Context: an optimization exercise on an open-source flow, tuned for small area. The choices shown serve that exercise and are no tape-out recipe. At most, simulation tests tie the RTL to the original design; equivalence was not proved. Some runs may be left out. An edit can pass the tests and still lose a function that they never use. Function not checked in runs 6 to 9 and 17: the RTL went through the layout flow alone. Power is estimated from default activity; no workload was simulated.

## config.mk

```make
export PLATFORM = sky130hd
export DESIGN_NAME = top
export DESIGN_NICKNAME = top
export VERILOG_FILES = /design/flow/design.v
export SDC_FILE = /design/flow/constraint.sdc
export NUM_CORES = 4
export LEC_CHECK = 0
export ABC_AREA = 1
export CAP_MARGIN = 20
export CORE_MARGIN = 2
export CORE_UTILIZATION = 40
export GPL_TIMING_DRIVEN = 0
export SLEW_MARGIN = 20
export SYNTH_HIERARCHICAL = 1
export SYNTH_MINIMUM_KEEP_SIZE = 0
```

## constraint.sdc

```tcl
create_clock -name core_clock -period 10.0 [get_ports {clk}]
set_input_delay 2.0000 -clock core_clock [delete_from_list [all_inputs] [get_ports {clk}]]
set_output_delay 2.0000 -clock core_clock [all_outputs]
set_load 0.01 [all_outputs]
```

## design.v

```verilog
module top(y, x, c0, c1, c2, clk, rst);
input clk;
input rst;
input [7:0] x;
input [7:0] c0;
input [7:0] c1;
input [7:0] c2;
output [15:0] y;
reg [7:0] xd;
reg [7:0] c0d;
reg [15:0] s2;
wire [7:0] xg = x & {8{~rst}};
wire [7:0] xdg = xd & {8{~rst}};
wire [15:0] s2n;
wire p1;
wire p2;
wire p3;
wire p4;
wire p5;
wire p6;
wire p7;
wire p8;
wire p9;
wire p10;
wire p11;
wire p12;
wire p13;
wire p14;
wire p15;
wire p16;
wire p17;
wire p18;
wire p19;
wire p20;
wire p21;
wire p22;
wire p23;
wire p24;
wire p25;
wire p26;
wire p27;
wire p28;
wire p29;
wire p30;
wire p31;
wire p32;
wire p33;
wire p34;
wire p35;
wire p36;
wire p37;
wire p38;
wire p39;
wire p40;
wire p41;
wire p42;
wire p43;
wire p44;
wire p45;
wire p46;
wire p47;
wire p48;
wire p49;
wire p50;
wire p51;
wire p52;
wire p53;
wire p54;
wire p55;
wire p56;
wire p57;
wire p58;
wire p59;
wire p60;
wire p61;
wire p62;
wire p63;
wire p64;
wire p65;
wire p66;
wire p67;
wire p68;
wire p69;
wire p70;
wire p71;
wire p72;
wire p73;
wire p74;
wire p75;
wire p76;
wire p77;
wire p78;
wire p79;
wire p80;
wire p81;
wire p82;
wire p83;
wire p84;
wire p85;
wire p86;
wire p87;
wire p88;
wire p89;
wire p90;
wire p91;
wire p92;
wire p93;
wire p94;
wire p95;
wire p96;
wire p97;
wire p98;
wire p99;
wire p100;
wire p101;
wire p102;
wire p103;
wire p104;
wire p105;
wire p106;
wire p107;
wire p108;
wire p109;
wire p110;
wire p111;
wire p112;
wire p113;
wire p114;
wire p115;
wire p116;
wire p117;
wire p118;
wire p119;
wire p120;
wire p121;
wire p122;
wire p123;
wire p124;
wire p125;
wire p126;
wire p127;
wire p128;
wire s129;
wire c130;
wire s131;
wire c132;
wire s133;
wire c134;
wire s135;
wire c136;
wire s137;
wire c138;
wire s139;
wire c140;
wire s141;
wire c142;
wire s143;
wire c144;
wire s145;
wire c146;
wire s147;
wire c148;
wire s149;
wire c150;
wire s151;
wire c152;
wire s153;
wire c154;
wire s155;
wire c156;
wire s157;
wire c158;
wire s159;
wire c160;
wire s161;
wire c162;
wire s163;
wire c164;
wire s165;
wire c166;
wire s167;
wire c168;
wire s169;
wire c170;
wire s171;
wire c172;
wire s173;
wire c174;
wire s175;
wire c176;
wire s177;
wire c178;
wire s179;
wire c180;
wire s181;
wire c182;
wire s183;
wire c184;
wire s185;
wire c186;
wire s187;
wire c188;
wire s189;
wire c190;
wire s191;
wire c192;
wire s193;
wire c194;
wire s195;
wire c196;
wire s197;
wire c198;
wire s199;
wire c200;
wire s201;
wire c202;
wire s203;
wire c204;
wire s205;
wire c206;
wire s207;
wire c208;
wire s209;
wire c210;
wire s211;
wire c212;
wire s213;
wire c214;
wire s215;
wire c216;
wire s217;
wire c218;
wire s219;
wire c220;
wire s221;
wire c222;
wire s223;
wire c224;
wire s225;
wire c226;
wire s227;
wire c228;
wire s229;
wire c230;
wire s231;
wire c232;
wire s233;
wire c234;
wire s235;
wire c236;
wire s237;
wire c238;
wire s239;
wire c240;
wire s241;
wire c242;
wire s243;
wire c244;
wire s245;
wire c246;
wire s247;
wire c248;
wire s249;
wire c250;
wire s251;
wire c252;
wire s253;
wire c254;
wire s255;
wire c256;
wire s257;
wire c258;
wire s259;
wire c260;
wire s261;
wire c262;
wire s263;
wire c264;
wire s265;
wire c266;
wire s267;
wire c268;
wire n269;
wire n270;
wire s271;
wire c272;
wire s273;
wire c274;
wire s275;
wire c276;
wire s277;
wire c278;
wire s279;
wire c280;
wire s281;
wire c282;
wire s283;
wire c284;
wire s285;
wire c286;
wire s287;
wire c288;
wire s289;
wire c290;
wire s291;
wire c292;
wire s293;
wire c294;
wire s295;
wire c296;
wire n297;
wire s298;
wire c299;
wire s300;
wire c301;
wire s302;
wire c303;
wire s304;
wire c305;
wire s306;
wire c307;
wire s308;
wire c309;
wire s310;
wire c311;
wire s312;
wire c313;
wire s314;
wire c315;
wire s316;
wire c317;
wire s318;
wire c319;
wire n320;
wire s321;
wire c322;
wire s323;
wire c324;
wire s325;
wire c326;
wire s327;
wire c328;
wire s329;
wire c330;
wire s331;
wire c332;
wire s333;
wire c334;
wire s335;
wire c336;
wire s337;
wire c338;
wire s339;
wire c340;
wire s341;
wire c342;
wire s343;
wire c344;
wire s345;
wire c346;
wire s347;
wire c348;
wire s349;
wire c350;
wire s351;
wire c352;
wire s353;
wire c354;
wire s355;
wire c356;
wire s357;
wire c358;
wire s359;
wire c360;
wire s361;
wire c362;
wire s363;
wire c364;
wire s365;
wire c366;
wire s367;
wire c368;
wire s369;
wire c370;
wire x371;
wire x372;
wire p373;
wire p374;
wire p375;
wire p376;
wire p377;
wire p378;
wire p379;
wire p380;
wire p381;
wire p382;
wire p383;
wire p384;
wire p385;
wire p386;
wire p387;
wire p388;
wire p389;
wire p390;
wire p391;
wire p392;
wire p393;
wire p394;
wire p395;
wire p396;
wire p397;
wire p398;
wire p399;
wire p400;
wire p401;
wire p402;
wire p403;
wire p404;
wire p405;
wire p406;
wire p407;
wire p408;
wire p409;
wire p410;
wire p411;
wire p412;
wire p413;
wire p414;
wire p415;
wire p416;
wire p417;
wire p418;
wire p419;
wire p420;
wire p421;
wire p422;
wire p423;
wire p424;
wire p425;
wire p426;
wire p427;
wire p428;
wire p429;
wire p430;
wire p431;
wire p432;
wire p433;
wire p434;
wire p435;
wire p436;
wire n437;
wire s438;
wire c439;
wire n440;
wire s441;
wire c442;
wire n443;
wire s444;
wire c445;
wire n446;
wire s447;
wire c448;
wire s449;
wire c450;
wire n451;
wire s452;
wire c453;
wire n454;
wire s455;
wire c456;
wire s457;
wire c458;
wire s459;
wire c460;
wire n461;
wire s462;
wire c463;
wire n464;
wire s465;
wire c466;
wire s467;
wire c468;
wire s469;
wire c470;
wire s471;
wire c472;
wire n473;
wire s474;
wire c475;
wire n476;
wire s477;
wire c478;
wire s479;
wire c480;
wire s481;
wire c482;
wire s483;
wire c484;
wire s485;
wire c486;
wire n487;
wire s488;
wire c489;
wire n490;
wire s491;
wire c492;
wire s493;
wire c494;
wire s495;
wire c496;
wire s497;
wire c498;
wire s499;
wire c500;
wire s501;
wire c502;
wire n503;
wire s504;
wire c505;
wire n506;
wire s507;
wire c508;
wire s509;
wire c510;
wire s511;
wire c512;
wire s513;
wire c514;
wire s515;
wire c516;
wire s517;
wire c518;
wire s519;
wire c520;
wire n521;
wire s522;
wire c523;
wire s524;
wire c525;
wire s526;
wire c527;
wire s528;
wire c529;
wire s530;
wire c531;
wire s532;
wire c533;
wire s534;
wire c535;
wire s536;
wire c537;
wire n538;
wire s539;
wire c540;
wire s541;
wire c542;
wire s543;
wire c544;
wire s545;
wire c546;
wire s547;
wire c548;
wire s549;
wire c550;
wire s551;
wire c552;
wire n553;
wire s554;
wire c555;
wire n556;
wire s557;
wire c558;
wire s559;
wire c560;
wire s561;
wire c562;
wire s563;
wire c564;
wire s565;
wire c566;
wire s567;
wire c568;
wire n569;
wire s570;
wire c571;
wire s572;
wire c573;
wire s574;
wire c575;
wire s576;
wire c577;
wire s578;
wire c579;
wire n580;
wire s581;
wire c582;
wire s583;
wire c584;
wire s585;
wire c586;
wire s587;
wire c588;
wire n589;
wire s590;
wire c591;
wire s592;
wire c593;
wire s594;
wire c595;
wire n596;
wire s597;
wire c598;
wire s599;
wire c600;
wire x601;
wire x602;
assign p1 = xdg[0] & c0d[0];
assign p2 = xdg[0] & c0d[1];
assign p3 = xdg[0] & c0d[2];
assign p4 = xdg[0] & c0d[3];
assign p5 = xdg[0] & c0d[4];
assign p6 = xdg[0] & c0d[5];
assign p7 = xdg[0] & c0d[6];
assign p8 = ~(xdg[0] & c0d[7]);
assign p9 = xdg[1] & c0d[0];
assign p10 = xdg[1] & c0d[1];
assign p11 = xdg[1] & c0d[2];
assign p12 = xdg[1] & c0d[3];
assign p13 = xdg[1] & c0d[4];
assign p14 = xdg[1] & c0d[5];
assign p15 = xdg[1] & c0d[6];
assign p16 = ~(xdg[1] & c0d[7]);
assign p17 = xdg[2] & c0d[0];
assign p18 = xdg[2] & c0d[1];
assign p19 = xdg[2] & c0d[2];
assign p20 = xdg[2] & c0d[3];
assign p21 = xdg[2] & c0d[4];
assign p22 = xdg[2] & c0d[5];
assign p23 = xdg[2] & c0d[6];
assign p24 = ~(xdg[2] & c0d[7]);
assign p25 = xdg[3] & c0d[0];
assign p26 = xdg[3] & c0d[1];
assign p27 = xdg[3] & c0d[2];
assign p28 = xdg[3] & c0d[3];
assign p29 = xdg[3] & c0d[4];
assign p30 = xdg[3] & c0d[5];
assign p31 = xdg[3] & c0d[6];
assign p32 = ~(xdg[3] & c0d[7]);
assign p33 = xdg[4] & c0d[0];
assign p34 = xdg[4] & c0d[1];
assign p35 = xdg[4] & c0d[2];
assign p36 = xdg[4] & c0d[3];
assign p37 = xdg[4] & c0d[4];
assign p38 = xdg[4] & c0d[5];
assign p39 = xdg[4] & c0d[6];
assign p40 = ~(xdg[4] & c0d[7]);
assign p41 = xdg[5] & c0d[0];
assign p42 = xdg[5] & c0d[1];
assign p43 = xdg[5] & c0d[2];
assign p44 = xdg[5] & c0d[3];
assign p45 = xdg[5] & c0d[4];
assign p46 = xdg[5] & c0d[5];
assign p47 = xdg[5] & c0d[6];
assign p48 = ~(xdg[5] & c0d[7]);
assign p49 = xdg[6] & c0d[0];
assign p50 = xdg[6] & c0d[1];
assign p51 = xdg[6] & c0d[2];
assign p52 = xdg[6] & c0d[3];
assign p53 = xdg[6] & c0d[4];
assign p54 = xdg[6] & c0d[5];
assign p55 = xdg[6] & c0d[6];
assign p56 = ~(xdg[6] & c0d[7]);
assign p57 = ~(xdg[7] & c0d[0]);
assign p58 = ~(xdg[7] & c0d[1]);
assign p59 = ~(xdg[7] & c0d[2]);
assign p60 = ~(xdg[7] & c0d[3]);
assign p61 = ~(xdg[7] & c0d[4]);
assign p62 = ~(xdg[7] & c0d[5]);
assign p63 = ~(xdg[7] & c0d[6]);
assign p64 = xdg[7] & c0d[7];
assign p65 = xg[0] & c1[0];
assign p66 = xg[0] & c1[1];
assign p67 = xg[0] & c1[2];
assign p68 = xg[0] & c1[3];
assign p69 = xg[0] & c1[4];
assign p70 = xg[0] & c1[5];
assign p71 = xg[0] & c1[6];
assign p72 = ~(xg[0] & c1[7]);
assign p73 = xg[1] & c1[0];
assign p74 = xg[1] & c1[1];
assign p75 = xg[1] & c1[2];
assign p76 = xg[1] & c1[3];
assign p77 = xg[1] & c1[4];
assign p78 = xg[1] & c1[5];
assign p79 = xg[1] & c1[6];
assign p80 = ~(xg[1] & c1[7]);
assign p81 = xg[2] & c1[0];
assign p82 = xg[2] & c1[1];
assign p83 = xg[2] & c1[2];
assign p84 = xg[2] & c1[3];
assign p85 = xg[2] & c1[4];
assign p86 = xg[2] & c1[5];
assign p87 = xg[2] & c1[6];
assign p88 = ~(xg[2] & c1[7]);
assign p89 = xg[3] & c1[0];
assign p90 = xg[3] & c1[1];
assign p91 = xg[3] & c1[2];
assign p92 = xg[3] & c1[3];
assign p93 = xg[3] & c1[4];
assign p94 = xg[3] & c1[5];
assign p95 = xg[3] & c1[6];
assign p96 = ~(xg[3] & c1[7]);
assign p97 = xg[4] & c1[0];
assign p98 = xg[4] & c1[1];
assign p99 = xg[4] & c1[2];
assign p100 = xg[4] & c1[3];
assign p101 = xg[4] & c1[4];
assign p102 = xg[4] & c1[5];
assign p103 = xg[4] & c1[6];
assign p104 = ~(xg[4] & c1[7]);
assign p105 = xg[5] & c1[0];
assign p106 = xg[5] & c1[1];
assign p107 = xg[5] & c1[2];
assign p108 = xg[5] & c1[3];
assign p109 = xg[5] & c1[4];
assign p110 = xg[5] & c1[5];
assign p111 = xg[5] & c1[6];
assign p112 = ~(xg[5] & c1[7]);
assign p113 = xg[6] & c1[0];
assign p114 = xg[6] & c1[1];
assign p115 = xg[6] & c1[2];
assign p116 = xg[6] & c1[3];
assign p117 = xg[6] & c1[4];
assign p118 = xg[6] & c1[5];
assign p119 = xg[6] & c1[6];
assign p120 = ~(xg[6] & c1[7]);
assign p121 = ~(xg[7] & c1[0]);
assign p122 = ~(xg[7] & c1[1]);
assign p123 = ~(xg[7] & c1[2]);
assign p124 = ~(xg[7] & c1[3]);
assign p125 = ~(xg[7] & c1[4]);
assign p126 = ~(xg[7] & c1[5]);
assign p127 = ~(xg[7] & c1[6]);
assign p128 = xg[7] & c1[7];
ha_cell u130 (.a(p1), .b(p65), .s(s129), .co(c130));
fa_cell u132 (.a(p2), .b(p9), .c(p66), .s(s131), .co(c132));
fa_cell u134 (.a(p73), .b(c130), .c(s131), .s(s133), .co(c134));
fa_cell u136 (.a(p3), .b(p10), .c(p17), .s(s135), .co(c136));
fa_cell u138 (.a(p67), .b(p74), .c(p81), .s(s137), .co(c138));
fa_cell u140 (.a(c132), .b(s135), .c(s137), .s(s139), .co(c140));
ha_cell u142 (.a(c134), .b(s139), .s(s141), .co(c142));
fa_cell u144 (.a(p4), .b(p11), .c(p18), .s(s143), .co(c144));
fa_cell u146 (.a(p25), .b(p68), .c(p75), .s(s145), .co(c146));
fa_cell u148 (.a(p82), .b(p89), .c(c136), .s(s147), .co(c148));
fa_cell u150 (.a(c138), .b(s143), .c(s145), .s(s149), .co(c150));
fa_cell u152 (.a(c140), .b(s147), .c(s149), .s(s151), .co(c152));
ha_cell u154 (.a(c142), .b(s151), .s(s153), .co(c154));
fa_cell u156 (.a(p5), .b(p12), .c(p19), .s(s155), .co(c156));
fa_cell u158 (.a(p26), .b(p33), .c(p69), .s(s157), .co(c158));
fa_cell u160 (.a(p76), .b(p83), .c(p90), .s(s159), .co(c160));
fa_cell u162 (.a(p97), .b(c144), .c(c146), .s(s161), .co(c162));
fa_cell u164 (.a(s155), .b(s157), .c(s159), .s(s163), .co(c164));
fa_cell u166 (.a(c148), .b(c150), .c(s161), .s(s165), .co(c166));
fa_cell u168 (.a(s163), .b(c152), .c(s165), .s(s167), .co(c168));
ha_cell u170 (.a(c154), .b(s167), .s(s169), .co(c170));
fa_cell u172 (.a(p6), .b(p13), .c(p20), .s(s171), .co(c172));
fa_cell u174 (.a(p27), .b(p34), .c(p41), .s(s173), .co(c174));
fa_cell u176 (.a(p70), .b(p77), .c(p84), .s(s175), .co(c176));
fa_cell u178 (.a(p91), .b(p98), .c(p105), .s(s177), .co(c178));
fa_cell u180 (.a(c156), .b(c158), .c(c160), .s(s179), .co(c180));
fa_cell u182 (.a(s171), .b(s173), .c(s175), .s(s181), .co(c182));
fa_cell u184 (.a(s177), .b(c162), .c(c164), .s(s183), .co(c184));
fa_cell u186 (.a(s179), .b(s181), .c(c166), .s(s185), .co(c186));
fa_cell u188 (.a(s183), .b(c168), .c(s185), .s(s187), .co(c188));
ha_cell u190 (.a(c170), .b(s187), .s(s189), .co(c190));
fa_cell u192 (.a(p7), .b(p14), .c(p21), .s(s191), .co(c192));
fa_cell u194 (.a(p28), .b(p35), .c(p42), .s(s193), .co(c194));
fa_cell u196 (.a(p49), .b(p71), .c(p78), .s(s195), .co(c196));
fa_cell u198 (.a(p85), .b(p92), .c(p99), .s(s197), .co(c198));
fa_cell u200 (.a(p106), .b(p113), .c(c172), .s(s199), .co(c200));
fa_cell u202 (.a(c174), .b(c176), .c(c178), .s(s201), .co(c202));
fa_cell u204 (.a(s191), .b(s193), .c(s195), .s(s203), .co(c204));
fa_cell u206 (.a(s197), .b(c180), .c(c182), .s(s205), .co(c206));
fa_cell u208 (.a(s199), .b(s201), .c(s203), .s(s207), .co(c208));
fa_cell u210 (.a(c184), .b(s205), .c(s207), .s(s209), .co(c210));
fa_cell u212 (.a(c186), .b(s209), .c(c188), .s(s211), .co(c212));
ha_cell u214 (.a(c190), .b(s211), .s(s213), .co(c214));
fa_cell u216 (.a(p8), .b(p15), .c(p22), .s(s215), .co(c216));
fa_cell u218 (.a(p29), .b(p36), .c(p43), .s(s217), .co(c218));
fa_cell u220 (.a(p50), .b(p57), .c(p72), .s(s219), .co(c220));
fa_cell u222 (.a(p79), .b(p86), .c(p93), .s(s221), .co(c222));
fa_cell u224 (.a(p100), .b(p107), .c(p114), .s(s223), .co(c224));
fa_cell u226 (.a(p121), .b(c192), .c(c194), .s(s225), .co(c226));
fa_cell u228 (.a(c196), .b(c198), .c(s215), .s(s227), .co(c228));
fa_cell u230 (.a(s217), .b(s219), .c(s221), .s(s229), .co(c230));
fa_cell u232 (.a(s223), .b(c200), .c(c202), .s(s231), .co(c232));
fa_cell u234 (.a(c204), .b(s225), .c(s227), .s(s233), .co(c234));
fa_cell u236 (.a(s229), .b(c206), .c(s231), .s(s235), .co(c236));
fa_cell u238 (.a(c208), .b(s233), .c(s235), .s(s237), .co(c238));
fa_cell u240 (.a(c210), .b(s237), .c(c212), .s(s239), .co(c240));
ha_cell u242 (.a(c214), .b(s239), .s(s241), .co(c242));
fa_cell u244 (.a(p16), .b(p23), .c(p30), .s(s243), .co(c244));
fa_cell u246 (.a(p37), .b(p44), .c(p51), .s(s245), .co(c246));
fa_cell u248 (.a(p58), .b(p80), .c(p87), .s(s247), .co(c248));
fa_cell u250 (.a(p94), .b(p101), .c(p108), .s(s249), .co(c250));
fa_cell u252 (.a(p115), .b(p122), .c(c216), .s(s251), .co(c252));
fa_cell u254 (.a(c218), .b(c220), .c(c222), .s(s253), .co(c254));
fa_cell u256 (.a(c224), .b(s243), .c(s245), .s(s255), .co(c256));
fa_cell u258 (.a(s247), .b(s249), .c(c226), .s(s257), .co(c258));
fa_cell u260 (.a(c228), .b(c230), .c(s251), .s(s259), .co(c260));
fa_cell u262 (.a(s253), .b(s255), .c(c232), .s(s261), .co(c262));
fa_cell u264 (.a(s257), .b(c234), .c(s259), .s(s263), .co(c264));
fa_cell u266 (.a(c236), .b(s261), .c(s263), .s(s265), .co(c266));
fa_cell u268 (.a(c238), .b(s265), .c(c240), .s(s267), .co(c268));
assign n269 = ~c242;
assign n270 = ~s267;
ha_cell u272 (.a(n269), .b(n270), .s(s271), .co(c272));
fa_cell u274 (.a(p24), .b(p31), .c(p38), .s(s273), .co(c274));
fa_cell u276 (.a(p45), .b(p52), .c(p59), .s(s275), .co(c276));
fa_cell u278 (.a(p88), .b(p95), .c(p102), .s(s277), .co(c278));
fa_cell u280 (.a(p109), .b(p116), .c(p123), .s(s279), .co(c280));
fa_cell u282 (.a(c244), .b(c246), .c(c248), .s(s281), .co(c282));
fa_cell u284 (.a(c250), .b(s273), .c(s275), .s(s283), .co(c284));
fa_cell u286 (.a(s277), .b(s279), .c(c252), .s(s285), .co(c286));
fa_cell u288 (.a(c254), .b(c256), .c(s281), .s(s287), .co(c288));
fa_cell u290 (.a(s283), .b(c258), .c(c260), .s(s289), .co(c290));
fa_cell u292 (.a(s285), .b(s287), .c(c262), .s(s291), .co(c292));
fa_cell u294 (.a(c264), .b(s289), .c(s291), .s(s293), .co(c294));
fa_cell u296 (.a(c266), .b(s293), .c(c268), .s(s295), .co(c296));
assign n297 = ~s295;
ha_cell u299 (.a(c272), .b(n297), .s(s298), .co(c299));
fa_cell u301 (.a(p32), .b(p39), .c(p46), .s(s300), .co(c301));
fa_cell u303 (.a(p53), .b(p60), .c(p96), .s(s302), .co(c303));
fa_cell u305 (.a(p103), .b(p110), .c(p117), .s(s304), .co(c305));
fa_cell u307 (.a(p124), .b(c274), .c(c276), .s(s306), .co(c307));
fa_cell u309 (.a(c278), .b(c280), .c(s300), .s(s308), .co(c309));
fa_cell u311 (.a(s302), .b(s304), .c(c282), .s(s310), .co(c311));
fa_cell u313 (.a(c284), .b(s306), .c(s308), .s(s312), .co(c313));
fa_cell u315 (.a(c286), .b(c288), .c(s310), .s(s314), .co(c315));
fa_cell u317 (.a(s312), .b(c290), .c(s314), .s(s316), .co(c317));
fa_cell u319 (.a(c292), .b(s316), .c(c294), .s(s318), .co(c319));
assign n320 = ~c299;
fa_cell u322 (.a(s318), .b(c296), .c(n320), .s(s321), .co(c322));
fa_cell u324 (.a(p40), .b(p47), .c(p54), .s(s323), .co(c324));
fa_cell u326 (.a(p61), .b(p104), .c(p111), .s(s325), .co(c326));
fa_cell u328 (.a(p118), .b(p125), .c(c301), .s(s327), .co(c328));
fa_cell u330 (.a(c303), .b(c305), .c(s323), .s(s329), .co(c330));
fa_cell u332 (.a(s325), .b(c307), .c(c309), .s(s331), .co(c332));
fa_cell u334 (.a(s327), .b(s329), .c(c311), .s(s333), .co(c334));
fa_cell u336 (.a(c313), .b(s331), .c(c315), .s(s335), .co(c336));
fa_cell u338 (.a(s333), .b(c317), .c(s335), .s(s337), .co(c338));
fa_cell u340 (.a(s337), .b(c319), .c(c322), .s(s339), .co(c340));
fa_cell u342 (.a(p48), .b(p55), .c(p62), .s(s341), .co(c342));
fa_cell u344 (.a(p112), .b(p119), .c(p126), .s(s343), .co(c344));
fa_cell u346 (.a(c324), .b(c326), .c(s341), .s(s345), .co(c346));
fa_cell u348 (.a(s343), .b(c328), .c(c330), .s(s347), .co(c348));
fa_cell u350 (.a(s345), .b(c332), .c(s347), .s(s349), .co(c350));
fa_cell u352 (.a(c334), .b(s349), .c(c336), .s(s351), .co(c352));
fa_cell u354 (.a(c338), .b(s351), .c(c340), .s(s353), .co(c354));
fa_cell u356 (.a(p56), .b(p63), .c(p120), .s(s355), .co(c356));
fa_cell u358 (.a(p127), .b(c342), .c(c344), .s(s357), .co(c358));
fa_cell u360 (.a(s355), .b(c346), .c(s357), .s(s359), .co(c360));
fa_cell u362 (.a(c348), .b(s359), .c(c350), .s(s361), .co(c362));
fa_cell u364 (.a(s361), .b(c352), .c(c354), .s(s363), .co(c364));
fa_cell u366 (.a(p64), .b(p128), .c(c356), .s(s365), .co(c366));
fa_cell u368 (.a(c358), .b(s365), .c(c360), .s(s367), .co(c368));
fa_cell u370 (.a(s367), .b(c362), .c(c364), .s(s369), .co(c370));
assign x371 = c366 ^ c368;
assign x372 = x371 ^ c370;
assign p373 = ~(x[0] & c2[0]);
assign p374 = ~(x[0] & c2[1]);
assign p375 = ~(x[0] & c2[2]);
assign p376 = ~(x[0] & c2[3]);
assign p377 = ~(x[0] & c2[4]);
assign p378 = ~(x[0] & c2[5]);
assign p379 = ~(x[0] & c2[6]);
assign p380 = x[0] & c2[7];
assign p381 = ~(x[1] & c2[0]);
assign p382 = ~(x[1] & c2[1]);
assign p383 = ~(x[1] & c2[2]);
assign p384 = ~(x[1] & c2[3]);
assign p385 = ~(x[1] & c2[4]);
assign p386 = ~(x[1] & c2[5]);
assign p387 = ~(x[1] & c2[6]);
assign p388 = x[1] & c2[7];
assign p389 = ~(x[2] & c2[0]);
assign p390 = ~(x[2] & c2[1]);
assign p391 = ~(x[2] & c2[2]);
assign p392 = ~(x[2] & c2[3]);
assign p393 = ~(x[2] & c2[4]);
assign p394 = ~(x[2] & c2[5]);
assign p395 = ~(x[2] & c2[6]);
assign p396 = x[2] & c2[7];
assign p397 = ~(x[3] & c2[0]);
assign p398 = ~(x[3] & c2[1]);
assign p399 = ~(x[3] & c2[2]);
assign p400 = ~(x[3] & c2[3]);
assign p401 = ~(x[3] & c2[4]);
assign p402 = ~(x[3] & c2[5]);
assign p403 = ~(x[3] & c2[6]);
assign p404 = x[3] & c2[7];
assign p405 = ~(x[4] & c2[0]);
assign p406 = ~(x[4] & c2[1]);
assign p407 = ~(x[4] & c2[2]);
assign p408 = ~(x[4] & c2[3]);
assign p409 = ~(x[4] & c2[4]);
assign p410 = ~(x[4] & c2[5]);
assign p411 = ~(x[4] & c2[6]);
assign p412 = x[4] & c2[7];
assign p413 = ~(x[5] & c2[0]);
assign p414 = ~(x[5] & c2[1]);
assign p415 = ~(x[5] & c2[2]);
assign p416 = ~(x[5] & c2[3]);
assign p417 = ~(x[5] & c2[4]);
assign p418 = ~(x[5] & c2[5]);
assign p419 = ~(x[5] & c2[6]);
assign p420 = x[5] & c2[7];
assign p421 = ~(x[6] & c2[0]);
assign p422 = ~(x[6] & c2[1]);
assign p423 = ~(x[6] & c2[2]);
assign p424 = ~(x[6] & c2[3]);
assign p425 = ~(x[6] & c2[4]);
assign p426 = ~(x[6] & c2[5]);
assign p427 = ~(x[6] & c2[6]);
assign p428 = x[6] & c2[7];
assign p429 = x[7] & c2[0];
assign p430 = x[7] & c2[1];
assign p431 = x[7] & c2[2];
assign p432 = x[7] & c2[3];
assign p433 = x[7] & c2[4];
assign p434 = x[7] & c2[5];
assign p435 = x[7] & c2[6];
assign p436 = ~(x[7] & c2[7]);
assign n437 = ~p373;
ha_cell u439 (.a(s2[0]), .b(n437), .s(s438), .co(c439));
assign n440 = ~s2[1];
fa_cell u442 (.a(n440), .b(p374), .c(p381), .s(s441), .co(c442));
assign n443 = ~s441;
ha_cell u445 (.a(c439), .b(n443), .s(s444), .co(c445));
assign n446 = ~s2[2];
fa_cell u448 (.a(n446), .b(p375), .c(p382), .s(s447), .co(c448));
fa_cell u450 (.a(p389), .b(c442), .c(s447), .s(s449), .co(c450));
assign n451 = ~s449;
ha_cell u453 (.a(c445), .b(n451), .s(s452), .co(c453));
assign n454 = ~s2[3];
fa_cell u456 (.a(n454), .b(p376), .c(p383), .s(s455), .co(c456));
fa_cell u458 (.a(p390), .b(p397), .c(c448), .s(s457), .co(c458));
fa_cell u460 (.a(s455), .b(c450), .c(s457), .s(s459), .co(c460));
assign n461 = ~s459;
ha_cell u463 (.a(c453), .b(n461), .s(s462), .co(c463));
assign n464 = ~s2[4];
fa_cell u466 (.a(n464), .b(p377), .c(p384), .s(s465), .co(c466));
fa_cell u468 (.a(p391), .b(p398), .c(p405), .s(s467), .co(c468));
fa_cell u470 (.a(c456), .b(s465), .c(s467), .s(s469), .co(c470));
fa_cell u472 (.a(c458), .b(s469), .c(c460), .s(s471), .co(c472));
assign n473 = ~s471;
ha_cell u475 (.a(c463), .b(n473), .s(s474), .co(c475));
assign n476 = ~s2[5];
fa_cell u478 (.a(n476), .b(p378), .c(p385), .s(s477), .co(c478));
fa_cell u480 (.a(p392), .b(p399), .c(p406), .s(s479), .co(c480));
fa_cell u482 (.a(p413), .b(c466), .c(c468), .s(s481), .co(c482));
fa_cell u484 (.a(s477), .b(s479), .c(c470), .s(s483), .co(c484));
fa_cell u486 (.a(s481), .b(s483), .c(c472), .s(s485), .co(c486));
assign n487 = ~s485;
ha_cell u489 (.a(c475), .b(n487), .s(s488), .co(c489));
assign n490 = ~s2[6];
fa_cell u492 (.a(n490), .b(p379), .c(p386), .s(s491), .co(c492));
fa_cell u494 (.a(p393), .b(p400), .c(p407), .s(s493), .co(c494));
fa_cell u496 (.a(p414), .b(p421), .c(c478), .s(s495), .co(c496));
fa_cell u498 (.a(c480), .b(s491), .c(s493), .s(s497), .co(c498));
fa_cell u500 (.a(c482), .b(s495), .c(s497), .s(s499), .co(c500));
fa_cell u502 (.a(c484), .b(s499), .c(c486), .s(s501), .co(c502));
assign n503 = ~s501;
ha_cell u505 (.a(c489), .b(n503), .s(s504), .co(c505));
assign n506 = ~s2[7];
fa_cell u508 (.a(n506), .b(p380), .c(p387), .s(s507), .co(c508));
fa_cell u510 (.a(p394), .b(p401), .c(p408), .s(s509), .co(c510));
fa_cell u512 (.a(p415), .b(p422), .c(p429), .s(s511), .co(c512));
fa_cell u514 (.a(c492), .b(c494), .c(s507), .s(s513), .co(c514));
fa_cell u516 (.a(s509), .b(s511), .c(c496), .s(s515), .co(c516));
fa_cell u518 (.a(c498), .b(s513), .c(s515), .s(s517), .co(c518));
fa_cell u520 (.a(c500), .b(s517), .c(c502), .s(s519), .co(c520));
assign n521 = ~s519;
ha_cell u523 (.a(c505), .b(n521), .s(s522), .co(c523));
fa_cell u525 (.a(s2[8]), .b(p388), .c(p395), .s(s524), .co(c525));
fa_cell u527 (.a(p402), .b(p409), .c(p416), .s(s526), .co(c527));
fa_cell u529 (.a(p423), .b(p430), .c(c508), .s(s528), .co(c529));
fa_cell u531 (.a(c510), .b(c512), .c(s524), .s(s530), .co(c531));
fa_cell u533 (.a(s526), .b(c514), .c(s528), .s(s532), .co(c533));
fa_cell u535 (.a(s530), .b(c516), .c(s532), .s(s534), .co(c535));
fa_cell u537 (.a(c518), .b(s534), .c(c520), .s(s536), .co(c537));
assign n538 = ~s536;
ha_cell u540 (.a(c523), .b(n538), .s(s539), .co(c540));
fa_cell u542 (.a(s2[9]), .b(p396), .c(p403), .s(s541), .co(c542));
fa_cell u544 (.a(p410), .b(p417), .c(p424), .s(s543), .co(c544));
fa_cell u546 (.a(p431), .b(c525), .c(c527), .s(s545), .co(c546));
fa_cell u548 (.a(s541), .b(s543), .c(c529), .s(s547), .co(c548));
fa_cell u550 (.a(c531), .b(s545), .c(c533), .s(s549), .co(c550));
fa_cell u552 (.a(s547), .b(c535), .c(s549), .s(s551), .co(c552));
assign n553 = ~c540;
fa_cell u555 (.a(s551), .b(c537), .c(n553), .s(s554), .co(c555));
assign n556 = ~s2[10];
fa_cell u558 (.a(n556), .b(p404), .c(p411), .s(s557), .co(c558));
fa_cell u560 (.a(p418), .b(p425), .c(p432), .s(s559), .co(c560));
fa_cell u562 (.a(c542), .b(c544), .c(s557), .s(s561), .co(c562));
fa_cell u564 (.a(s559), .b(c546), .c(s561), .s(s563), .co(c564));
fa_cell u566 (.a(c548), .b(s563), .c(c550), .s(s565), .co(c566));
fa_cell u568 (.a(c552), .b(s565), .c(c555), .s(s567), .co(c568));
assign n569 = ~s2[11];
fa_cell u571 (.a(n569), .b(p412), .c(p419), .s(s570), .co(c571));
fa_cell u573 (.a(p426), .b(p433), .c(c558), .s(s572), .co(c573));
fa_cell u575 (.a(c560), .b(s570), .c(c562), .s(s574), .co(c575));
fa_cell u577 (.a(s572), .b(c564), .c(s574), .s(s576), .co(c577));
fa_cell u579 (.a(s576), .b(c566), .c(c568), .s(s578), .co(c579));
assign n580 = ~s2[12];
fa_cell u582 (.a(n580), .b(p420), .c(p427), .s(s581), .co(c582));
fa_cell u584 (.a(p434), .b(c571), .c(s581), .s(s583), .co(c584));
fa_cell u586 (.a(c573), .b(s583), .c(c575), .s(s585), .co(c586));
fa_cell u588 (.a(c577), .b(s585), .c(c579), .s(s587), .co(c588));
assign n589 = ~s2[13];
fa_cell u591 (.a(n589), .b(p428), .c(p435), .s(s590), .co(c591));
fa_cell u593 (.a(c582), .b(s590), .c(c584), .s(s592), .co(c593));
fa_cell u595 (.a(s592), .b(c586), .c(c588), .s(s594), .co(c595));
assign n596 = ~s2[14];
fa_cell u598 (.a(n596), .b(p436), .c(c591), .s(s597), .co(c598));
fa_cell u600 (.a(s597), .b(c593), .c(c595), .s(s599), .co(c600));
assign x601 = s2[15] ^ c598;
assign x602 = x601 ^ c600;
assign y[0] = s438;
assign s2n[0] = s129;
assign y[1] = s444;
assign s2n[1] = s133;
assign y[2] = s452;
assign s2n[2] = s141;
assign y[3] = s462;
assign s2n[3] = s153;
assign y[4] = s474;
assign s2n[4] = s169;
assign y[5] = s488;
assign s2n[5] = s189;
assign y[6] = s504;
assign s2n[6] = s213;
assign y[7] = s522;
assign s2n[7] = s241;
assign y[8] = s539;
assign s2n[8] = s271;
assign y[9] = ~s554;
assign s2n[9] = s298;
assign y[10] = ~s567;
assign s2n[10] = s321;
assign y[11] = ~s578;
assign s2n[11] = s339;
assign y[12] = ~s587;
assign s2n[12] = s353;
assign y[13] = ~s594;
assign s2n[13] = s363;
assign y[14] = ~s599;
assign s2n[14] = s369;
assign y[15] = ~x602;
assign s2n[15] = x372;
always @(posedge clk) begin
  xd <= xg;
  c0d <= c0;
  s2 <= s2n;
end
endmodule
module fa_cell(input a, input b, input c, output s, output co);
assign s = a ^ b ^ c;
assign co = (a & b) | (a & c) | (b & c);
endmodule
module ha_cell(input a, input b, output s, output co);
assign s = a ^ b;
assign co = a & b;
endmodule
```

## run.sh

```bash
#!/bin/bash
# synth_recipe.tcl (not shown) runs the flow's synth.tcl, then flattens the netlist and writes it again
# the make line also repeats each setting of config.mk as NAME=value (left out here)
make -C /OpenROAD-flow-scripts/flow DESIGN_CONFIG=/design/flow/config.mk WORK_HOME=/design/flow/orfs CLKGATE_MAP_FILE= SYNTH_SCRIPT=/design/flow/synth_recipe.tcl finish
```

### M1 wires, run 1

Drawn at 4 px/um. Supply wires on this layer in gray.
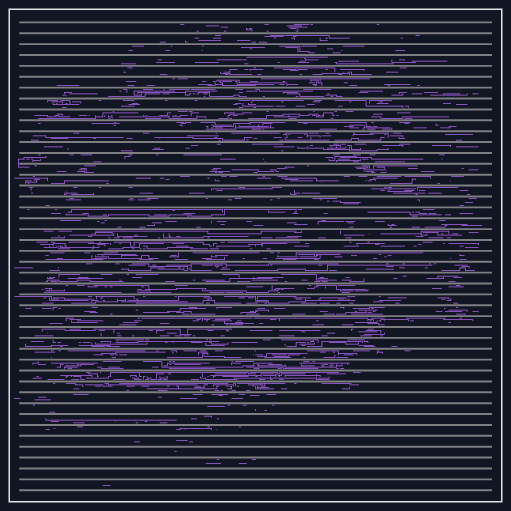
The wires run mostly horizontal. The layer carries 4,580 um of wire. The longest straight run is 37.7 um.
met1 global-route usage: 22.6%
wire length after detailed routing: 11,900 um

### Met2 routing, run 1

Drawn at 4 px/um.
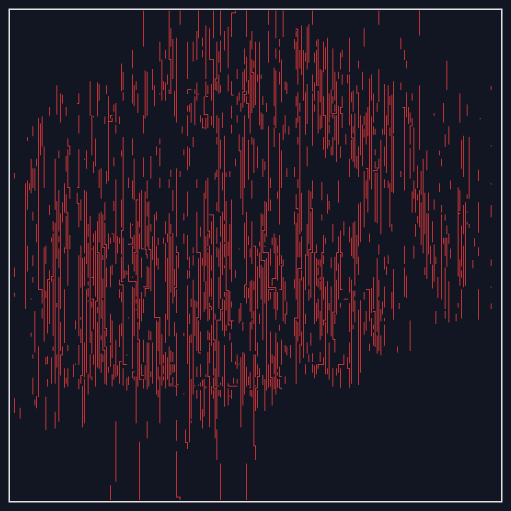
The longest straight run is 42.8 um. The layer holds 55% of the routed length.
met2 usage: 33.0%
routed via count: 3,763

### Met3 routing, run 1

Drawn at 6 px/um. Cells faint in the background.
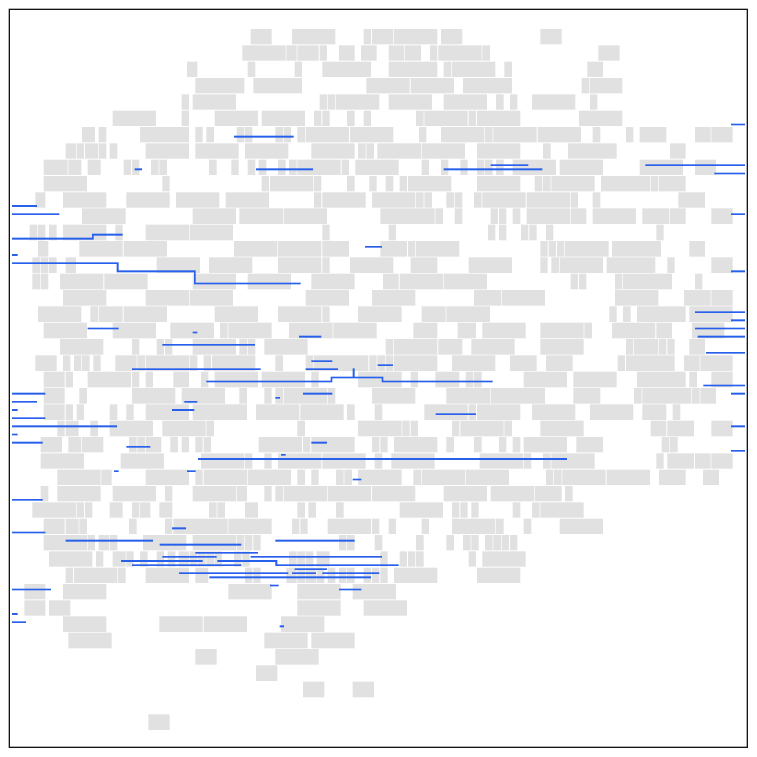
The wires run mostly horizontal. The longest straight run is 61.2 um. 64 nets have wire on it.
met3 Usage GRT: 3.02%

### The metal 4 layer, run 1

Drawn at 6 px/um. Supply wires on this layer in gray. Cells faint in the background.
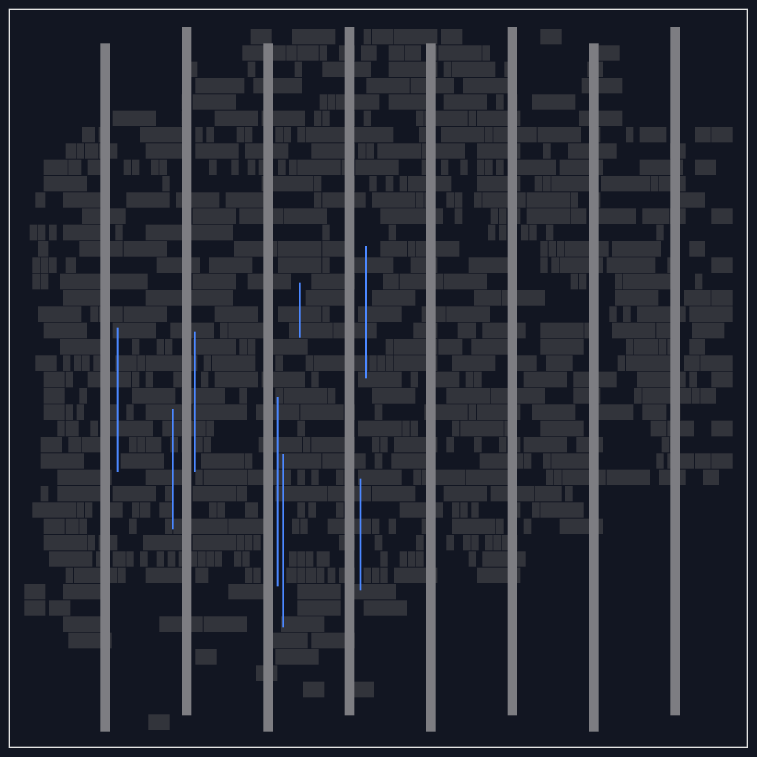
The longest straight run is 31.3 um. 7 nets have wire on it. The layer holds 1.5% of the routed length.

==> results.cfg, run 1 <==
[outcome]
outcome = timing/DRC/antenna clean

[critical_path]
crit_buf_inv = 4
critical_path.top_delay_family = adder cells
critical_path.endpoint_type = output port
endpoint_of_the_most_critical_setup_path = y[15]
timing.reg2reg.setup_slack_ns = 3.07

[detailed_routing]
remaining_drc_errors = 0
top_signal_layer_used = met4
drt_first_pass_iters = 7
drt-wirelength-per-cell_um = 15.5
first_iter_violations = 221
wl_met1_um = 4580

[placed_design]
pre_cts_ws_ns = -0.921
place.detailed.hpwl_um = 10200
place.gp.congestion = 0.887

[synth]
synthMostInstantiatedCell = fa_1
synthDistinctLibCells = 17
yosys_most_used_dff = dfxtp_1
synth_edf_count = 0
netlist_top_cells_count = 172 x fa_1, 99 x nand2_1, 99 x nor2_1, 72 x inv_1, 32 x dfxtp_1
synth_simple_gate_area_share_pct = 15.8
dominant_combinational_cell_family_by_area_after_synthesis = adder cells
synth_seq_area_share_pct = 11.4
yosysTopAreaCell = fa_1
warning_count_from_the_yosys_run = 7
yosysTopAreaCellShare_pct = 61.0

[global_route]
grt-busiest-layer = met2
gr-total-overflow = 0

[cts]
cts_max_level = 2
post_cts_resize_count = 28
cts.root.buffer_cell = clkbuf_16

[floorplanning]
io_pins = 50

[timing]
report.final.hold_viol_count = 0
timing.max_slew.rel_slack_pct = 67.6
rsz_0062_raised_after_global_routing = yes

[final_layout]
biggest_regs = s2: 16 flops, c0d: 8 flops, xd: 8 flops
clockNetworkAreaShare_pct = 2.29
layout-drive-gt1-share_pct = 12.7
layout.clock_buffers = 5
non_clock_buffer_area_share_pct = 8.73
most-common-layout-cells = 157 x fa_1, 99 x nor2_1, 93 x nand2_1
multi_input_gate_area_in_the_final_layout_um2 = 4620
seq_share_pct = 9.87
layout-area-overhead-vs-synth_pct = 15.0
sequential_cell_area_um2 = 641

[pwr]
total_leakage_power_nw = 3.05
worst_ir_drop_vdd_v = 0.000217
power_top_consumer = combinational logic
### Placement view, run 1

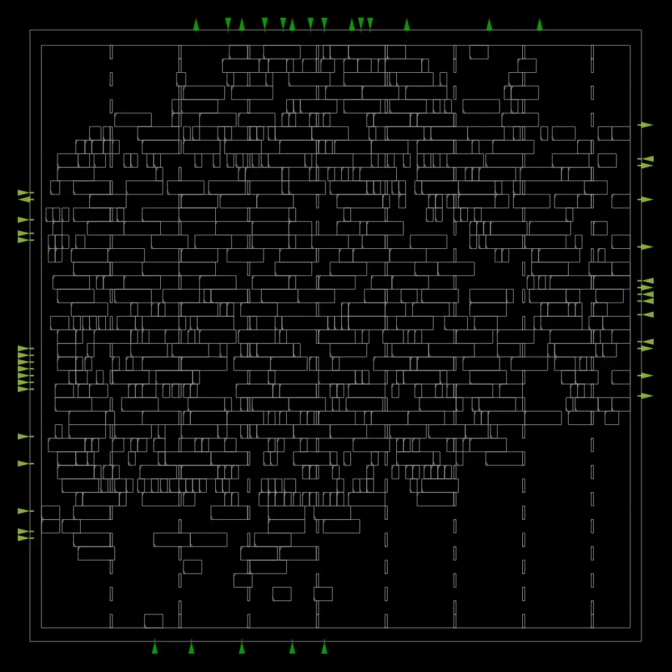

--- run 2 (diff from run 1) ---
--- a/config.mk
+++ b/config.mk
@@ -9,7 +9,6 @@
 export CAP_MARGIN = 20
 export CORE_MARGIN = 2
 export CORE_UTILIZATION = 40
-export GPL_TIMING_DRIVEN = 0
 export SLEW_MARGIN = 20
 export SYNTH_HIERARCHICAL = 1
 export SYNTH_MINIMUM_KEEP_SIZE = 0
### Placement view, run 2

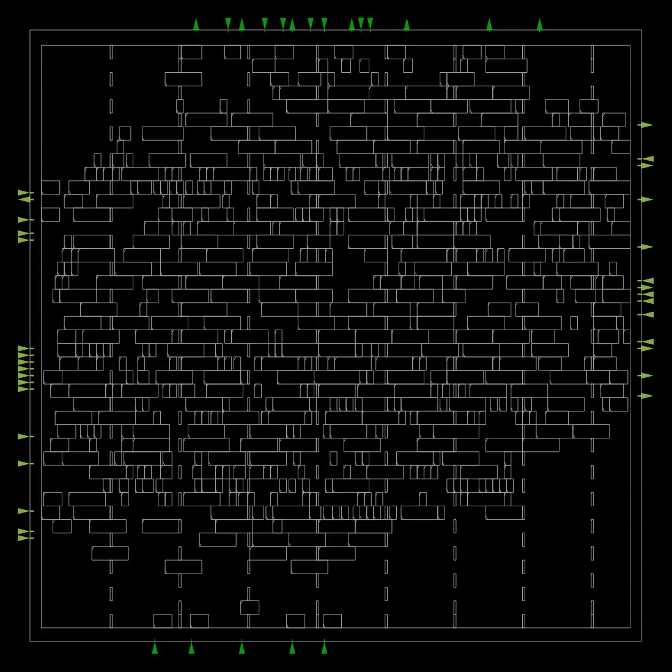
final-layout fill cell count: 1,301
non-filler instance count after layout: 778
Std-Cell Core Area: 13,800 um2
share of the core filled with cells in the final layout: 47.8%

==> run 2 against run 1 <==
  * Register-to-register slack gained 0.03 ns
  * Non-clock buffer count grew 9
  * Area after synthesis is the same
  * Cell count grew 1.2%
  * Routed wire length grew 3.6%
  * Cell area grew 1.8%
  * Largest cell class unchanged
  * Largest power group unchanged
  * Highest routed layer unchanged
==> results.cfg, run 2 <==
[pwr]
power_top_consumer = combinational logic
total_leakage_power_nw = 3.12
worst_ir_drop_vdd_v = 0.000234

[synth]
synthMostInstantiatedCell = fa_1
yosysTopAreaCellShare_pct = 61.0
yosys_most_used_dff = dfxtp_1
synthDistinctLibCells = 17
synth_edf_count = 0
dominant_combinational_cell_family_by_area_after_synthesis = adder cells
synth_seq_area_share_pct = 11.4

[critical_path]
timing.reg2reg.setup_slack_ns = 3.10
critical_path.endpoint_type = output port
endpoint_of_the_most_critical_setup_path = y[15]
crit_buf_inv = 5

[final_layout]
sequential_cell_area_um2 = 641
clockNetworkAreaShare_pct = 2.25
non_clock_buffer_area_share_pct = 10.4
most-common-layout-cells = 157 x fa_1, 99 x nor2_1, 92 x nand2_1
seq_share_pct = 9.70
layout-drive-gt1-share_pct = 13.9

[placed_design]
place.detailed.hpwl_um = 10900
place.gp.congestion = 0.918
pre_cts_ws_ns = -1.12

[global_route]
grt_use_met3_pct = 3.58
met2_usage_pct = 33.7
grt.met1_usage_pct = 23.4
grt-busiest-layer = met2

[outcome]
outcome = timing/DRC/antenna clean

[detailed_routing]
drt_first_pass_iters = 5
drt-wirelength-per-cell_um = 15.8
wl_met1_um = 4740

[timing]
report.final.hold_viol_count = 0
timing.max_slew.rel_slack_pct = 68.8

[cts]
post_cts_resize_count = 62
### The metal 4 layer, run 2

Drawn at 6 px/um. Supply wires on this layer in gray. Cells faint in the background.
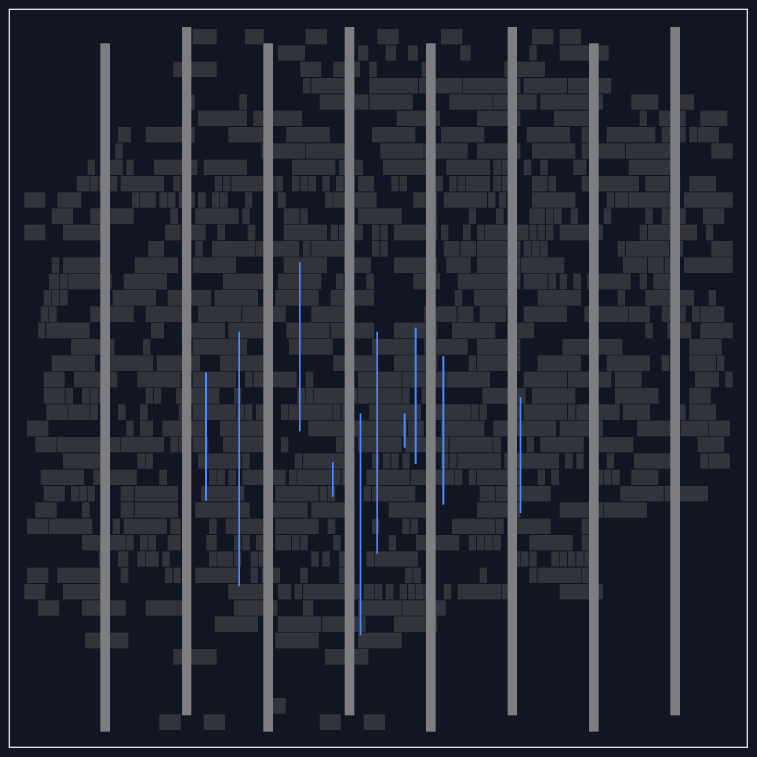
The layer carries 241 um of wire. The wires run mostly vertical. The longest straight run is 42.2 um. The layer holds 2.0% of the routed length.
wire length after detailed routing: 12,300 um
routed via count: 3,797

### Met3 routing, run 2

Drawn at 6 px/um. Cells faint in the background.
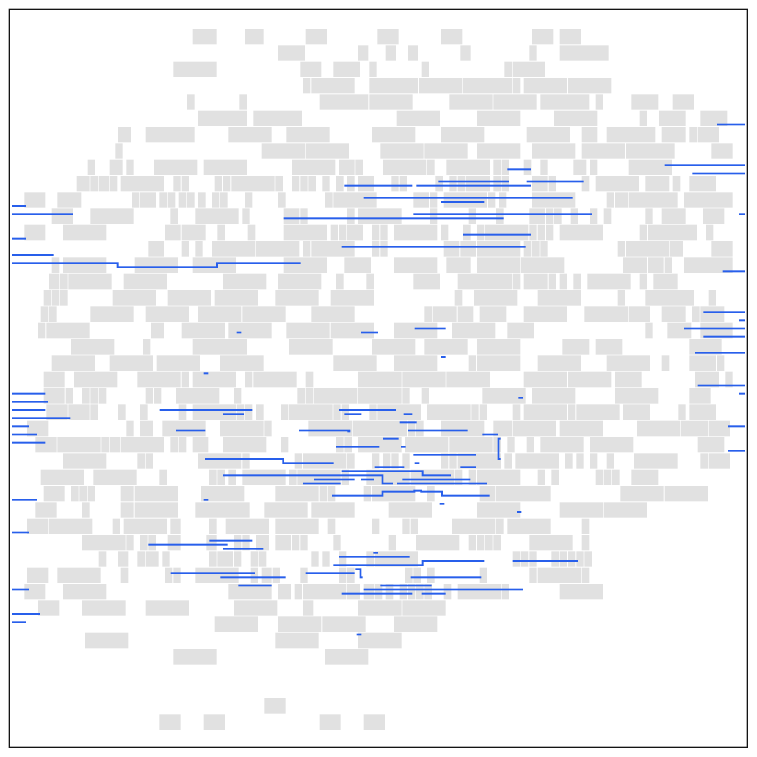

--- run 3 (diff from run 2) ---
--- a/config.mk
+++ b/config.mk
@@ -8,7 +8,8 @@
 export ABC_AREA = 1
 export CAP_MARGIN = 20
 export CORE_MARGIN = 2
-export CORE_UTILIZATION = 40
+export CORE_UTILIZATION = 60
+export CTS_BUF_LIST = sky130_fd_sc_hd__clkbuf_4 sky130_fd_sc_hd__clkbuf_8
 export SLEW_MARGIN = 20
 export SYNTH_HIERARCHICAL = 1
 export SYNTH_MINIMUM_KEEP_SIZE = 0
### Met3 routing, run 3

Drawn at 8 px/um. Cells faint in the background.
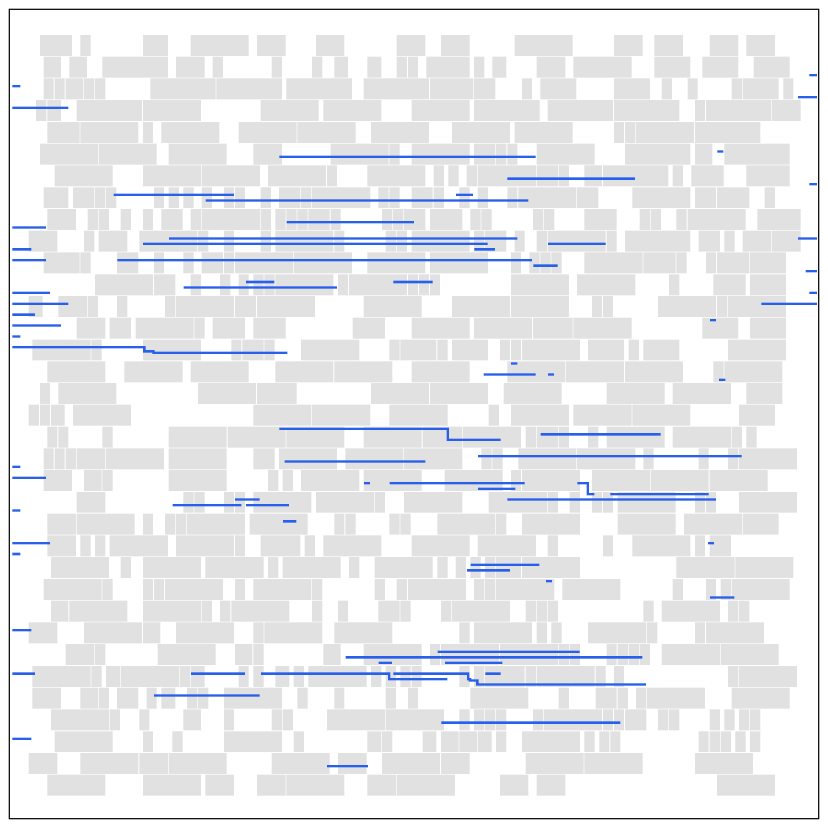
The longest straight run is 51.5 um. The wires run mostly horizontal. 67 nets have wire on it.
routed via count: 3,753
wire length after detailed routing: 12,100 um
met3 Usage GRT: 5.27%

==> run 3 against run 2 <==
  * Clock-buffer cell count is the same
  * Still clean on timing, DRC and antenna
  * Via count shrank 1.2%
  * Combinational power grew 3%
  * Non-clock buffer count grew 4
  * First-iteration DRC count shrank 15%
  * Total power is essentially flat
  * Sequential power is essentially flat
  * Cell count shrank 8.4%
  * Sequential cell count is the same
  * Highest routed layer unchanged
  * Critical path depth shrank 1
  * Clock skew grew 0.0033 ns
  * Register-to-register slack lost 0.03 ns
==> results.cfg, run 3 <==
[final_layout]
final_util_pct = 70.5
biggest_regs = s2: 16 flops, c0d: 8 flops, xd: 8 flops
seq_share_pct = 9.88
num-fill-cells = 739
non_clock_buffer_area_share_pct = 10.8
most-common-layout-cells = 157 x fa_1, 99 x nor2_1, 92 x nand2_1
layout-area-overhead-vs-synth_pct = 14.9
layout-drive-gt1-share_pct = 14.3
clockNetworkAreaShare_pct = 1.43
layout.clock_buffers = 5
multi_input_gate_area_in_the_final_layout_um2 = 4630
sequential_cell_area_um2 = 641

[detailed_routing]
wl_met1_um = 4830
routed_via_density = 5.26
remaining_drc_errors = 0
drt_first_pass_iters = 5
first_iter_violations = 222
top_signal_layer_used = met4

[timing]
finalSetupViolCount = 0
report.final.hold_viol_count = 0
rsz_0062_raised_after_global_routing = yes

[synth]
yosysTopAreaCellShare_pct = 61.0
warning_count_from_the_yosys_run = 7
synth_edf_count = 0
synth_seq_area_share_pct = 11.4
yosys_most_used_dff = dfxtp_1
synth_simple_gate_area_share_pct = 15.8
dominant_combinational_cell_family_by_area_after_synthesis = adder cells
netlist_top_cells_count = 172 x fa_1, 99 x nand2_1, 99 x nor2_1, 72 x inv_1, 32 x dfxtp_1
synthDistinctLibCells = 17
yosysTopAreaCell = fa_1

[global_route]
gr-total-overflow = 0
met2_usage_pct = 47.2
grt.met1_usage_pct = 37.4
grt-busiest-layer = met2
wire_length_of_the_first_global_routing_pass_um = 21100

[floorplanning]
core_um2 = 9200
io_pins = 50
start_util_pct = 61.4

[pwr]
total_leakage_power_nw = 3.10
sw_frac_of_total_pct = 43.8
worst_ir_drop_vdd_v = 0.000579
internal-power_mw = 1.13

[cts]
cts_made_buffers = 5
cts_max_level = 2
cts.root.buffer_cell = clkbuf_8

[critical_path]
critical_path.top_delay_family = adder cells
timing.critical_path.from = x[3]
critical_path.endpoint_type = output port

[placed_design]
place.detailed.hpwl_um = 10700
place.gp.congestion = 0.893

[outcome]
outcome = timing/DRC/antenna clean

[job]
cap_violations = 0
### Placement view, run 3

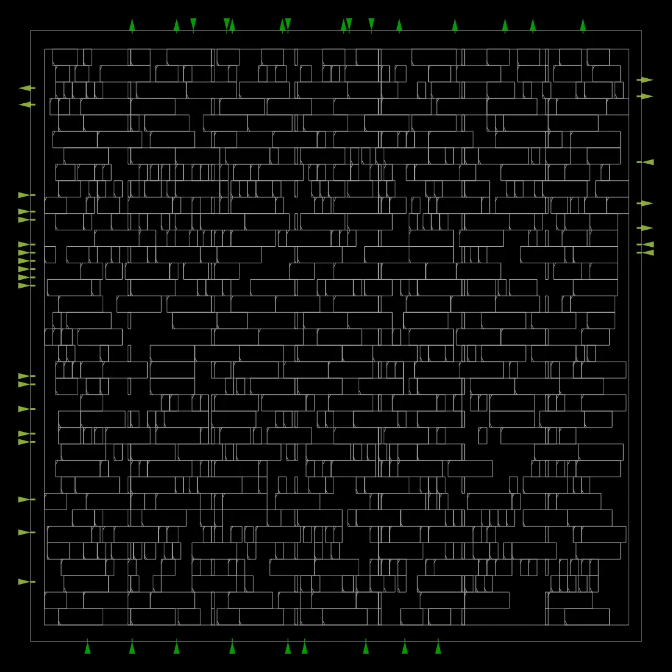
inserted tap cell count: 111
sequential cell count of the final layout: 32

### The metal 4 layer, run 3

Drawn at 6 px/um. Supply wires on this layer in gray. Cells faint in the background.
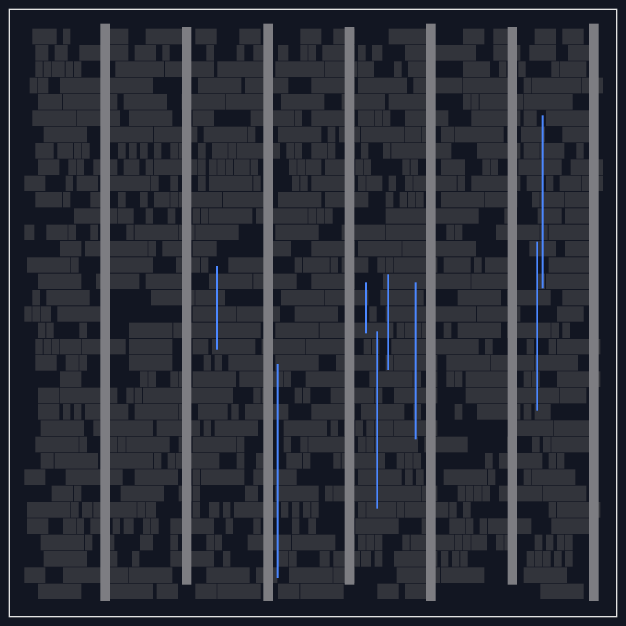

--- run 4 (changed files replaced; the others as in run 3) ---
==> design.v <==
module top(y, x, c0, c1, c2, clk, rst);
input clk;
input rst;
input [7:0] x;
input [7:0] c0;
input [7:0] c1;
input [7:0] c2;
output [15:0] y;
reg [7:0] xd;
reg [7:0] c0d;
reg [15:0] s2q;
wire [7:0] xg = x & {8{~rst}};
wire [7:0] xdg = xd & {8{~rst}};
wire [15:0] s2n;
wire p1;
wire p2;
wire p3;
wire p4;
wire p5;
wire p6;
wire p7;
wire p8;
wire p9;
wire p10;
wire p11;
wire p12;
wire p13;
wire p14;
wire p15;
wire p16;
wire p17;
wire p18;
wire p19;
wire p20;
wire p21;
wire p22;
wire p23;
wire p24;
wire p25;
wire p26;
wire p27;
wire p28;
wire p29;
wire p30;
wire p31;
wire p32;
wire p33;
wire p34;
wire p35;
wire p36;
wire p37;
wire p38;
wire p39;
wire p40;
wire p41;
wire p42;
wire p43;
wire p44;
wire p45;
wire p46;
wire p47;
wire p48;
wire p49;
wire p50;
wire p51;
wire p52;
wire p53;
wire p54;
wire p55;
wire p56;
wire p57;
wire p58;
wire p59;
wire p60;
wire p61;
wire p62;
wire p63;
wire p64;
wire p65;
wire p66;
wire p67;
wire p68;
wire p69;
wire p70;
wire p71;
wire p72;
wire p73;
wire p74;
wire p75;
wire p76;
wire p77;
wire p78;
wire p79;
wire p80;
wire p81;
wire p82;
wire p83;
wire p84;
wire p85;
wire p86;
wire p87;
wire p88;
wire p89;
wire p90;
wire p91;
wire p92;
wire p93;
wire p94;
wire p95;
wire p96;
wire p97;
wire p98;
wire p99;
wire p100;
wire p101;
wire p102;
wire p103;
wire p104;
wire p105;
wire p106;
wire p107;
wire p108;
wire p109;
wire p110;
wire p111;
wire p112;
wire p113;
wire p114;
wire p115;
wire p116;
wire p117;
wire p118;
wire p119;
wire p120;
wire p121;
wire p122;
wire p123;
wire p124;
wire p125;
wire p126;
wire p127;
wire p128;
wire n129;
wire n130;
wire s131;
wire c132;
wire s133;
wire c134;
wire n135;
wire s136;
wire c137;
wire s138;
wire c139;
wire s140;
wire c141;
wire s142;
wire c143;
wire s144;
wire c145;
wire s146;
wire c147;
wire s148;
wire c149;
wire s150;
wire c151;
wire s152;
wire c153;
wire s154;
wire c155;
wire s156;
wire c157;
wire s158;
wire c159;
wire s160;
wire c161;
wire s162;
wire c163;
wire s164;
wire c165;
wire s166;
wire c167;
wire s168;
wire c169;
wire s170;
wire c171;
wire n172;
wire n173;
wire s174;
wire c175;
wire s176;
wire c177;
wire s178;
wire c179;
wire s180;
wire c181;
wire s182;
wire c183;
wire s184;
wire c185;
wire s186;
wire c187;
wire s188;
wire c189;
wire s190;
wire c191;
wire s192;
wire c193;
wire n194;
wire s195;
wire c196;
wire s197;
wire c198;
wire s199;
wire c200;
wire s201;
wire c202;
wire s203;
wire c204;
wire s205;
wire c206;
wire s207;
wire c208;
wire s209;
wire c210;
wire s211;
wire c212;
wire s213;
wire c214;
wire s215;
wire c216;
wire s217;
wire c218;
wire s219;
wire c220;
wire s221;
wire c222;
wire s223;
wire c224;
wire s225;
wire c226;
wire s227;
wire c228;
wire s229;
wire c230;
wire s231;
wire c232;
wire s233;
wire c234;
wire s235;
wire c236;
wire s237;
wire c238;
wire s239;
wire c240;
wire s241;
wire c242;
wire s243;
wire c244;
wire s245;
wire c246;
wire s247;
wire c248;
wire s249;
wire c250;
wire s251;
wire c252;
wire s253;
wire c254;
wire s255;
wire c256;
wire s257;
wire c258;
wire s259;
wire c260;
wire s261;
wire c262;
wire s263;
wire c264;
wire s265;
wire c266;
wire s267;
wire c268;
wire s269;
wire c270;
wire s271;
wire c272;
wire s273;
wire c274;
wire s275;
wire c276;
wire s277;
wire c278;
wire s279;
wire c280;
wire s281;
wire c282;
wire s283;
wire c284;
wire s285;
wire c286;
wire s287;
wire c288;
wire s289;
wire c290;
wire s291;
wire c292;
wire s293;
wire c294;
wire s295;
wire c296;
wire s297;
wire c298;
wire s299;
wire c300;
wire n301;
wire n302;
wire s303;
wire c304;
wire s305;
wire c306;
wire s307;
wire c308;
wire s309;
wire c310;
wire s311;
wire c312;
wire s313;
wire c314;
wire s315;
wire c316;
wire s317;
wire c318;
wire s319;
wire c320;
wire s321;
wire c322;
wire s323;
wire c324;
wire n325;
wire s326;
wire c327;
wire s328;
wire c329;
wire s330;
wire c331;
wire s332;
wire c333;
wire s334;
wire c335;
wire s336;
wire c337;
wire s338;
wire c339;
wire s340;
wire c341;
wire s342;
wire c343;
wire s344;
wire c345;
wire s346;
wire c347;
wire s348;
wire c349;
wire s350;
wire c351;
wire s352;
wire c353;
wire s354;
wire c355;
wire s356;
wire c357;
wire s358;
wire c359;
wire s360;
wire c361;
wire s362;
wire c363;
wire s364;
wire c365;
wire s366;
wire c367;
wire s368;
wire c369;
wire s370;
wire c371;
wire s372;
wire c373;
wire s374;
wire c375;
wire x376;
wire x377;
wire p378;
wire p379;
wire p380;
wire p381;
wire p382;
wire p383;
wire p384;
wire p385;
wire p386;
wire p387;
wire p388;
wire p389;
wire p390;
wire p391;
wire p392;
wire p393;
wire p394;
wire p395;
wire p396;
wire p397;
wire p398;
wire p399;
wire p400;
wire p401;
wire p402;
wire p403;
wire p404;
wire p405;
wire p406;
wire p407;
wire p408;
wire p409;
wire p410;
wire p411;
wire p412;
wire p413;
wire p414;
wire p415;
wire p416;
wire p417;
wire p418;
wire p419;
wire p420;
wire p421;
wire p422;
wire p423;
wire p424;
wire p425;
wire p426;
wire p427;
wire p428;
wire p429;
wire p430;
wire p431;
wire p432;
wire p433;
wire p434;
wire p435;
wire p436;
wire p437;
wire p438;
wire p439;
wire p440;
wire p441;
wire n442;
wire s443;
wire c444;
wire s445;
wire c446;
wire n447;
wire s448;
wire c449;
wire s450;
wire c451;
wire s452;
wire c453;
wire n454;
wire s455;
wire c456;
wire n457;
wire s458;
wire c459;
wire s460;
wire c461;
wire s462;
wire c463;
wire n464;
wire n465;
wire s466;
wire c467;
wire s468;
wire c469;
wire s470;
wire c471;
wire s472;
wire c473;
wire s474;
wire c475;
wire n476;
wire s477;
wire c478;
wire s479;
wire c480;
wire s481;
wire c482;
wire s483;
wire c484;
wire s485;
wire c486;
wire s487;
wire c488;
wire n489;
wire s490;
wire c491;
wire s492;
wire c493;
wire s494;
wire c495;
wire s496;
wire c497;
wire s498;
wire c499;
wire s500;
wire c501;
wire s502;
wire c503;
wire n504;
wire s505;
wire c506;
wire s507;
wire c508;
wire s509;
wire c510;
wire s511;
wire c512;
wire s513;
wire c514;
wire s515;
wire c516;
wire s517;
wire c518;
wire s519;
wire c520;
wire n521;
wire s522;
wire c523;
wire s524;
wire c525;
wire s526;
wire c527;
wire s528;
wire c529;
wire s530;
wire c531;
wire s532;
wire c533;
wire s534;
wire c535;
wire s536;
wire c537;
wire n538;
wire s539;
wire c540;
wire n541;
wire s542;
wire c543;
wire s544;
wire c545;
wire s546;
wire c547;
wire n548;
wire s549;
wire c550;
wire s551;
wire c552;
wire s553;
wire c554;
wire s555;
wire c556;
wire n557;
wire s558;
wire c559;
wire s560;
wire c561;
wire s562;
wire c563;
wire s564;
wire c565;
wire s566;
wire c567;
wire n568;
wire n569;
wire s570;
wire c571;
wire s572;
wire c573;
wire s574;
wire c575;
wire s576;
wire c577;
wire s578;
wire c579;
wire n580;
wire s581;
wire c582;
wire s583;
wire c584;
wire s585;
wire c586;
wire s587;
wire c588;
wire s589;
wire c590;
wire s591;
wire c592;
wire s593;
wire c594;
wire s595;
wire c596;
wire s597;
wire c598;
wire s599;
wire c600;
wire x601;
wire x602;
wire [5:0] t603;
wire y604;
wire y605;
wire n606;
wire y607;
wire n608;
wire y609;
wire n610;
wire y611;
wire n612;
wire y613;
assign p1 = ~(xdg[0] & c0d[0]);
assign p2 = ~(xdg[0] & c0d[1]);
assign p3 = ~(xdg[0] & c0d[2]);
assign p4 = ~(xdg[0] & c0d[3]);
assign p5 = ~(xdg[0] & c0d[4]);
assign p6 = ~(xdg[0] & c0d[5]);
assign p7 = ~(xdg[0] & c0d[6]);
assign p8 = xdg[0] & c0d[7];
assign p9 = ~(xdg[1] & c0d[0]);
assign p10 = ~(xdg[1] & c0d[1]);
assign p11 = ~(xdg[1] & c0d[2]);
assign p12 = ~(xdg[1] & c0d[3]);
assign p13 = ~(xdg[1] & c0d[4]);
assign p14 = ~(xdg[1] & c0d[5]);
assign p15 = ~(xdg[1] & c0d[6]);
assign p16 = xdg[1] & c0d[7];
assign p17 = ~(xdg[2] & c0d[0]);
assign p18 = ~(xdg[2] & c0d[1]);
assign p19 = ~(xdg[2] & c0d[2]);
assign p20 = ~(xdg[2] & c0d[3]);
assign p21 = ~(xdg[2] & c0d[4]);
assign p22 = ~(xdg[2] & c0d[5]);
assign p23 = ~(xdg[2] & c0d[6]);
assign p24 = xdg[2] & c0d[7];
assign p25 = ~(xdg[3] & c0d[0]);
assign p26 = ~(xdg[3] & c0d[1]);
assign p27 = ~(xdg[3] & c0d[2]);
assign p28 = ~(xdg[3] & c0d[3]);
assign p29 = ~(xdg[3] & c0d[4]);
assign p30 = ~(xdg[3] & c0d[5]);
assign p31 = ~(xdg[3] & c0d[6]);
assign p32 = xdg[3] & c0d[7];
assign p33 = ~(xdg[4] & c0d[0]);
assign p34 = ~(xdg[4] & c0d[1]);
assign p35 = ~(xdg[4] & c0d[2]);
assign p36 = ~(xdg[4] & c0d[3]);
assign p37 = ~(xdg[4] & c0d[4]);
assign p38 = ~(xdg[4] & c0d[5]);
assign p39 = ~(xdg[4] & c0d[6]);
assign p40 = xdg[4] & c0d[7];
assign p41 = ~(xdg[5] & c0d[0]);
assign p42 = ~(xdg[5] & c0d[1]);
assign p43 = ~(xdg[5] & c0d[2]);
assign p44 = ~(xdg[5] & c0d[3]);
assign p45 = ~(xdg[5] & c0d[4]);
assign p46 = ~(xdg[5] & c0d[5]);
assign p47 = ~(xdg[5] & c0d[6]);
assign p48 = xdg[5] & c0d[7];
assign p49 = ~(xdg[6] & c0d[0]);
assign p50 = ~(xdg[6] & c0d[1]);
assign p51 = ~(xdg[6] & c0d[2]);
assign p52 = ~(xdg[6] & c0d[3]);
assign p53 = ~(xdg[6] & c0d[4]);
assign p54 = ~(xdg[6] & c0d[5]);
assign p55 = ~(xdg[6] & c0d[6]);
assign p56 = xdg[6] & c0d[7];
assign p57 = xdg[7] & c0d[0];
assign p58 = xdg[7] & c0d[1];
assign p59 = xdg[7] & c0d[2];
assign p60 = xdg[7] & c0d[3];
assign p61 = xdg[7] & c0d[4];
assign p62 = xdg[7] & c0d[5];
assign p63 = xdg[7] & c0d[6];
assign p64 = ~(xdg[7] & c0d[7]);
assign p65 = ~(xg[0] & c1[0]);
assign p66 = ~(xg[0] & c1[1]);
assign p67 = ~(xg[0] & c1[2]);
assign p68 = ~(xg[0] & c1[3]);
assign p69 = ~(xg[0] & c1[4]);
assign p70 = ~(xg[0] & c1[5]);
assign p71 = ~(xg[0] & c1[6]);
assign p72 = xg[0] & c1[7];
assign p73 = ~(xg[1] & c1[0]);
assign p74 = ~(xg[1] & c1[1]);
assign p75 = ~(xg[1] & c1[2]);
assign p76 = ~(xg[1] & c1[3]);
assign p77 = ~(xg[1] & c1[4]);
assign p78 = ~(xg[1] & c1[5]);
assign p79 = ~(xg[1] & c1[6]);
assign p80 = xg[1] & c1[7];
assign p81 = ~(xg[2] & c1[0]);
assign p82 = ~(xg[2] & c1[1]);
assign p83 = ~(xg[2] & c1[2]);
assign p84 = ~(xg[2] & c1[3]);
assign p85 = ~(xg[2] & c1[4]);
assign p86 = ~(xg[2] & c1[5]);
assign p87 = ~(xg[2] & c1[6]);
assign p88 = xg[2] & c1[7];
assign p89 = ~(xg[3] & c1[0]);
assign p90 = ~(xg[3] & c1[1]);
assign p91 = ~(xg[3] & c1[2]);
assign p92 = ~(xg[3] & c1[3]);
assign p93 = ~(xg[3] & c1[4]);
assign p94 = ~(xg[3] & c1[5]);
assign p95 = ~(xg[3] & c1[6]);
assign p96 = xg[3] & c1[7];
assign p97 = ~(xg[4] & c1[0]);
assign p98 = ~(xg[4] & c1[1]);
assign p99 = ~(xg[4] & c1[2]);
assign p100 = ~(xg[4] & c1[3]);
assign p101 = ~(xg[4] & c1[4]);
assign p102 = ~(xg[4] & c1[5]);
assign p103 = ~(xg[4] & c1[6]);
assign p104 = xg[4] & c1[7];
assign p105 = ~(xg[5] & c1[0]);
assign p106 = ~(xg[5] & c1[1]);
assign p107 = ~(xg[5] & c1[2]);
assign p108 = ~(xg[5] & c1[3]);
assign p109 = ~(xg[5] & c1[4]);
assign p110 = ~(xg[5] & c1[5]);
assign p111 = ~(xg[5] & c1[6]);
assign p112 = xg[5] & c1[7];
assign p113 = ~(xg[6] & c1[0]);
assign p114 = ~(xg[6] & c1[1]);
assign p115 = ~(xg[6] & c1[2]);
assign p116 = ~(xg[6] & c1[3]);
assign p117 = ~(xg[6] & c1[4]);
assign p118 = ~(xg[6] & c1[5]);
assign p119 = ~(xg[6] & c1[6]);
assign p120 = xg[6] & c1[7];
assign p121 = xg[7] & c1[0];
assign p122 = xg[7] & c1[1];
assign p123 = xg[7] & c1[2];
assign p124 = xg[7] & c1[3];
assign p125 = xg[7] & c1[4];
assign p126 = xg[7] & c1[5];
assign p127 = xg[7] & c1[6];
assign p128 = ~(xg[7] & c1[7]);
assign n129 = ~p1;
assign n130 = ~p65;
ha_cell u132 (.a(n129), .b(n130), .s(s131), .co(c132));
fa_cell u134 (.a(p2), .b(p9), .c(p66), .s(s133), .co(c134));
assign n135 = ~c132;
fa_cell u137 (.a(p73), .b(n135), .c(s133), .s(s136), .co(c137));
ha_cell u139 (.a(p3), .b(p10), .s(s138), .co(c139));
fa_cell u141 (.a(p17), .b(p67), .c(p74), .s(s140), .co(c141));
fa_cell u143 (.a(p81), .b(s138), .c(c134), .s(s142), .co(c143));
fa_cell u145 (.a(s140), .b(c137), .c(s142), .s(s144), .co(c145));
ha_cell u147 (.a(p4), .b(p11), .s(s146), .co(c147));
fa_cell u149 (.a(p18), .b(p25), .c(p68), .s(s148), .co(c149));
fa_cell u151 (.a(p75), .b(p82), .c(p89), .s(s150), .co(c151));
fa_cell u153 (.a(c139), .b(s146), .c(c141), .s(s152), .co(c153));
fa_cell u155 (.a(s148), .b(s150), .c(c143), .s(s154), .co(c155));
fa_cell u157 (.a(s152), .b(s154), .c(c145), .s(s156), .co(c157));
fa_cell u159 (.a(p5), .b(p12), .c(p19), .s(s158), .co(c159));
fa_cell u161 (.a(p26), .b(p33), .c(p69), .s(s160), .co(c161));
fa_cell u163 (.a(p76), .b(p83), .c(p90), .s(s162), .co(c163));
fa_cell u165 (.a(p97), .b(c147), .c(c149), .s(s164), .co(c165));
fa_cell u167 (.a(c151), .b(s158), .c(s160), .s(s166), .co(c167));
fa_cell u169 (.a(s162), .b(c153), .c(s164), .s(s168), .co(c169));
fa_cell u171 (.a(s166), .b(c155), .c(s168), .s(s170), .co(c171));
assign n172 = ~c157;
assign n173 = ~s170;
ha_cell u175 (.a(n172), .b(n173), .s(s174), .co(c175));
ha_cell u177 (.a(p6), .b(p13), .s(s176), .co(c177));
fa_cell u179 (.a(p20), .b(p27), .c(p34), .s(s178), .co(c179));
fa_cell u181 (.a(p41), .b(p70), .c(p77), .s(s180), .co(c181));
fa_cell u183 (.a(p84), .b(p91), .c(p98), .s(s182), .co(c183));
fa_cell u185 (.a(p105), .b(s176), .c(c159), .s(s184), .co(c185));
fa_cell u187 (.a(c161), .b(c163), .c(s178), .s(s186), .co(c187));
fa_cell u189 (.a(s180), .b(s182), .c(c165), .s(s188), .co(c189));
fa_cell u191 (.a(s184), .b(c167), .c(s186), .s(s190), .co(c191));
fa_cell u193 (.a(c169), .b(s188), .c(s190), .s(s192), .co(c193));
assign n194 = ~c175;
fa_cell u196 (.a(c171), .b(s192), .c(n194), .s(s195), .co(c196));
ha_cell u198 (.a(p7), .b(p14), .s(s197), .co(c198));
fa_cell u200 (.a(p21), .b(p28), .c(p35), .s(s199), .co(c200));
fa_cell u202 (.a(p42), .b(p49), .c(p71), .s(s201), .co(c202));
fa_cell u204 (.a(p78), .b(p85), .c(p92), .s(s203), .co(c204));
fa_cell u206 (.a(p99), .b(p106), .c(p113), .s(s205), .co(c206));
fa_cell u208 (.a(c177), .b(s197), .c(c179), .s(s207), .co(c208));
fa_cell u210 (.a(c181), .b(c183), .c(s199), .s(s209), .co(c210));
fa_cell u212 (.a(s201), .b(s203), .c(s205), .s(s211), .co(c212));
fa_cell u214 (.a(c185), .b(c187), .c(s207), .s(s213), .co(c214));
fa_cell u216 (.a(s209), .b(s211), .c(c189), .s(s215), .co(c216));
fa_cell u218 (.a(c191), .b(s213), .c(s215), .s(s217), .co(c218));
fa_cell u220 (.a(c193), .b(s217), .c(c196), .s(s219), .co(c220));
ha_cell u222 (.a(p8), .b(p15), .s(s221), .co(c222));
fa_cell u224 (.a(p22), .b(p29), .c(p36), .s(s223), .co(c224));
fa_cell u226 (.a(p43), .b(p50), .c(p57), .s(s225), .co(c226));
fa_cell u228 (.a(p72), .b(p79), .c(p86), .s(s227), .co(c228));
fa_cell u230 (.a(p93), .b(p100), .c(p107), .s(s229), .co(c230));
fa_cell u232 (.a(p114), .b(p121), .c(c198), .s(s231), .co(c232));
fa_cell u234 (.a(s221), .b(c200), .c(c202), .s(s233), .co(c234));
fa_cell u236 (.a(c204), .b(c206), .c(s223), .s(s235), .co(c236));
fa_cell u238 (.a(s225), .b(s227), .c(s229), .s(s237), .co(c238));
fa_cell u240 (.a(s231), .b(c208), .c(c210), .s(s239), .co(c240));
fa_cell u242 (.a(s233), .b(c212), .c(s235), .s(s241), .co(c242));
fa_cell u244 (.a(s237), .b(c214), .c(s239), .s(s243), .co(c244));
fa_cell u246 (.a(s241), .b(c216), .c(s243), .s(s245), .co(c246));
fa_cell u248 (.a(c218), .b(s245), .c(c220), .s(s247), .co(c248));
ha_cell u250 (.a(p16), .b(p23), .s(s249), .co(c250));
fa_cell u252 (.a(p30), .b(p37), .c(p44), .s(s251), .co(c252));
fa_cell u254 (.a(p51), .b(p58), .c(p80), .s(s253), .co(c254));
fa_cell u256 (.a(p87), .b(p94), .c(p101), .s(s255), .co(c256));
fa_cell u258 (.a(p108), .b(p115), .c(p122), .s(s257), .co(c258));
fa_cell u260 (.a(c222), .b(s249), .c(c224), .s(s259), .co(c260));
fa_cell u262 (.a(c226), .b(c228), .c(c230), .s(s261), .co(c262));
fa_cell u264 (.a(s251), .b(s253), .c(s255), .s(s263), .co(c264));
fa_cell u266 (.a(s257), .b(c232), .c(c234), .s(s265), .co(c266));
fa_cell u268 (.a(c236), .b(s259), .c(s261), .s(s267), .co(c268));
fa_cell u270 (.a(c238), .b(s263), .c(c240), .s(s269), .co(c270));
fa_cell u272 (.a(s265), .b(c242), .c(s267), .s(s271), .co(c272));
fa_cell u274 (.a(s269), .b(c244), .c(s271), .s(s273), .co(c274));
fa_cell u276 (.a(c246), .b(s273), .c(c248), .s(s275), .co(c276));
fa_cell u278 (.a(p24), .b(p31), .c(p38), .s(s277), .co(c278));
fa_cell u280 (.a(p45), .b(p52), .c(p59), .s(s279), .co(c280));
fa_cell u282 (.a(p88), .b(p95), .c(p102), .s(s281), .co(c282));
fa_cell u284 (.a(p109), .b(p116), .c(p123), .s(s283), .co(c284));
fa_cell u286 (.a(c250), .b(c252), .c(c254), .s(s285), .co(c286));
fa_cell u288 (.a(c256), .b(c258), .c(s277), .s(s287), .co(c288));
fa_cell u290 (.a(s279), .b(s281), .c(s283), .s(s289), .co(c290));
fa_cell u292 (.a(c260), .b(c262), .c(s285), .s(s291), .co(c292));
fa_cell u294 (.a(c264), .b(s287), .c(s289), .s(s293), .co(c294));
fa_cell u296 (.a(c266), .b(c268), .c(s291), .s(s295), .co(c296));
fa_cell u298 (.a(s293), .b(c270), .c(c272), .s(s297), .co(c298));
fa_cell u300 (.a(s295), .b(c274), .c(s297), .s(s299), .co(c300));
assign n301 = ~s299;
assign n302 = ~c276;
ha_cell u304 (.a(n301), .b(n302), .s(s303), .co(c304));
fa_cell u306 (.a(p32), .b(p39), .c(p46), .s(s305), .co(c306));
fa_cell u308 (.a(p53), .b(p60), .c(p96), .s(s307), .co(c308));
fa_cell u310 (.a(p103), .b(p110), .c(p117), .s(s309), .co(c310));
fa_cell u312 (.a(p124), .b(c278), .c(c280), .s(s311), .co(c312));
fa_cell u314 (.a(c282), .b(c284), .c(s305), .s(s313), .co(c314));
fa_cell u316 (.a(s307), .b(s309), .c(c286), .s(s315), .co(c316));
fa_cell u318 (.a(c288), .b(s311), .c(c290), .s(s317), .co(c318));
fa_cell u320 (.a(s313), .b(c292), .c(s315), .s(s319), .co(c320));
fa_cell u322 (.a(c294), .b(s317), .c(c296), .s(s321), .co(c322));
fa_cell u324 (.a(s319), .b(c298), .c(s321), .s(s323), .co(c324));
assign n325 = ~c304;
fa_cell u327 (.a(c300), .b(s323), .c(n325), .s(s326), .co(c327));
fa_cell u329 (.a(p40), .b(p47), .c(p54), .s(s328), .co(c329));
fa_cell u331 (.a(p61), .b(p104), .c(p111), .s(s330), .co(c331));
fa_cell u333 (.a(p118), .b(p125), .c(c306), .s(s332), .co(c333));
fa_cell u335 (.a(c308), .b(c310), .c(s328), .s(s334), .co(c335));
fa_cell u337 (.a(s330), .b(c312), .c(c314), .s(s336), .co(c337));
fa_cell u339 (.a(s332), .b(s334), .c(c316), .s(s338), .co(c339));
fa_cell u341 (.a(c318), .b(s336), .c(s338), .s(s340), .co(c341));
fa_cell u343 (.a(c320), .b(c322), .c(s340), .s(s342), .co(c343));
fa_cell u345 (.a(c324), .b(s342), .c(c327), .s(s344), .co(c345));
fa_cell u347 (.a(p48), .b(p55), .c(p62), .s(s346), .co(c347));
fa_cell u349 (.a(p112), .b(p119), .c(p126), .s(s348), .co(c349));
fa_cell u351 (.a(c329), .b(c331), .c(s346), .s(s350), .co(c351));
fa_cell u353 (.a(s348), .b(c333), .c(c335), .s(s352), .co(c353));
fa_cell u355 (.a(s350), .b(c337), .c(s352), .s(s354), .co(c355));
fa_cell u357 (.a(c339), .b(s354), .c(c341), .s(s356), .co(c357));
fa_cell u359 (.a(s356), .b(c343), .c(c345), .s(s358), .co(c359));
fa_cell u361 (.a(p56), .b(p63), .c(p120), .s(s360), .co(c361));
fa_cell u363 (.a(p127), .b(c347), .c(c349), .s(s362), .co(c363));
fa_cell u365 (.a(s360), .b(c351), .c(s362), .s(s364), .co(c365));
fa_cell u367 (.a(c353), .b(s364), .c(c355), .s(s366), .co(c367));
fa_cell u369 (.a(s366), .b(c357), .c(c359), .s(s368), .co(c369));
fa_cell u371 (.a(p64), .b(p128), .c(c361), .s(s370), .co(c371));
fa_cell u373 (.a(c363), .b(s370), .c(c365), .s(s372), .co(c373));
fa_cell u375 (.a(s372), .b(c367), .c(c369), .s(s374), .co(c375));
assign x376 = c371 ^ c373;
assign x377 = x376 ^ c375;
assign p378 = ~(x[0] & c2[0]);
assign p379 = ~(x[0] & c2[1]);
assign p380 = ~(x[0] & c2[2]);
assign p381 = ~(x[0] & c2[3]);
assign p382 = ~(x[0] & c2[4]);
assign p383 = ~(x[0] & c2[5]);
assign p384 = ~(x[0] & c2[6]);
assign p385 = x[0] & c2[7];
assign p386 = ~(x[1] & c2[0]);
assign p387 = ~(x[1] & c2[1]);
assign p388 = ~(x[1] & c2[2]);
assign p389 = ~(x[1] & c2[3]);
assign p390 = ~(x[1] & c2[4]);
assign p391 = ~(x[1] & c2[5]);
assign p392 = ~(x[1] & c2[6]);
assign p393 = x[1] & c2[7];
assign p394 = ~(x[2] & c2[0]);
assign p395 = ~(x[2] & c2[1]);
assign p396 = ~(x[2] & c2[2]);
assign p397 = ~(x[2] & c2[3]);
assign p398 = ~(x[2] & c2[4]);
assign p399 = ~(x[2] & c2[5]);
assign p400 = ~(x[2] & c2[6]);
assign p401 = x[2] & c2[7];
assign p402 = ~(x[3] & c2[0]);
assign p403 = ~(x[3] & c2[1]);
assign p404 = ~(x[3] & c2[2]);
assign p405 = ~(x[3] & c2[3]);
assign p406 = ~(x[3] & c2[4]);
assign p407 = ~(x[3] & c2[5]);
assign p408 = ~(x[3] & c2[6]);
assign p409 = x[3] & c2[7];
assign p410 = ~(x[4] & c2[0]);
assign p411 = ~(x[4] & c2[1]);
assign p412 = ~(x[4] & c2[2]);
assign p413 = ~(x[4] & c2[3]);
assign p414 = ~(x[4] & c2[4]);
assign p415 = ~(x[4] & c2[5]);
assign p416 = ~(x[4] & c2[6]);
assign p417 = x[4] & c2[7];
assign p418 = ~(x[5] & c2[0]);
assign p419 = ~(x[5] & c2[1]);
assign p420 = ~(x[5] & c2[2]);
assign p421 = ~(x[5] & c2[3]);
assign p422 = ~(x[5] & c2[4]);
assign p423 = ~(x[5] & c2[5]);
assign p424 = ~(x[5] & c2[6]);
assign p425 = x[5] & c2[7];
assign p426 = ~(x[6] & c2[0]);
assign p427 = ~(x[6] & c2[1]);
assign p428 = ~(x[6] & c2[2]);
assign p429 = ~(x[6] & c2[3]);
assign p430 = ~(x[6] & c2[4]);
assign p431 = ~(x[6] & c2[5]);
assign p432 = ~(x[6] & c2[6]);
assign p433 = x[6] & c2[7];
assign p434 = x[7] & c2[0];
assign p435 = x[7] & c2[1];
assign p436 = x[7] & c2[2];
assign p437 = x[7] & c2[3];
assign p438 = x[7] & c2[4];
assign p439 = x[7] & c2[5];
assign p440 = x[7] & c2[6];
assign p441 = ~(x[7] & c2[7]);
assign n442 = ~p378;
ha_cell u444 (.a(s2q[0]), .b(n442), .s(s443), .co(c444));
fa_cell u446 (.a(s2q[1]), .b(p379), .c(p386), .s(s445), .co(c446));
assign n447 = ~s445;
ha_cell u449 (.a(c444), .b(n447), .s(s448), .co(c449));
ha_cell u451 (.a(s2q[2]), .b(p380), .s(s450), .co(c451));
fa_cell u453 (.a(p387), .b(p394), .c(s450), .s(s452), .co(c453));
assign n454 = ~c449;
fa_cell u456 (.a(c446), .b(s452), .c(n454), .s(s455), .co(c456));
assign n457 = ~s455;
fa_cell u459 (.a(s2q[3]), .b(p381), .c(p388), .s(s458), .co(c459));
fa_cell u461 (.a(p395), .b(p402), .c(c451), .s(s460), .co(c461));
fa_cell u463 (.a(s458), .b(c453), .c(s460), .s(s462), .co(c463));
assign n464 = ~s462;
assign n465 = ~c456;
ha_cell u467 (.a(n464), .b(n465), .s(s466), .co(c467));
ha_cell u469 (.a(p382), .b(p389), .s(s468), .co(c469));
fa_cell u471 (.a(p396), .b(p403), .c(p410), .s(s470), .co(c471));
fa_cell u473 (.a(s468), .b(c459), .c(s470), .s(s472), .co(c473));
fa_cell u475 (.a(c461), .b(s472), .c(c463), .s(s474), .co(c475));
assign n476 = ~s474;
fa_cell u478 (.a(s2q[4]), .b(n476), .c(c467), .s(s477), .co(c478));
fa_cell u480 (.a(s2q[5]), .b(p383), .c(p390), .s(s479), .co(c480));
fa_cell u482 (.a(p397), .b(p404), .c(p411), .s(s481), .co(c482));
fa_cell u484 (.a(p418), .b(c469), .c(c471), .s(s483), .co(c484));
fa_cell u486 (.a(s479), .b(s481), .c(c473), .s(s485), .co(c486));
fa_cell u488 (.a(s483), .b(s485), .c(c475), .s(s487), .co(c488));
assign n489 = ~s487;
ha_cell u491 (.a(n489), .b(c478), .s(s490), .co(c491));
fa_cell u493 (.a(s2q[6]), .b(p384), .c(p391), .s(s492), .co(c493));
fa_cell u495 (.a(p398), .b(p405), .c(p412), .s(s494), .co(c495));
fa_cell u497 (.a(p419), .b(p426), .c(c480), .s(s496), .co(c497));
fa_cell u499 (.a(c482), .b(s492), .c(s494), .s(s498), .co(c499));
fa_cell u501 (.a(c484), .b(s496), .c(s498), .s(s500), .co(c501));
fa_cell u503 (.a(c486), .b(s500), .c(c488), .s(s502), .co(c503));
assign n504 = ~s502;
ha_cell u506 (.a(n504), .b(c491), .s(s505), .co(c506));
fa_cell u508 (.a(s2q[7]), .b(p385), .c(p392), .s(s507), .co(c508));
fa_cell u510 (.a(p399), .b(p406), .c(p413), .s(s509), .co(c510));
fa_cell u512 (.a(p420), .b(p427), .c(p434), .s(s511), .co(c512));
fa_cell u514 (.a(c493), .b(c495), .c(s507), .s(s513), .co(c514));
fa_cell u516 (.a(s509), .b(s511), .c(c497), .s(s515), .co(c516));
fa_cell u518 (.a(c499), .b(s513), .c(s515), .s(s517), .co(c518));
fa_cell u520 (.a(c501), .b(s517), .c(c503), .s(s519), .co(c520));
assign n521 = ~s519;
ha_cell u523 (.a(c506), .b(n521), .s(s522), .co(c523));
ha_cell u525 (.a(s2q[8]), .b(p393), .s(s524), .co(c525));
fa_cell u527 (.a(p400), .b(p407), .c(p414), .s(s526), .co(c527));
fa_cell u529 (.a(p421), .b(p428), .c(p435), .s(s528), .co(c529));
fa_cell u531 (.a(s524), .b(c508), .c(c510), .s(s530), .co(c531));
fa_cell u533 (.a(c512), .b(s526), .c(s528), .s(s532), .co(c533));
fa_cell u535 (.a(c514), .b(s530), .c(s532), .s(s534), .co(c535));
fa_cell u537 (.a(c516), .b(s534), .c(c518), .s(s536), .co(c537));
assign n538 = ~c523;
fa_cell u540 (.a(s536), .b(c520), .c(n538), .s(s539), .co(c540));
assign n541 = ~s539;
fa_cell u543 (.a(p401), .b(p408), .c(p415), .s(s542), .co(c543));
fa_cell u545 (.a(p422), .b(p429), .c(p436), .s(s544), .co(c545));
fa_cell u547 (.a(c525), .b(c527), .c(c529), .s(s546), .co(c547));
assign n548 = ~s2q[9];
fa_cell u550 (.a(n548), .b(s542), .c(s544), .s(s549), .co(c550));
fa_cell u552 (.a(c531), .b(s546), .c(c533), .s(s551), .co(c552));
fa_cell u554 (.a(s549), .b(c535), .c(s551), .s(s553), .co(c554));
fa_cell u556 (.a(s553), .b(c537), .c(c540), .s(s555), .co(c556));
assign n557 = ~s555;
fa_cell u559 (.a(s2q[10]), .b(p409), .c(p416), .s(s558), .co(c559));
fa_cell u561 (.a(p423), .b(p430), .c(p437), .s(s560), .co(c561));
fa_cell u563 (.a(c543), .b(c545), .c(s558), .s(s562), .co(c563));
fa_cell u565 (.a(s560), .b(c547), .c(c550), .s(s564), .co(c565));
fa_cell u567 (.a(s562), .b(c552), .c(s564), .s(s566), .co(c567));
assign n568 = ~c554;
assign n569 = ~s566;
ha_cell u571 (.a(n568), .b(n569), .s(s570), .co(c571));
fa_cell u573 (.a(s2q[11]), .b(p417), .c(p424), .s(s572), .co(c573));
fa_cell u575 (.a(p431), .b(p438), .c(c559), .s(s574), .co(c575));
fa_cell u577 (.a(c561), .b(s572), .c(c563), .s(s576), .co(c577));
fa_cell u579 (.a(s574), .b(c565), .c(s576), .s(s578), .co(c579));
assign n580 = ~c571;
fa_cell u582 (.a(c567), .b(s578), .c(n580), .s(s581), .co(c582));
fa_cell u584 (.a(s2q[12]), .b(p425), .c(p432), .s(s583), .co(c584));
fa_cell u586 (.a(p439), .b(c573), .c(s583), .s(s585), .co(c586));
fa_cell u588 (.a(c575), .b(s585), .c(c577), .s(s587), .co(c588));
fa_cell u590 (.a(s587), .b(c579), .c(c582), .s(s589), .co(c590));
fa_cell u592 (.a(s2q[13]), .b(p433), .c(p440), .s(s591), .co(c592));
fa_cell u594 (.a(c584), .b(s591), .c(c586), .s(s593), .co(c594));
fa_cell u596 (.a(s593), .b(c588), .c(c590), .s(s595), .co(c596));
fa_cell u598 (.a(s2q[14]), .b(p441), .c(c592), .s(s597), .co(c598));
fa_cell u600 (.a(s597), .b(c594), .c(c596), .s(s599), .co(c600));
assign x601 = s2q[15] ^ c598;
assign x602 = x601 ^ c600;
inc_and6 u603 (.a({~s599, ~s595, ~s589, ~s581, s570, ~c556}), .t(t603));
assign y604 = s570 ^ t603[0];
assign y605 = s581 ^ t603[1];
assign n606 = ~y605;
assign y607 = s589 ^ t603[2];
assign n608 = ~y607;
assign y609 = s595 ^ t603[3];
assign n610 = ~y609;
assign y611 = s599 ^ t603[4];
assign n612 = ~y611;
assign y613 = x602 ^ t603[5];
assign y[0] = s443;
assign s2n[0] = s131;
assign y[1] = s448;
assign s2n[1] = s136;
assign y[2] = n457;
assign s2n[2] = s144;
assign y[3] = s466;
assign s2n[3] = s156;
assign y[4] = s477;
assign s2n[4] = s174;
assign y[5] = s490;
assign s2n[5] = s195;
assign y[6] = s505;
assign s2n[6] = s219;
assign y[7] = s522;
assign s2n[7] = s247;
assign y[8] = n541;
assign s2n[8] = s275;
assign y[9] = n557;
assign s2n[9] = s303;
assign y[10] = y604;
assign s2n[10] = s326;
assign y[11] = n606;
assign s2n[11] = s344;
assign y[12] = n608;
assign s2n[12] = s358;
assign y[13] = n610;
assign s2n[13] = s368;
assign y[14] = n612;
assign s2n[14] = s374;
assign y[15] = y613;
assign s2n[15] = x377;
always @(posedge clk) begin
  xd <= xg;
  c0d <= c0;
  s2q <= s2n;
end
endmodule
module fa_cell(input a, input b, input c, output s, output co);
assign s = a ^ b ^ c;
assign co = (a & b) | (a & c) | (b & c);
endmodule
module ha_cell(input a, input b, output s, output co);
assign s = a ^ b;
assign co = a & b;
endmodule
module inc_and6(input [5:0] a, output [5:0] t);
genvar i;
assign t[0] = a[0];
generate for (i = 1; i < 6; i = i + 1) begin : g
  assign t[i] = &a[i:0];
end endgenerate
endmodule
==> config.mk <==
export PLATFORM = sky130hd
export DESIGN_NAME = top
export DESIGN_NICKNAME = top
export VERILOG_FILES = /design/flow/design.v
export SDC_FILE = /design/flow/constraint.sdc
export NUM_CORES = 4
export LEC_CHECK = 0
export CAP_MARGIN = 20
export CORE_MARGIN = 2
export CORE_UTILIZATION = 40
export SLEW_MARGIN = 20
export SYNTH_HIERARCHICAL = 1
export SYNTH_MINIMUM_KEEP_SIZE = 0
### The metal 4 layer, run 4

Drawn at 6 px/um. Supply wires on this layer in gray. Cells faint in the background.
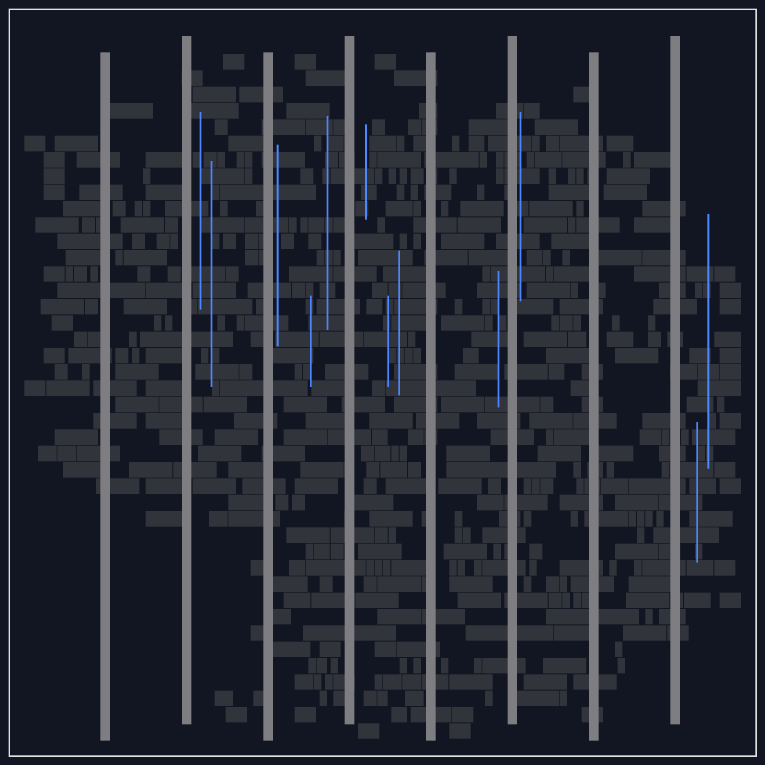
wire length after detailed routing: 12,100 um
routed via count: 3,647

==> run 4 against run 3 <==
  * Still clean
  * Non-clock buffer count shrank 8
  * Maximum frequency grew 1.0%
  * Clock-buffer cell count unchanged
  * Sequential share of layout area decreased by 0.062 points
  * Clock skew is 0.0045 ns lower
  * Via count decreased by 2.8%
==> results.cfg, run 4 <==
[synth]
yosysTopAreaCell = fa_1
synth_seq_area_share_pct = 11.1
synthMostInstantiatedCell = fa_1
warning_count_from_the_yosys_run = 7
synth-compound-area-share_pct = 0
dominant_combinational_cell_family_by_area_after_synthesis = adder cells
yosys_most_used_dff = dfxtp_1
synthDistinctLibCells = 21
netlist_top_cells_count = 171 x fa_1, 148 x nand2_1, 45 x and2_1, 32 x dfxtp_1, 28 x inv_1
yosys-mux-area-fraction_pct = 0

[detailed_routing]
remaining_drc_errors = 0
routed_via_density = 4.97
top_signal_layer_used = met4
wl_met1_um = 4880
drt_first_pass_iters = 5
first_iter_violations = 184
routed-wl-met3_um = 615

[pwr]
internal-power_mw = 1.29
worst_ir_drop_vdd_v = 0.000295
sequential_power_mw = 0.196
total_leakage_power_nw = 2.41
sw_frac_of_total_pct = 41.8
power_top_consumer = combinational logic

[floorplanning]
core_um2 = 14000
start_util_pct = 41.3
fp-row-count = 43
nWellTaps = 180
io_pins = 50

[final_layout]
seq_share_pct = 9.81
multi_input_gate_area_in_the_final_layout_um2 = 4750
layout-drive-gt1-share_pct = 5.78
final_cell_count_no_fill = 734
layout-area-overhead-vs-synth_pct = 12.9
sequential_cell_area_um2 = 641
num-fill-cells = 1323
largestClassByArea = multi-input combinational cells
non_clock_buffer_area_share_pct = 9.85
layout.clock_buffers = 5
final_util_pct = 46.7

[global_route]
gr-total-overflow = 0
wire_length_of_the_first_global_routing_pass_um = 20800
grt.met1_usage_pct = 21.8

[cts]
cts_made_buffers = 5
cts_max_level = 2
cts.root.buffer_cell = clkbuf_16

[critical_path]
critical_path.top_delay_family = adder cells
timing.reg2reg.setup_slack_ns = 3.04
endpoint_of_the_most_critical_setup_path = y[15]
critical_path.endpoint_type = output port
timing.critical_path.from = c2[2]

[outcome]
outcome = timing/DRC/antenna clean

[timing]
worst-slew-pin-transition_ns = 0.602
rsz_0062_raised_after_global_routing = no
report.final.hold_viol_count = 0
finalSetupViolCount = 0

[placed_design]
pre_cts_ws_ns = 0.217
place.detailed.hpwl_um = 10600
place.gp.congestion = 0.912

[job]
cap_violations = 0
### Met3 routing, run 4

Drawn at 6 px/um. Cells faint in the background.
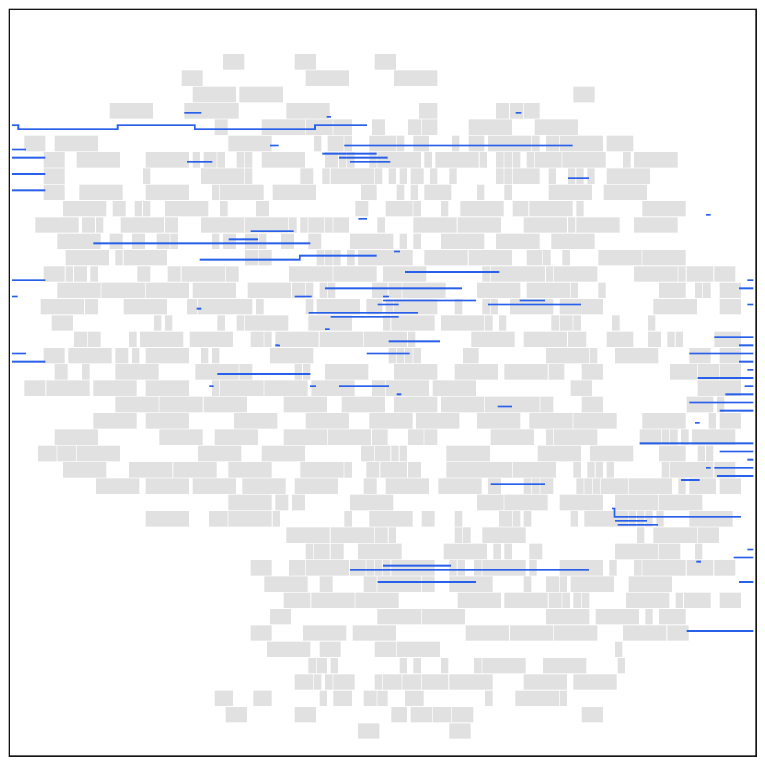
The wires run mostly horizontal. 66 nets have wire on it.
met3 Usage GRT: 2.54%

### M1 wires, run 4

Drawn at 4 px/um. Supply wires on this layer in gray.
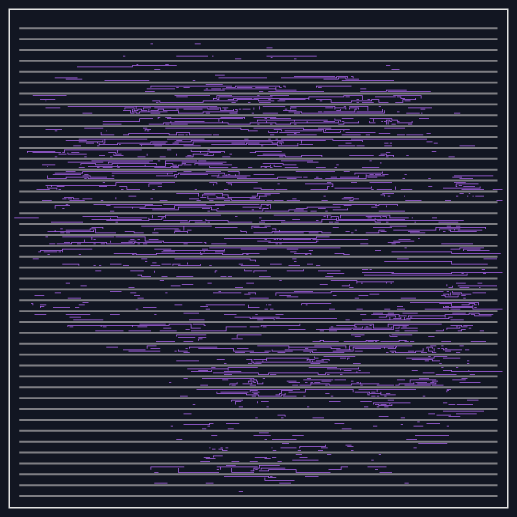

--- run 5 (diff from run 4) ---
==> flow/run.sh (new file) <==
#!/bin/bash
# The standard layout (standard.sh, unchanged synthesis and steps), with
# one difference: the buffers that global placement puts on every input and
# output port are the platform's smallest buffer, not the delay buffer that
# buffer_ports picks by default. The resizer may still upsize them later.
set -euo pipefail
export BUFFER_PORTS_ARGS="-buffer_cell sky130_fd_sc_hd__buf_1"
bash standard.sh > standard.log 2>&1
==> standard.sh (new file) <==
#!/bin/bash
# synth_recipe.tcl (not shown) runs the flow's synth.tcl, then flattens the netlist and writes it again
# the make line also repeats each setting of config.mk as NAME=value (left out here)
make -C /OpenROAD-flow-scripts/flow DESIGN_CONFIG=/design/flow/config.mk WORK_HOME=/design/flow/orfs CLKGATE_MAP_FILE= SYNTH_SCRIPT=/design/flow/synth_recipe.tcl "${@:-finish}"
removed: run.sh
### M1 wires, run 5

Drawn at 4 px/um. Supply wires on this layer in gray.
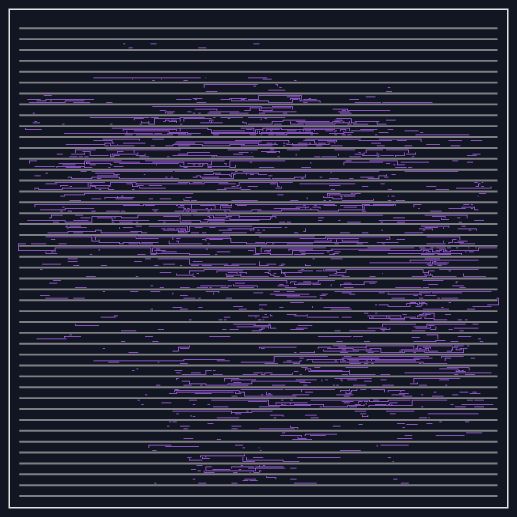
wire length after detailed routing: 12,200 um
routed via count: 3,622
met1 global-route usage: 21.0%

### Met3 routing, run 5

Drawn at 6 px/um. Cells faint in the background.
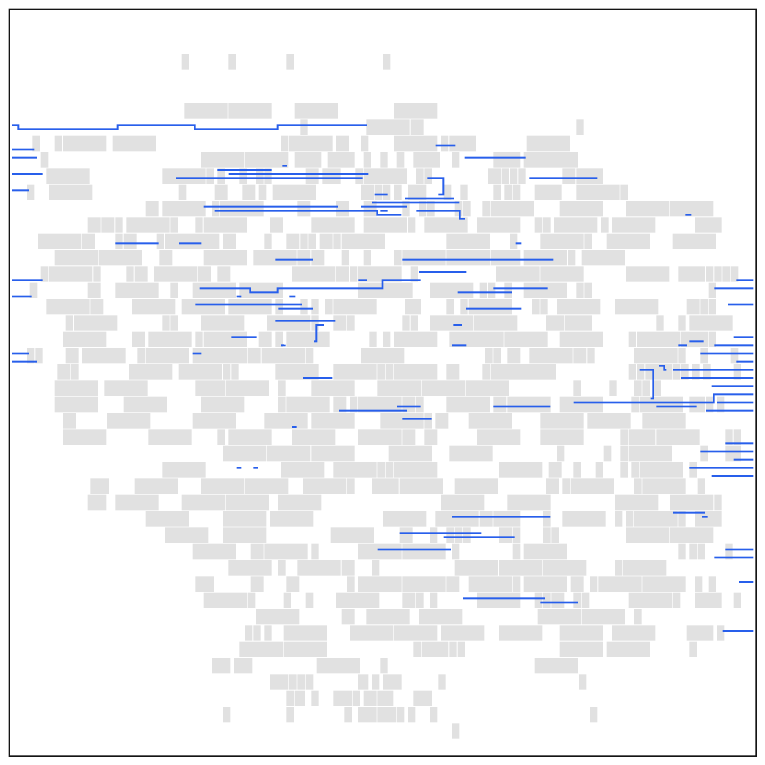
The wires run mostly horizontal. The longest straight run is 30.8 um.
met3 Usage GRT: 3.66%

==> run 5 against run 4 <==
  * Worst setup slack improved by 0.61 ns
  * Synthesized cell count did not move
  * Combinational power is 18% lower
  * Cell area down 6.5%
  * First-iteration DRC count increased by 1.6%
  * Via count fell by 0.69%
  * Utilization down 3.0 points
  * Non-clock buffer count fell by 16
  * Sequential share of layout area up 0.68 points
  * Clock-buffer cell count up 2
  * Critical path depth did not move
  * Critical endpoint unchanged
  * Largest cell class unchanged
  * Largest power group unchanged
==> results.cfg, run 5 <==
[outcome]
outcome = timing/DRC/antenna clean

[placed_design]
place.gp.congestion = 0.869
pre_cts_ws_ns = 0.804

[final_layout]
seq_share_pct = 10.5
clockNetworkAreaShare_pct = 2.99
layout.clock_buffers = 7
most-common-layout-cells = 171 x fa_1, 148 x nand2_1, 49 x buf_1
final_util_pct = 43.6
biggest_regs = s2q: 16 flops, c0d: 8 flops, xd: 8 flops
final_cell_count_no_fill = 718
layout-drive-gt1-share_pct = 2.97
layout-area-overhead-vs-synth_pct = 5.58

[synth]
yosysTopAreaCell = fa_1
yosys_most_used_dff = dfxtp_1
synth_simple_gate_area_share_pct = 17.2
synthDistinctLibCells = 21
yosys-mux-area-fraction_pct = 0
warning_count_from_the_yosys_run = 7
yosysTopAreaCellShare_pct = 59.2

[pwr]
worst_ir_drop_vdd_v = 0.000259
sequential_power_mw = 0.196
total_leakage_power_nw = 2.17

[critical_path]
endpoint_of_the_most_critical_setup_path = y[15]
crit_buf_inv = 5
critical_path.top_delay_family = adder cells

[floorplanning]
core_um2 = 14000
fp-row-count = 43

[job]
cap_violations = 0

[cts]
cts_max_level = 2
cts.root.buffer_cell = clkbuf_16
cts_made_buffers = 5

[timing]
finalSetupViolCount = 0
timing.max_slew.rel_slack_pct = 42.8
worst-slew-pin-transition_ns = 0.856

[global_route]
met2_usage_pct = 28.4
grt-busiest-layer = met2

[detailed_routing]
routed-wl-met3_um = 730
drt_first_pass_iters = 6
drt-wirelength-per-cell_um = 17.0
### Placement view, run 5

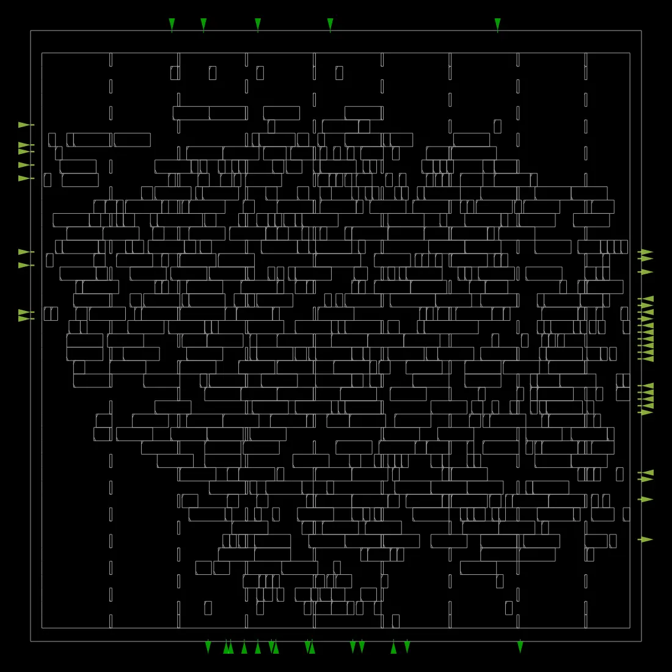

--- run 6 (diff from run 5) ---
--- a/design.v
+++ b/design.v
@@ -9,8 +9,24 @@
 reg [7:0] xd;
 reg [7:0] c0d;
 reg [15:0] s2q;
-wire [7:0] xg = x & {8{~rst}};
-wire [7:0] xdg = xd & {8{~rst}};
+wire [7:0] xg;
+wire [7:0] xdg;
+gate_cell ug0 (.a(x[0]), .r(rst), .y(xg[0]));
+gate_cell ugd0 (.a(xd[0]), .r(rst), .y(xdg[0]));
+gate_cell ug1 (.a(x[1]), .r(rst), .y(xg[1]));
+gate_cell ugd1 (.a(xd[1]), .r(rst), .y(xdg[1]));
+gate_cell ug2 (.a(x[2]), .r(rst), .y(xg[2]));
+gate_cell ugd2 (.a(xd[2]), .r(rst), .y(xdg[2]));
+gate_cell ug3 (.a(x[3]), .r(rst), .y(xg[3]));
+gate_cell ugd3 (.a(xd[3]), .r(rst), .y(xdg[3]));
+gate_cell ug4 (.a(x[4]), .r(rst), .y(xg[4]));
+gate_cell ugd4 (.a(xd[4]), .r(rst), .y(xdg[4]));
+gate_cell ug5 (.a(x[5]), .r(rst), .y(xg[5]));
+gate_cell ugd5 (.a(xd[5]), .r(rst), .y(xdg[5]));
+gate_cell ug6 (.a(x[6]), .r(rst), .y(xg[6]));
+gate_cell ugd6 (.a(xd[6]), .r(rst), .y(xdg[6]));
+gate_cell ug7 (.a(x[7]), .r(rst), .y(xg[7]));
+gate_cell ugd7 (.a(xd[7]), .r(rst), .y(xdg[7]));
 wire [15:0] s2n;
 wire p1;
 wire p2;
@@ -625,134 +641,134 @@
 wire y611;
 wire n612;
 wire y613;
-assign p1 = ~(xdg[0] & c0d[0]);
-assign p2 = ~(xdg[0] & c0d[1]);
-assign p3 = ~(xdg[0] & c0d[2]);
-assign p4 = ~(xdg[0] & c0d[3]);
-assign p5 = ~(xdg[0] & c0d[4]);
-assign p6 = ~(xdg[0] & c0d[5]);
-assign p7 = ~(xdg[0] & c0d[6]);
-assign p8 = xdg[0] & c0d[7];
-assign p9 = ~(xdg[1] & c0d[0]);
-assign p10 = ~(xdg[1] & c0d[1]);
-assign p11 = ~(xdg[1] & c0d[2]);
-assign p12 = ~(xdg[1] & c0d[3]);
-assign p13 = ~(xdg[1] & c0d[4]);
-assign p14 = ~(xdg[1] & c0d[5]);
-assign p15 = ~(xdg[1] & c0d[6]);
-assign p16 = xdg[1] & c0d[7];
-assign p17 = ~(xdg[2] & c0d[0]);
-assign p18 = ~(xdg[2] & c0d[1]);
-assign p19 = ~(xdg[2] & c0d[2]);
-assign p20 = ~(xdg[2] & c0d[3]);
-assign p21 = ~(xdg[2] & c0d[4]);
-assign p22 = ~(xdg[2] & c0d[5]);
-assign p23 = ~(xdg[2] & c0d[6]);
-assign p24 = xdg[2] & c0d[7];
-assign p25 = ~(xdg[3] & c0d[0]);
-assign p26 = ~(xdg[3] & c0d[1]);
-assign p27 = ~(xdg[3] & c0d[2]);
-assign p28 = ~(xdg[3] & c0d[3]);
-assign p29 = ~(xdg[3] & c0d[4]);
-assign p30 = ~(xdg[3] & c0d[5]);
-assign p31 = ~(xdg[3] & c0d[6]);
-assign p32 = xdg[3] & c0d[7];
-assign p33 = ~(xdg[4] & c0d[0]);
-assign p34 = ~(xdg[4] & c0d[1]);
-assign p35 = ~(xdg[4] & c0d[2]);
-assign p36 = ~(xdg[4] & c0d[3]);
-assign p37 = ~(xdg[4] & c0d[4]);
-assign p38 = ~(xdg[4] & c0d[5]);
-assign p39 = ~(xdg[4] & c0d[6]);
-assign p40 = xdg[4] & c0d[7];
-assign p41 = ~(xdg[5] & c0d[0]);
-assign p42 = ~(xdg[5] & c0d[1]);
-assign p43 = ~(xdg[5] & c0d[2]);
-assign p44 = ~(xdg[5] & c0d[3]);
-assign p45 = ~(xdg[5] & c0d[4]);
-assign p46 = ~(xdg[5] & c0d[5]);
-assign p47 = ~(xdg[5] & c0d[6]);
-assign p48 = xdg[5] & c0d[7];
-assign p49 = ~(xdg[6] & c0d[0]);
-assign p50 = ~(xdg[6] & c0d[1]);
-assign p51 = ~(xdg[6] & c0d[2]);
-assign p52 = ~(xdg[6] & c0d[3]);
-assign p53 = ~(xdg[6] & c0d[4]);
-assign p54 = ~(xdg[6] & c0d[5]);
-assign p55 = ~(xdg[6] & c0d[6]);
-assign p56 = xdg[6] & c0d[7];
-assign p57 = xdg[7] & c0d[0];
-assign p58 = xdg[7] & c0d[1];
-assign p59 = xdg[7] & c0d[2];
-assign p60 = xdg[7] & c0d[3];
-assign p61 = xdg[7] & c0d[4];
-assign p62 = xdg[7] & c0d[5];
-assign p63 = xdg[7] & c0d[6];
-assign p64 = ~(xdg[7] & c0d[7]);
-assign p65 = ~(xg[0] & c1[0]);
-assign p66 = ~(xg[0] & c1[1]);
-assign p67 = ~(xg[0] & c1[2]);
-assign p68 = ~(xg[0] & c1[3]);
-assign p69 = ~(xg[0] & c1[4]);
-assign p70 = ~(xg[0] & c1[5]);
-assign p71 = ~(xg[0] & c1[6]);
-assign p72 = xg[0] & c1[7];
-assign p73 = ~(xg[1] & c1[0]);
-assign p74 = ~(xg[1] & c1[1]);
-assign p75 = ~(xg[1] & c1[2]);
-assign p76 = ~(xg[1] & c1[3]);
-assign p77 = ~(xg[1] & c1[4]);
-assign p78 = ~(xg[1] & c1[5]);
-assign p79 = ~(xg[1] & c1[6]);
-assign p80 = xg[1] & c1[7];
-assign p81 = ~(xg[2] & c1[0]);
-assign p82 = ~(xg[2] & c1[1]);
-assign p83 = ~(xg[2] & c1[2]);
-assign p84 = ~(xg[2] & c1[3]);
-assign p85 = ~(xg[2] & c1[4]);
-assign p86 = ~(xg[2] & c1[5]);
-assign p87 = ~(xg[2] & c1[6]);
-assign p88 = xg[2] & c1[7];
-assign p89 = ~(xg[3] & c1[0]);
-assign p90 = ~(xg[3] & c1[1]);
-assign p91 = ~(xg[3] & c1[2]);
-assign p92 = ~(xg[3] & c1[3]);
-assign p93 = ~(xg[3] & c1[4]);
-assign p94 = ~(xg[3] & c1[5]);
-assign p95 = ~(xg[3] & c1[6]);
-assign p96 = xg[3] & c1[7];
-assign p97 = ~(xg[4] & c1[0]);
-assign p98 = ~(xg[4] & c1[1]);
-assign p99 = ~(xg[4] & c1[2]);
-assign p100 = ~(xg[4] & c1[3]);
-assign p101 = ~(xg[4] & c1[4]);
-assign p102 = ~(xg[4] & c1[5]);
-assign p103 = ~(xg[4] & c1[6]);
-assign p104 = xg[4] & c1[7];
-assign p105 = ~(xg[5] & c1[0]);
-assign p106 = ~(xg[5] & c1[1]);
-assign p107 = ~(xg[5] & c1[2]);
-assign p108 = ~(xg[5] & c1[3]);
-assign p109 = ~(xg[5] & c1[4]);
-assign p110 = ~(xg[5] & c1[5]);
-assign p111 = ~(xg[5] & c1[6]);
-assign p112 = xg[5] & c1[7];
-assign p113 = ~(xg[6] & c1[0]);
-assign p114 = ~(xg[6] & c1[1]);
-assign p115 = ~(xg[6] & c1[2]);
-assign p116 = ~(xg[6] & c1[3]);
-assign p117 = ~(xg[6] & c1[4]);
-assign p118 = ~(xg[6] & c1[5]);
-assign p119 = ~(xg[6] & c1[6]);
-assign p120 = xg[6] & c1[7];
-assign p121 = xg[7] & c1[0];
-assign p122 = xg[7] & c1[1];
-assign p123 = xg[7] & c1[2];
-assign p124 = xg[7] & c1[3];
-assign p125 = xg[7] & c1[4];
-assign p126 = xg[7] & c1[5];
-assign p127 = xg[7] & c1[6];
-assign p128 = ~(xg[7] & c1[7]);
+nand_cell u1 (.a(xdg[0]), .b(c0d[0]), .y(p1));
+nand_cell u2 (.a(xdg[0]), .b(c0d[1]), .y(p2));
+nand_cell u3 (.a(xdg[0]), .b(c0d[2]), .y(p3));
+nand_cell u4 (.a(xdg[0]), .b(c0d[3]), .y(p4));
+nand_cell u5 (.a(xdg[0]), .b(c0d[4]), .y(p5));
+nand_cell u6 (.a(xdg[0]), .b(c0d[5]), .y(p6));
+nand_cell u7 (.a(xdg[0]), .b(c0d[6]), .y(p7));
+and_cell u8 (.a(xdg[0]), .b(c0d[7]), .y(p8));
+nand_cell u9 (.a(xdg[1]), .b(c0d[0]), .y(p9));
+nand_cell u10 (.a(xdg[1]), .b(c0d[1]), .y(p10));
+nand_cell u11 (.a(xdg[1]), .b(c0d[2]), .y(p11));
+nand_cell u12 (.a(xdg[1]), .b(c0d[3]), .y(p12));
+nand_cell u13 (.a(xdg[1]), .b(c0d[4]), .y(p13));
+nand_cell u14 (.a(xdg[1]), .b(c0d[5]), .y(p14));
+nand_cell u15 (.a(xdg[1]), .b(c0d[6]), .y(p15));
+and_cell u16 (.a(xdg[1]), .b(c0d[7]), .y(p16));
+nand_cell u17 (.a(xdg[2]), .b(c0d[0]), .y(p17));
+nand_cell u18 (.a(xdg[2]), .b(c0d[1]), .y(p18));
+nand_cell u19 (.a(xdg[2]), .b(c0d[2]), .y(p19));
+nand_cell u20 (.a(xdg[2]), .b(c0d[3]), .y(p20));
+nand_cell u21 (.a(xdg[2]), .b(c0d[4]), .y(p21));
+nand_cell u22 (.a(xdg[2]), .b(c0d[5]), .y(p22));
+nand_cell u23 (.a(xdg[2]), .b(c0d[6]), .y(p23));
+and_cell u24 (.a(xdg[2]), .b(c0d[7]), .y(p24));
+nand_cell u25 (.a(xdg[3]), .b(c0d[0]), .y(p25));
+nand_cell u26 (.a(xdg[3]), .b(c0d[1]), .y(p26));
+nand_cell u27 (.a(xdg[3]), .b(c0d[2]), .y(p27));
+nand_cell u28 (.a(xdg[3]), .b(c0d[3]), .y(p28));
+nand_cell u29 (.a(xdg[3]), .b(c0d[4]), .y(p29));
+nand_cell u30 (.a(xdg[3]), .b(c0d[5]), .y(p30));
+nand_cell u31 (.a(xdg[3]), .b(c0d[6]), .y(p31));
+and_cell u32 (.a(xdg[3]), .b(c0d[7]), .y(p32));
+nand_cell u33 (.a(xdg[4]), .b(c0d[0]), .y(p33));
+nand_cell u34 (.a(xdg[4]), .b(c0d[1]), .y(p34));
+nand_cell u35 (.a(xdg[4]), .b(c0d[2]), .y(p35));
+nand_cell u36 (.a(xdg[4]), .b(c0d[3]), .y(p36));
+nand_cell u37 (.a(xdg[4]), .b(c0d[4]), .y(p37));
+nand_cell u38 (.a(xdg[4]), .b(c0d[5]), .y(p38));
+nand_cell u39 (.a(xdg[4]), .b(c0d[6]), .y(p39));
+and_cell u40 (.a(xdg[4]), .b(c0d[7]), .y(p40));
+nand_cell u41 (.a(xdg[5]), .b(c0d[0]), .y(p41));
+nand_cell u42 (.a(xdg[5]), .b(c0d[1]), .y(p42));
+nand_cell u43 (.a(xdg[5]), .b(c0d[2]), .y(p43));
+nand_cell u44 (.a(xdg[5]), .b(c0d[3]), .y(p44));
+nand_cell u45 (.a(xdg[5]), .b(c0d[4]), .y(p45));
+nand_cell u46 (.a(xdg[5]), .b(c0d[5]), .y(p46));
+nand_cell u47 (.a(xdg[5]), .b(c0d[6]), .y(p47));
+and_cell u48 (.a(xdg[5]), .b(c0d[7]), .y(p48));
+nand_cell u49 (.a(xdg[6]), .b(c0d[0]), .y(p49));
+nand_cell u50 (.a(xdg[6]), .b(c0d[1]), .y(p50));
+nand_cell u51 (.a(xdg[6]), .b(c0d[2]), .y(p51));
+nand_cell u52 (.a(xdg[6]), .b(c0d[3]), .y(p52));
+nand_cell u53 (.a(xdg[6]), .b(c0d[4]), .y(p53));
+nand_cell u54 (.a(xdg[6]), .b(c0d[5]), .y(p54));
+nand_cell u55 (.a(xdg[6]), .b(c0d[6]), .y(p55));
+and_cell u56 (.a(xdg[6]), .b(c0d[7]), .y(p56));
+and_cell u57 (.a(xdg[7]), .b(c0d[0]), .y(p57));
+and_cell u58 (.a(xdg[7]), .b(c0d[1]), .y(p58));
+and_cell u59 (.a(xdg[7]), .b(c0d[2]), .y(p59));
+and_cell u60 (.a(xdg[7]), .b(c0d[3]), .y(p60));
+and_cell u61 (.a(xdg[7]), .b(c0d[4]), .y(p61));
+and_cell u62 (.a(xdg[7]), .b(c0d[5]), .y(p62));
+and_cell u63 (.a(xdg[7]), .b(c0d[6]), .y(p63));
+nand_cell u64 (.a(xdg[7]), .b(c0d[7]), .y(p64));
+nand_cell u65 (.a(xg[0]), .b(c1[0]), .y(p65));
+nand_cell u66 (.a(xg[0]), .b(c1[1]), .y(p66));
+nand_cell u67 (.a(xg[0]), .b(c1[2]), .y(p67));
+nand_cell u68 (.a(xg[0]), .b(c1[3]), .y(p68));
+nand_cell u69 (.a(xg[0]), .b(c1[4]), .y(p69));
+nand_cell u70 (.a(xg[0]), .b(c1[5]), .y(p70));
+nand_cell u71 (.a(xg[0]), .b(c1[6]), .y(p71));
+and_cell u72 (.a(xg[0]), .b(c1[7]), .y(p72));
+nand_cell u73 (.a(xg[1]), .b(c1[0]), .y(p73));
+nand_cell u74 (.a(xg[1]), .b(c1[1]), .y(p74));
+nand_cell u75 (.a(xg[1]), .b(c1[2]), .y(p75));
+nand_cell u76 (.a(xg[1]), .b(c1[3]), .y(p76));
+nand_cell u77 (.a(xg[1]), .b(c1[4]), .y(p77));
+nand_cell u78 (.a(xg[1]), .b(c1[5]), .y(p78));
+nand_cell u79 (.a(xg[1]), .b(c1[6]), .y(p79));
+and_cell u80 (.a(xg[1]), .b(c1[7]), .y(p80));
+nand_cell u81 (.a(xg[2]), .b(c1[0]), .y(p81));
+nand_cell u82 (.a(xg[2]), .b(c1[1]), .y(p82));
+nand_cell u83 (.a(xg[2]), .b(c1[2]), .y(p83));
+nand_cell u84 (.a(xg[2]), .b(c1[3]), .y(p84));
+nand_cell u85 (.a(xg[2]), .b(c1[4]), .y(p85));
+nand_cell u86 (.a(xg[2]), .b(c1[5]), .y(p86));
+nand_cell u87 (.a(xg[2]), .b(c1[6]), .y(p87));
+and_cell u88 (.a(xg[2]), .b(c1[7]), .y(p88));
+nand_cell u89 (.a(xg[3]), .b(c1[0]), .y(p89));
+nand_cell u90 (.a(xg[3]), .b(c1[1]), .y(p90));
+nand_cell u91 (.a(xg[3]), .b(c1[2]), .y(p91));
+nand_cell u92 (.a(xg[3]), .b(c1[3]), .y(p92));
+nand_cell u93 (.a(xg[3]), .b(c1[4]), .y(p93));
+nand_cell u94 (.a(xg[3]), .b(c1[5]), .y(p94));
+nand_cell u95 (.a(xg[3]), .b(c1[6]), .y(p95));
+and_cell u96 (.a(xg[3]), .b(c1[7]), .y(p96));
+nand_cell u97 (.a(xg[4]), .b(c1[0]), .y(p97));
+nand_cell u98 (.a(xg[4]), .b(c1[1]), .y(p98));
+nand_cell u99 (.a(xg[4]), .b(c1[2]), .y(p99));
+nand_cell u100 (.a(xg[4]), .b(c1[3]), .y(p100));
+nand_cell u101 (.a(xg[4]), .b(c1[4]), .y(p101));
+nand_cell u102 (.a(xg[4]), .b(c1[5]), .y(p102));
+nand_cell u103 (.a(xg[4]), .b(c1[6]), .y(p103));
+and_cell u104 (.a(xg[4]), .b(c1[7]), .y(p104));
+nand_cell u105 (.a(xg[5]), .b(c1[0]), .y(p105));
+nand_cell u106 (.a(xg[5]), .b(c1[1]), .y(p106));
+nand_cell u107 (.a(xg[5]), .b(c1[2]), .y(p107));
+nand_cell u108 (.a(xg[5]), .b(c1[3]), .y(p108));
+nand_cell u109 (.a(xg[5]), .b(c1[4]), .y(p109));
+nand_cell u110 (.a(xg[5]), .b(c1[5]), .y(p110));
+nand_cell u111 (.a(xg[5]), .b(c1[6]), .y(p111));
+and_cell u112 (.a(xg[5]), .b(c1[7]), .y(p112));
+nand_cell u113 (.a(xg[6]), .b(c1[0]), .y(p113));
+nand_cell u114 (.a(xg[6]), .b(c1[1]), .y(p114));
+nand_cell u115 (.a(xg[6]), .b(c1[2]), .y(p115));
+nand_cell u116 (.a(xg[6]), .b(c1[3]), .y(p116));
+nand_cell u117 (.a(xg[6]), .b(c1[4]), .y(p117));
+nand_cell u118 (.a(xg[6]), .b(c1[5]), .y(p118));
+nand_cell u119 (.a(xg[6]), .b(c1[6]), .y(p119));
+and_cell u120 (.a(xg[6]), .b(c1[7]), .y(p120));
+and_cell u121 (.a(xg[7]), .b(c1[0]), .y(p121));
+and_cell u122 (.a(xg[7]), .b(c1[1]), .y(p122));
+and_cell u123 (.a(xg[7]), .b(c1[2]), .y(p123));
+and_cell u124 (.a(xg[7]), .b(c1[3]), .y(p124));
+and_cell u125 (.a(xg[7]), .b(c1[4]), .y(p125));
+and_cell u126 (.a(xg[7]), .b(c1[5]), .y(p126));
+and_cell u127 (.a(xg[7]), .b(c1[6]), .y(p127));
+nand_cell u128 (.a(xg[7]), .b(c1[7]), .y(p128));
 assign n129 = ~p1;
 assign n130 = ~p65;
 ha_cell u132 (.a(n129), .b(n130), .s(s131), .co(c132));
@@ -883,70 +899,70 @@
 fa_cell u375 (.a(s372), .b(c367), .c(c369), .s(s374), .co(c375));
 assign x376 = c371 ^ c373;
 assign x377 = x376 ^ c375;
-assign p378 = ~(x[0] & c2[0]);
-assign p379 = ~(x[0] & c2[1]);
-assign p380 = ~(x[0] & c2[2]);
-assign p381 = ~(x[0] & c2[3]);
-assign p382 = ~(x[0] & c2[4]);
-assign p383 = ~(x[0] & c2[5]);
-assign p384 = ~(x[0] & c2[6]);
-assign p385 = x[0] & c2[7];
-assign p386 = ~(x[1] & c2[0]);
-assign p387 = ~(x[1] & c2[1]);
-assign p388 = ~(x[1] & c2[2]);
-assign p389 = ~(x[1] & c2[3]);
-assign p390 = ~(x[1] & c2[4]);
-assign p391 = ~(x[1] & c2[5]);
-assign p392 = ~(x[1] & c2[6]);
-assign p393 = x[1] & c2[7];
-assign p394 = ~(x[2] & c2[0]);
-assign p395 = ~(x[2] & c2[1]);
-assign p396 = ~(x[2] & c2[2]);
-assign p397 = ~(x[2] & c2[3]);
-assign p398 = ~(x[2] & c2[4]);
-assign p399 = ~(x[2] & c2[5]);
-assign p400 = ~(x[2] & c2[6]);
-assign p401 = x[2] & c2[7];
-assign p402 = ~(x[3] & c2[0]);
-assign p403 = ~(x[3] & c2[1]);
-assign p404 = ~(x[3] & c2[2]);
-assign p405 = ~(x[3] & c2[3]);
-assign p406 = ~(x[3] & c2[4]);
-assign p407 = ~(x[3] & c2[5]);
-assign p408 = ~(x[3] & c2[6]);
-assign p409 = x[3] & c2[7];
-assign p410 = ~(x[4] & c2[0]);
-assign p411 = ~(x[4] & c2[1]);
-assign p412 = ~(x[4] & c2[2]);
-assign p413 = ~(x[4] & c2[3]);
-assign p414 = ~(x[4] & c2[4]);
-assign p415 = ~(x[4] & c2[5]);
-assign p416 = ~(x[4] & c2[6]);
-assign p417 = x[4] & c2[7];
-assign p418 = ~(x[5] & c2[0]);
-assign p419 = ~(x[5] & c2[1]);
-assign p420 = ~(x[5] & c2[2]);
-assign p421 = ~(x[5] & c2[3]);
-assign p422 = ~(x[5] & c2[4]);
-assign p423 = ~(x[5] & c2[5]);
-assign p424 = ~(x[5] & c2[6]);
-assign p425 = x[5] & c2[7];
-assign p426 = ~(x[6] & c2[0]);
-assign p427 = ~(x[6] & c2[1]);
-assign p428 = ~(x[6] & c2[2]);
-assign p429 = ~(x[6] & c2[3]);
-assign p430 = ~(x[6] & c2[4]);
-assign p431 = ~(x[6] & c2[5]);
-assign p432 = ~(x[6] & c2[6]);
-assign p433 = x[6] & c2[7];
-assign p434 = x[7] & c2[0];
-assign p435 = x[7] & c2[1];
-assign p436 = x[7] & c2[2];
-assign p437 = x[7] & c2[3];
-assign p438 = x[7] & c2[4];
-assign p439 = x[7] & c2[5];
-assign p440 = x[7] & c2[6];
-assign p441 = ~(x[7] & c2[7]);
+nand_cell u378 (.a(x[0]), .b(c2[0]), .y(p378));
+nand_cell u379 (.a(x[0]), .b(c2[1]), .y(p379));
+nand_cell u380 (.a(x[0]), .b(c2[2]), .y(p380));
+nand_cell u381 (.a(x[0]), .b(c2[3]), .y(p381));
+nand_cell u382 (.a(x[0]), .b(c2[4]), .y(p382));
+nand_cell u383 (.a(x[0]), .b(c2[5]), .y(p383));
+nand_cell u384 (.a(x[0]), .b(c2[6]), .y(p384));
+and_cell u385 (.a(x[0]), .b(c2[7]), .y(p385));
+nand_cell u386 (.a(x[1]), .b(c2[0]), .y(p386));
+nand_cell u387 (.a(x[1]), .b(c2[1]), .y(p387));
+nand_cell u388 (.a(x[1]), .b(c2[2]), .y(p388));
+nand_cell u389 (.a(x[1]), .b(c2[3]), .y(p389));
+nand_cell u390 (.a(x[1]), .b(c2[4]), .y(p390));
+nand_cell u391 (.a(x[1]), .b(c2[5]), .y(p391));
+nand_cell u392 (.a(x[1]), .b(c2[6]), .y(p392));
+and_cell u393 (.a(x[1]), .b(c2[7]), .y(p393));
+nand_cell u394 (.a(x[2]), .b(c2[0]), .y(p394));
+nand_cell u395 (.a(x[2]), .b(c2[1]), .y(p395));
+nand_cell u396 (.a(x[2]), .b(c2[2]), .y(p396));
+nand_cell u397 (.a(x[2]), .b(c2[3]), .y(p397));
+nand_cell u398 (.a(x[2]), .b(c2[4]), .y(p398));
+nand_cell u399 (.a(x[2]), .b(c2[5]), .y(p399));
+nand_cell u400 (.a(x[2]), .b(c2[6]), .y(p400));
+and_cell u401 (.a(x[2]), .b(c2[7]), .y(p401));
+nand_cell u402 (.a(x[3]), .b(c2[0]), .y(p402));
+nand_cell u403 (.a(x[3]), .b(c2[1]), .y(p403));
+nand_cell u404 (.a(x[3]), .b(c2[2]), .y(p404));
+nand_cell u405 (.a(x[3]), .b(c2[3]), .y(p405));
+nand_cell u406 (.a(x[3]), .b(c2[4]), .y(p406));
+nand_cell u407 (.a(x[3]), .b(c2[5]), .y(p407));
+nand_cell u408 (.a(x[3]), .b(c2[6]), .y(p408));
+and_cell u409 (.a(x[3]), .b(c2[7]), .y(p409));
+nand_cell u410 (.a(x[4]), .b(c2[0]), .y(p410));
+nand_cell u411 (.a(x[4]), .b(c2[1]), .y(p411));
+nand_cell u412 (.a(x[4]), .b(c2[2]), .y(p412));
+nand_cell u413 (.a(x[4]), .b(c2[3]), .y(p413));
+nand_cell u414 (.a(x[4]), .b(c2[4]), .y(p414));
+nand_cell u415 (.a(x[4]), .b(c2[5]), .y(p415));
+nand_cell u416 (.a(x[4]), .b(c2[6]), .y(p416));
+and_cell u417 (.a(x[4]), .b(c2[7]), .y(p417));
+nand_cell u418 (.a(x[5]), .b(c2[0]), .y(p418));
+nand_cell u419 (.a(x[5]), .b(c2[1]), .y(p419));
+nand_cell u420 (.a(x[5]), .b(c2[2]), .y(p420));
+nand_cell u421 (.a(x[5]), .b(c2[3]), .y(p421));
+nand_cell u422 (.a(x[5]), .b(c2[4]), .y(p422));
+nand_cell u423 (.a(x[5]), .b(c2[5]), .y(p423));
+nand_cell u424 (.a(x[5]), .b(c2[6]), .y(p424));
+and_cell u425 (.a(x[5]), .b(c2[7]), .y(p425));
+nand_cell u426 (.a(x[6]), .b(c2[0]), .y(p426));
+nand_cell u427 (.a(x[6]), .b(c2[1]), .y(p427));
+nand_cell u428 (.a(x[6]), .b(c2[2]), .y(p428));
+nand_cell u429 (.a(x[6]), .b(c2[3]), .y(p429));
+nand_cell u430 (.a(x[6]), .b(c2[4]), .y(p430));
+nand_cell u431 (.a(x[6]), .b(c2[5]), .y(p431));
+nand_cell u432 (.a(x[6]), .b(c2[6]), .y(p432));
+and_cell u433 (.a(x[6]), .b(c2[7]), .y(p433));
+and_cell u434 (.a(x[7]), .b(c2[0]), .y(p434));
+and_cell u435 (.a(x[7]), .b(c2[1]), .y(p435));
+and_cell u436 (.a(x[7]), .b(c2[2]), .y(p436));
+and_cell u437 (.a(x[7]), .b(c2[3]), .y(p437));
+and_cell u438 (.a(x[7]), .b(c2[4]), .y(p438));
+and_cell u439 (.a(x[7]), .b(c2[5]), .y(p439));
+and_cell u440 (.a(x[7]), .b(c2[6]), .y(p440));
+nand_cell u441 (.a(x[7]), .b(c2[7]), .y(p441));
 assign n442 = ~p378;
 ha_cell u444 (.a(s2q[0]), .b(n442), .s(s443), .co(c444));
 fa_cell u446 (.a(s2q[1]), .b(p379), .c(p386), .s(s445), .co(c446));
@@ -1101,3 +1117,12 @@
   assign t[i] = &a[i:0];
 end endgenerate
 endmodule
+module nand_cell(input a, input b, output y);
+assign y = ~(a & b);
+endmodule
+module and_cell(input a, input b, output y);
+assign y = a & b;
+endmodule
+module gate_cell(input a, input r, output y);
+assign y = a & ~r;
+endmodule
### Placement view, run 6

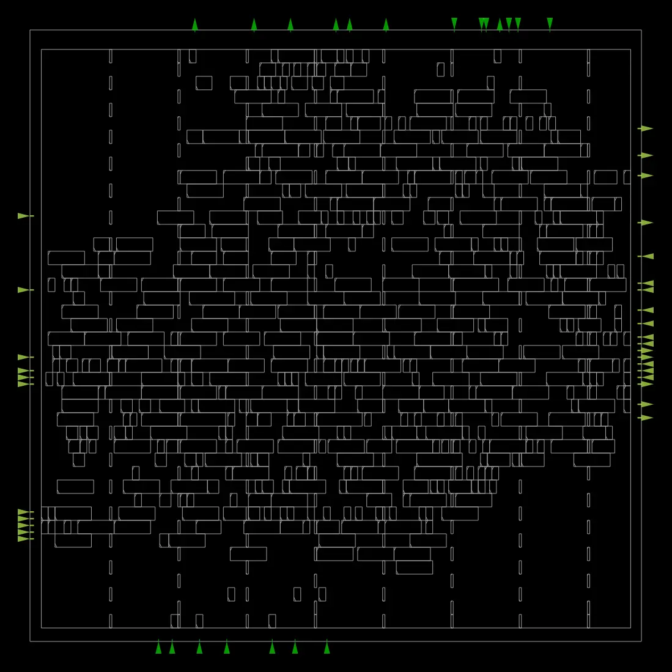
Rows: 43
sequential share of cell area: 10.4%

### Met3 routing, run 6

Drawn at 6 px/um. Cells faint in the background.
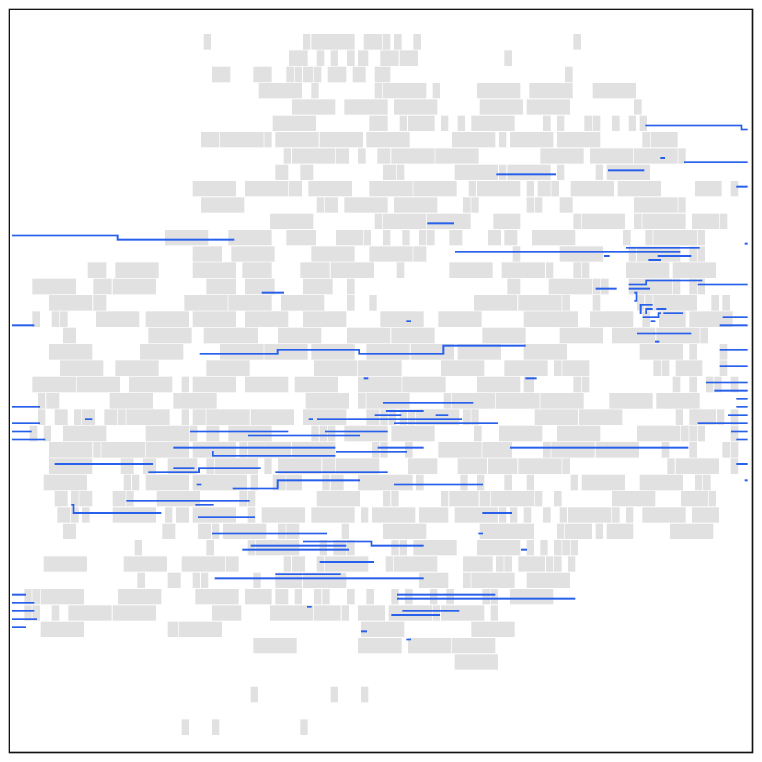
The layer holds 7.2% of the routed length. The longest straight run is 37.3 um. The wires run mostly horizontal.
met3 Usage GRT: 3.07%
wire length after detailed routing: 12,300 um

==> run 6 against run 5 <==
  * Synthesized cell count down 6.4%
  * Sequential share of layout area down 0.096 points
  * Die area is 1.0% lower
  * Highest routed layer unchanged
==> results.cfg, run 6 <==
[synth]
yosys-mux-area-fraction_pct = 0
yosysTopAreaCell = fa_1
synth-compound-area-share_pct = 0
dominant_combinational_cell_family_by_area_after_synthesis = adder cells
synth_seq_area_share_pct = 11.2
netlist_top_cells_count = 171 x fa_1, 151 x nand2_1, 42 x and2_1, 32 x dfxtp_1, 31 x inv_1
yosys_most_used_dff = dfxtp_1
warning_count_from_the_yosys_run = 7
yosysTopAreaCellShare_pct = 59.8
synth_simple_gate_area_share_pct = 19.0
synthMostInstantiatedCell = fa_1

[critical_path]
critical_path.endpoint_type = output port
timing.critical_path.from = x[2]
timing.reg2reg.setup_slack_ns = 3.22

[floorplanning]
core_um2 = 13900
start_util_pct = 41.1
io_pins = 50

[global_route]
grt.met1_usage_pct = 22.8
wire_length_of_the_first_global_routing_pass_um = 21000
grt-busiest-layer = met2

[final_layout]
layout.clock_buffers = 6
sequential_cell_area_um2 = 641
seq_cells = 32
layout-area-overhead-vs-synth_pct = 7.67
final_cell_count_no_fill = 717
non_clock_buffer_area_share_pct = 3.13
num-fill-cells = 1317
largestClassByArea = multi-input combinational cells

[detailed_routing]
first_iter_violations = 142
remaining_drc_errors = 0
routed-wl-met3_um = 888
drt-wirelength-per-cell_um = 17.1
routed_via_density = 5.10
detailroute.via_count = 3656

[cts]
cts_max_level = 2
post_cts_resize_count = 0
cts_made_buffers = 5

[pwr]
internal-power_mw = 0.956
sw_frac_of_total_pct = 48.9

[timing]
worst-slew-pin-transition_ns = 0.563
report.final.hold_viol_count = 0
timing.max_slew.rel_slack_pct = 62.4
finalSetupViolCount = 0

[job]
cap_violations = 0

[placed_design]
place.detailed.hpwl_um = 10300

[outcome]
outcome = timing/DRC/antenna clean
### M1 wires, run 6

Drawn at 4 px/um. Supply wires on this layer in gray.
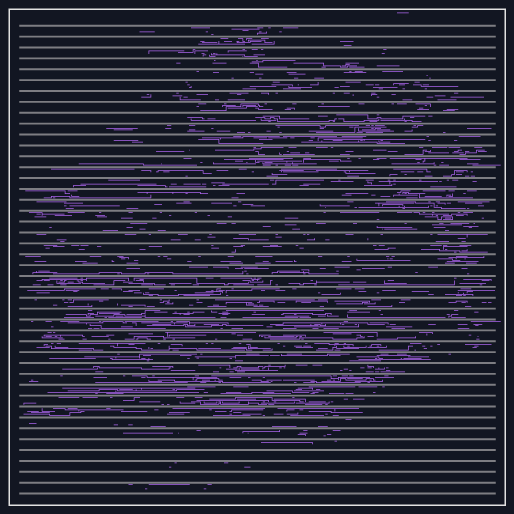

--- run 7 (diff from run 6) ---
--- a/config.mk
+++ b/config.mk
@@ -8,6 +8,7 @@
 export CAP_MARGIN = 20
 export CORE_MARGIN = 2
 export CORE_UTILIZATION = 40
+export CTS_BUF_LIST = sky130_fd_sc_hd__clkbuf_8
 export SLEW_MARGIN = 20
 export SYNTH_HIERARCHICAL = 1
 export SYNTH_MINIMUM_KEEP_SIZE = 0
### M1 wires, run 7

Drawn at 4 px/um. Supply wires on this layer in gray.
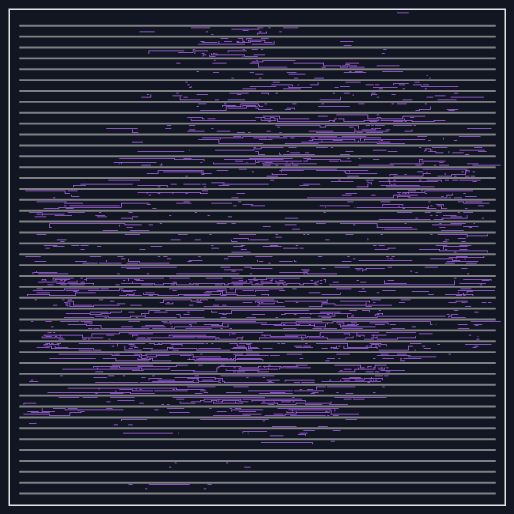
wire length after detailed routing: 12,100 um
met1 global-route usage: 22.4%

==> run 7 against run 6 <==
  * Global-route usage down 0.25 points
  * Via count down 0.57%
  * Routed wire length down 0.93%
  * Worst hold slack better by 0.0051 ns
  * Area after synthesis unchanged
  * Sequential power about the same
  * Worst setup slack about the same
  * Sequential cell count unchanged
  * Maximum frequency about the same
  * Clock-buffer cell count unchanged
  * Die area unchanged
==> results.cfg, run 7 <==
[synth]
synth_simple_gate_area_share_pct = 19.0
netlist_top_cells_count = 171 x fa_1, 151 x nand2_1, 42 x and2_1, 32 x dfxtp_1, 31 x inv_1
syn-cell-area_um2 = 5720
warning_count_from_the_yosys_run = 7
synth_seq_area_share_pct = 11.2
synthMostInstantiatedCell = fa_1
synth_edf_count = 0
yosysTopAreaCellShare_pct = 59.8
yosys_most_used_dff = dfxtp_1

[timing]
finalSetupViolCount = 0
report.final.hold_viol_count = 0
rsz_0062_raised_after_global_routing = no
worst-slew-pin-transition_ns = 0.553

[critical_path]
critical_path.top_delay_family = adder cells
crit_buf_inv = 5
timing.reg2reg.setup_slack_ns = 3.20
timing.critical_path.from = x[2]
critical_path.endpoint_type = output port
endpoint_of_the_most_critical_setup_path = y[15]

[detailed_routing]
routed_via_density = 5.07
top_signal_layer_used = met4
wl_met1_um = 4680
remaining_drc_errors = 0
first_iter_violations = 179
drt_first_pass_iters = 4
detailroute.via_count = 3635

[cts]
cts.root.buffer_cell = clkbuf_8
post_cts_resize_count = 0
cts_made_buffers = 5

[final_layout]
multi_input_comb_cells = 416
sequential_cell_area_um2 = 641
multi_input_gate_area_in_the_final_layout_um2 = 4840
layout-drive-gt1-share_pct = 5.21
biggest_regs = s2q: 16 flops, c0d: 8 flops, xd: 8 flops
clockNetworkAreaShare_pct = 1.52
layout-area-overhead-vs-synth_pct = 6.69
seq_cells = 32

[pwr]
sw_frac_of_total_pct = 49.9
sequential_power_mw = 0.195
worst_ir_drop_vdd_v = 0.000195
power_top_consumer = combinational logic
total_leakage_power_nw = 2.20

[global_route]
gr-total-overflow = 0
grt-busiest-layer = met2
wire_length_of_the_first_global_routing_pass_um = 21000
met2_usage_pct = 32.3
grt_use_met3_pct = 3.34

[placed_design]
pre_cts_ws_ns = 0.827
place.gp.congestion = 0.872
place.detailed.hpwl_um = 10300

[job]
cap_violations = 0

[floorplanning]
start_util_pct = 41.1
io_pins = 50
fp-row-count = 43

[outcome]
outcome = timing/DRC/antenna clean
### Placement view, run 7

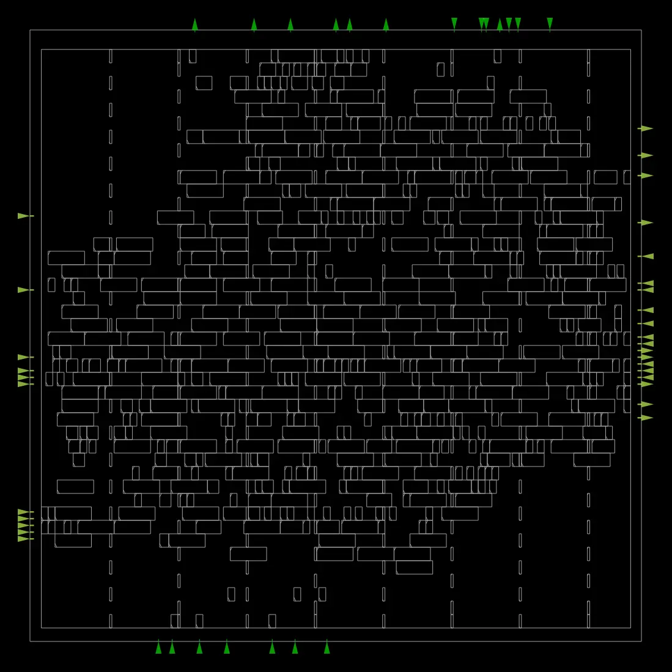
share of the core filled with cells in the final layout: 43.8%
sequential share of cell area: 10.5%
final-layout fill cell count: 1,318
Std-Cell Core Area: 13,900 um2
non-filler instance count after layout: 717

### The metal 4 layer, run 7

Drawn at 6 px/um. Supply wires on this layer in gray. Cells faint in the background.
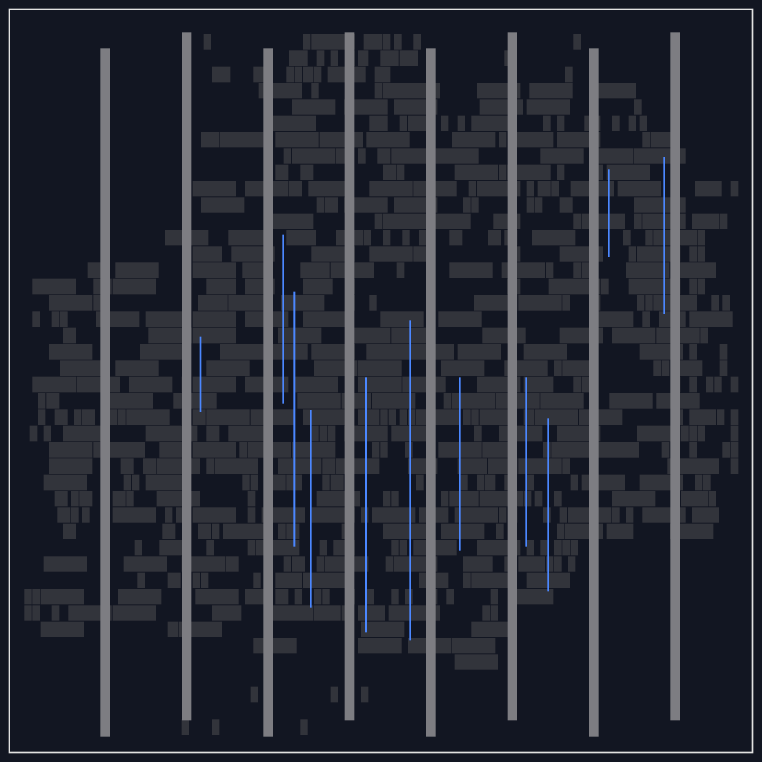

--- run 8 (diff from run 7) ---
--- a/design.v
+++ b/design.v
@@ -11,22 +11,23 @@
 reg [15:0] s2q;
 wire [7:0] xg;
 wire [7:0] xdg;
-gate_cell ug0 (.a(x[0]), .r(rst), .y(xg[0]));
-gate_cell ugd0 (.a(xd[0]), .r(rst), .y(xdg[0]));
-gate_cell ug1 (.a(x[1]), .r(rst), .y(xg[1]));
-gate_cell ugd1 (.a(xd[1]), .r(rst), .y(xdg[1]));
-gate_cell ug2 (.a(x[2]), .r(rst), .y(xg[2]));
-gate_cell ugd2 (.a(xd[2]), .r(rst), .y(xdg[2]));
-gate_cell ug3 (.a(x[3]), .r(rst), .y(xg[3]));
-gate_cell ugd3 (.a(xd[3]), .r(rst), .y(xdg[3]));
-gate_cell ug4 (.a(x[4]), .r(rst), .y(xg[4]));
-gate_cell ugd4 (.a(xd[4]), .r(rst), .y(xdg[4]));
-gate_cell ug5 (.a(x[5]), .r(rst), .y(xg[5]));
-gate_cell ugd5 (.a(xd[5]), .r(rst), .y(xdg[5]));
-gate_cell ug6 (.a(x[6]), .r(rst), .y(xg[6]));
-gate_cell ugd6 (.a(xd[6]), .r(rst), .y(xdg[6]));
-gate_cell ug7 (.a(x[7]), .r(rst), .y(xg[7]));
-gate_cell ugd7 (.a(xd[7]), .r(rst), .y(xdg[7]));
+wire rstn = ~rst;
+and_cell ug0 (.a(x[0]), .b(rstn), .y(xg[0]));
+and_cell ugd0 (.a(xd[0]), .b(rstn), .y(xdg[0]));
+and_cell ug1 (.a(x[1]), .b(rstn), .y(xg[1]));
+and_cell ugd1 (.a(xd[1]), .b(rstn), .y(xdg[1]));
+and_cell ug2 (.a(x[2]), .b(rstn), .y(xg[2]));
+and_cell ugd2 (.a(xd[2]), .b(rstn), .y(xdg[2]));
+and_cell ug3 (.a(x[3]), .b(rstn), .y(xg[3]));
+and_cell ugd3 (.a(xd[3]), .b(rstn), .y(xdg[3]));
+and_cell ug4 (.a(x[4]), .b(rstn), .y(xg[4]));
+and_cell ugd4 (.a(xd[4]), .b(rstn), .y(xdg[4]));
+and_cell ug5 (.a(x[5]), .b(rstn), .y(xg[5]));
+and_cell ugd5 (.a(xd[5]), .b(rstn), .y(xdg[5]));
+and_cell ug6 (.a(x[6]), .b(rstn), .y(xg[6]));
+and_cell ugd6 (.a(xd[6]), .b(rstn), .y(xdg[6]));
+and_cell ug7 (.a(x[7]), .b(rstn), .y(xg[7]));
+and_cell ugd7 (.a(xd[7]), .b(rstn), .y(xdg[7]));
 wire [15:0] s2n;
 wire p1;
 wire p2;
--- a/config.mk
+++ b/config.mk
@@ -8,7 +8,7 @@
 export CAP_MARGIN = 20
 export CORE_MARGIN = 2
 export CORE_UTILIZATION = 40
-export CTS_BUF_LIST = sky130_fd_sc_hd__clkbuf_8
+export CTS_BUF_LIST = sky130_fd_sc_hd__clkbuf_4 sky130_fd_sc_hd__clkbuf_8
 export SLEW_MARGIN = 20
 export SYNTH_HIERARCHICAL = 1
 export SYNTH_MINIMUM_KEEP_SIZE = 0
### The metal 4 layer, run 8

Drawn at 6 px/um. Supply wires on this layer in gray. Cells faint in the background.
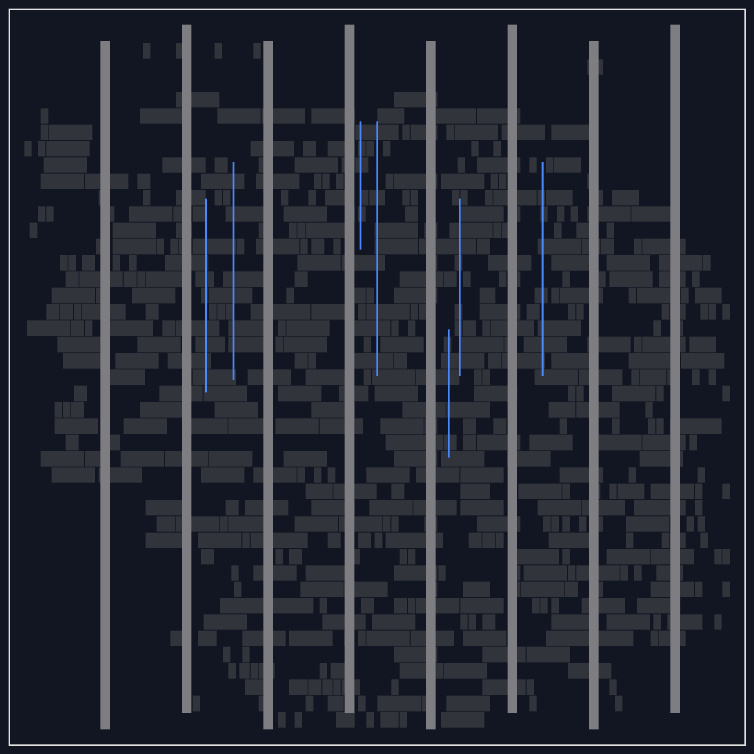
The layer holds 1.7% of the routed length. The layer carries 217 um of wire. 6 nets have wire on it. The longest straight run is 42.2 um.
routed via count: 3,608
wire length after detailed routing: 12,500 um

### Met3 routing, run 8

Drawn at 6 px/um. Cells faint in the background.
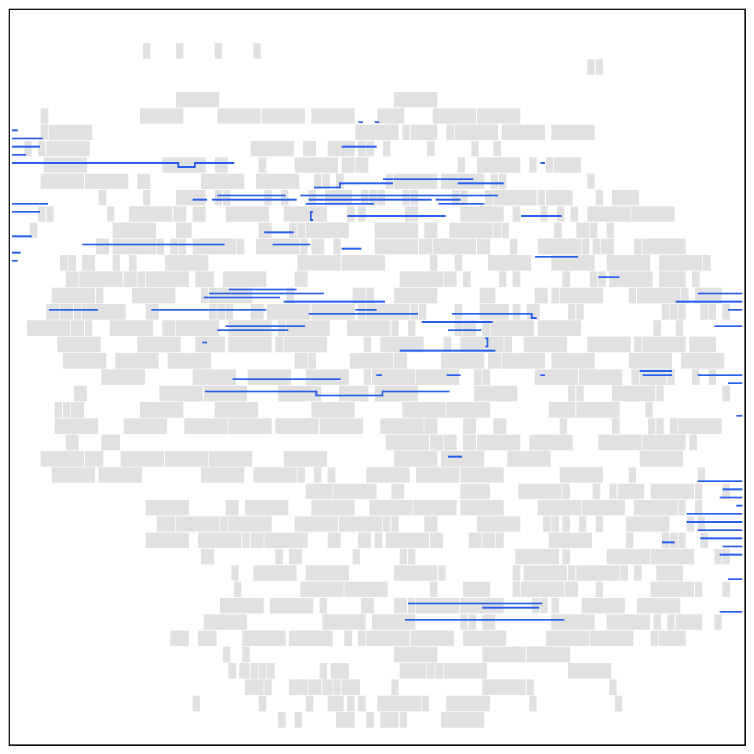
64 nets have wire on it. The layer carries 687 um of wire. The wires run mostly horizontal. The longest straight run is 32.7 um. The layer holds 5.5% of the routed length.
met3 Usage GRT: 2.37%

==> run 8 against run 7 <==
  * Critical path depth unchanged
  * Non-clock buffer count down 1
  * Maximum frequency barely moved
  * Total power down 0.55%
  * Combinational power is essentially flat
  * Die area shrank 2.0%
  * Clock skew shrank 0.0022 ns
  * Routed wire length increased by 2.6%
  * Sequential cell count did not move
==> results.cfg, run 8 <==
[floorplanning]
io_pins = 50
core_um2 = 13800
fp-row-count = 43
nWellTaps = 180

[synth]
synthMostInstantiatedCell = fa_1
warning_count_from_the_yosys_run = 7
syn-cell-area_um2 = 5610
netlist_top_cells_count = 171 x fa_1, 151 x nand2_1, 58 x and2_1, 32 x dfxtp_1, 32 x inv_1
yosysTopAreaCell = fa_1
dominant_combinational_cell_family_by_area_after_synthesis = adder cells
yosys-mux-area-fraction_pct = 0
synth-compound-area-share_pct = 0
synthDistinctLibCells = 14
synth_simple_gate_area_share_pct = 17.3

[critical_path]
critical_path.endpoint_type = output port
critical_path.top_delay_family = adder cells
timing.reg2reg.setup_slack_ns = 3.13
timing.critical_path.from = x[2]
endpoint_of_the_most_critical_setup_path = y[15]

[global_route]
grt-busiest-layer = met2
met2_usage_pct = 32.3
gr-total-overflow = 0

[final_layout]
most-common-layout-cells = 171 x fa_1, 151 x nand2_1, 58 x and2_1
layout-area-overhead-vs-synth_pct = 6.67
biggest_regs = s2q: 16 flops, c0d: 8 flops, xd: 8 flops
seq_share_pct = 10.7
multi_input_gate_area_in_the_final_layout_um2 = 4720
clockNetworkAreaShare_pct = 1.55
sequential_cell_area_um2 = 641
seq_cells = 32
largestClassByArea = multi-input combinational cells
num-fill-cells = 1362
final_cell_count_no_fill = 717
final_util_pct = 43.4
layout.clock_buffers = 5

[timing]
timing.max_slew.rel_slack_pct = 63.3
report.final.hold_viol_count = 0
finalSetupViolCount = 0

[pwr]
sequential_power_mw = 0.194
worst_ir_drop_vdd_v = 0.000279
internal-power_mw = 0.900
sw_frac_of_total_pct = 50.2
power_top_consumer = combinational logic

[cts]
cts_made_buffers = 5

[job]
cap_violations = 0

[detailed_routing]
drt-wirelength-per-cell_um = 17.4
top_signal_layer_used = met4
wl_met1_um = 4800
routed-wl-met3_um = 686

[outcome]
outcome = timing/DRC/antenna clean
--- run 9 (diff from run 8) ---
--- a/config.mk
+++ b/config.mk
@@ -8,7 +8,7 @@
 export CAP_MARGIN = 20
 export CORE_MARGIN = 2
 export CORE_UTILIZATION = 40
-export CTS_BUF_LIST = sky130_fd_sc_hd__clkbuf_4 sky130_fd_sc_hd__clkbuf_8
+export CTS_BUF_LIST = sky130_fd_sc_hd__clkbuf_8
 export SLEW_MARGIN = 20
 export SYNTH_HIERARCHICAL = 1
 export SYNTH_MINIMUM_KEEP_SIZE = 0
### Placement view, run 9

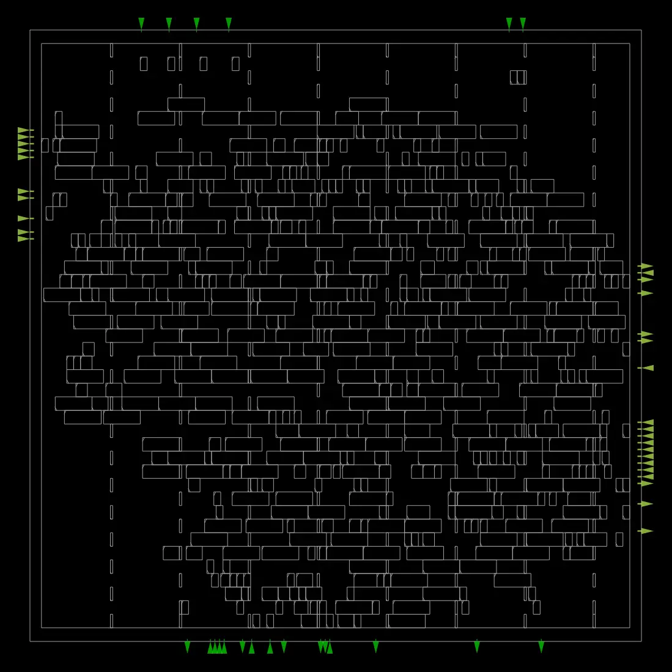
share of the core filled with cells in the final layout: 43.4%
final-layout fill cell count: 1,362

### M1 wires, run 9

Drawn at 4 px/um. Supply wires on this layer in gray.
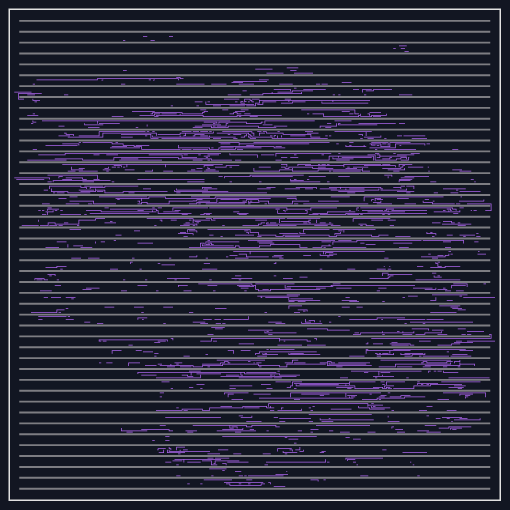
The wires run mostly horizontal. The longest straight run is 46.9 um.
met1 global-route usage: 24.1%

==> run 9 against run 8 <==
  * Area after synthesis is the same
  * Global-route usage unchanged
  * Non-clock buffer count stayed put
  * Critical endpoint unchanged
  * Register-to-register slack hardly changed
  * Largest cell class unchanged
==> results.cfg, run 9 <==
[outcome]
outcome = timing/DRC/antenna clean

[detailed_routing]
drt-total-wl_um = 12500
wl_met1_um = 4800
remaining_drc_errors = 0
routed_via_density = 5.03
drt-wirelength-per-cell_um = 17.4

[synth]
syn-cell-area_um2 = 5610
yosysTopAreaCellShare_pct = 61.1
synth_simple_gate_area_share_pct = 17.3
dominant_combinational_cell_family_by_area_after_synthesis = adder cells
synthMostInstantiatedCell = fa_1
yosysTopAreaCell = fa_1

[floorplanning]
core_um2 = 13800
fp-row-count = 43
nWellTaps = 180

[job]
cap_violations = 0

[global_route]
met2_usage_pct = 32.3

[pwr]
sw_frac_of_total_pct = 50.2
internal-power_mw = 0.900

[critical_path]
critical_path.endpoint_type = output port
endpoint_of_the_most_critical_setup_path = y[15]
timing.critical_path.from = x[2]

[final_layout]
layout-drive-gt1-share_pct = 1.86
seq_cells = 32
most-common-layout-cells = 171 x fa_1, 151 x nand2_1, 58 x and2_1
layout.clock_buffers = 5
non_clock_buffer_area_share_pct = 3.08

[timing]
worst-slew-pin-transition_ns = 0.550
timing.max_slew.rel_slack_pct = 63.3
finalSetupViolCount = 0
### Met2 routing, run 9

Drawn at 4 px/um.
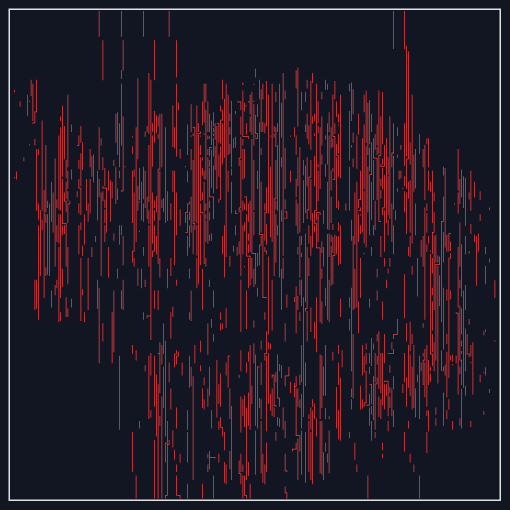

## Run 10: files that changed since run 9, shown whole
==> design.v <==
module top(y, x, c0, c1, c2, clk, rst);
input clk;
input rst;
input [7:0] x;
input [7:0] c0;
input [7:0] c1;
input [7:0] c2;
output [15:0] y;
reg [7:0] xd;
reg [7:0] c0d;
reg [15:0] s2q;
wire [7:0] xg;
wire [7:0] xdg;
wire rstn = ~rst;
and_cell ug0 (.a(x[0]), .b(rstn), .y(xg[0]));
and_cell ugd0 (.a(xd[0]), .b(rstn), .y(xdg[0]));
and_cell ug1 (.a(x[1]), .b(rstn), .y(xg[1]));
and_cell ugd1 (.a(xd[1]), .b(rstn), .y(xdg[1]));
and_cell ug2 (.a(x[2]), .b(rstn), .y(xg[2]));
and_cell ugd2 (.a(xd[2]), .b(rstn), .y(xdg[2]));
and_cell ug3 (.a(x[3]), .b(rstn), .y(xg[3]));
and_cell ugd3 (.a(xd[3]), .b(rstn), .y(xdg[3]));
and_cell ug4 (.a(x[4]), .b(rstn), .y(xg[4]));
and_cell ugd4 (.a(xd[4]), .b(rstn), .y(xdg[4]));
and_cell ug5 (.a(x[5]), .b(rstn), .y(xg[5]));
and_cell ugd5 (.a(xd[5]), .b(rstn), .y(xdg[5]));
and_cell ug6 (.a(x[6]), .b(rstn), .y(xg[6]));
and_cell ugd6 (.a(xd[6]), .b(rstn), .y(xdg[6]));
and_cell ug7 (.a(x[7]), .b(rstn), .y(xg[7]));
and_cell ugd7 (.a(xd[7]), .b(rstn), .y(xdg[7]));
wire [15:0] s2n;
wire p1;
wire p2;
wire p3;
wire p4;
wire p5;
wire p6;
wire p7;
wire p8;
wire p9;
wire p10;
wire p11;
wire p12;
wire p13;
wire p14;
wire p15;
wire p16;
wire p17;
wire p18;
wire p19;
wire p20;
wire p21;
wire p22;
wire p23;
wire p24;
wire p25;
wire p26;
wire p27;
wire p28;
wire p29;
wire p30;
wire p31;
wire p32;
wire p33;
wire p34;
wire p35;
wire p36;
wire p37;
wire p38;
wire p39;
wire p40;
wire p41;
wire p42;
wire p43;
wire p44;
wire p45;
wire p46;
wire p47;
wire p48;
wire p49;
wire p50;
wire p51;
wire p52;
wire p53;
wire p54;
wire p55;
wire p56;
wire p57;
wire p58;
wire p59;
wire p60;
wire p61;
wire p62;
wire p63;
wire p64;
wire p65;
wire p66;
wire p67;
wire p68;
wire p69;
wire p70;
wire p71;
wire p72;
wire p73;
wire p74;
wire p75;
wire p76;
wire p77;
wire p78;
wire p79;
wire p80;
wire p81;
wire p82;
wire p83;
wire p84;
wire p85;
wire p86;
wire p87;
wire p88;
wire p89;
wire p90;
wire p91;
wire p92;
wire p93;
wire p94;
wire p95;
wire p96;
wire p97;
wire p98;
wire p99;
wire p100;
wire p101;
wire p102;
wire p103;
wire p104;
wire p105;
wire p106;
wire p107;
wire p108;
wire p109;
wire p110;
wire p111;
wire p112;
wire p113;
wire p114;
wire p115;
wire p116;
wire p117;
wire p118;
wire p119;
wire p120;
wire p121;
wire p122;
wire p123;
wire p124;
wire p125;
wire p126;
wire p127;
wire p128;
wire s129;
wire c130;
wire s131;
wire c132;
wire s133;
wire c134;
wire s135;
wire c136;
wire s137;
wire c138;
wire s139;
wire c140;
wire s141;
wire c142;
wire s143;
wire c144;
wire s145;
wire c146;
wire s147;
wire c148;
wire s149;
wire c150;
wire s151;
wire c152;
wire s153;
wire c154;
wire s155;
wire c156;
wire s157;
wire c158;
wire s159;
wire c160;
wire s161;
wire c162;
wire s163;
wire c164;
wire s165;
wire c166;
wire s167;
wire c168;
wire s169;
wire c170;
wire s171;
wire c172;
wire s173;
wire c174;
wire s175;
wire c176;
wire s177;
wire c178;
wire s179;
wire c180;
wire s181;
wire c182;
wire s183;
wire c184;
wire s185;
wire c186;
wire s187;
wire c188;
wire s189;
wire c190;
wire s191;
wire c192;
wire s193;
wire c194;
wire s195;
wire c196;
wire s197;
wire c198;
wire s199;
wire c200;
wire s201;
wire c202;
wire s203;
wire c204;
wire s205;
wire c206;
wire s207;
wire c208;
wire s209;
wire c210;
wire s211;
wire c212;
wire s213;
wire c214;
wire s215;
wire c216;
wire s217;
wire c218;
wire s219;
wire c220;
wire s221;
wire c222;
wire s223;
wire c224;
wire s225;
wire c226;
wire s227;
wire c228;
wire s229;
wire c230;
wire s231;
wire c232;
wire s233;
wire c234;
wire s235;
wire c236;
wire s237;
wire c238;
wire s239;
wire c240;
wire s241;
wire c242;
wire s243;
wire c244;
wire s245;
wire c246;
wire s247;
wire c248;
wire s249;
wire c250;
wire s251;
wire c252;
wire s253;
wire c254;
wire s255;
wire c256;
wire s257;
wire c258;
wire s259;
wire c260;
wire s261;
wire c262;
wire s263;
wire c264;
wire s265;
wire c266;
wire s267;
wire c268;
wire n269;
wire n270;
wire s271;
wire c272;
wire s273;
wire c274;
wire s275;
wire c276;
wire s277;
wire c278;
wire s279;
wire c280;
wire s281;
wire c282;
wire s283;
wire c284;
wire s285;
wire c286;
wire s287;
wire c288;
wire s289;
wire c290;
wire s291;
wire c292;
wire s293;
wire c294;
wire s295;
wire c296;
wire n297;
wire s298;
wire c299;
wire s300;
wire c301;
wire s302;
wire c303;
wire s304;
wire c305;
wire s306;
wire c307;
wire s308;
wire c309;
wire s310;
wire c311;
wire s312;
wire c313;
wire s314;
wire c315;
wire s316;
wire c317;
wire s318;
wire c319;
wire s320;
wire c321;
wire s322;
wire c323;
wire s324;
wire c325;
wire s326;
wire c327;
wire s328;
wire c329;
wire s330;
wire c331;
wire s332;
wire c333;
wire s334;
wire c335;
wire s336;
wire c337;
wire s338;
wire c339;
wire s340;
wire c341;
wire s342;
wire c343;
wire s344;
wire c345;
wire s346;
wire c347;
wire s348;
wire c349;
wire s350;
wire c351;
wire s352;
wire c353;
wire s354;
wire c355;
wire s356;
wire c357;
wire s358;
wire c359;
wire s360;
wire c361;
wire s362;
wire c363;
wire s364;
wire c365;
wire s366;
wire c367;
wire s368;
wire c369;
wire x370;
wire x371;
wire p372;
wire p373;
wire p374;
wire p375;
wire p376;
wire p377;
wire p378;
wire p379;
wire p380;
wire p381;
wire p382;
wire p383;
wire p384;
wire p385;
wire p386;
wire p387;
wire p388;
wire p389;
wire p390;
wire p391;
wire p392;
wire p393;
wire p394;
wire p395;
wire p396;
wire p397;
wire p398;
wire p399;
wire p400;
wire p401;
wire p402;
wire p403;
wire p404;
wire p405;
wire p406;
wire p407;
wire p408;
wire p409;
wire p410;
wire p411;
wire p412;
wire p413;
wire p414;
wire p415;
wire p416;
wire p417;
wire p418;
wire p419;
wire p420;
wire p421;
wire p422;
wire p423;
wire p424;
wire p425;
wire p426;
wire p427;
wire p428;
wire p429;
wire p430;
wire p431;
wire p432;
wire p433;
wire p434;
wire p435;
wire s436;
wire c437;
wire n438;
wire s439;
wire c440;
wire s441;
wire c442;
wire n443;
wire s444;
wire c445;
wire s446;
wire c447;
wire n448;
wire n449;
wire s450;
wire c451;
wire s452;
wire c453;
wire s454;
wire c455;
wire s456;
wire c457;
wire n458;
wire s459;
wire c460;
wire s461;
wire c462;
wire s463;
wire c464;
wire s465;
wire c466;
wire s467;
wire c468;
wire n469;
wire s470;
wire c471;
wire s472;
wire c473;
wire s474;
wire c475;
wire s476;
wire c477;
wire s478;
wire c479;
wire s480;
wire c481;
wire n482;
wire s483;
wire c484;
wire s485;
wire c486;
wire s487;
wire c488;
wire s489;
wire c490;
wire s491;
wire c492;
wire s493;
wire c494;
wire s495;
wire c496;
wire n497;
wire s498;
wire c499;
wire s500;
wire c501;
wire s502;
wire c503;
wire s504;
wire c505;
wire s506;
wire c507;
wire s508;
wire c509;
wire s510;
wire c511;
wire s512;
wire c513;
wire n514;
wire s515;
wire c516;
wire s517;
wire c518;
wire s519;
wire c520;
wire s521;
wire c522;
wire s523;
wire c524;
wire s525;
wire c526;
wire n527;
wire s528;
wire c529;
wire s530;
wire c531;
wire n532;
wire s533;
wire c534;
wire s535;
wire c536;
wire s537;
wire c538;
wire s539;
wire c540;
wire s541;
wire c542;
wire s543;
wire c544;
wire s545;
wire c546;
wire n547;
wire s548;
wire c549;
wire n550;
wire s551;
wire c552;
wire s553;
wire c554;
wire s555;
wire c556;
wire s557;
wire c558;
wire s559;
wire c560;
wire n561;
wire n562;
wire s563;
wire c564;
wire s565;
wire c566;
wire s567;
wire c568;
wire s569;
wire c570;
wire s571;
wire c572;
wire n573;
wire s574;
wire c575;
wire s576;
wire c577;
wire s578;
wire c579;
wire s580;
wire c581;
wire s582;
wire c583;
wire s584;
wire c585;
wire s586;
wire c587;
wire s588;
wire c589;
wire s590;
wire c591;
wire s592;
wire c593;
wire x594;
wire x595;
wire [5:0] t596;
wire y597;
wire y598;
wire y599;
wire y600;
wire y601;
wire y602;
nand_cell u1 (.a(xdg[0]), .b(c0d[0]), .y(p1));
nand_cell u2 (.a(xdg[0]), .b(c0d[1]), .y(p2));
nand_cell u3 (.a(xdg[0]), .b(c0d[2]), .y(p3));
nand_cell u4 (.a(xdg[0]), .b(c0d[3]), .y(p4));
nand_cell u5 (.a(xdg[0]), .b(c0d[4]), .y(p5));
nand_cell u6 (.a(xdg[0]), .b(c0d[5]), .y(p6));
nand_cell u7 (.a(xdg[0]), .b(c0d[6]), .y(p7));
and_cell u8 (.a(xdg[0]), .b(c0d[7]), .y(p8));
nand_cell u9 (.a(xdg[1]), .b(c0d[0]), .y(p9));
nand_cell u10 (.a(xdg[1]), .b(c0d[1]), .y(p10));
nand_cell u11 (.a(xdg[1]), .b(c0d[2]), .y(p11));
nand_cell u12 (.a(xdg[1]), .b(c0d[3]), .y(p12));
nand_cell u13 (.a(xdg[1]), .b(c0d[4]), .y(p13));
nand_cell u14 (.a(xdg[1]), .b(c0d[5]), .y(p14));
nand_cell u15 (.a(xdg[1]), .b(c0d[6]), .y(p15));
and_cell u16 (.a(xdg[1]), .b(c0d[7]), .y(p16));
nand_cell u17 (.a(xdg[2]), .b(c0d[0]), .y(p17));
nand_cell u18 (.a(xdg[2]), .b(c0d[1]), .y(p18));
nand_cell u19 (.a(xdg[2]), .b(c0d[2]), .y(p19));
nand_cell u20 (.a(xdg[2]), .b(c0d[3]), .y(p20));
nand_cell u21 (.a(xdg[2]), .b(c0d[4]), .y(p21));
nand_cell u22 (.a(xdg[2]), .b(c0d[5]), .y(p22));
nand_cell u23 (.a(xdg[2]), .b(c0d[6]), .y(p23));
and_cell u24 (.a(xdg[2]), .b(c0d[7]), .y(p24));
nand_cell u25 (.a(xdg[3]), .b(c0d[0]), .y(p25));
nand_cell u26 (.a(xdg[3]), .b(c0d[1]), .y(p26));
nand_cell u27 (.a(xdg[3]), .b(c0d[2]), .y(p27));
nand_cell u28 (.a(xdg[3]), .b(c0d[3]), .y(p28));
nand_cell u29 (.a(xdg[3]), .b(c0d[4]), .y(p29));
nand_cell u30 (.a(xdg[3]), .b(c0d[5]), .y(p30));
nand_cell u31 (.a(xdg[3]), .b(c0d[6]), .y(p31));
and_cell u32 (.a(xdg[3]), .b(c0d[7]), .y(p32));
nand_cell u33 (.a(xdg[4]), .b(c0d[0]), .y(p33));
nand_cell u34 (.a(xdg[4]), .b(c0d[1]), .y(p34));
nand_cell u35 (.a(xdg[4]), .b(c0d[2]), .y(p35));
nand_cell u36 (.a(xdg[4]), .b(c0d[3]), .y(p36));
nand_cell u37 (.a(xdg[4]), .b(c0d[4]), .y(p37));
nand_cell u38 (.a(xdg[4]), .b(c0d[5]), .y(p38));
nand_cell u39 (.a(xdg[4]), .b(c0d[6]), .y(p39));
and_cell u40 (.a(xdg[4]), .b(c0d[7]), .y(p40));
nand_cell u41 (.a(xdg[5]), .b(c0d[0]), .y(p41));
nand_cell u42 (.a(xdg[5]), .b(c0d[1]), .y(p42));
nand_cell u43 (.a(xdg[5]), .b(c0d[2]), .y(p43));
nand_cell u44 (.a(xdg[5]), .b(c0d[3]), .y(p44));
nand_cell u45 (.a(xdg[5]), .b(c0d[4]), .y(p45));
nand_cell u46 (.a(xdg[5]), .b(c0d[5]), .y(p46));
nand_cell u47 (.a(xdg[5]), .b(c0d[6]), .y(p47));
and_cell u48 (.a(xdg[5]), .b(c0d[7]), .y(p48));
nand_cell u49 (.a(xdg[6]), .b(c0d[0]), .y(p49));
nand_cell u50 (.a(xdg[6]), .b(c0d[1]), .y(p50));
nand_cell u51 (.a(xdg[6]), .b(c0d[2]), .y(p51));
nand_cell u52 (.a(xdg[6]), .b(c0d[3]), .y(p52));
nand_cell u53 (.a(xdg[6]), .b(c0d[4]), .y(p53));
nand_cell u54 (.a(xdg[6]), .b(c0d[5]), .y(p54));
nand_cell u55 (.a(xdg[6]), .b(c0d[6]), .y(p55));
and_cell u56 (.a(xdg[6]), .b(c0d[7]), .y(p56));
and_cell u57 (.a(xdg[7]), .b(c0d[0]), .y(p57));
and_cell u58 (.a(xdg[7]), .b(c0d[1]), .y(p58));
and_cell u59 (.a(xdg[7]), .b(c0d[2]), .y(p59));
and_cell u60 (.a(xdg[7]), .b(c0d[3]), .y(p60));
and_cell u61 (.a(xdg[7]), .b(c0d[4]), .y(p61));
and_cell u62 (.a(xdg[7]), .b(c0d[5]), .y(p62));
and_cell u63 (.a(xdg[7]), .b(c0d[6]), .y(p63));
nand_cell u64 (.a(xdg[7]), .b(c0d[7]), .y(p64));
nand_cell u65 (.a(xg[0]), .b(c1[0]), .y(p65));
nand_cell u66 (.a(xg[0]), .b(c1[1]), .y(p66));
nand_cell u67 (.a(xg[0]), .b(c1[2]), .y(p67));
nand_cell u68 (.a(xg[0]), .b(c1[3]), .y(p68));
nand_cell u69 (.a(xg[0]), .b(c1[4]), .y(p69));
nand_cell u70 (.a(xg[0]), .b(c1[5]), .y(p70));
nand_cell u71 (.a(xg[0]), .b(c1[6]), .y(p71));
and_cell u72 (.a(xg[0]), .b(c1[7]), .y(p72));
nand_cell u73 (.a(xg[1]), .b(c1[0]), .y(p73));
nand_cell u74 (.a(xg[1]), .b(c1[1]), .y(p74));
nand_cell u75 (.a(xg[1]), .b(c1[2]), .y(p75));
nand_cell u76 (.a(xg[1]), .b(c1[3]), .y(p76));
nand_cell u77 (.a(xg[1]), .b(c1[4]), .y(p77));
nand_cell u78 (.a(xg[1]), .b(c1[5]), .y(p78));
nand_cell u79 (.a(xg[1]), .b(c1[6]), .y(p79));
and_cell u80 (.a(xg[1]), .b(c1[7]), .y(p80));
nand_cell u81 (.a(xg[2]), .b(c1[0]), .y(p81));
nand_cell u82 (.a(xg[2]), .b(c1[1]), .y(p82));
nand_cell u83 (.a(xg[2]), .b(c1[2]), .y(p83));
nand_cell u84 (.a(xg[2]), .b(c1[3]), .y(p84));
nand_cell u85 (.a(xg[2]), .b(c1[4]), .y(p85));
nand_cell u86 (.a(xg[2]), .b(c1[5]), .y(p86));
nand_cell u87 (.a(xg[2]), .b(c1[6]), .y(p87));
and_cell u88 (.a(xg[2]), .b(c1[7]), .y(p88));
nand_cell u89 (.a(xg[3]), .b(c1[0]), .y(p89));
nand_cell u90 (.a(xg[3]), .b(c1[1]), .y(p90));
nand_cell u91 (.a(xg[3]), .b(c1[2]), .y(p91));
nand_cell u92 (.a(xg[3]), .b(c1[3]), .y(p92));
nand_cell u93 (.a(xg[3]), .b(c1[4]), .y(p93));
nand_cell u94 (.a(xg[3]), .b(c1[5]), .y(p94));
nand_cell u95 (.a(xg[3]), .b(c1[6]), .y(p95));
and_cell u96 (.a(xg[3]), .b(c1[7]), .y(p96));
nand_cell u97 (.a(xg[4]), .b(c1[0]), .y(p97));
nand_cell u98 (.a(xg[4]), .b(c1[1]), .y(p98));
nand_cell u99 (.a(xg[4]), .b(c1[2]), .y(p99));
nand_cell u100 (.a(xg[4]), .b(c1[3]), .y(p100));
nand_cell u101 (.a(xg[4]), .b(c1[4]), .y(p101));
nand_cell u102 (.a(xg[4]), .b(c1[5]), .y(p102));
nand_cell u103 (.a(xg[4]), .b(c1[6]), .y(p103));
and_cell u104 (.a(xg[4]), .b(c1[7]), .y(p104));
nand_cell u105 (.a(xg[5]), .b(c1[0]), .y(p105));
nand_cell u106 (.a(xg[5]), .b(c1[1]), .y(p106));
nand_cell u107 (.a(xg[5]), .b(c1[2]), .y(p107));
nand_cell u108 (.a(xg[5]), .b(c1[3]), .y(p108));
nand_cell u109 (.a(xg[5]), .b(c1[4]), .y(p109));
nand_cell u110 (.a(xg[5]), .b(c1[5]), .y(p110));
nand_cell u111 (.a(xg[5]), .b(c1[6]), .y(p111));
and_cell u112 (.a(xg[5]), .b(c1[7]), .y(p112));
nand_cell u113 (.a(xg[6]), .b(c1[0]), .y(p113));
nand_cell u114 (.a(xg[6]), .b(c1[1]), .y(p114));
nand_cell u115 (.a(xg[6]), .b(c1[2]), .y(p115));
nand_cell u116 (.a(xg[6]), .b(c1[3]), .y(p116));
nand_cell u117 (.a(xg[6]), .b(c1[4]), .y(p117));
nand_cell u118 (.a(xg[6]), .b(c1[5]), .y(p118));
nand_cell u119 (.a(xg[6]), .b(c1[6]), .y(p119));
and_cell u120 (.a(xg[6]), .b(c1[7]), .y(p120));
and_cell u121 (.a(xg[7]), .b(c1[0]), .y(p121));
and_cell u122 (.a(xg[7]), .b(c1[1]), .y(p122));
and_cell u123 (.a(xg[7]), .b(c1[2]), .y(p123));
and_cell u124 (.a(xg[7]), .b(c1[3]), .y(p124));
and_cell u125 (.a(xg[7]), .b(c1[4]), .y(p125));
and_cell u126 (.a(xg[7]), .b(c1[5]), .y(p126));
and_cell u127 (.a(xg[7]), .b(c1[6]), .y(p127));
nand_cell u128 (.a(xg[7]), .b(c1[7]), .y(p128));
ha_cell u130 (.a(p1), .b(p65), .s(s129), .co(c130));
fa_cell u132 (.a(p2), .b(p9), .c(p66), .s(s131), .co(c132));
fa_cell u134 (.a(p73), .b(c130), .c(s131), .s(s133), .co(c134));
ha_cell u136 (.a(p3), .b(p10), .s(s135), .co(c136));
fa_cell u138 (.a(p17), .b(p67), .c(p74), .s(s137), .co(c138));
fa_cell u140 (.a(p81), .b(s135), .c(c132), .s(s139), .co(c140));
fa_cell u142 (.a(s137), .b(c134), .c(s139), .s(s141), .co(c142));
ha_cell u144 (.a(p4), .b(p11), .s(s143), .co(c144));
fa_cell u146 (.a(p18), .b(p25), .c(p68), .s(s145), .co(c146));
fa_cell u148 (.a(p75), .b(p82), .c(p89), .s(s147), .co(c148));
fa_cell u150 (.a(c136), .b(s143), .c(c138), .s(s149), .co(c150));
fa_cell u152 (.a(s145), .b(s147), .c(c140), .s(s151), .co(c152));
fa_cell u154 (.a(s149), .b(s151), .c(c142), .s(s153), .co(c154));
ha_cell u156 (.a(p5), .b(p12), .s(s155), .co(c156));
fa_cell u158 (.a(p19), .b(p26), .c(p33), .s(s157), .co(c158));
fa_cell u160 (.a(p69), .b(p76), .c(p83), .s(s159), .co(c160));
fa_cell u162 (.a(p90), .b(p97), .c(c144), .s(s161), .co(c162));
fa_cell u164 (.a(s155), .b(c146), .c(c148), .s(s163), .co(c164));
fa_cell u166 (.a(s157), .b(s159), .c(s161), .s(s165), .co(c166));
fa_cell u168 (.a(c150), .b(s163), .c(s165), .s(s167), .co(c168));
fa_cell u170 (.a(c152), .b(s167), .c(c154), .s(s169), .co(c170));
ha_cell u172 (.a(p6), .b(p13), .s(s171), .co(c172));
fa_cell u174 (.a(p20), .b(p27), .c(p34), .s(s173), .co(c174));
fa_cell u176 (.a(p41), .b(p70), .c(p77), .s(s175), .co(c176));
fa_cell u178 (.a(p84), .b(p91), .c(p98), .s(s177), .co(c178));
fa_cell u180 (.a(p105), .b(c156), .c(s171), .s(s179), .co(c180));
fa_cell u182 (.a(c158), .b(c160), .c(s173), .s(s181), .co(c182));
fa_cell u184 (.a(s175), .b(s177), .c(c162), .s(s183), .co(c184));
fa_cell u186 (.a(s179), .b(c164), .c(s181), .s(s185), .co(c186));
fa_cell u188 (.a(c166), .b(s183), .c(s185), .s(s187), .co(c188));
fa_cell u190 (.a(c168), .b(s187), .c(c170), .s(s189), .co(c190));
ha_cell u192 (.a(p7), .b(p14), .s(s191), .co(c192));
fa_cell u194 (.a(p21), .b(p28), .c(p35), .s(s193), .co(c194));
fa_cell u196 (.a(p42), .b(p49), .c(p71), .s(s195), .co(c196));
fa_cell u198 (.a(p78), .b(p85), .c(p92), .s(s197), .co(c198));
fa_cell u200 (.a(p99), .b(p106), .c(p113), .s(s199), .co(c200));
fa_cell u202 (.a(c172), .b(s191), .c(c174), .s(s201), .co(c202));
fa_cell u204 (.a(c176), .b(c178), .c(s193), .s(s203), .co(c204));
fa_cell u206 (.a(s195), .b(s197), .c(s199), .s(s205), .co(c206));
fa_cell u208 (.a(c180), .b(c182), .c(s201), .s(s207), .co(c208));
fa_cell u210 (.a(s203), .b(s205), .c(c184), .s(s209), .co(c210));
fa_cell u212 (.a(c186), .b(s207), .c(s209), .s(s211), .co(c212));
fa_cell u214 (.a(c188), .b(s211), .c(c190), .s(s213), .co(c214));
ha_cell u216 (.a(p8), .b(p15), .s(s215), .co(c216));
fa_cell u218 (.a(p22), .b(p29), .c(p36), .s(s217), .co(c218));
fa_cell u220 (.a(p43), .b(p50), .c(p57), .s(s219), .co(c220));
fa_cell u222 (.a(p72), .b(p79), .c(p86), .s(s221), .co(c222));
fa_cell u224 (.a(p93), .b(p100), .c(p107), .s(s223), .co(c224));
fa_cell u226 (.a(p114), .b(p121), .c(c192), .s(s225), .co(c226));
fa_cell u228 (.a(s215), .b(c194), .c(c196), .s(s227), .co(c228));
fa_cell u230 (.a(c198), .b(c200), .c(s217), .s(s229), .co(c230));
fa_cell u232 (.a(s219), .b(s221), .c(s223), .s(s231), .co(c232));
fa_cell u234 (.a(s225), .b(c202), .c(c204), .s(s233), .co(c234));
fa_cell u236 (.a(s227), .b(c206), .c(s229), .s(s235), .co(c236));
fa_cell u238 (.a(s231), .b(c208), .c(s233), .s(s237), .co(c238));
fa_cell u240 (.a(s235), .b(c210), .c(s237), .s(s239), .co(c240));
fa_cell u242 (.a(c212), .b(s239), .c(c214), .s(s241), .co(c242));
fa_cell u244 (.a(p16), .b(p23), .c(p30), .s(s243), .co(c244));
fa_cell u246 (.a(p37), .b(p44), .c(p51), .s(s245), .co(c246));
fa_cell u248 (.a(p58), .b(p80), .c(p87), .s(s247), .co(c248));
fa_cell u250 (.a(p94), .b(p101), .c(p108), .s(s249), .co(c250));
fa_cell u252 (.a(p115), .b(p122), .c(c216), .s(s251), .co(c252));
fa_cell u254 (.a(c218), .b(c220), .c(c222), .s(s253), .co(c254));
fa_cell u256 (.a(c224), .b(s243), .c(s245), .s(s255), .co(c256));
fa_cell u258 (.a(s247), .b(s249), .c(c226), .s(s257), .co(c258));
fa_cell u260 (.a(s251), .b(c228), .c(c230), .s(s259), .co(c260));
fa_cell u262 (.a(s253), .b(c232), .c(s255), .s(s261), .co(c262));
fa_cell u264 (.a(s257), .b(c234), .c(c236), .s(s263), .co(c264));
fa_cell u266 (.a(s259), .b(s261), .c(c238), .s(s265), .co(c266));
fa_cell u268 (.a(s263), .b(c240), .c(s265), .s(s267), .co(c268));
assign n269 = ~s267;
assign n270 = ~c242;
ha_cell u272 (.a(n269), .b(n270), .s(s271), .co(c272));
ha_cell u274 (.a(p24), .b(p31), .s(s273), .co(c274));
fa_cell u276 (.a(p38), .b(p45), .c(p52), .s(s275), .co(c276));
fa_cell u278 (.a(p59), .b(p88), .c(p95), .s(s277), .co(c278));
fa_cell u280 (.a(p102), .b(p109), .c(p116), .s(s279), .co(c280));
fa_cell u282 (.a(p123), .b(s273), .c(c244), .s(s281), .co(c282));
fa_cell u284 (.a(c246), .b(c248), .c(c250), .s(s283), .co(c284));
fa_cell u286 (.a(s275), .b(s277), .c(s279), .s(s285), .co(c286));
fa_cell u288 (.a(c252), .b(c254), .c(s281), .s(s287), .co(c288));
fa_cell u290 (.a(s283), .b(c256), .c(s285), .s(s289), .co(c290));
fa_cell u292 (.a(c258), .b(c260), .c(c262), .s(s291), .co(c292));
fa_cell u294 (.a(s287), .b(s289), .c(c264), .s(s293), .co(c294));
fa_cell u296 (.a(s291), .b(c266), .c(s293), .s(s295), .co(c296));
assign n297 = ~c272;
fa_cell u299 (.a(c268), .b(s295), .c(n297), .s(s298), .co(c299));
fa_cell u301 (.a(p32), .b(p39), .c(p46), .s(s300), .co(c301));
fa_cell u303 (.a(p53), .b(p60), .c(p96), .s(s302), .co(c303));
fa_cell u305 (.a(p103), .b(p110), .c(p117), .s(s304), .co(c305));
fa_cell u307 (.a(p124), .b(c274), .c(c276), .s(s306), .co(c307));
fa_cell u309 (.a(c278), .b(c280), .c(s300), .s(s308), .co(c309));
fa_cell u311 (.a(s302), .b(s304), .c(c282), .s(s310), .co(c311));
fa_cell u313 (.a(c284), .b(s306), .c(c286), .s(s312), .co(c313));
fa_cell u315 (.a(s308), .b(s310), .c(c288), .s(s314), .co(c315));
fa_cell u317 (.a(c290), .b(s312), .c(c292), .s(s316), .co(c317));
fa_cell u319 (.a(s314), .b(c294), .c(s316), .s(s318), .co(c319));
fa_cell u321 (.a(c296), .b(s318), .c(c299), .s(s320), .co(c321));
fa_cell u323 (.a(p40), .b(p47), .c(p54), .s(s322), .co(c323));
fa_cell u325 (.a(p61), .b(p104), .c(p111), .s(s324), .co(c325));
fa_cell u327 (.a(p118), .b(p125), .c(c301), .s(s326), .co(c327));
fa_cell u329 (.a(c303), .b(c305), .c(s322), .s(s328), .co(c329));
fa_cell u331 (.a(s324), .b(c307), .c(c309), .s(s330), .co(c331));
fa_cell u333 (.a(s326), .b(s328), .c(c311), .s(s332), .co(c333));
fa_cell u335 (.a(c313), .b(s330), .c(s332), .s(s334), .co(c335));
fa_cell u337 (.a(c315), .b(c317), .c(s334), .s(s336), .co(c337));
fa_cell u339 (.a(c319), .b(s336), .c(c321), .s(s338), .co(c339));
fa_cell u341 (.a(p48), .b(p55), .c(p62), .s(s340), .co(c341));
fa_cell u343 (.a(p112), .b(p119), .c(p126), .s(s342), .co(c343));
fa_cell u345 (.a(c323), .b(c325), .c(s340), .s(s344), .co(c345));
fa_cell u347 (.a(s342), .b(c327), .c(c329), .s(s346), .co(c347));
fa_cell u349 (.a(s344), .b(c331), .c(s346), .s(s348), .co(c349));
fa_cell u351 (.a(c333), .b(s348), .c(c335), .s(s350), .co(c351));
fa_cell u353 (.a(s350), .b(c337), .c(c339), .s(s352), .co(c353));
fa_cell u355 (.a(p56), .b(p63), .c(p120), .s(s354), .co(c355));
fa_cell u357 (.a(p127), .b(c341), .c(c343), .s(s356), .co(c357));
fa_cell u359 (.a(s354), .b(c345), .c(s356), .s(s358), .co(c359));
fa_cell u361 (.a(c347), .b(s358), .c(c349), .s(s360), .co(c361));
fa_cell u363 (.a(s360), .b(c351), .c(c353), .s(s362), .co(c363));
fa_cell u365 (.a(p64), .b(p128), .c(c355), .s(s364), .co(c365));
fa_cell u367 (.a(c357), .b(s364), .c(c359), .s(s366), .co(c367));
fa_cell u369 (.a(s366), .b(c361), .c(c363), .s(s368), .co(c369));
assign x370 = c365 ^ c367;
assign x371 = x370 ^ c369;
nand_cell u372 (.a(x[0]), .b(c2[0]), .y(p372));
nand_cell u373 (.a(x[0]), .b(c2[1]), .y(p373));
nand_cell u374 (.a(x[0]), .b(c2[2]), .y(p374));
nand_cell u375 (.a(x[0]), .b(c2[3]), .y(p375));
nand_cell u376 (.a(x[0]), .b(c2[4]), .y(p376));
nand_cell u377 (.a(x[0]), .b(c2[5]), .y(p377));
nand_cell u378 (.a(x[0]), .b(c2[6]), .y(p378));
and_cell u379 (.a(x[0]), .b(c2[7]), .y(p379));
nand_cell u380 (.a(x[1]), .b(c2[0]), .y(p380));
nand_cell u381 (.a(x[1]), .b(c2[1]), .y(p381));
nand_cell u382 (.a(x[1]), .b(c2[2]), .y(p382));
nand_cell u383 (.a(x[1]), .b(c2[3]), .y(p383));
nand_cell u384 (.a(x[1]), .b(c2[4]), .y(p384));
nand_cell u385 (.a(x[1]), .b(c2[5]), .y(p385));
nand_cell u386 (.a(x[1]), .b(c2[6]), .y(p386));
and_cell u387 (.a(x[1]), .b(c2[7]), .y(p387));
nand_cell u388 (.a(x[2]), .b(c2[0]), .y(p388));
nand_cell u389 (.a(x[2]), .b(c2[1]), .y(p389));
nand_cell u390 (.a(x[2]), .b(c2[2]), .y(p390));
nand_cell u391 (.a(x[2]), .b(c2[3]), .y(p391));
nand_cell u392 (.a(x[2]), .b(c2[4]), .y(p392));
nand_cell u393 (.a(x[2]), .b(c2[5]), .y(p393));
nand_cell u394 (.a(x[2]), .b(c2[6]), .y(p394));
and_cell u395 (.a(x[2]), .b(c2[7]), .y(p395));
nand_cell u396 (.a(x[3]), .b(c2[0]), .y(p396));
nand_cell u397 (.a(x[3]), .b(c2[1]), .y(p397));
nand_cell u398 (.a(x[3]), .b(c2[2]), .y(p398));
nand_cell u399 (.a(x[3]), .b(c2[3]), .y(p399));
nand_cell u400 (.a(x[3]), .b(c2[4]), .y(p400));
nand_cell u401 (.a(x[3]), .b(c2[5]), .y(p401));
nand_cell u402 (.a(x[3]), .b(c2[6]), .y(p402));
and_cell u403 (.a(x[3]), .b(c2[7]), .y(p403));
nand_cell u404 (.a(x[4]), .b(c2[0]), .y(p404));
nand_cell u405 (.a(x[4]), .b(c2[1]), .y(p405));
nand_cell u406 (.a(x[4]), .b(c2[2]), .y(p406));
nand_cell u407 (.a(x[4]), .b(c2[3]), .y(p407));
nand_cell u408 (.a(x[4]), .b(c2[4]), .y(p408));
nand_cell u409 (.a(x[4]), .b(c2[5]), .y(p409));
nand_cell u410 (.a(x[4]), .b(c2[6]), .y(p410));
and_cell u411 (.a(x[4]), .b(c2[7]), .y(p411));
nand_cell u412 (.a(x[5]), .b(c2[0]), .y(p412));
nand_cell u413 (.a(x[5]), .b(c2[1]), .y(p413));
nand_cell u414 (.a(x[5]), .b(c2[2]), .y(p414));
nand_cell u415 (.a(x[5]), .b(c2[3]), .y(p415));
nand_cell u416 (.a(x[5]), .b(c2[4]), .y(p416));
nand_cell u417 (.a(x[5]), .b(c2[5]), .y(p417));
nand_cell u418 (.a(x[5]), .b(c2[6]), .y(p418));
and_cell u419 (.a(x[5]), .b(c2[7]), .y(p419));
nand_cell u420 (.a(x[6]), .b(c2[0]), .y(p420));
nand_cell u421 (.a(x[6]), .b(c2[1]), .y(p421));
nand_cell u422 (.a(x[6]), .b(c2[2]), .y(p422));
nand_cell u423 (.a(x[6]), .b(c2[3]), .y(p423));
nand_cell u424 (.a(x[6]), .b(c2[4]), .y(p424));
nand_cell u425 (.a(x[6]), .b(c2[5]), .y(p425));
nand_cell u426 (.a(x[6]), .b(c2[6]), .y(p426));
and_cell u427 (.a(x[6]), .b(c2[7]), .y(p427));
and_cell u428 (.a(x[7]), .b(c2[0]), .y(p428));
and_cell u429 (.a(x[7]), .b(c2[1]), .y(p429));
and_cell u430 (.a(x[7]), .b(c2[2]), .y(p430));
and_cell u431 (.a(x[7]), .b(c2[3]), .y(p431));
and_cell u432 (.a(x[7]), .b(c2[4]), .y(p432));
and_cell u433 (.a(x[7]), .b(c2[5]), .y(p433));
and_cell u434 (.a(x[7]), .b(c2[6]), .y(p434));
nand_cell u435 (.a(x[7]), .b(c2[7]), .y(p435));
ha_cell u437 (.a(s2q[0]), .b(p372), .s(s436), .co(c437));
assign n438 = ~s436;
ha_cell u440 (.a(s2q[1]), .b(p373), .s(s439), .co(c440));
fa_cell u442 (.a(p380), .b(c437), .c(s439), .s(s441), .co(c442));
assign n443 = ~s441;
fa_cell u445 (.a(s2q[2]), .b(p374), .c(p381), .s(s444), .co(c445));
fa_cell u447 (.a(p388), .b(c440), .c(s444), .s(s446), .co(c447));
assign n448 = ~c442;
assign n449 = ~s446;
ha_cell u451 (.a(n448), .b(n449), .s(s450), .co(c451));
fa_cell u453 (.a(s2q[3]), .b(p375), .c(p382), .s(s452), .co(c453));
fa_cell u455 (.a(p389), .b(p396), .c(c445), .s(s454), .co(c455));
fa_cell u457 (.a(s452), .b(c447), .c(s454), .s(s456), .co(c457));
assign n458 = ~s456;
ha_cell u460 (.a(c451), .b(n458), .s(s459), .co(c460));
fa_cell u462 (.a(s2q[4]), .b(p376), .c(p383), .s(s461), .co(c462));
fa_cell u464 (.a(p390), .b(p397), .c(p404), .s(s463), .co(c464));
fa_cell u466 (.a(c453), .b(s461), .c(s463), .s(s465), .co(c466));
fa_cell u468 (.a(c455), .b(s465), .c(c457), .s(s467), .co(c468));
assign n469 = ~s467;
ha_cell u471 (.a(c460), .b(n469), .s(s470), .co(c471));
fa_cell u473 (.a(s2q[5]), .b(p377), .c(p384), .s(s472), .co(c473));
fa_cell u475 (.a(p391), .b(p398), .c(p405), .s(s474), .co(c475));
fa_cell u477 (.a(p412), .b(c462), .c(c464), .s(s476), .co(c477));
fa_cell u479 (.a(s472), .b(s474), .c(s476), .s(s478), .co(c479));
fa_cell u481 (.a(c466), .b(s478), .c(c468), .s(s480), .co(c481));
assign n482 = ~s480;
ha_cell u484 (.a(c471), .b(n482), .s(s483), .co(c484));
fa_cell u486 (.a(s2q[6]), .b(p378), .c(p385), .s(s485), .co(c486));
fa_cell u488 (.a(p392), .b(p399), .c(p406), .s(s487), .co(c488));
fa_cell u490 (.a(p413), .b(p420), .c(c473), .s(s489), .co(c490));
fa_cell u492 (.a(c475), .b(s485), .c(s487), .s(s491), .co(c492));
fa_cell u494 (.a(c477), .b(s489), .c(s491), .s(s493), .co(c494));
fa_cell u496 (.a(c479), .b(s493), .c(c481), .s(s495), .co(c496));
assign n497 = ~s495;
ha_cell u499 (.a(c484), .b(n497), .s(s498), .co(c499));
fa_cell u501 (.a(s2q[7]), .b(p379), .c(p386), .s(s500), .co(c501));
fa_cell u503 (.a(p393), .b(p400), .c(p407), .s(s502), .co(c503));
fa_cell u505 (.a(p414), .b(p421), .c(p428), .s(s504), .co(c505));
fa_cell u507 (.a(c486), .b(c488), .c(s500), .s(s506), .co(c507));
fa_cell u509 (.a(s502), .b(s504), .c(c490), .s(s508), .co(c509));
fa_cell u511 (.a(c492), .b(s506), .c(s508), .s(s510), .co(c511));
fa_cell u513 (.a(c494), .b(s510), .c(c496), .s(s512), .co(c513));
assign n514 = ~s512;
ha_cell u516 (.a(c499), .b(n514), .s(s515), .co(c516));
fa_cell u518 (.a(p387), .b(p394), .c(p401), .s(s517), .co(c518));
fa_cell u520 (.a(p408), .b(p415), .c(p422), .s(s519), .co(c520));
fa_cell u522 (.a(p429), .b(c501), .c(c503), .s(s521), .co(c522));
fa_cell u524 (.a(c505), .b(s517), .c(s519), .s(s523), .co(c524));
fa_cell u526 (.a(c507), .b(s521), .c(s523), .s(s525), .co(c526));
assign n527 = ~s2q[8];
fa_cell u529 (.a(n527), .b(c509), .c(s525), .s(s528), .co(c529));
fa_cell u531 (.a(c511), .b(s528), .c(c513), .s(s530), .co(c531));
assign n532 = ~s530;
ha_cell u534 (.a(c516), .b(n532), .s(s533), .co(c534));
fa_cell u536 (.a(s2q[9]), .b(p395), .c(p402), .s(s535), .co(c536));
fa_cell u538 (.a(p409), .b(p416), .c(p423), .s(s537), .co(c538));
fa_cell u540 (.a(p430), .b(c518), .c(c520), .s(s539), .co(c540));
fa_cell u542 (.a(s535), .b(s537), .c(c522), .s(s541), .co(c542));
fa_cell u544 (.a(s539), .b(c524), .c(s541), .s(s543), .co(c544));
fa_cell u546 (.a(c526), .b(s543), .c(c529), .s(s545), .co(c546));
assign n547 = ~c534;
fa_cell u549 (.a(s545), .b(c531), .c(n547), .s(s548), .co(c549));
assign n550 = ~s548;
fa_cell u552 (.a(s2q[10]), .b(p403), .c(p410), .s(s551), .co(c552));
fa_cell u554 (.a(p417), .b(p424), .c(p431), .s(s553), .co(c554));
fa_cell u556 (.a(c536), .b(c538), .c(s551), .s(s555), .co(c556));
fa_cell u558 (.a(s553), .b(c540), .c(s555), .s(s557), .co(c558));
fa_cell u560 (.a(c542), .b(s557), .c(c544), .s(s559), .co(c560));
assign n561 = ~s559;
assign n562 = ~c546;
ha_cell u564 (.a(n561), .b(n562), .s(s563), .co(c564));
fa_cell u566 (.a(s2q[11]), .b(p411), .c(p418), .s(s565), .co(c566));
fa_cell u568 (.a(p425), .b(p432), .c(c552), .s(s567), .co(c568));
fa_cell u570 (.a(c554), .b(s565), .c(c556), .s(s569), .co(c570));
fa_cell u572 (.a(s567), .b(c558), .c(s569), .s(s571), .co(c572));
assign n573 = ~c564;
fa_cell u575 (.a(s571), .b(c560), .c(n573), .s(s574), .co(c575));
fa_cell u577 (.a(s2q[12]), .b(p419), .c(p426), .s(s576), .co(c577));
fa_cell u579 (.a(p433), .b(c566), .c(s576), .s(s578), .co(c579));
fa_cell u581 (.a(c568), .b(s578), .c(c570), .s(s580), .co(c581));
fa_cell u583 (.a(s580), .b(c572), .c(c575), .s(s582), .co(c583));
fa_cell u585 (.a(s2q[13]), .b(p427), .c(p434), .s(s584), .co(c585));
fa_cell u587 (.a(c577), .b(s584), .c(c579), .s(s586), .co(c587));
fa_cell u589 (.a(s586), .b(c581), .c(c583), .s(s588), .co(c589));
fa_cell u591 (.a(s2q[14]), .b(p435), .c(c585), .s(s590), .co(c591));
fa_cell u593 (.a(s590), .b(c587), .c(c589), .s(s592), .co(c593));
assign x594 = s2q[15] ^ c591;
assign x595 = x594 ^ c593;
inc_and6 u596 (.a({~s592, ~s588, ~s582, ~s574, s563, ~c549}), .t(t596));
assign y597 = s563 ^ t596[0];
assign y598 = ~(s574 ^ t596[1]);
assign y599 = ~(s582 ^ t596[2]);
assign y600 = ~(s588 ^ t596[3]);
assign y601 = ~(s592 ^ t596[4]);
assign y602 = x595 ^ t596[5];
assign y[0] = n438;
assign s2n[0] = s129;
assign y[1] = n443;
assign s2n[1] = s133;
assign y[2] = s450;
assign s2n[2] = s141;
assign y[3] = s459;
assign s2n[3] = s153;
assign y[4] = s470;
assign s2n[4] = s169;
assign y[5] = s483;
assign s2n[5] = s189;
assign y[6] = s498;
assign s2n[6] = s213;
assign y[7] = s515;
assign s2n[7] = s241;
assign y[8] = s533;
assign s2n[8] = s271;
assign y[9] = n550;
assign s2n[9] = s298;
assign y[10] = y597;
assign s2n[10] = s320;
assign y[11] = y598;
assign s2n[11] = s338;
assign y[12] = y599;
assign s2n[12] = s352;
assign y[13] = y600;
assign s2n[13] = s362;
assign y[14] = y601;
assign s2n[14] = s368;
assign y[15] = y602;
assign s2n[15] = x371;
always @(posedge clk) begin
  xd <= xg;
  c0d <= c0;
  s2q <= s2n;
end
endmodule
module fa_cell(input a, input b, input c, output s, output co);
assign s = a ^ b ^ c;
assign co = (a & b) | (a & c) | (b & c);
endmodule
module ha_cell(input a, input b, output s, output co);
assign s = a ^ b;
assign co = a & b;
endmodule
module inc_and6(input [5:0] a, output [5:0] t);
genvar i;
assign t[0] = a[0];
generate for (i = 1; i < 6; i = i + 1) begin : g
  assign t[i] = &a[i:0];
end endgenerate
endmodule
module nand_cell(input a, input b, output y);
assign y = ~(a & b);
endmodule
module and_cell(input a, input b, output y);
assign y = a & b;
endmodule
module gate_cell(input a, input r, output y);
assign y = a & ~r;
endmodule
==> config.mk <==
export PLATFORM = sky130hd
export DESIGN_NAME = top
export DESIGN_NICKNAME = top
export VERILOG_FILES = /design/flow/design.v
export SDC_FILE = /design/flow/constraint.sdc
export NUM_CORES = 4
export LEC_CHECK = 0
export CAP_MARGIN = 20
export CORE_MARGIN = 2
export CORE_UTILIZATION = 40
export CTS_BUF_LIST = sky130_fd_sc_hd__clkbuf_8
export CTS_CLUSTER_DIAMETER = 300
export CTS_CLUSTER_SIZE = 40
export SLEW_MARGIN = 20
export SYNTH_HIERARCHICAL = 1
export SYNTH_MINIMUM_KEEP_SIZE = 0
### Met2 routing, run 10

Drawn at 4 px/um.
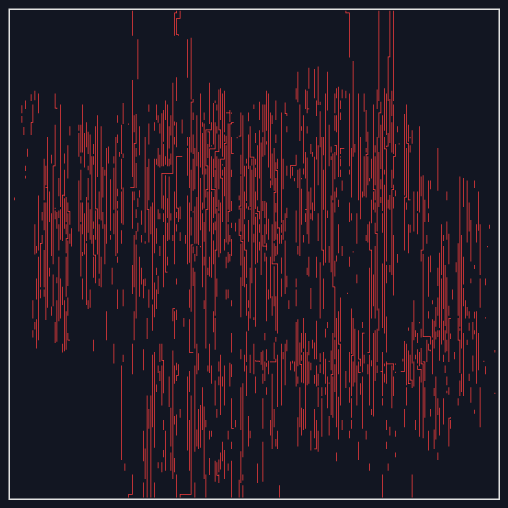
wire length after detailed routing: 12,600 um
routed via count: 3,623
met2 usage: 33.1%

### Met3 routing, run 10

Drawn at 6 px/um. Cells faint in the background.
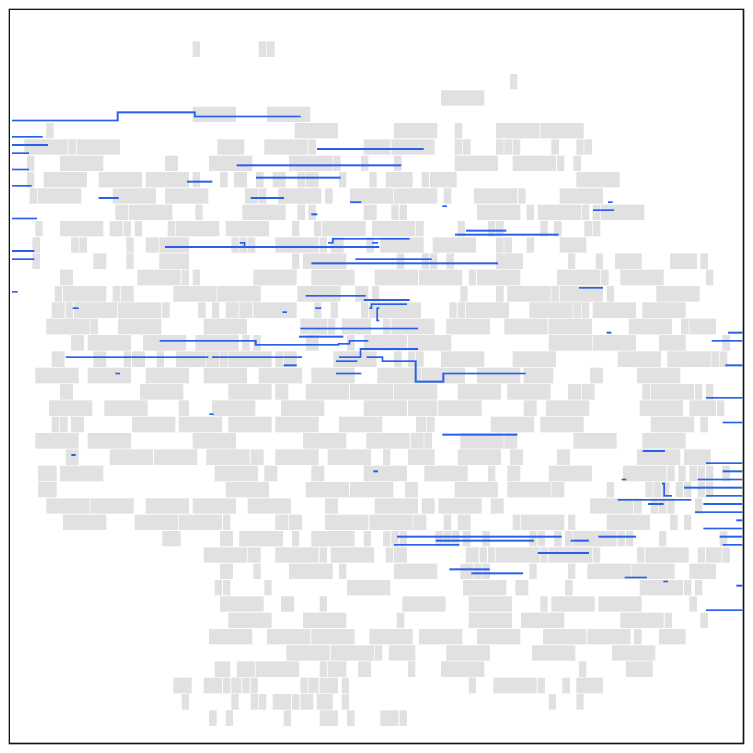
met3 Usage GRT: 3.28%

==> run 10 against run 9 <==
  * Area after synthesis shrank 0.47%
  * Register-to-register slack lost 0.15 ns
  * Total power grew 2.0%
  * Sequential share of layout area is essentially flat
  * Highest routed layer unchanged
  * Routed wire length grew 0.75%
  * Maximum frequency shrank 1.8%
  * Clock power shrank 5%
  * Worst hold slack lost 0.097 ns
  * Utilization shrank 0.082 points
  * Synthesized cell count shrank 1.4%
  * Via count grew 0.42%
==> results.cfg, run 10 <==
[outcome]
outcome = timing/DRC/antenna clean

[final_layout]
seq_cells = 32
most-common-layout-cells = 171 x fa_1, 151 x nand2_1, 58 x and2_1
seq_share_pct = 10.7
final_util_pct = 43.3
layout.clock_buffers = 6
multi_input_gate_area_in_the_final_layout_um2 = 4720
num-fill-cells = 1365
multi_input_comb_cells = 416
layout-area-overhead-vs-synth_pct = 6.97

[placed_design]
pre_cts_ws_ns = 0.608
place.detailed.hpwl_um = 10400
place.gp.congestion = 0.912

[pwr]
total_leakage_power_nw = 2.10
internal-power_mw = 0.920
worst_ir_drop_vdd_v = 0.000289
power_top_consumer = combinational logic

[global_route]
grt.met1_usage_pct = 23.0
grt-busiest-layer = met2

[synth]
synthDistinctLibCells = 14
netlist_top_cells_count = 171 x fa_1, 151 x nand2_1, 58 x and2_1, 32 x dfxtp_1, 25 x inv_1
syn-cell-area_um2 = 5580
yosysTopAreaCell = fa_1
dominant_combinational_cell_family_by_area_after_synthesis = adder cells
synth_seq_area_share_pct = 11.5
synth_edf_count = 0
warning_count_from_the_yosys_run = 7
yosys_most_used_dff = dfxtp_1
synth_simple_gate_area_share_pct = 17.4

[detailed_routing]
drt_first_pass_iters = 6
top_signal_layer_used = met4
routed_via_density = 5.09
drt-wirelength-per-cell_um = 17.6
remaining_drc_errors = 0

[timing]
rsz_0062_raised_after_global_routing = no
worst-slew-pin-transition_ns = 0.543
report.final.hold_viol_count = 0

[job]
cap_violations = 0

[critical_path]
critical_path.top_delay_family = adder cells
timing.critical_path.from = x[4]
timing.reg2reg.setup_slack_ns = 2.98

[floorplanning]
io_pins = 50
start_util_pct = 40.5
nWellTaps = 180
core_um2 = 13800
fp-row-count = 43

[cts]
cts_made_buffers = 5
cts_max_level = 2
--- run 11 (diff from run 10) ---
--- a/config.mk
+++ b/config.mk
@@ -9,8 +9,6 @@
 export CORE_MARGIN = 2
 export CORE_UTILIZATION = 40
 export CTS_BUF_LIST = sky130_fd_sc_hd__clkbuf_8
-export CTS_CLUSTER_DIAMETER = 300
-export CTS_CLUSTER_SIZE = 40
 export SLEW_MARGIN = 20
 export SYNTH_HIERARCHICAL = 1
 export SYNTH_MINIMUM_KEEP_SIZE = 0
### M1 wires, run 11

Drawn at 4 px/um. Supply wires on this layer in gray.
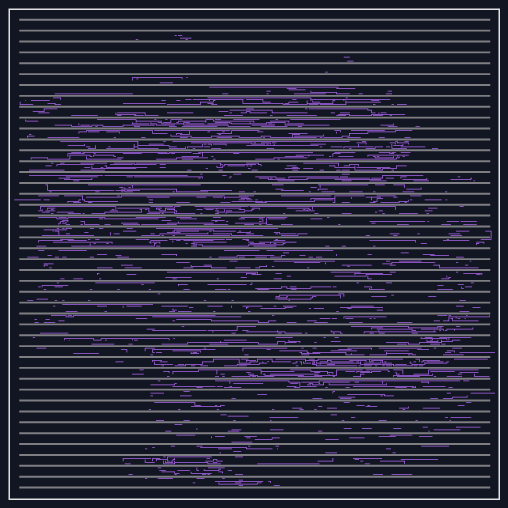
The layer carries 4,750 um of wire. The wires run mostly horizontal. The longest straight run is 44.2 um. 616 nets have wire on it. The layer holds 38% of the routed length.
met1 global-route usage: 23.0%

### The metal 4 layer, run 11

Drawn at 6 px/um. Supply wires on this layer in gray. Cells faint in the background.
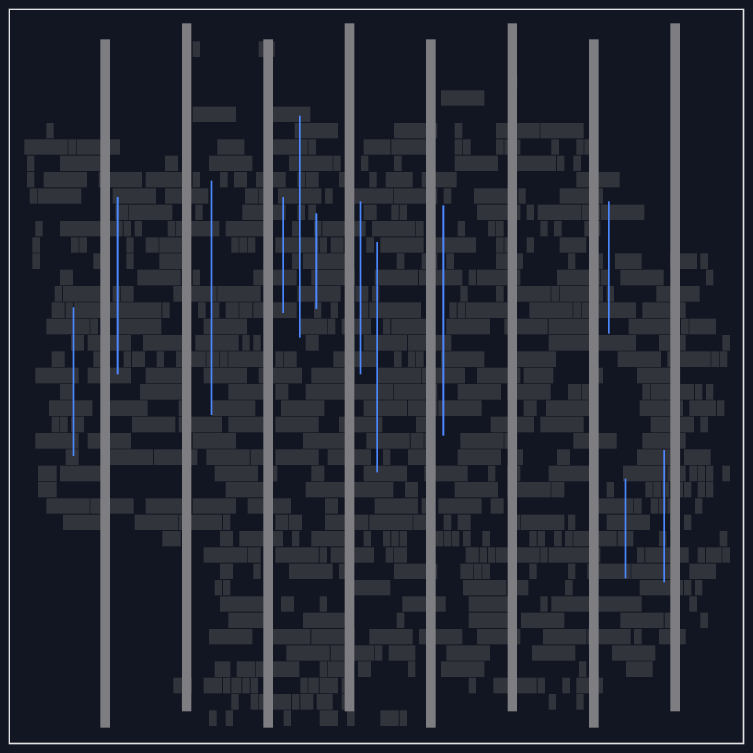
The layer holds 2.6% of the routed length. The longest straight run is 38.8 um. The wires run mostly vertical. The layer carries 328 um of wire. 11 nets have wire on it.

==> run 11 against run 10 <==
  * First-iteration DRC count unchanged
  * Critical path depth unchanged
  * Sequential share of layout area unchanged
  * Cell count unchanged
  * Critical path type unchanged
  * Critical endpoint unchanged
  * Highest routed layer unchanged
==> results.cfg, run 11 <==
[outcome]
outcome = timing/DRC/antenna clean

[timing]
worst-slew-pin-transition_ns = 0.543
timing.max_slew.rel_slack_pct = 63.8
finalSetupViolCount = 0

[critical_path]
endpoint_of_the_most_critical_setup_path = y[15]
timing.critical_path.from = x[4]
critical_path.endpoint_type = output port

[synth]
syn-cell-area_um2 = 5580
netlist_top_cells_count = 171 x fa_1, 151 x nand2_1, 58 x and2_1, 32 x dfxtp_1, 25 x inv_1
yosysTopAreaCell = fa_1
synthMostInstantiatedCell = fa_1
synth_simple_gate_area_share_pct = 17.4
synthDistinctLibCells = 14
synth_edf_count = 0
synth_seq_area_share_pct = 11.5
synth-compound-area-share_pct = 0
dominant_combinational_cell_family_by_area_after_synthesis = adder cells
yosysTopAreaCellShare_pct = 61.3
yosys_most_used_dff = dfxtp_1

[cts]
post_cts_resize_count = 0
cts_max_level = 2
cts.root.buffer_cell = clkbuf_8
cts_made_buffers = 5

[floorplanning]
core_um2 = 13800
io_pins = 50
fp-row-count = 43
start_util_pct = 40.5

[global_route]
wire_length_of_the_first_global_routing_pass_um = 20700
grt-busiest-layer = met2
met2_usage_pct = 33.1
gr-total-overflow = 0

[final_layout]
non_clock_buffer_area_share_pct = 3.33
clockNetworkAreaShare_pct = 1.55
biggest_regs = s2q: 16 flops, c0d: 8 flops, xd: 8 flops
seq_cells = 32
multi_input_gate_area_in_the_final_layout_um2 = 4720
most-common-layout-cells = 171 x fa_1, 151 x nand2_1, 58 x and2_1
seq_share_pct = 10.7
largestClassByArea = multi-input combinational cells

[job]
cap_violations = 0

[pwr]
internal-power_mw = 0.920
sw_frac_of_total_pct = 50.1

[placed_design]
place.gp.congestion = 0.912
place.detailed.hpwl_um = 10400
pre_cts_ws_ns = 0.608

[detailed_routing]
drt-total-wl_um = 12600
first_iter_violations = 173
routed_via_density = 5.09
detailroute.via_count = 3623
remaining_drc_errors = 0
drt-wirelength-per-cell_um = 17.6
top_signal_layer_used = met4
drt_first_pass_iters = 6
### Placement view, run 11

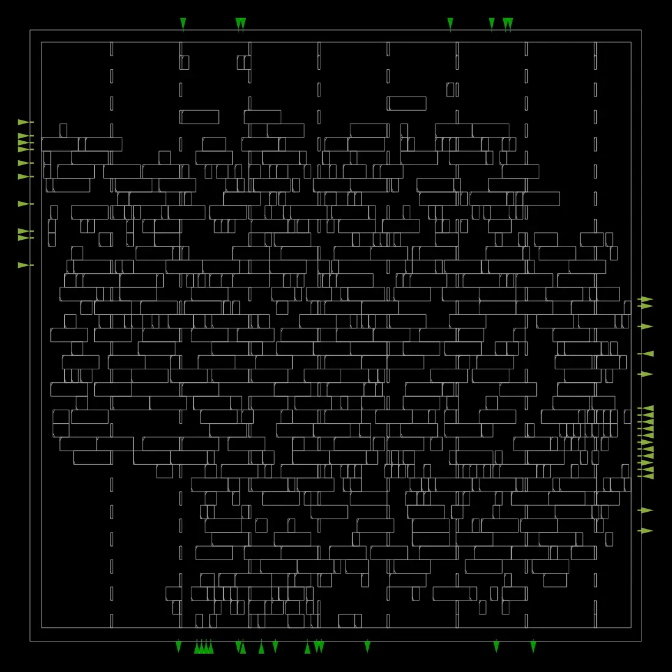

--- run 12 (diff from run 11) ---
==> flow/run.sh (replaced) <==
#!/bin/bash
set -euo pipefail
export BUFFER_PORTS_ARGS="-buffer_cell sky130_fd_sc_hd__buf_1"
export CTS_ARGS="-buf_list sky130_fd_sc_hd__clkbuf_8 -sink_clustering_enable -dont_use_dummy_load -repair_clock_nets"
bash standard.sh > standard.log 2>&1
### Placement view, run 12

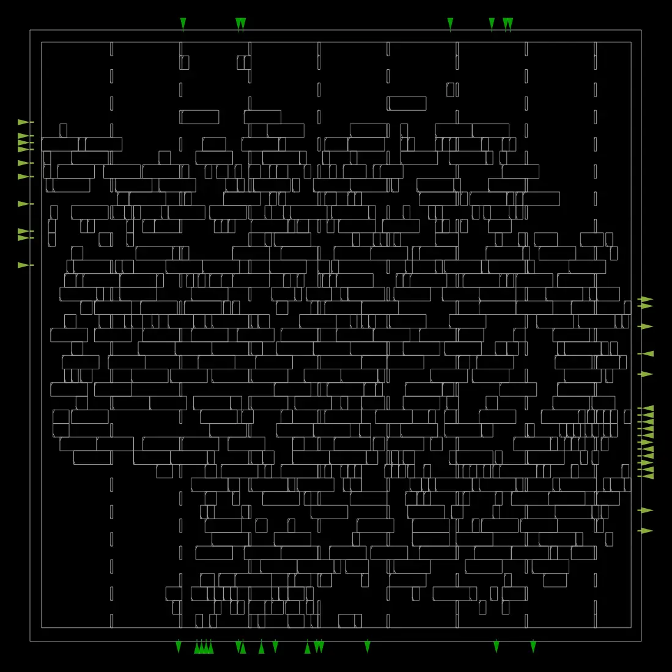
final-layout fill cell count: 1,366
Std-Cell Core Area: 13,800 um2
share of the core filled with cells in the final layout: 43.2%

==> run 12 against run 11 <==
  * First-iteration DRC count fell by 5.2%
  * Synthesized cell count is the same
  * Area after synthesis did not move
  * Non-clock buffer count did not move
  * Sequential share of layout area about the same
  * Global-route usage about the same
  * Cell area is 0.40% lower
  * Register-to-register slack lost 0.02 ns
  * Critical path type unchanged
  * Sequential cell count did not move
  * Critical endpoint unchanged
==> results.cfg, run 12 <==
[final_layout]
seq_cells = 32
sequential_cell_area_um2 = 641
seq_share_pct = 10.8
layout.clock_buffers = 5
most-common-layout-cells = 171 x fa_1, 151 x nand2_1, 58 x and2_1
final_cell_count_no_fill = 709
layout-drive-gt1-share_pct = 1.70
largestClassByArea = multi-input combinational cells
biggest_regs = s2q: 16 flops, c0d: 8 flops, xd: 8 flops
multi_input_comb_cells = 416
non_clock_buffer_area_share_pct = 3.35
multi_input_gate_area_in_the_final_layout_um2 = 4720
layout-area-overhead-vs-synth_pct = 6.55

[synth]
synthDistinctLibCells = 14
netlist_top_cells_count = 171 x fa_1, 151 x nand2_1, 58 x and2_1, 32 x dfxtp_1, 25 x inv_1
synthMostInstantiatedCell = fa_1
synth_seq_area_share_pct = 11.5
warning_count_from_the_yosys_run = 7
synth_simple_gate_area_share_pct = 17.4
synth-compound-area-share_pct = 0
yosysTopAreaCell = fa_1
yosysTopAreaCellShare_pct = 61.3
yosys_most_used_dff = dfxtp_1
syn-cell-area_um2 = 5580
yosys-mux-area-fraction_pct = 0

[timing]
report.final.hold_viol_count = 0
worst-slew-pin-transition_ns = 0.543
rsz_0062_raised_after_global_routing = no
timing.max_slew.rel_slack_pct = 63.8
finalSetupViolCount = 0

[detailed_routing]
routed-wl-met3_um = 706
wl_met1_um = 4750
drt-wirelength-per-cell_um = 17.7
top_signal_layer_used = met4

[global_route]
wire_length_of_the_first_global_routing_pass_um = 20700
gr-total-overflow = 0
met2_usage_pct = 33.0
grt_use_met3_pct = 3.28

[critical_path]
critical_path.endpoint_type = output port
crit_buf_inv = 5
critical_path.top_delay_family = adder cells
endpoint_of_the_most_critical_setup_path = y[15]

[floorplanning]
io_pins = 50
nWellTaps = 180

[cts]
post_cts_resize_count = 0

[pwr]
power_top_consumer = combinational logic
worst_ir_drop_vdd_v = 0.000289
total_leakage_power_nw = 2.09
sw_frac_of_total_pct = 50.2
internal-power_mw = 0.910

[placed_design]
place.gp.congestion = 0.912

[outcome]
outcome = timing/DRC/antenna clean
### The metal 4 layer, run 12

Drawn at 6 px/um. Supply wires on this layer in gray. Cells faint in the background.
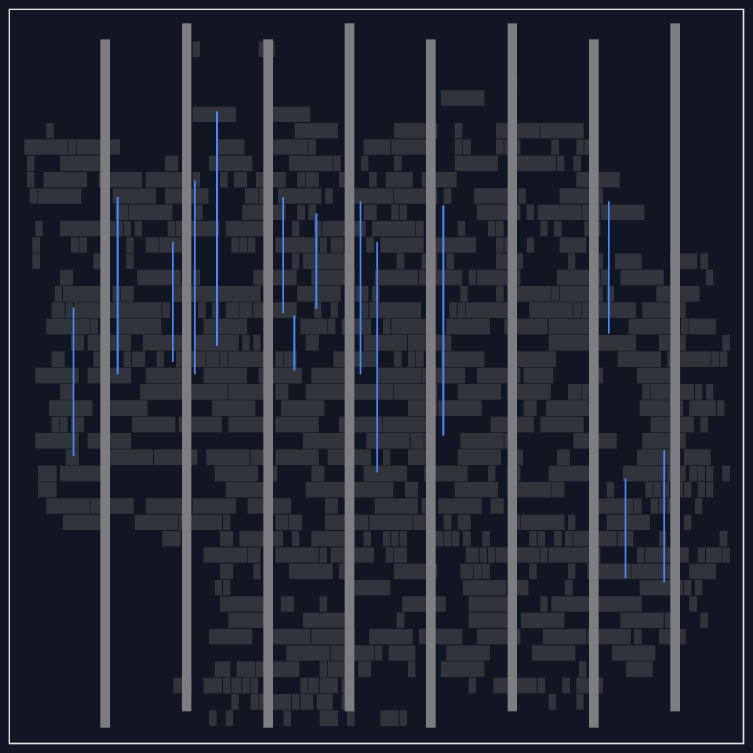
The wires run mostly vertical. The layer carries 352 um of wire. The layer holds 2.8% of the routed length. The longest straight run is 38.8 um.
wire length after detailed routing: 12,500 um
routed via count: 3,596

### M1 wires, run 12

Drawn at 4 px/um. Supply wires on this layer in gray.
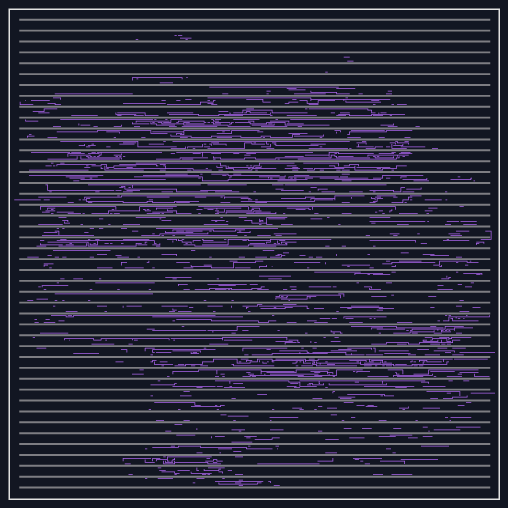

--- run 13 (diff from run 12) ---
==> flow/run.sh (replaced) <==
#!/bin/bash
set -euo pipefail
export BUFFER_PORTS_ARGS="-buffer_cell sky130_fd_sc_hd__buf_1"
export REMOVE_ABC_BUFFERS=1
export CTS_ARGS="-buf_list sky130_fd_sc_hd__clkbuf_8 -sink_clustering_enable -dont_use_dummy_load -repair_clock_nets"
bash standard.sh > standard.log 2>&1
--- a/config.mk
+++ b/config.mk
@@ -9,6 +9,7 @@
 export CORE_MARGIN = 2
 export CORE_UTILIZATION = 40
 export CTS_BUF_LIST = sky130_fd_sc_hd__clkbuf_8
+export GPL_TIMING_DRIVEN = 0
 export SLEW_MARGIN = 20
 export SYNTH_HIERARCHICAL = 1
 export SYNTH_MINIMUM_KEEP_SIZE = 0
### M1 wires, run 13

Drawn at 4 px/um. Supply wires on this layer in gray.
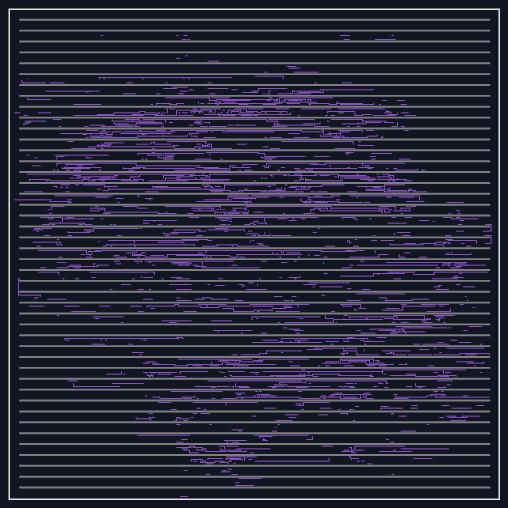
The layer carries 4,570 um of wire. The layer holds 37% of the routed length.
met1 global-route usage: 23.7%
wire length after detailed routing: 12,300 um
routed via count: 3,540

### Met3 routing, run 13

Drawn at 6 px/um. Cells faint in the background.
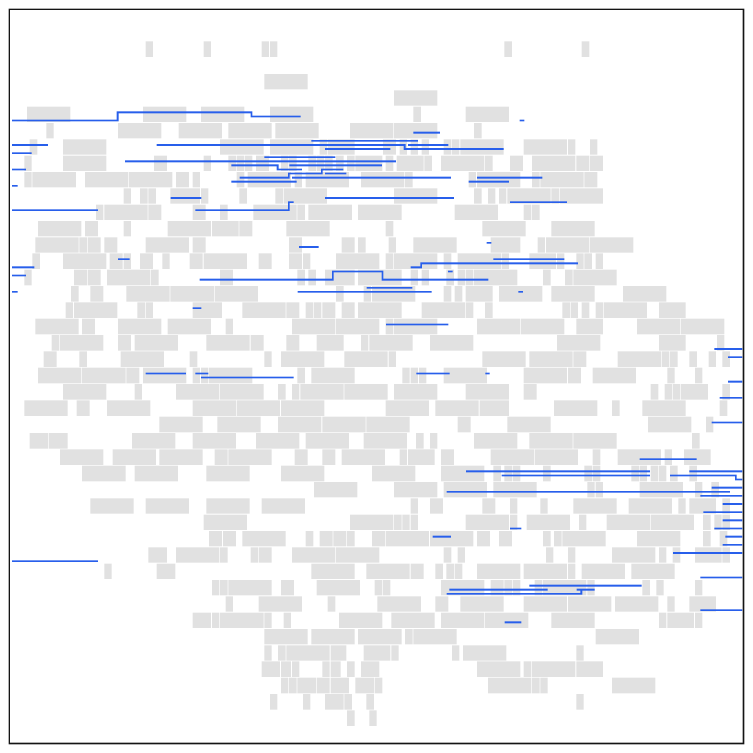
The longest straight run is 46.9 um. The layer holds 6.9% of the routed length. The wires run mostly horizontal. The layer carries 843 um of wire.
met3 Usage GRT: 3.42%

==> run 13 against run 12 <==
  * Area after synthesis is the same
  * Maximum frequency shrank 1.1%
  * Still clean
  * Sequential cell count unchanged
  * Largest cell class unchanged
  * Combinational power hardly changed
  * Critical path depth stayed put
  * Critical endpoint unchanged
  * Clock skew rose by 0.0036 ns
  * Die area did not move
  * Cell count shrank 0.28%
  * Worst setup slack worse by 0.10 ns
==> results.cfg, run 13 <==
[synth]
netlist_top_cells_count = 171 x fa_1, 151 x nand2_1, 58 x and2_1, 32 x dfxtp_1, 25 x inv_1
synthDistinctLibCells = 14
yosysTopAreaCell = fa_1
yosysTopAreaCellShare_pct = 61.3
synth-compound-area-share_pct = 0

[final_layout]
layout-drive-gt1-share_pct = 1.33
largestClassByArea = multi-input combinational cells
most-common-layout-cells = 171 x fa_1, 151 x nand2_1, 58 x and2_1
num-fill-cells = 1356
sequential_cell_area_um2 = 641
layout.clock_buffers = 5
final_util_pct = 43.1

[critical_path]
critical_path.endpoint_type = output port
endpoint_of_the_most_critical_setup_path = y[15]

[timing]
report.final.hold_viol_count = 0
finalSetupViolCount = 0

[pwr]
sw_frac_of_total_pct = 50.4

[global_route]
grt-busiest-layer = met2
met2_usage_pct = 32.1

[detailed_routing]
top_signal_layer_used = met4
routed-wl-met3_um = 843
routed_via_density = 5.01
remaining_drc_errors = 0
wl_met1_um = 4570

[placed_design]
place.gp.congestion = 0.870

[floorplanning]
io_pins = 50
nWellTaps = 180
core_um2 = 13800
fp-row-count = 43

[cts]
post_cts_resize_count = 0
cts.root.buffer_cell = clkbuf_8

[outcome]
outcome = timing/DRC/antenna clean
### Met2 routing, run 13

Drawn at 4 px/um.
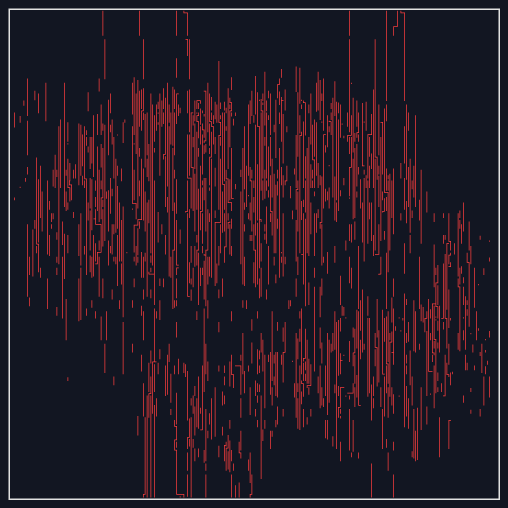

--- run 14 (diff from run 13) ---
==> flow/run.sh (replaced) <==
#!/bin/bash
set -euo pipefail
export BUFFER_PORTS_ARGS="-buffer_cell sky130_fd_sc_hd__buf_1"
export CTS_ARGS="-root_buf sky130_fd_sc_hd__clkbuf_8 -buf_list sky130_fd_sc_hd__clkbuf_4 -sink_clustering_enable -dont_use_dummy_load -repair_clock_nets"
bash standard.sh > standard.log 2>&1
--- a/config.mk
+++ b/config.mk
@@ -9,7 +9,6 @@
 export CORE_MARGIN = 2
 export CORE_UTILIZATION = 40
 export CTS_BUF_LIST = sky130_fd_sc_hd__clkbuf_8
-export GPL_TIMING_DRIVEN = 0
 export SLEW_MARGIN = 20
 export SYNTH_HIERARCHICAL = 1
 export SYNTH_MINIMUM_KEEP_SIZE = 0
### Met2 routing, run 14

Drawn at 4 px/um.
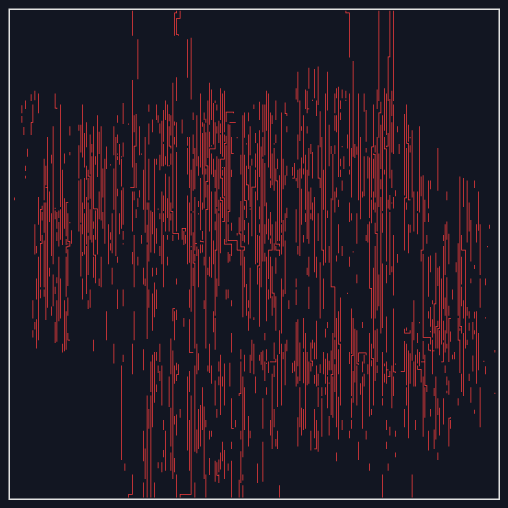
The layer carries 6,710 um of wire. The wires run mostly vertical. 669 nets have wire on it. The longest straight run is 42.5 um. The layer holds 54% of the routed length.
routed via count: 3,596
met2 usage: 33.0%
wire length after detailed routing: 12,500 um

### Met3 routing, run 14

Drawn at 6 px/um. Cells faint in the background.
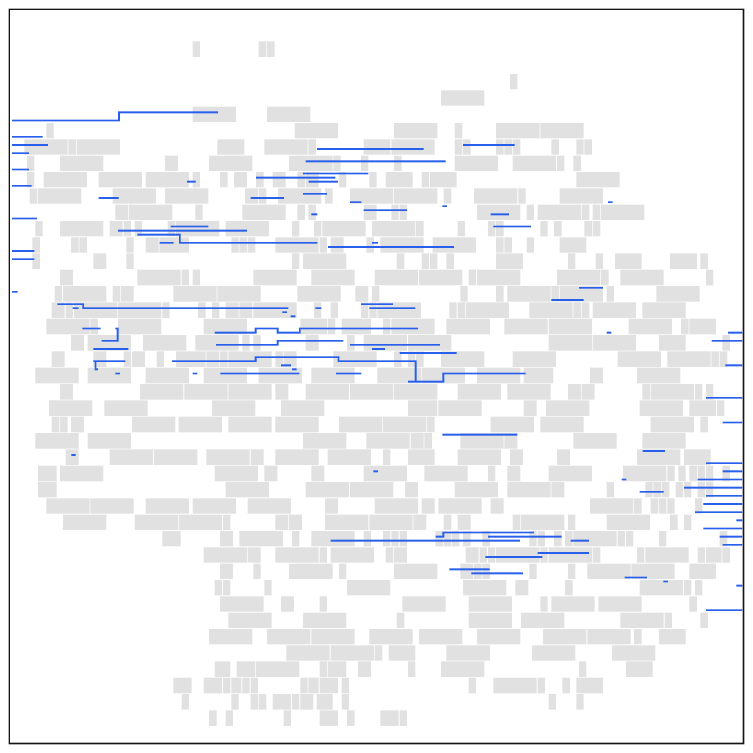
69 nets have wire on it. The layer carries 706 um of wire. The longest straight run is 34.0 um.
met3 Usage GRT: 3.28%

==> run 14 against run 13 <==
  * Clock power shrank 7.4%
  * Cell count grew 0.28%
  * First-iteration DRC count shrank 33%
  * Area after synthesis unchanged
  * Still clean on timing, DRC and antenna
  * Cell area is 0.25% higher
  * Sequential share of layout area about the same
  * Die area stayed put
  * Global-route usage is 0.30 points higher
  * Critical path depth unchanged
==> results.cfg, run 14 <==
[outcome]
outcome = timing/DRC/antenna clean

[synth]
synth_edf_count = 0
synth_seq_area_share_pct = 11.5
synth-compound-area-share_pct = 0
synth_simple_gate_area_share_pct = 17.4
dominant_combinational_cell_family_by_area_after_synthesis = adder cells
netlist_top_cells_count = 171 x fa_1, 151 x nand2_1, 58 x and2_1, 32 x dfxtp_1, 25 x inv_1
yosysTopAreaCellShare_pct = 61.3
warning_count_from_the_yosys_run = 7
yosys_most_used_dff = dfxtp_1
synthDistinctLibCells = 14
yosysTopAreaCell = fa_1

[critical_path]
timing.reg2reg.setup_slack_ns = 2.96
crit_buf_inv = 5
critical_path.endpoint_type = output port
timing.critical_path.from = x[6]

[detailed_routing]
first_iter_violations = 164
drt-wirelength-per-cell_um = 17.7
wl_met1_um = 4750

[final_layout]
final_util_pct = 43.2
multi_input_gate_area_in_the_final_layout_um2 = 4720
layout-drive-gt1-share_pct = 1.70
non_clock_buffer_area_share_pct = 3.35
clockNetworkAreaShare_pct = 1.16
most-common-layout-cells = 171 x fa_1, 151 x nand2_1, 58 x and2_1
layout-area-overhead-vs-synth_pct = 6.55
layout.clock_buffers = 5
biggest_regs = s2q: 16 flops, c0d: 8 flops, xd: 8 flops
seq_cells = 32
final_cell_count_no_fill = 709
sequential_cell_area_um2 = 641
largestClassByArea = multi-input combinational cells
multi_input_comb_cells = 416
seq_share_pct = 10.8

[floorplanning]
nWellTaps = 180
core_um2 = 13800
io_pins = 50
start_util_pct = 40.5

[placed_design]
place.gp.congestion = 0.912

[timing]
worst-slew-pin-transition_ns = 0.543
finalSetupViolCount = 0
report.final.hold_viol_count = 0

[global_route]
grt-busiest-layer = met2
gr-total-overflow = 0

[cts]
cts.root.buffer_cell = clkbuf_8
cts_made_buffers = 5

[pwr]
power_top_consumer = combinational logic
total_leakage_power_nw = 2.09

[job]
cap_violations = 0
--- run 15 (diff from run 14) ---
==> flow/run.sh (replaced) <==
#!/bin/bash
set -euo pipefail
export BUFFER_PORTS_ARGS="-buffer_cell sky130_fd_sc_hd__buf_1"
export CTS_ARGS="-buf_list sky130_fd_sc_hd__clkbuf_16 -sink_clustering_enable -sink_clustering_size 32 -sink_clustering_max_diameter 500 -dont_use_dummy_load -repair_clock_nets"
bash standard.sh > standard.log 2>&1
### The metal 4 layer, run 15

Drawn at 6 px/um. Supply wires on this layer in gray. Cells faint in the background.
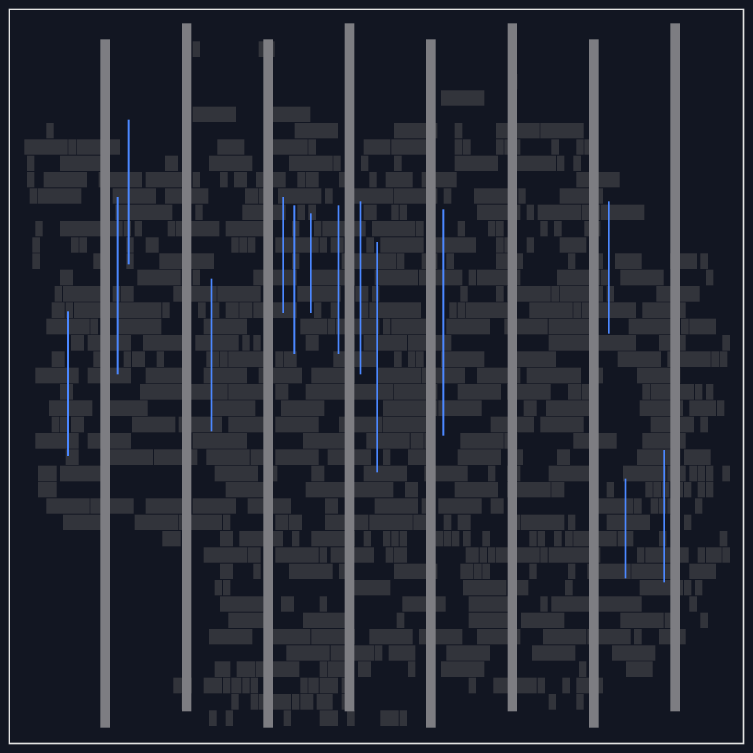
The wires run mostly vertical. The layer holds 2.8% of the routed length. The longest straight run is 38.1 um. The layer carries 350 um of wire. 13 nets have wire on it.
wire length after detailed routing: 12,600 um
routed via count: 3,591

### Met3 routing, run 15

Drawn at 6 px/um. Cells faint in the background.
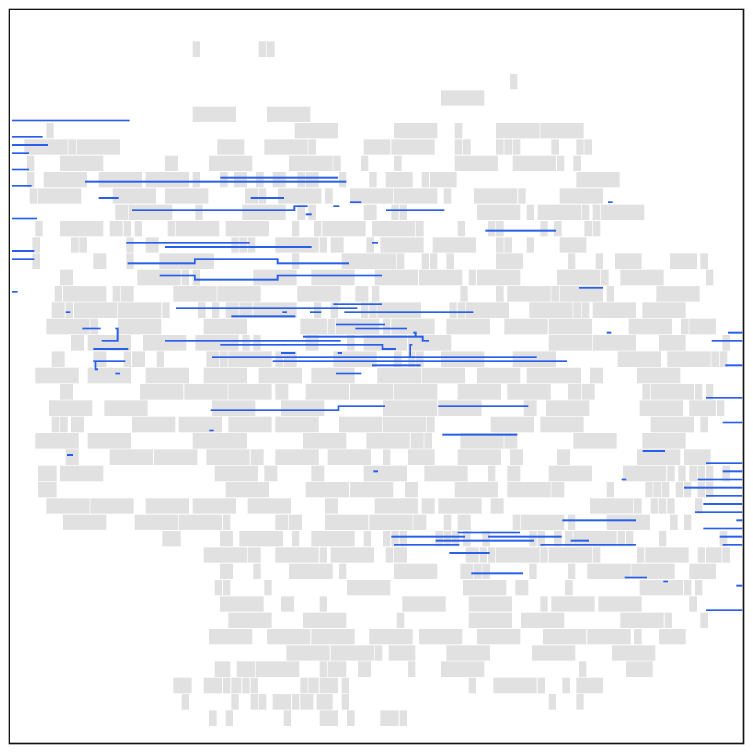
The wires run mostly horizontal. The longest straight run is 53.8 um. The layer carries 860 um of wire.
met3 Usage GRT: 4.21%

==> run 15 against run 14 <==
  * Worst hold slack worse by 0.0019 ns
  * Sequential cell count unchanged
  * Synthesized cell count stayed put
  * Maximum frequency hardly changed
  * First-iteration DRC count shrank 10%
  * Combinational power about the same
  * Total power grew 2.7%
==> results.cfg, run 15 <==
[floorplanning]
nWellTaps = 180
io_pins = 50
core_um2 = 13800

[cts]
cts_max_level = 2
post_cts_resize_count = 0
cts.root.buffer_cell = clkbuf_16

[timing]
rsz_0062_raised_after_global_routing = no
timing.max_slew.rel_slack_pct = 64.4
report.final.hold_viol_count = 0
finalSetupViolCount = 0
worst-slew-pin-transition_ns = 0.534

[pwr]
power_top_consumer = combinational logic
worst_ir_drop_vdd_v = 0.000289
sequential_power_mw = 0.197
internal-power_mw = 0.953
sw_frac_of_total_pct = 49.3
total_leakage_power_nw = 2.11

[detailed_routing]
remaining_drc_errors = 0
wl_met1_um = 4540
top_signal_layer_used = met4
routed-wl-met3_um = 859
routed_via_density = 5.06
first_iter_violations = 147

[global_route]
gr-total-overflow = 0
grt-busiest-layer = met2
grt.met1_usage_pct = 22.8

[final_layout]
final_cell_count_no_fill = 709
num-fill-cells = 1367
sequential_cell_area_um2 = 641
layout.clock_buffers = 5
layout-area-overhead-vs-synth_pct = 7.56
seq_cells = 32
final_util_pct = 43.6
seq_share_pct = 10.7
biggest_regs = s2q: 16 flops, c0d: 8 flops, xd: 8 flops
multi_input_gate_area_in_the_final_layout_um2 = 4720
non_clock_buffer_area_share_pct = 3.31
most-common-layout-cells = 171 x fa_1, 151 x nand2_1, 58 x and2_1

[critical_path]
endpoint_of_the_most_critical_setup_path = y[15]
timing.critical_path.from = x[4]
timing.reg2reg.setup_slack_ns = 2.96
critical_path.endpoint_type = output port

[synth]
yosys-mux-area-fraction_pct = 0
yosys_most_used_dff = dfxtp_1
warning_count_from_the_yosys_run = 7
netlist_top_cells_count = 171 x fa_1, 151 x nand2_1, 58 x and2_1, 32 x dfxtp_1, 25 x inv_1
synth_seq_area_share_pct = 11.5
yosysTopAreaCell = fa_1
synthDistinctLibCells = 14

[job]
cap_violations = 0

[outcome]
outcome = timing/DRC/antenna clean

[placed_design]
pre_cts_ws_ns = 0.608
--- run 16 (diff from run 15) ---
==> flow/run.sh (replaced) <==
#!/bin/bash
set -euo pipefail
export BUFFER_PORTS_ARGS="-buffer_cell sky130_fd_sc_hd__buf_1"
export CTS_ARGS="-buf_list sky130_fd_sc_hd__clkbuf_8 -sink_clustering_enable -sink_clustering_size 32 -sink_clustering_max_diameter 500 -dont_use_dummy_load -repair_clock_nets"
bash standard.sh > standard.log 2>&1
==> run 16 against run 15 <==
  * Cell area down 0.94%
  * Largest cell class unchanged
  * Still clean
  * Area after synthesis unchanged
  * Clock power shrank 36%
  * Worst setup slack improved by 0.00080 ns
==> results.cfg, run 16 <==
[final_layout]
layout-area-overhead-vs-synth_pct = 6.55
layout-drive-gt1-share_pct = 1.70
biggest_regs = s2q: 16 flops, c0d: 8 flops, xd: 8 flops
largestClassByArea = multi-input combinational cells
final_util_pct = 43.2
seq_cells = 32
multi_input_gate_area_in_the_final_layout_um2 = 4720
seq_share_pct = 10.8
non_clock_buffer_area_share_pct = 3.35
most-common-layout-cells = 171 x fa_1, 151 x nand2_1, 58 x and2_1

[pwr]
total_leakage_power_nw = 2.09
sw_frac_of_total_pct = 50.2
worst_ir_drop_vdd_v = 0.000289
power_top_consumer = combinational logic
sequential_power_mw = 0.197

[global_route]
grt.met1_usage_pct = 23.0
gr-total-overflow = 0

[detailed_routing]
drt-wirelength-per-cell_um = 17.7
routed-wl-met3_um = 706
drt-total-wl_um = 12500
routed_via_density = 5.07
top_signal_layer_used = met4
wl_met1_um = 4750
drt_first_pass_iters = 4
remaining_drc_errors = 0

[cts]
cts_max_level = 2
cts_made_buffers = 5
post_cts_resize_count = 0

[synth]
synthMostInstantiatedCell = fa_1
synth_edf_count = 0
synth_simple_gate_area_share_pct = 17.4
yosysTopAreaCellShare_pct = 61.3
dominant_combinational_cell_family_by_area_after_synthesis = adder cells
synth_seq_area_share_pct = 11.5
netlist_top_cells_count = 171 x fa_1, 151 x nand2_1, 58 x and2_1, 32 x dfxtp_1, 25 x inv_1
warning_count_from_the_yosys_run = 7
synth-compound-area-share_pct = 0

[outcome]
outcome = timing/DRC/antenna clean

[placed_design]
place.gp.congestion = 0.912

[timing]
worst-slew-pin-transition_ns = 0.543
rsz_0062_raised_after_global_routing = no

[floorplanning]
start_util_pct = 40.5
fp-row-count = 43
core_um2 = 13800

[critical_path]
timing.critical_path.from = x[6]
crit_buf_inv = 5
endpoint_of_the_most_critical_setup_path = y[15]
critical_path.top_delay_family = adder cells
--- run 17 (diff from run 16) ---
--- a/design.v
+++ b/design.v
@@ -589,18 +589,18 @@
 wire c558;
 wire s559;
 wire c560;
-wire n561;
-wire n562;
-wire s563;
-wire c564;
-wire s565;
-wire c566;
-wire s567;
-wire c568;
-wire s569;
-wire c570;
-wire s571;
-wire c572;
+wire s561;
+wire c562;
+wire n563;
+wire s564;
+wire c565;
+wire s566;
+wire c567;
+wire s568;
+wire c569;
+wire s570;
+wire c571;
+wire n572;
 wire n573;
 wire s574;
 wire c575;
@@ -610,22 +610,22 @@
 wire c579;
 wire s580;
 wire c581;
-wire s582;
-wire c583;
-wire s584;
-wire c585;
-wire s586;
-wire c587;
-wire s588;
-wire c589;
-wire s590;
-wire c591;
-wire s592;
-wire c593;
-wire x594;
+wire n582;
+wire s583;
+wire c584;
+wire s585;
+wire c586;
+wire s587;
+wire c588;
+wire s589;
+wire c590;
+wire s591;
+wire c592;
+wire s593;
+wire c594;
 wire x595;
-wire [5:0] t596;
-wire y597;
+wire x596;
+wire [4:0] t597;
 wire y598;
 wire y599;
 wire y600;
@@ -1016,33 +1016,33 @@
 fa_cell u556 (.a(c536), .b(c538), .c(s551), .s(s555), .co(c556));
 fa_cell u558 (.a(s553), .b(c540), .c(s555), .s(s557), .co(c558));
 fa_cell u560 (.a(c542), .b(s557), .c(c544), .s(s559), .co(c560));
-assign n561 = ~s559;
-assign n562 = ~c546;
-ha_cell u564 (.a(n561), .b(n562), .s(s563), .co(c564));
-fa_cell u566 (.a(s2q[11]), .b(p411), .c(p418), .s(s565), .co(c566));
-fa_cell u568 (.a(p425), .b(p432), .c(c552), .s(s567), .co(c568));
-fa_cell u570 (.a(c554), .b(s565), .c(c556), .s(s569), .co(c570));
-fa_cell u572 (.a(s567), .b(c558), .c(s569), .s(s571), .co(c572));
-assign n573 = ~c564;
-fa_cell u575 (.a(s571), .b(c560), .c(n573), .s(s574), .co(c575));
+fa_cell u562 (.a(s559), .b(c546), .c(c549), .s(s561), .co(c562));
+assign n563 = ~s561;
+fa_cell u565 (.a(s2q[11]), .b(p411), .c(p418), .s(s564), .co(c565));
+fa_cell u567 (.a(p425), .b(p432), .c(c552), .s(s566), .co(c567));
+fa_cell u569 (.a(c554), .b(s564), .c(c556), .s(s568), .co(c569));
+fa_cell u571 (.a(s566), .b(c558), .c(s568), .s(s570), .co(c571));
+assign n572 = ~s570;
+assign n573 = ~c560;
+ha_cell u575 (.a(n572), .b(n573), .s(s574), .co(c575));
 fa_cell u577 (.a(s2q[12]), .b(p419), .c(p426), .s(s576), .co(c577));
-fa_cell u579 (.a(p433), .b(c566), .c(s576), .s(s578), .co(c579));
-fa_cell u581 (.a(c568), .b(s578), .c(c570), .s(s580), .co(c581));
-fa_cell u583 (.a(s580), .b(c572), .c(c575), .s(s582), .co(c583));
-fa_cell u585 (.a(s2q[13]), .b(p427), .c(p434), .s(s584), .co(c585));
-fa_cell u587 (.a(c577), .b(s584), .c(c579), .s(s586), .co(c587));
-fa_cell u589 (.a(s586), .b(c581), .c(c583), .s(s588), .co(c589));
-fa_cell u591 (.a(s2q[14]), .b(p435), .c(c585), .s(s590), .co(c591));
-fa_cell u593 (.a(s590), .b(c587), .c(c589), .s(s592), .co(c593));
-assign x594 = s2q[15] ^ c591;
-assign x595 = x594 ^ c593;
-inc_and6 u596 (.a({~s592, ~s588, ~s582, ~s574, s563, ~c549}), .t(t596));
-assign y597 = s563 ^ t596[0];
-assign y598 = ~(s574 ^ t596[1]);
-assign y599 = ~(s582 ^ t596[2]);
-assign y600 = ~(s588 ^ t596[3]);
-assign y601 = ~(s592 ^ t596[4]);
-assign y602 = x595 ^ t596[5];
+fa_cell u579 (.a(p433), .b(c565), .c(s576), .s(s578), .co(c579));
+fa_cell u581 (.a(c567), .b(s578), .c(c569), .s(s580), .co(c581));
+assign n582 = ~c575;
+fa_cell u584 (.a(s580), .b(c571), .c(n582), .s(s583), .co(c584));
+fa_cell u586 (.a(s2q[13]), .b(p427), .c(p434), .s(s585), .co(c586));
+fa_cell u588 (.a(c577), .b(s585), .c(c579), .s(s587), .co(c588));
+fa_cell u590 (.a(s587), .b(c581), .c(c584), .s(s589), .co(c590));
+fa_cell u592 (.a(s2q[14]), .b(p435), .c(c586), .s(s591), .co(c592));
+fa_cell u594 (.a(s591), .b(c588), .c(c590), .s(s593), .co(c594));
+assign x595 = s2q[15] ^ c592;
+assign x596 = x595 ^ c594;
+inc_and5 u597 (.a({~s593, ~s589, ~s583, s574, ~c562}), .t(t597));
+assign y598 = s574 ^ t597[0];
+assign y599 = ~(s583 ^ t597[1]);
+assign y600 = ~(s589 ^ t597[2]);
+assign y601 = ~(s593 ^ t597[3]);
+assign y602 = x596 ^ t597[4];
 assign y[0] = n438;
 assign s2n[0] = s129;
 assign y[1] = n443;
@@ -1063,7 +1063,7 @@
 assign s2n[8] = s271;
 assign y[9] = n550;
 assign s2n[9] = s298;
-assign y[10] = y597;
+assign y[10] = n563;
 assign s2n[10] = s320;
 assign y[11] = y598;
 assign s2n[11] = s338;
@@ -1089,10 +1089,10 @@
 assign s = a ^ b;
 assign co = a & b;
 endmodule
-module inc_and6(input [5:0] a, output [5:0] t);
+module inc_and5(input [4:0] a, output [4:0] t);
 genvar i;
 assign t[0] = a[0];
-generate for (i = 1; i < 6; i = i + 1) begin : g
+generate for (i = 1; i < 5; i = i + 1) begin : g
   assign t[i] = &a[i:0];
 end endgenerate
 endmodule
### The metal 4 layer, run 17

Drawn at 6 px/um. Supply wires on this layer in gray. Cells faint in the background.
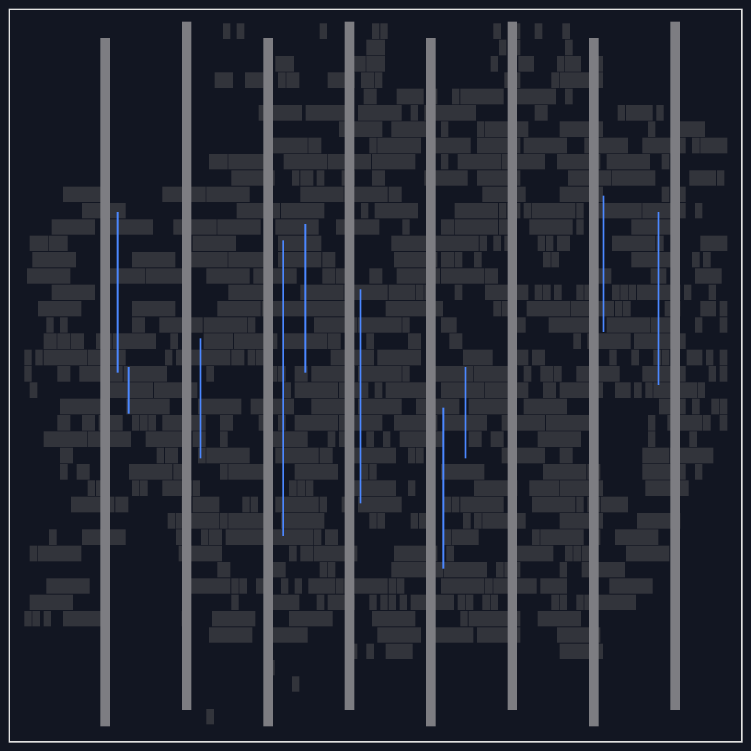
8 nets have wire on it. The wires run mostly vertical. The longest straight run is 49.0 um.
wire length after detailed routing: 12,400 um
routed via count: 3,548

### Met2 routing, run 17

Drawn at 4 px/um.
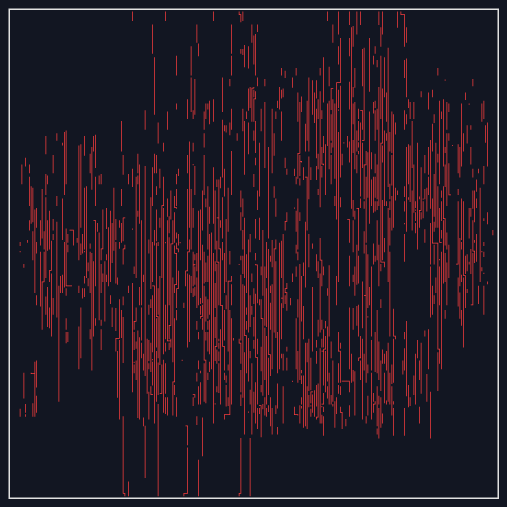
The longest straight run is 52.4 um. The layer carries 6,860 um of wire. The layer holds 55% of the routed length.
met2 usage: 36.3%

==> run 17 against run 16 <==
  * Global-route usage is 0.36 points higher
  * Cell count is 0.42% higher
  * Worst setup slack got worse by 0.20 ns
  * Worst hold slack lost 0.022 ns
  * Utilization rose by 0.42 points
  * Sequential power is essentially flat
  * Clock skew fell by 0.0028 ns
  * Clock-buffer cell count unchanged
  * Critical path type unchanged
==> results.cfg, run 17 <==
[pwr]
powerComb_mw = 1.48
worst_ir_drop_vdd_v = 0.000134
sw_frac_of_total_pct = 50.0
total_leakage_power_nw = 2.11
sequential_power_mw = 0.197

[detailed_routing]
wl_met1_um = 4600
remaining_drc_errors = 0
routed-wl-met3_um = 672
first_iter_violations = 175
drt-wirelength-per-cell_um = 17.4
top_signal_layer_used = met4

[timing]
finalSetupViolCount = 0
worst-slew-pin-transition_ns = 0.545
report.final.hold_viol_count = 0
timing.max_slew.rel_slack_pct = 63.7

[outcome]
outcome = timing/DRC/antenna clean

[synth]
synth_seq_area_share_pct = 11.5
yosys-mux-area-fraction_pct = 0
synthDistinctLibCells = 11
yosysTopAreaCell = fa_1
synth_edf_count = 0
syn-cell-area_um2 = 5560
synth-compound-area-share_pct = 0
netlist_top_cells_count = 171 x fa_1, 150 x nand2_1, 60 x and2_1, 32 x dfxtp_1, 25 x inv_1
warning_count_from_the_yosys_run = 7
yosys_most_used_dff = dfxtp_1
synth_simple_gate_area_share_pct = 17.2

[final_layout]
final_cell_count_no_fill = 712
layout-area-overhead-vs-synth_pct = 7.66
largestClassByArea = multi-input combinational cells
final_util_pct = 43.6
sequential_cell_area_um2 = 641
multi_input_comb_cells = 411
multi_input_gate_area_in_the_final_layout_um2 = 4690
layout-drive-gt1-share_pct = 2.82

[cts]
cts_made_buffers = 5
post_cts.repair.setup_buffers = 0
cts_max_level = 2

[placed_design]
place.gp.congestion = 0.881
place.detailed.hpwl_um = 10500

[floorplanning]
nWellTaps = 180
fp-row-count = 43
start_util_pct = 40.5
core_um2 = 13700
io_pins = 50

[job]
cap_violations = 0

[critical_path]
endpoint_of_the_most_critical_setup_path = y[15]
crit_buf_inv = 5
critical_path.endpoint_type = output port
timing.reg2reg.setup_slack_ns = 2.99
critical_path.top_delay_family = adder cells
timing.critical_path.from = x[0]

[global_route]
grt_use_met3_pct = 2.57
grt.met1_usage_pct = 22.1
gr-total-overflow = 0
### M1 wires, run 17

Drawn at 4 px/um. Supply wires on this layer in gray.
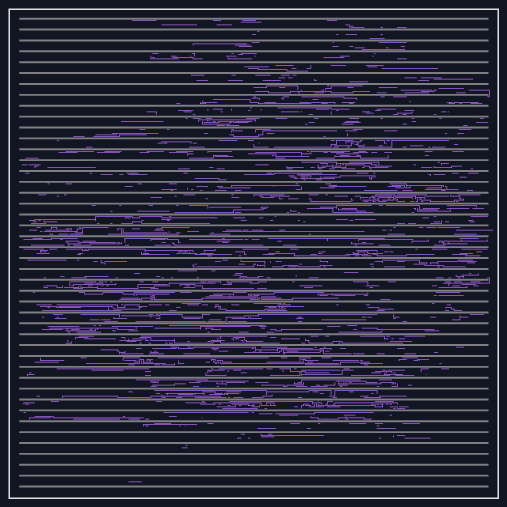

## Run 18: large edit since run 17, in outline
design.v: 1107 -> 1108 lines; modules unchanged: 5
  top: edited, 1083 -> 1060 lines
  g_xor: new, 3 lines
  g_xnor: new, 3 lines
  g_and: new, 3 lines
  g_nand: new, 3 lines
  g_nor: new, 3 lines
  g_or: new, 3 lines
  g_andn: new, 3 lines
  g_nandn: new, 3 lines
  inc_and6: new, 7 lines
  removed: inc_and5
==> module inc_and6 as of run 18 <==
module inc_and6(input [5:0] a, output [5:0] t);
genvar i;
assign t[0] = a[0];
generate for (i = 1; i < 6; i = i + 1) begin : g
  assign t[i] = &a[i:0];
end endgenerate
endmodule
==> module g_nandn as of run 18 <==
module g_nandn(input a, input b, output y);
assign y = ~(a & ~b);
endmodule
==> module g_nor as of run 18 <==
module g_nor(input a, input b, output y);
assign y = ~(a | b);
endmodule
==> module g_nand as of run 18 <==
module g_nand(input a, input b, output y);
assign y = ~(a & b);
endmodule
==> module g_or as of run 18 <==
module g_or(input a, input b, output y);
assign y = a | b;
endmodule
==> module g_andn as of run 18 <==
module g_andn(input a, input b, output y);
assign y = a & ~b;
endmodule
==> module g_xor as of run 18 <==
module g_xor(input a, input b, output y);
assign y = a ^ b;
endmodule
==> module g_xnor as of run 18 <==
module g_xnor(input a, input b, output y);
assign y = ~(a ^ b);
endmodule
==> module g_and as of run 18 <==
module g_and(input a, input b, output y);
assign y = a & b;
endmodule
### M1 wires, run 18

Drawn at 4 px/um. Supply wires on this layer in gray.
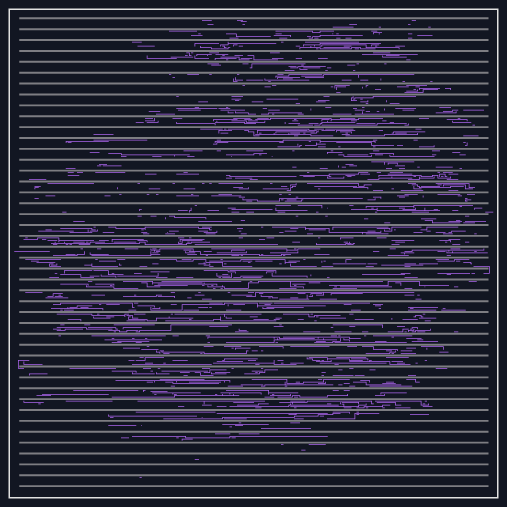
wire length after detailed routing: 12,400 um
routed via count: 3,503
met1 global-route usage: 23.9%

==> run 18 against run 17 <==
  * Cell area down 0.52%
  * Non-clock buffer count down 3
  * Area after synthesis down 0.16%
  * Maximum frequency up 2.2%
  * Highest routed layer unchanged
==> results.cfg, run 18 <==
[synth]
yosys-mux-area-fraction_pct = 0
synth_simple_gate_area_share_pct = 18.5
netlist_top_cells_count = 171 x fa_1, 151 x nand2_1, 58 x and2_1, 32 x dfxtp_1, 17 x buf_4

[timing]
rsz_0062_raised_after_global_routing = no
timing.max_slew.rel_slack_pct = 65.8
finalSetupViolCount = 0

[final_layout]
final_util_pct = 43.4
most-common-layout-cells = 171 x fa_1, 151 x nand2_1, 58 x and2_1
multi_input_gate_area_in_the_final_layout_um2 = 4740
num-fill-cells = 1337
seq_share_pct = 10.8

[detailed_routing]
drt-wirelength-per-cell_um = 17.5
first_iter_violations = 132

[floorplanning]
io_pins = 50
fp-row-count = 43
nWellTaps = 180

[cts]
cts.root.buffer_cell = clkbuf_8
post_cts_resize_count = 0
cts_made_buffers = 5
post_cts.repair.setup_buffers = 0

[outcome]
outcome = timing/DRC/antenna clean

[pwr]
sw_frac_of_total_pct = 49.6
powerComb_mw = 1.64

[global_route]
grt-busiest-layer = met2
gr-total-overflow = 0

[critical_path]
timing.critical_path.from = x[0]
### Met2 routing, run 18

Drawn at 4 px/um.
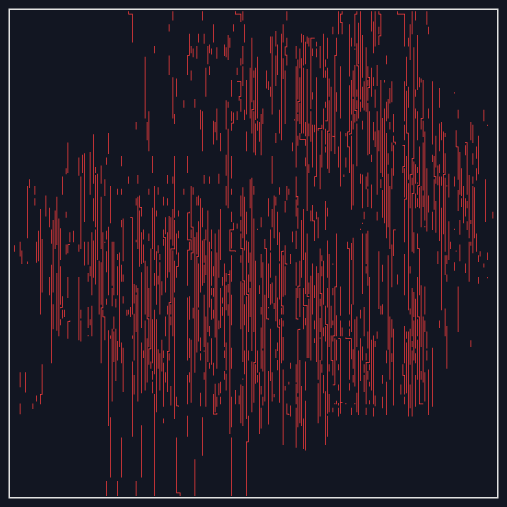
The layer carries 6,640 um of wire. The longest straight run is 43.2 um. The layer holds 54% of the routed length.
met2 usage: 34.2%

### Met3 routing, run 18

Drawn at 6 px/um. Cells faint in the background.
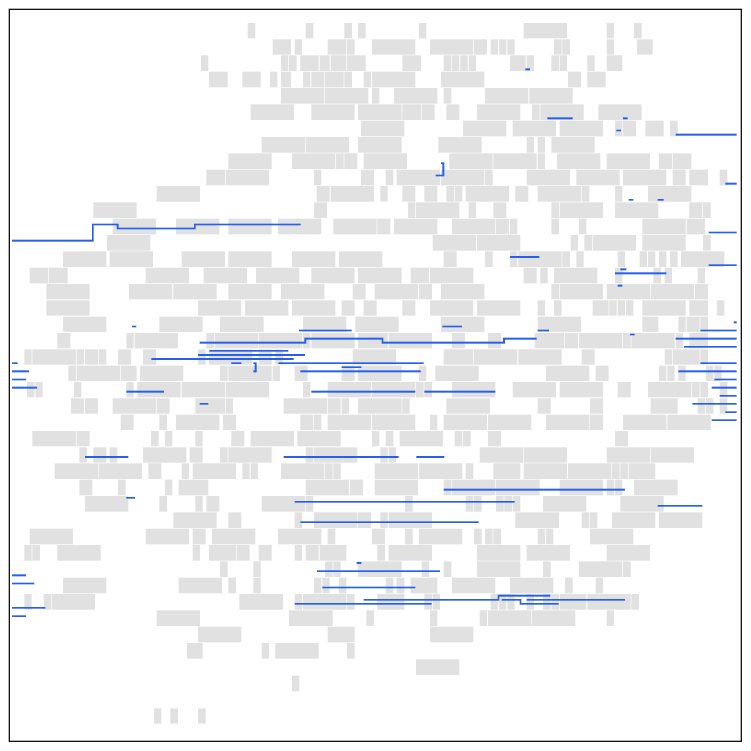

--- run 19 (diff from run 18) ---
==> flow/run.sh (replaced) <==
#!/bin/bash
set -euo pipefail
export BUFFER_PORTS_ARGS="-buffer_cell sky130_fd_sc_hd__buf_1"
export REMOVE_ABC_BUFFERS=1
export CTS_ARGS="-buf_list sky130_fd_sc_hd__clkbuf_8 -sink_clustering_enable -dont_use_dummy_load -repair_clock_nets"
bash standard.sh > standard.log 2>&1
--- a/config.mk
+++ b/config.mk
@@ -9,6 +9,7 @@
 export CORE_MARGIN = 2
 export CORE_UTILIZATION = 40
 export CTS_BUF_LIST = sky130_fd_sc_hd__clkbuf_8
+export GPL_TIMING_DRIVEN = 0
 export SLEW_MARGIN = 20
 export SYNTH_HIERARCHICAL = 1
 export SYNTH_MINIMUM_KEEP_SIZE = 0
### Met3 routing, run 19

Drawn at 6 px/um. Cells faint in the background.
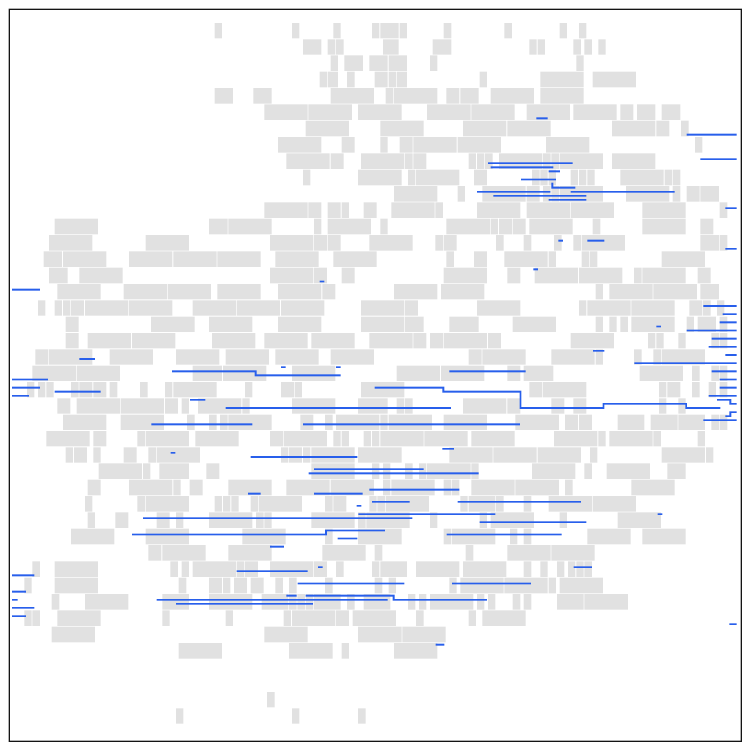
The longest straight run is 44.6 um. The layer holds 6.8% of the routed length.
wire length after detailed routing: 12,000 um
routed via count: 3,537

### Met2 routing, run 19

Drawn at 4 px/um.
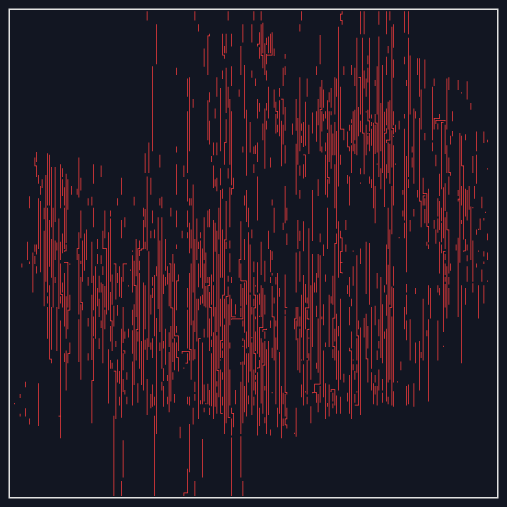
The longest straight run is 39.8 um. The layer holds 53% of the routed length.
met2 usage: 32.8%

==> run 19 against run 18 <==
  * Via count grew 0.97%
  * Critical path depth is the same
  * Global-route usage shrank 0.42 points
  * Die area is the same
  * Cell area shrank 0.88%
  * Cell count shrank 0.99%
  * Routed wire length shrank 3.0%
  * Register-to-register slack gained 0.06 ns
  * Non-clock buffer count shrank 7
  * Clock-buffer cell count is the same
  * Sequential cell count is the same
  * Critical endpoint unchanged
  * Largest power group unchanged
==> results.cfg, run 19 <==
[final_layout]
num-fill-cells = 1305
clockNetworkAreaShare_pct = 1.17
final_util_pct = 43.0
non_clock_buffer_area_share_pct = 3.12
final_cell_count_no_fill = 701
largestClassByArea = multi-input combinational cells

[global_route]
grt_use_met3_pct = 2.90
wire_length_of_the_first_global_routing_pass_um = 20900
grt.met1_usage_pct = 23.4

[critical_path]
timing.critical_path.from = c2[2]
critical_path.top_delay_family = adder cells

[pwr]
power_top_consumer = combinational logic
powerComb_mw = 1.63
worst_ir_drop_vdd_v = 0.000201
total_leakage_power_nw = 1.96
sw_frac_of_total_pct = 49.4

[detailed_routing]
drt_first_pass_iters = 4
routed-wl-met3_um = 819
first_iter_violations = 195
drt-wirelength-per-cell_um = 17.1
remaining_drc_errors = 0
routed_via_density = 5.05

[synth]
warning_count_from_the_yosys_run = 7
synth_simple_gate_area_share_pct = 18.5
synthMostInstantiatedCell = fa_1
syn-cell-area_um2 = 5550
synth_edf_count = 0
synth_seq_area_share_pct = 11.5
yosys-mux-area-fraction_pct = 0

[job]
cap_violations = 0

[cts]
cts_made_buffers = 5
cts.root.buffer_cell = clkbuf_8
cts_max_level = 2

[floorplanning]
fp-row-count = 43
core_um2 = 13700

[timing]
finalSetupViolCount = 0
timing.max_slew.rel_slack_pct = 62.1

[outcome]
outcome = timing/DRC/antenna clean

## re-timing with driven ports
The flow's constraints put no driver on any port. The routed layouts listed below were extracted and timed again, unchanged, in two steps. Step 1 assumes that a clkbuf_16 drives the clock port and a buf_2 every other input. Step 2 also shifts input and output timing later by t, the mid clock arrival at the registers, as if the neighbouring blocks saw the same clock. a / b / c = ideal ports / drivers / drivers and shift; a / b = the first two.
run	shift t [ns]	slack for setup (ns)	worst setup path at the end	worst slew at a driven data input, ns
run 1	0.318	0.147 / 0.095 / 0.095	input to output	0.07
run 2	0.324	0.155 / 0.107 / 0.107	input to output	0.05
run 3	0.326	0.133 / 0.097 / 0.097	input to output	0.05
run 4	0.320	0.231 / 0.206 / 0.206	input to output	0.05
run 5	0.319	0.840 / 0.813 / 0.791	input to register	0.05
run 6	0.323	0.839 / 0.813 / 0.813	input to output	0.04
run 7	0.322	0.839 / 0.813 / 0.813	input to output	0.04
run 8	0.331	0.831 / 0.799 / 0.799	input to output	0.04
run 9	0.331	0.831 / 0.799 / 0.799	input to output	0.04
run 10	0.318	0.662 / 0.637 / 0.637	input to output	0.04
run 11	0.318	0.662 / 0.637 / 0.637	input to output	0.04
run 12	0.312	0.662 / 0.641 / 0.641	input to output	0.04
run 13	0.320	0.562 / 0.539 / 0.539	input to output	0.04
run 14	0.312	0.662 / 0.641 / 0.641	input to output	0.04
run 15	0.311	0.662 / 0.636 / 0.636	input to output	0.04
run 16	0.312	0.662 / 0.641 / 0.641	input to output	0.04
run 17	0.318	0.463 / 0.441 / 0.441	input to output	0.04
run 18	0.309	0.667 / 0.640 / 0.640	input to output	0.04
run 19	0.310	0.629 / 0.601 / 0.601	input to output	0.04
After both steps setup and hold are still met in every run listed. The setup slack of run 1, which loses most, moves by -0.052 ns with the drivers and by -0.052 ns with both steps.
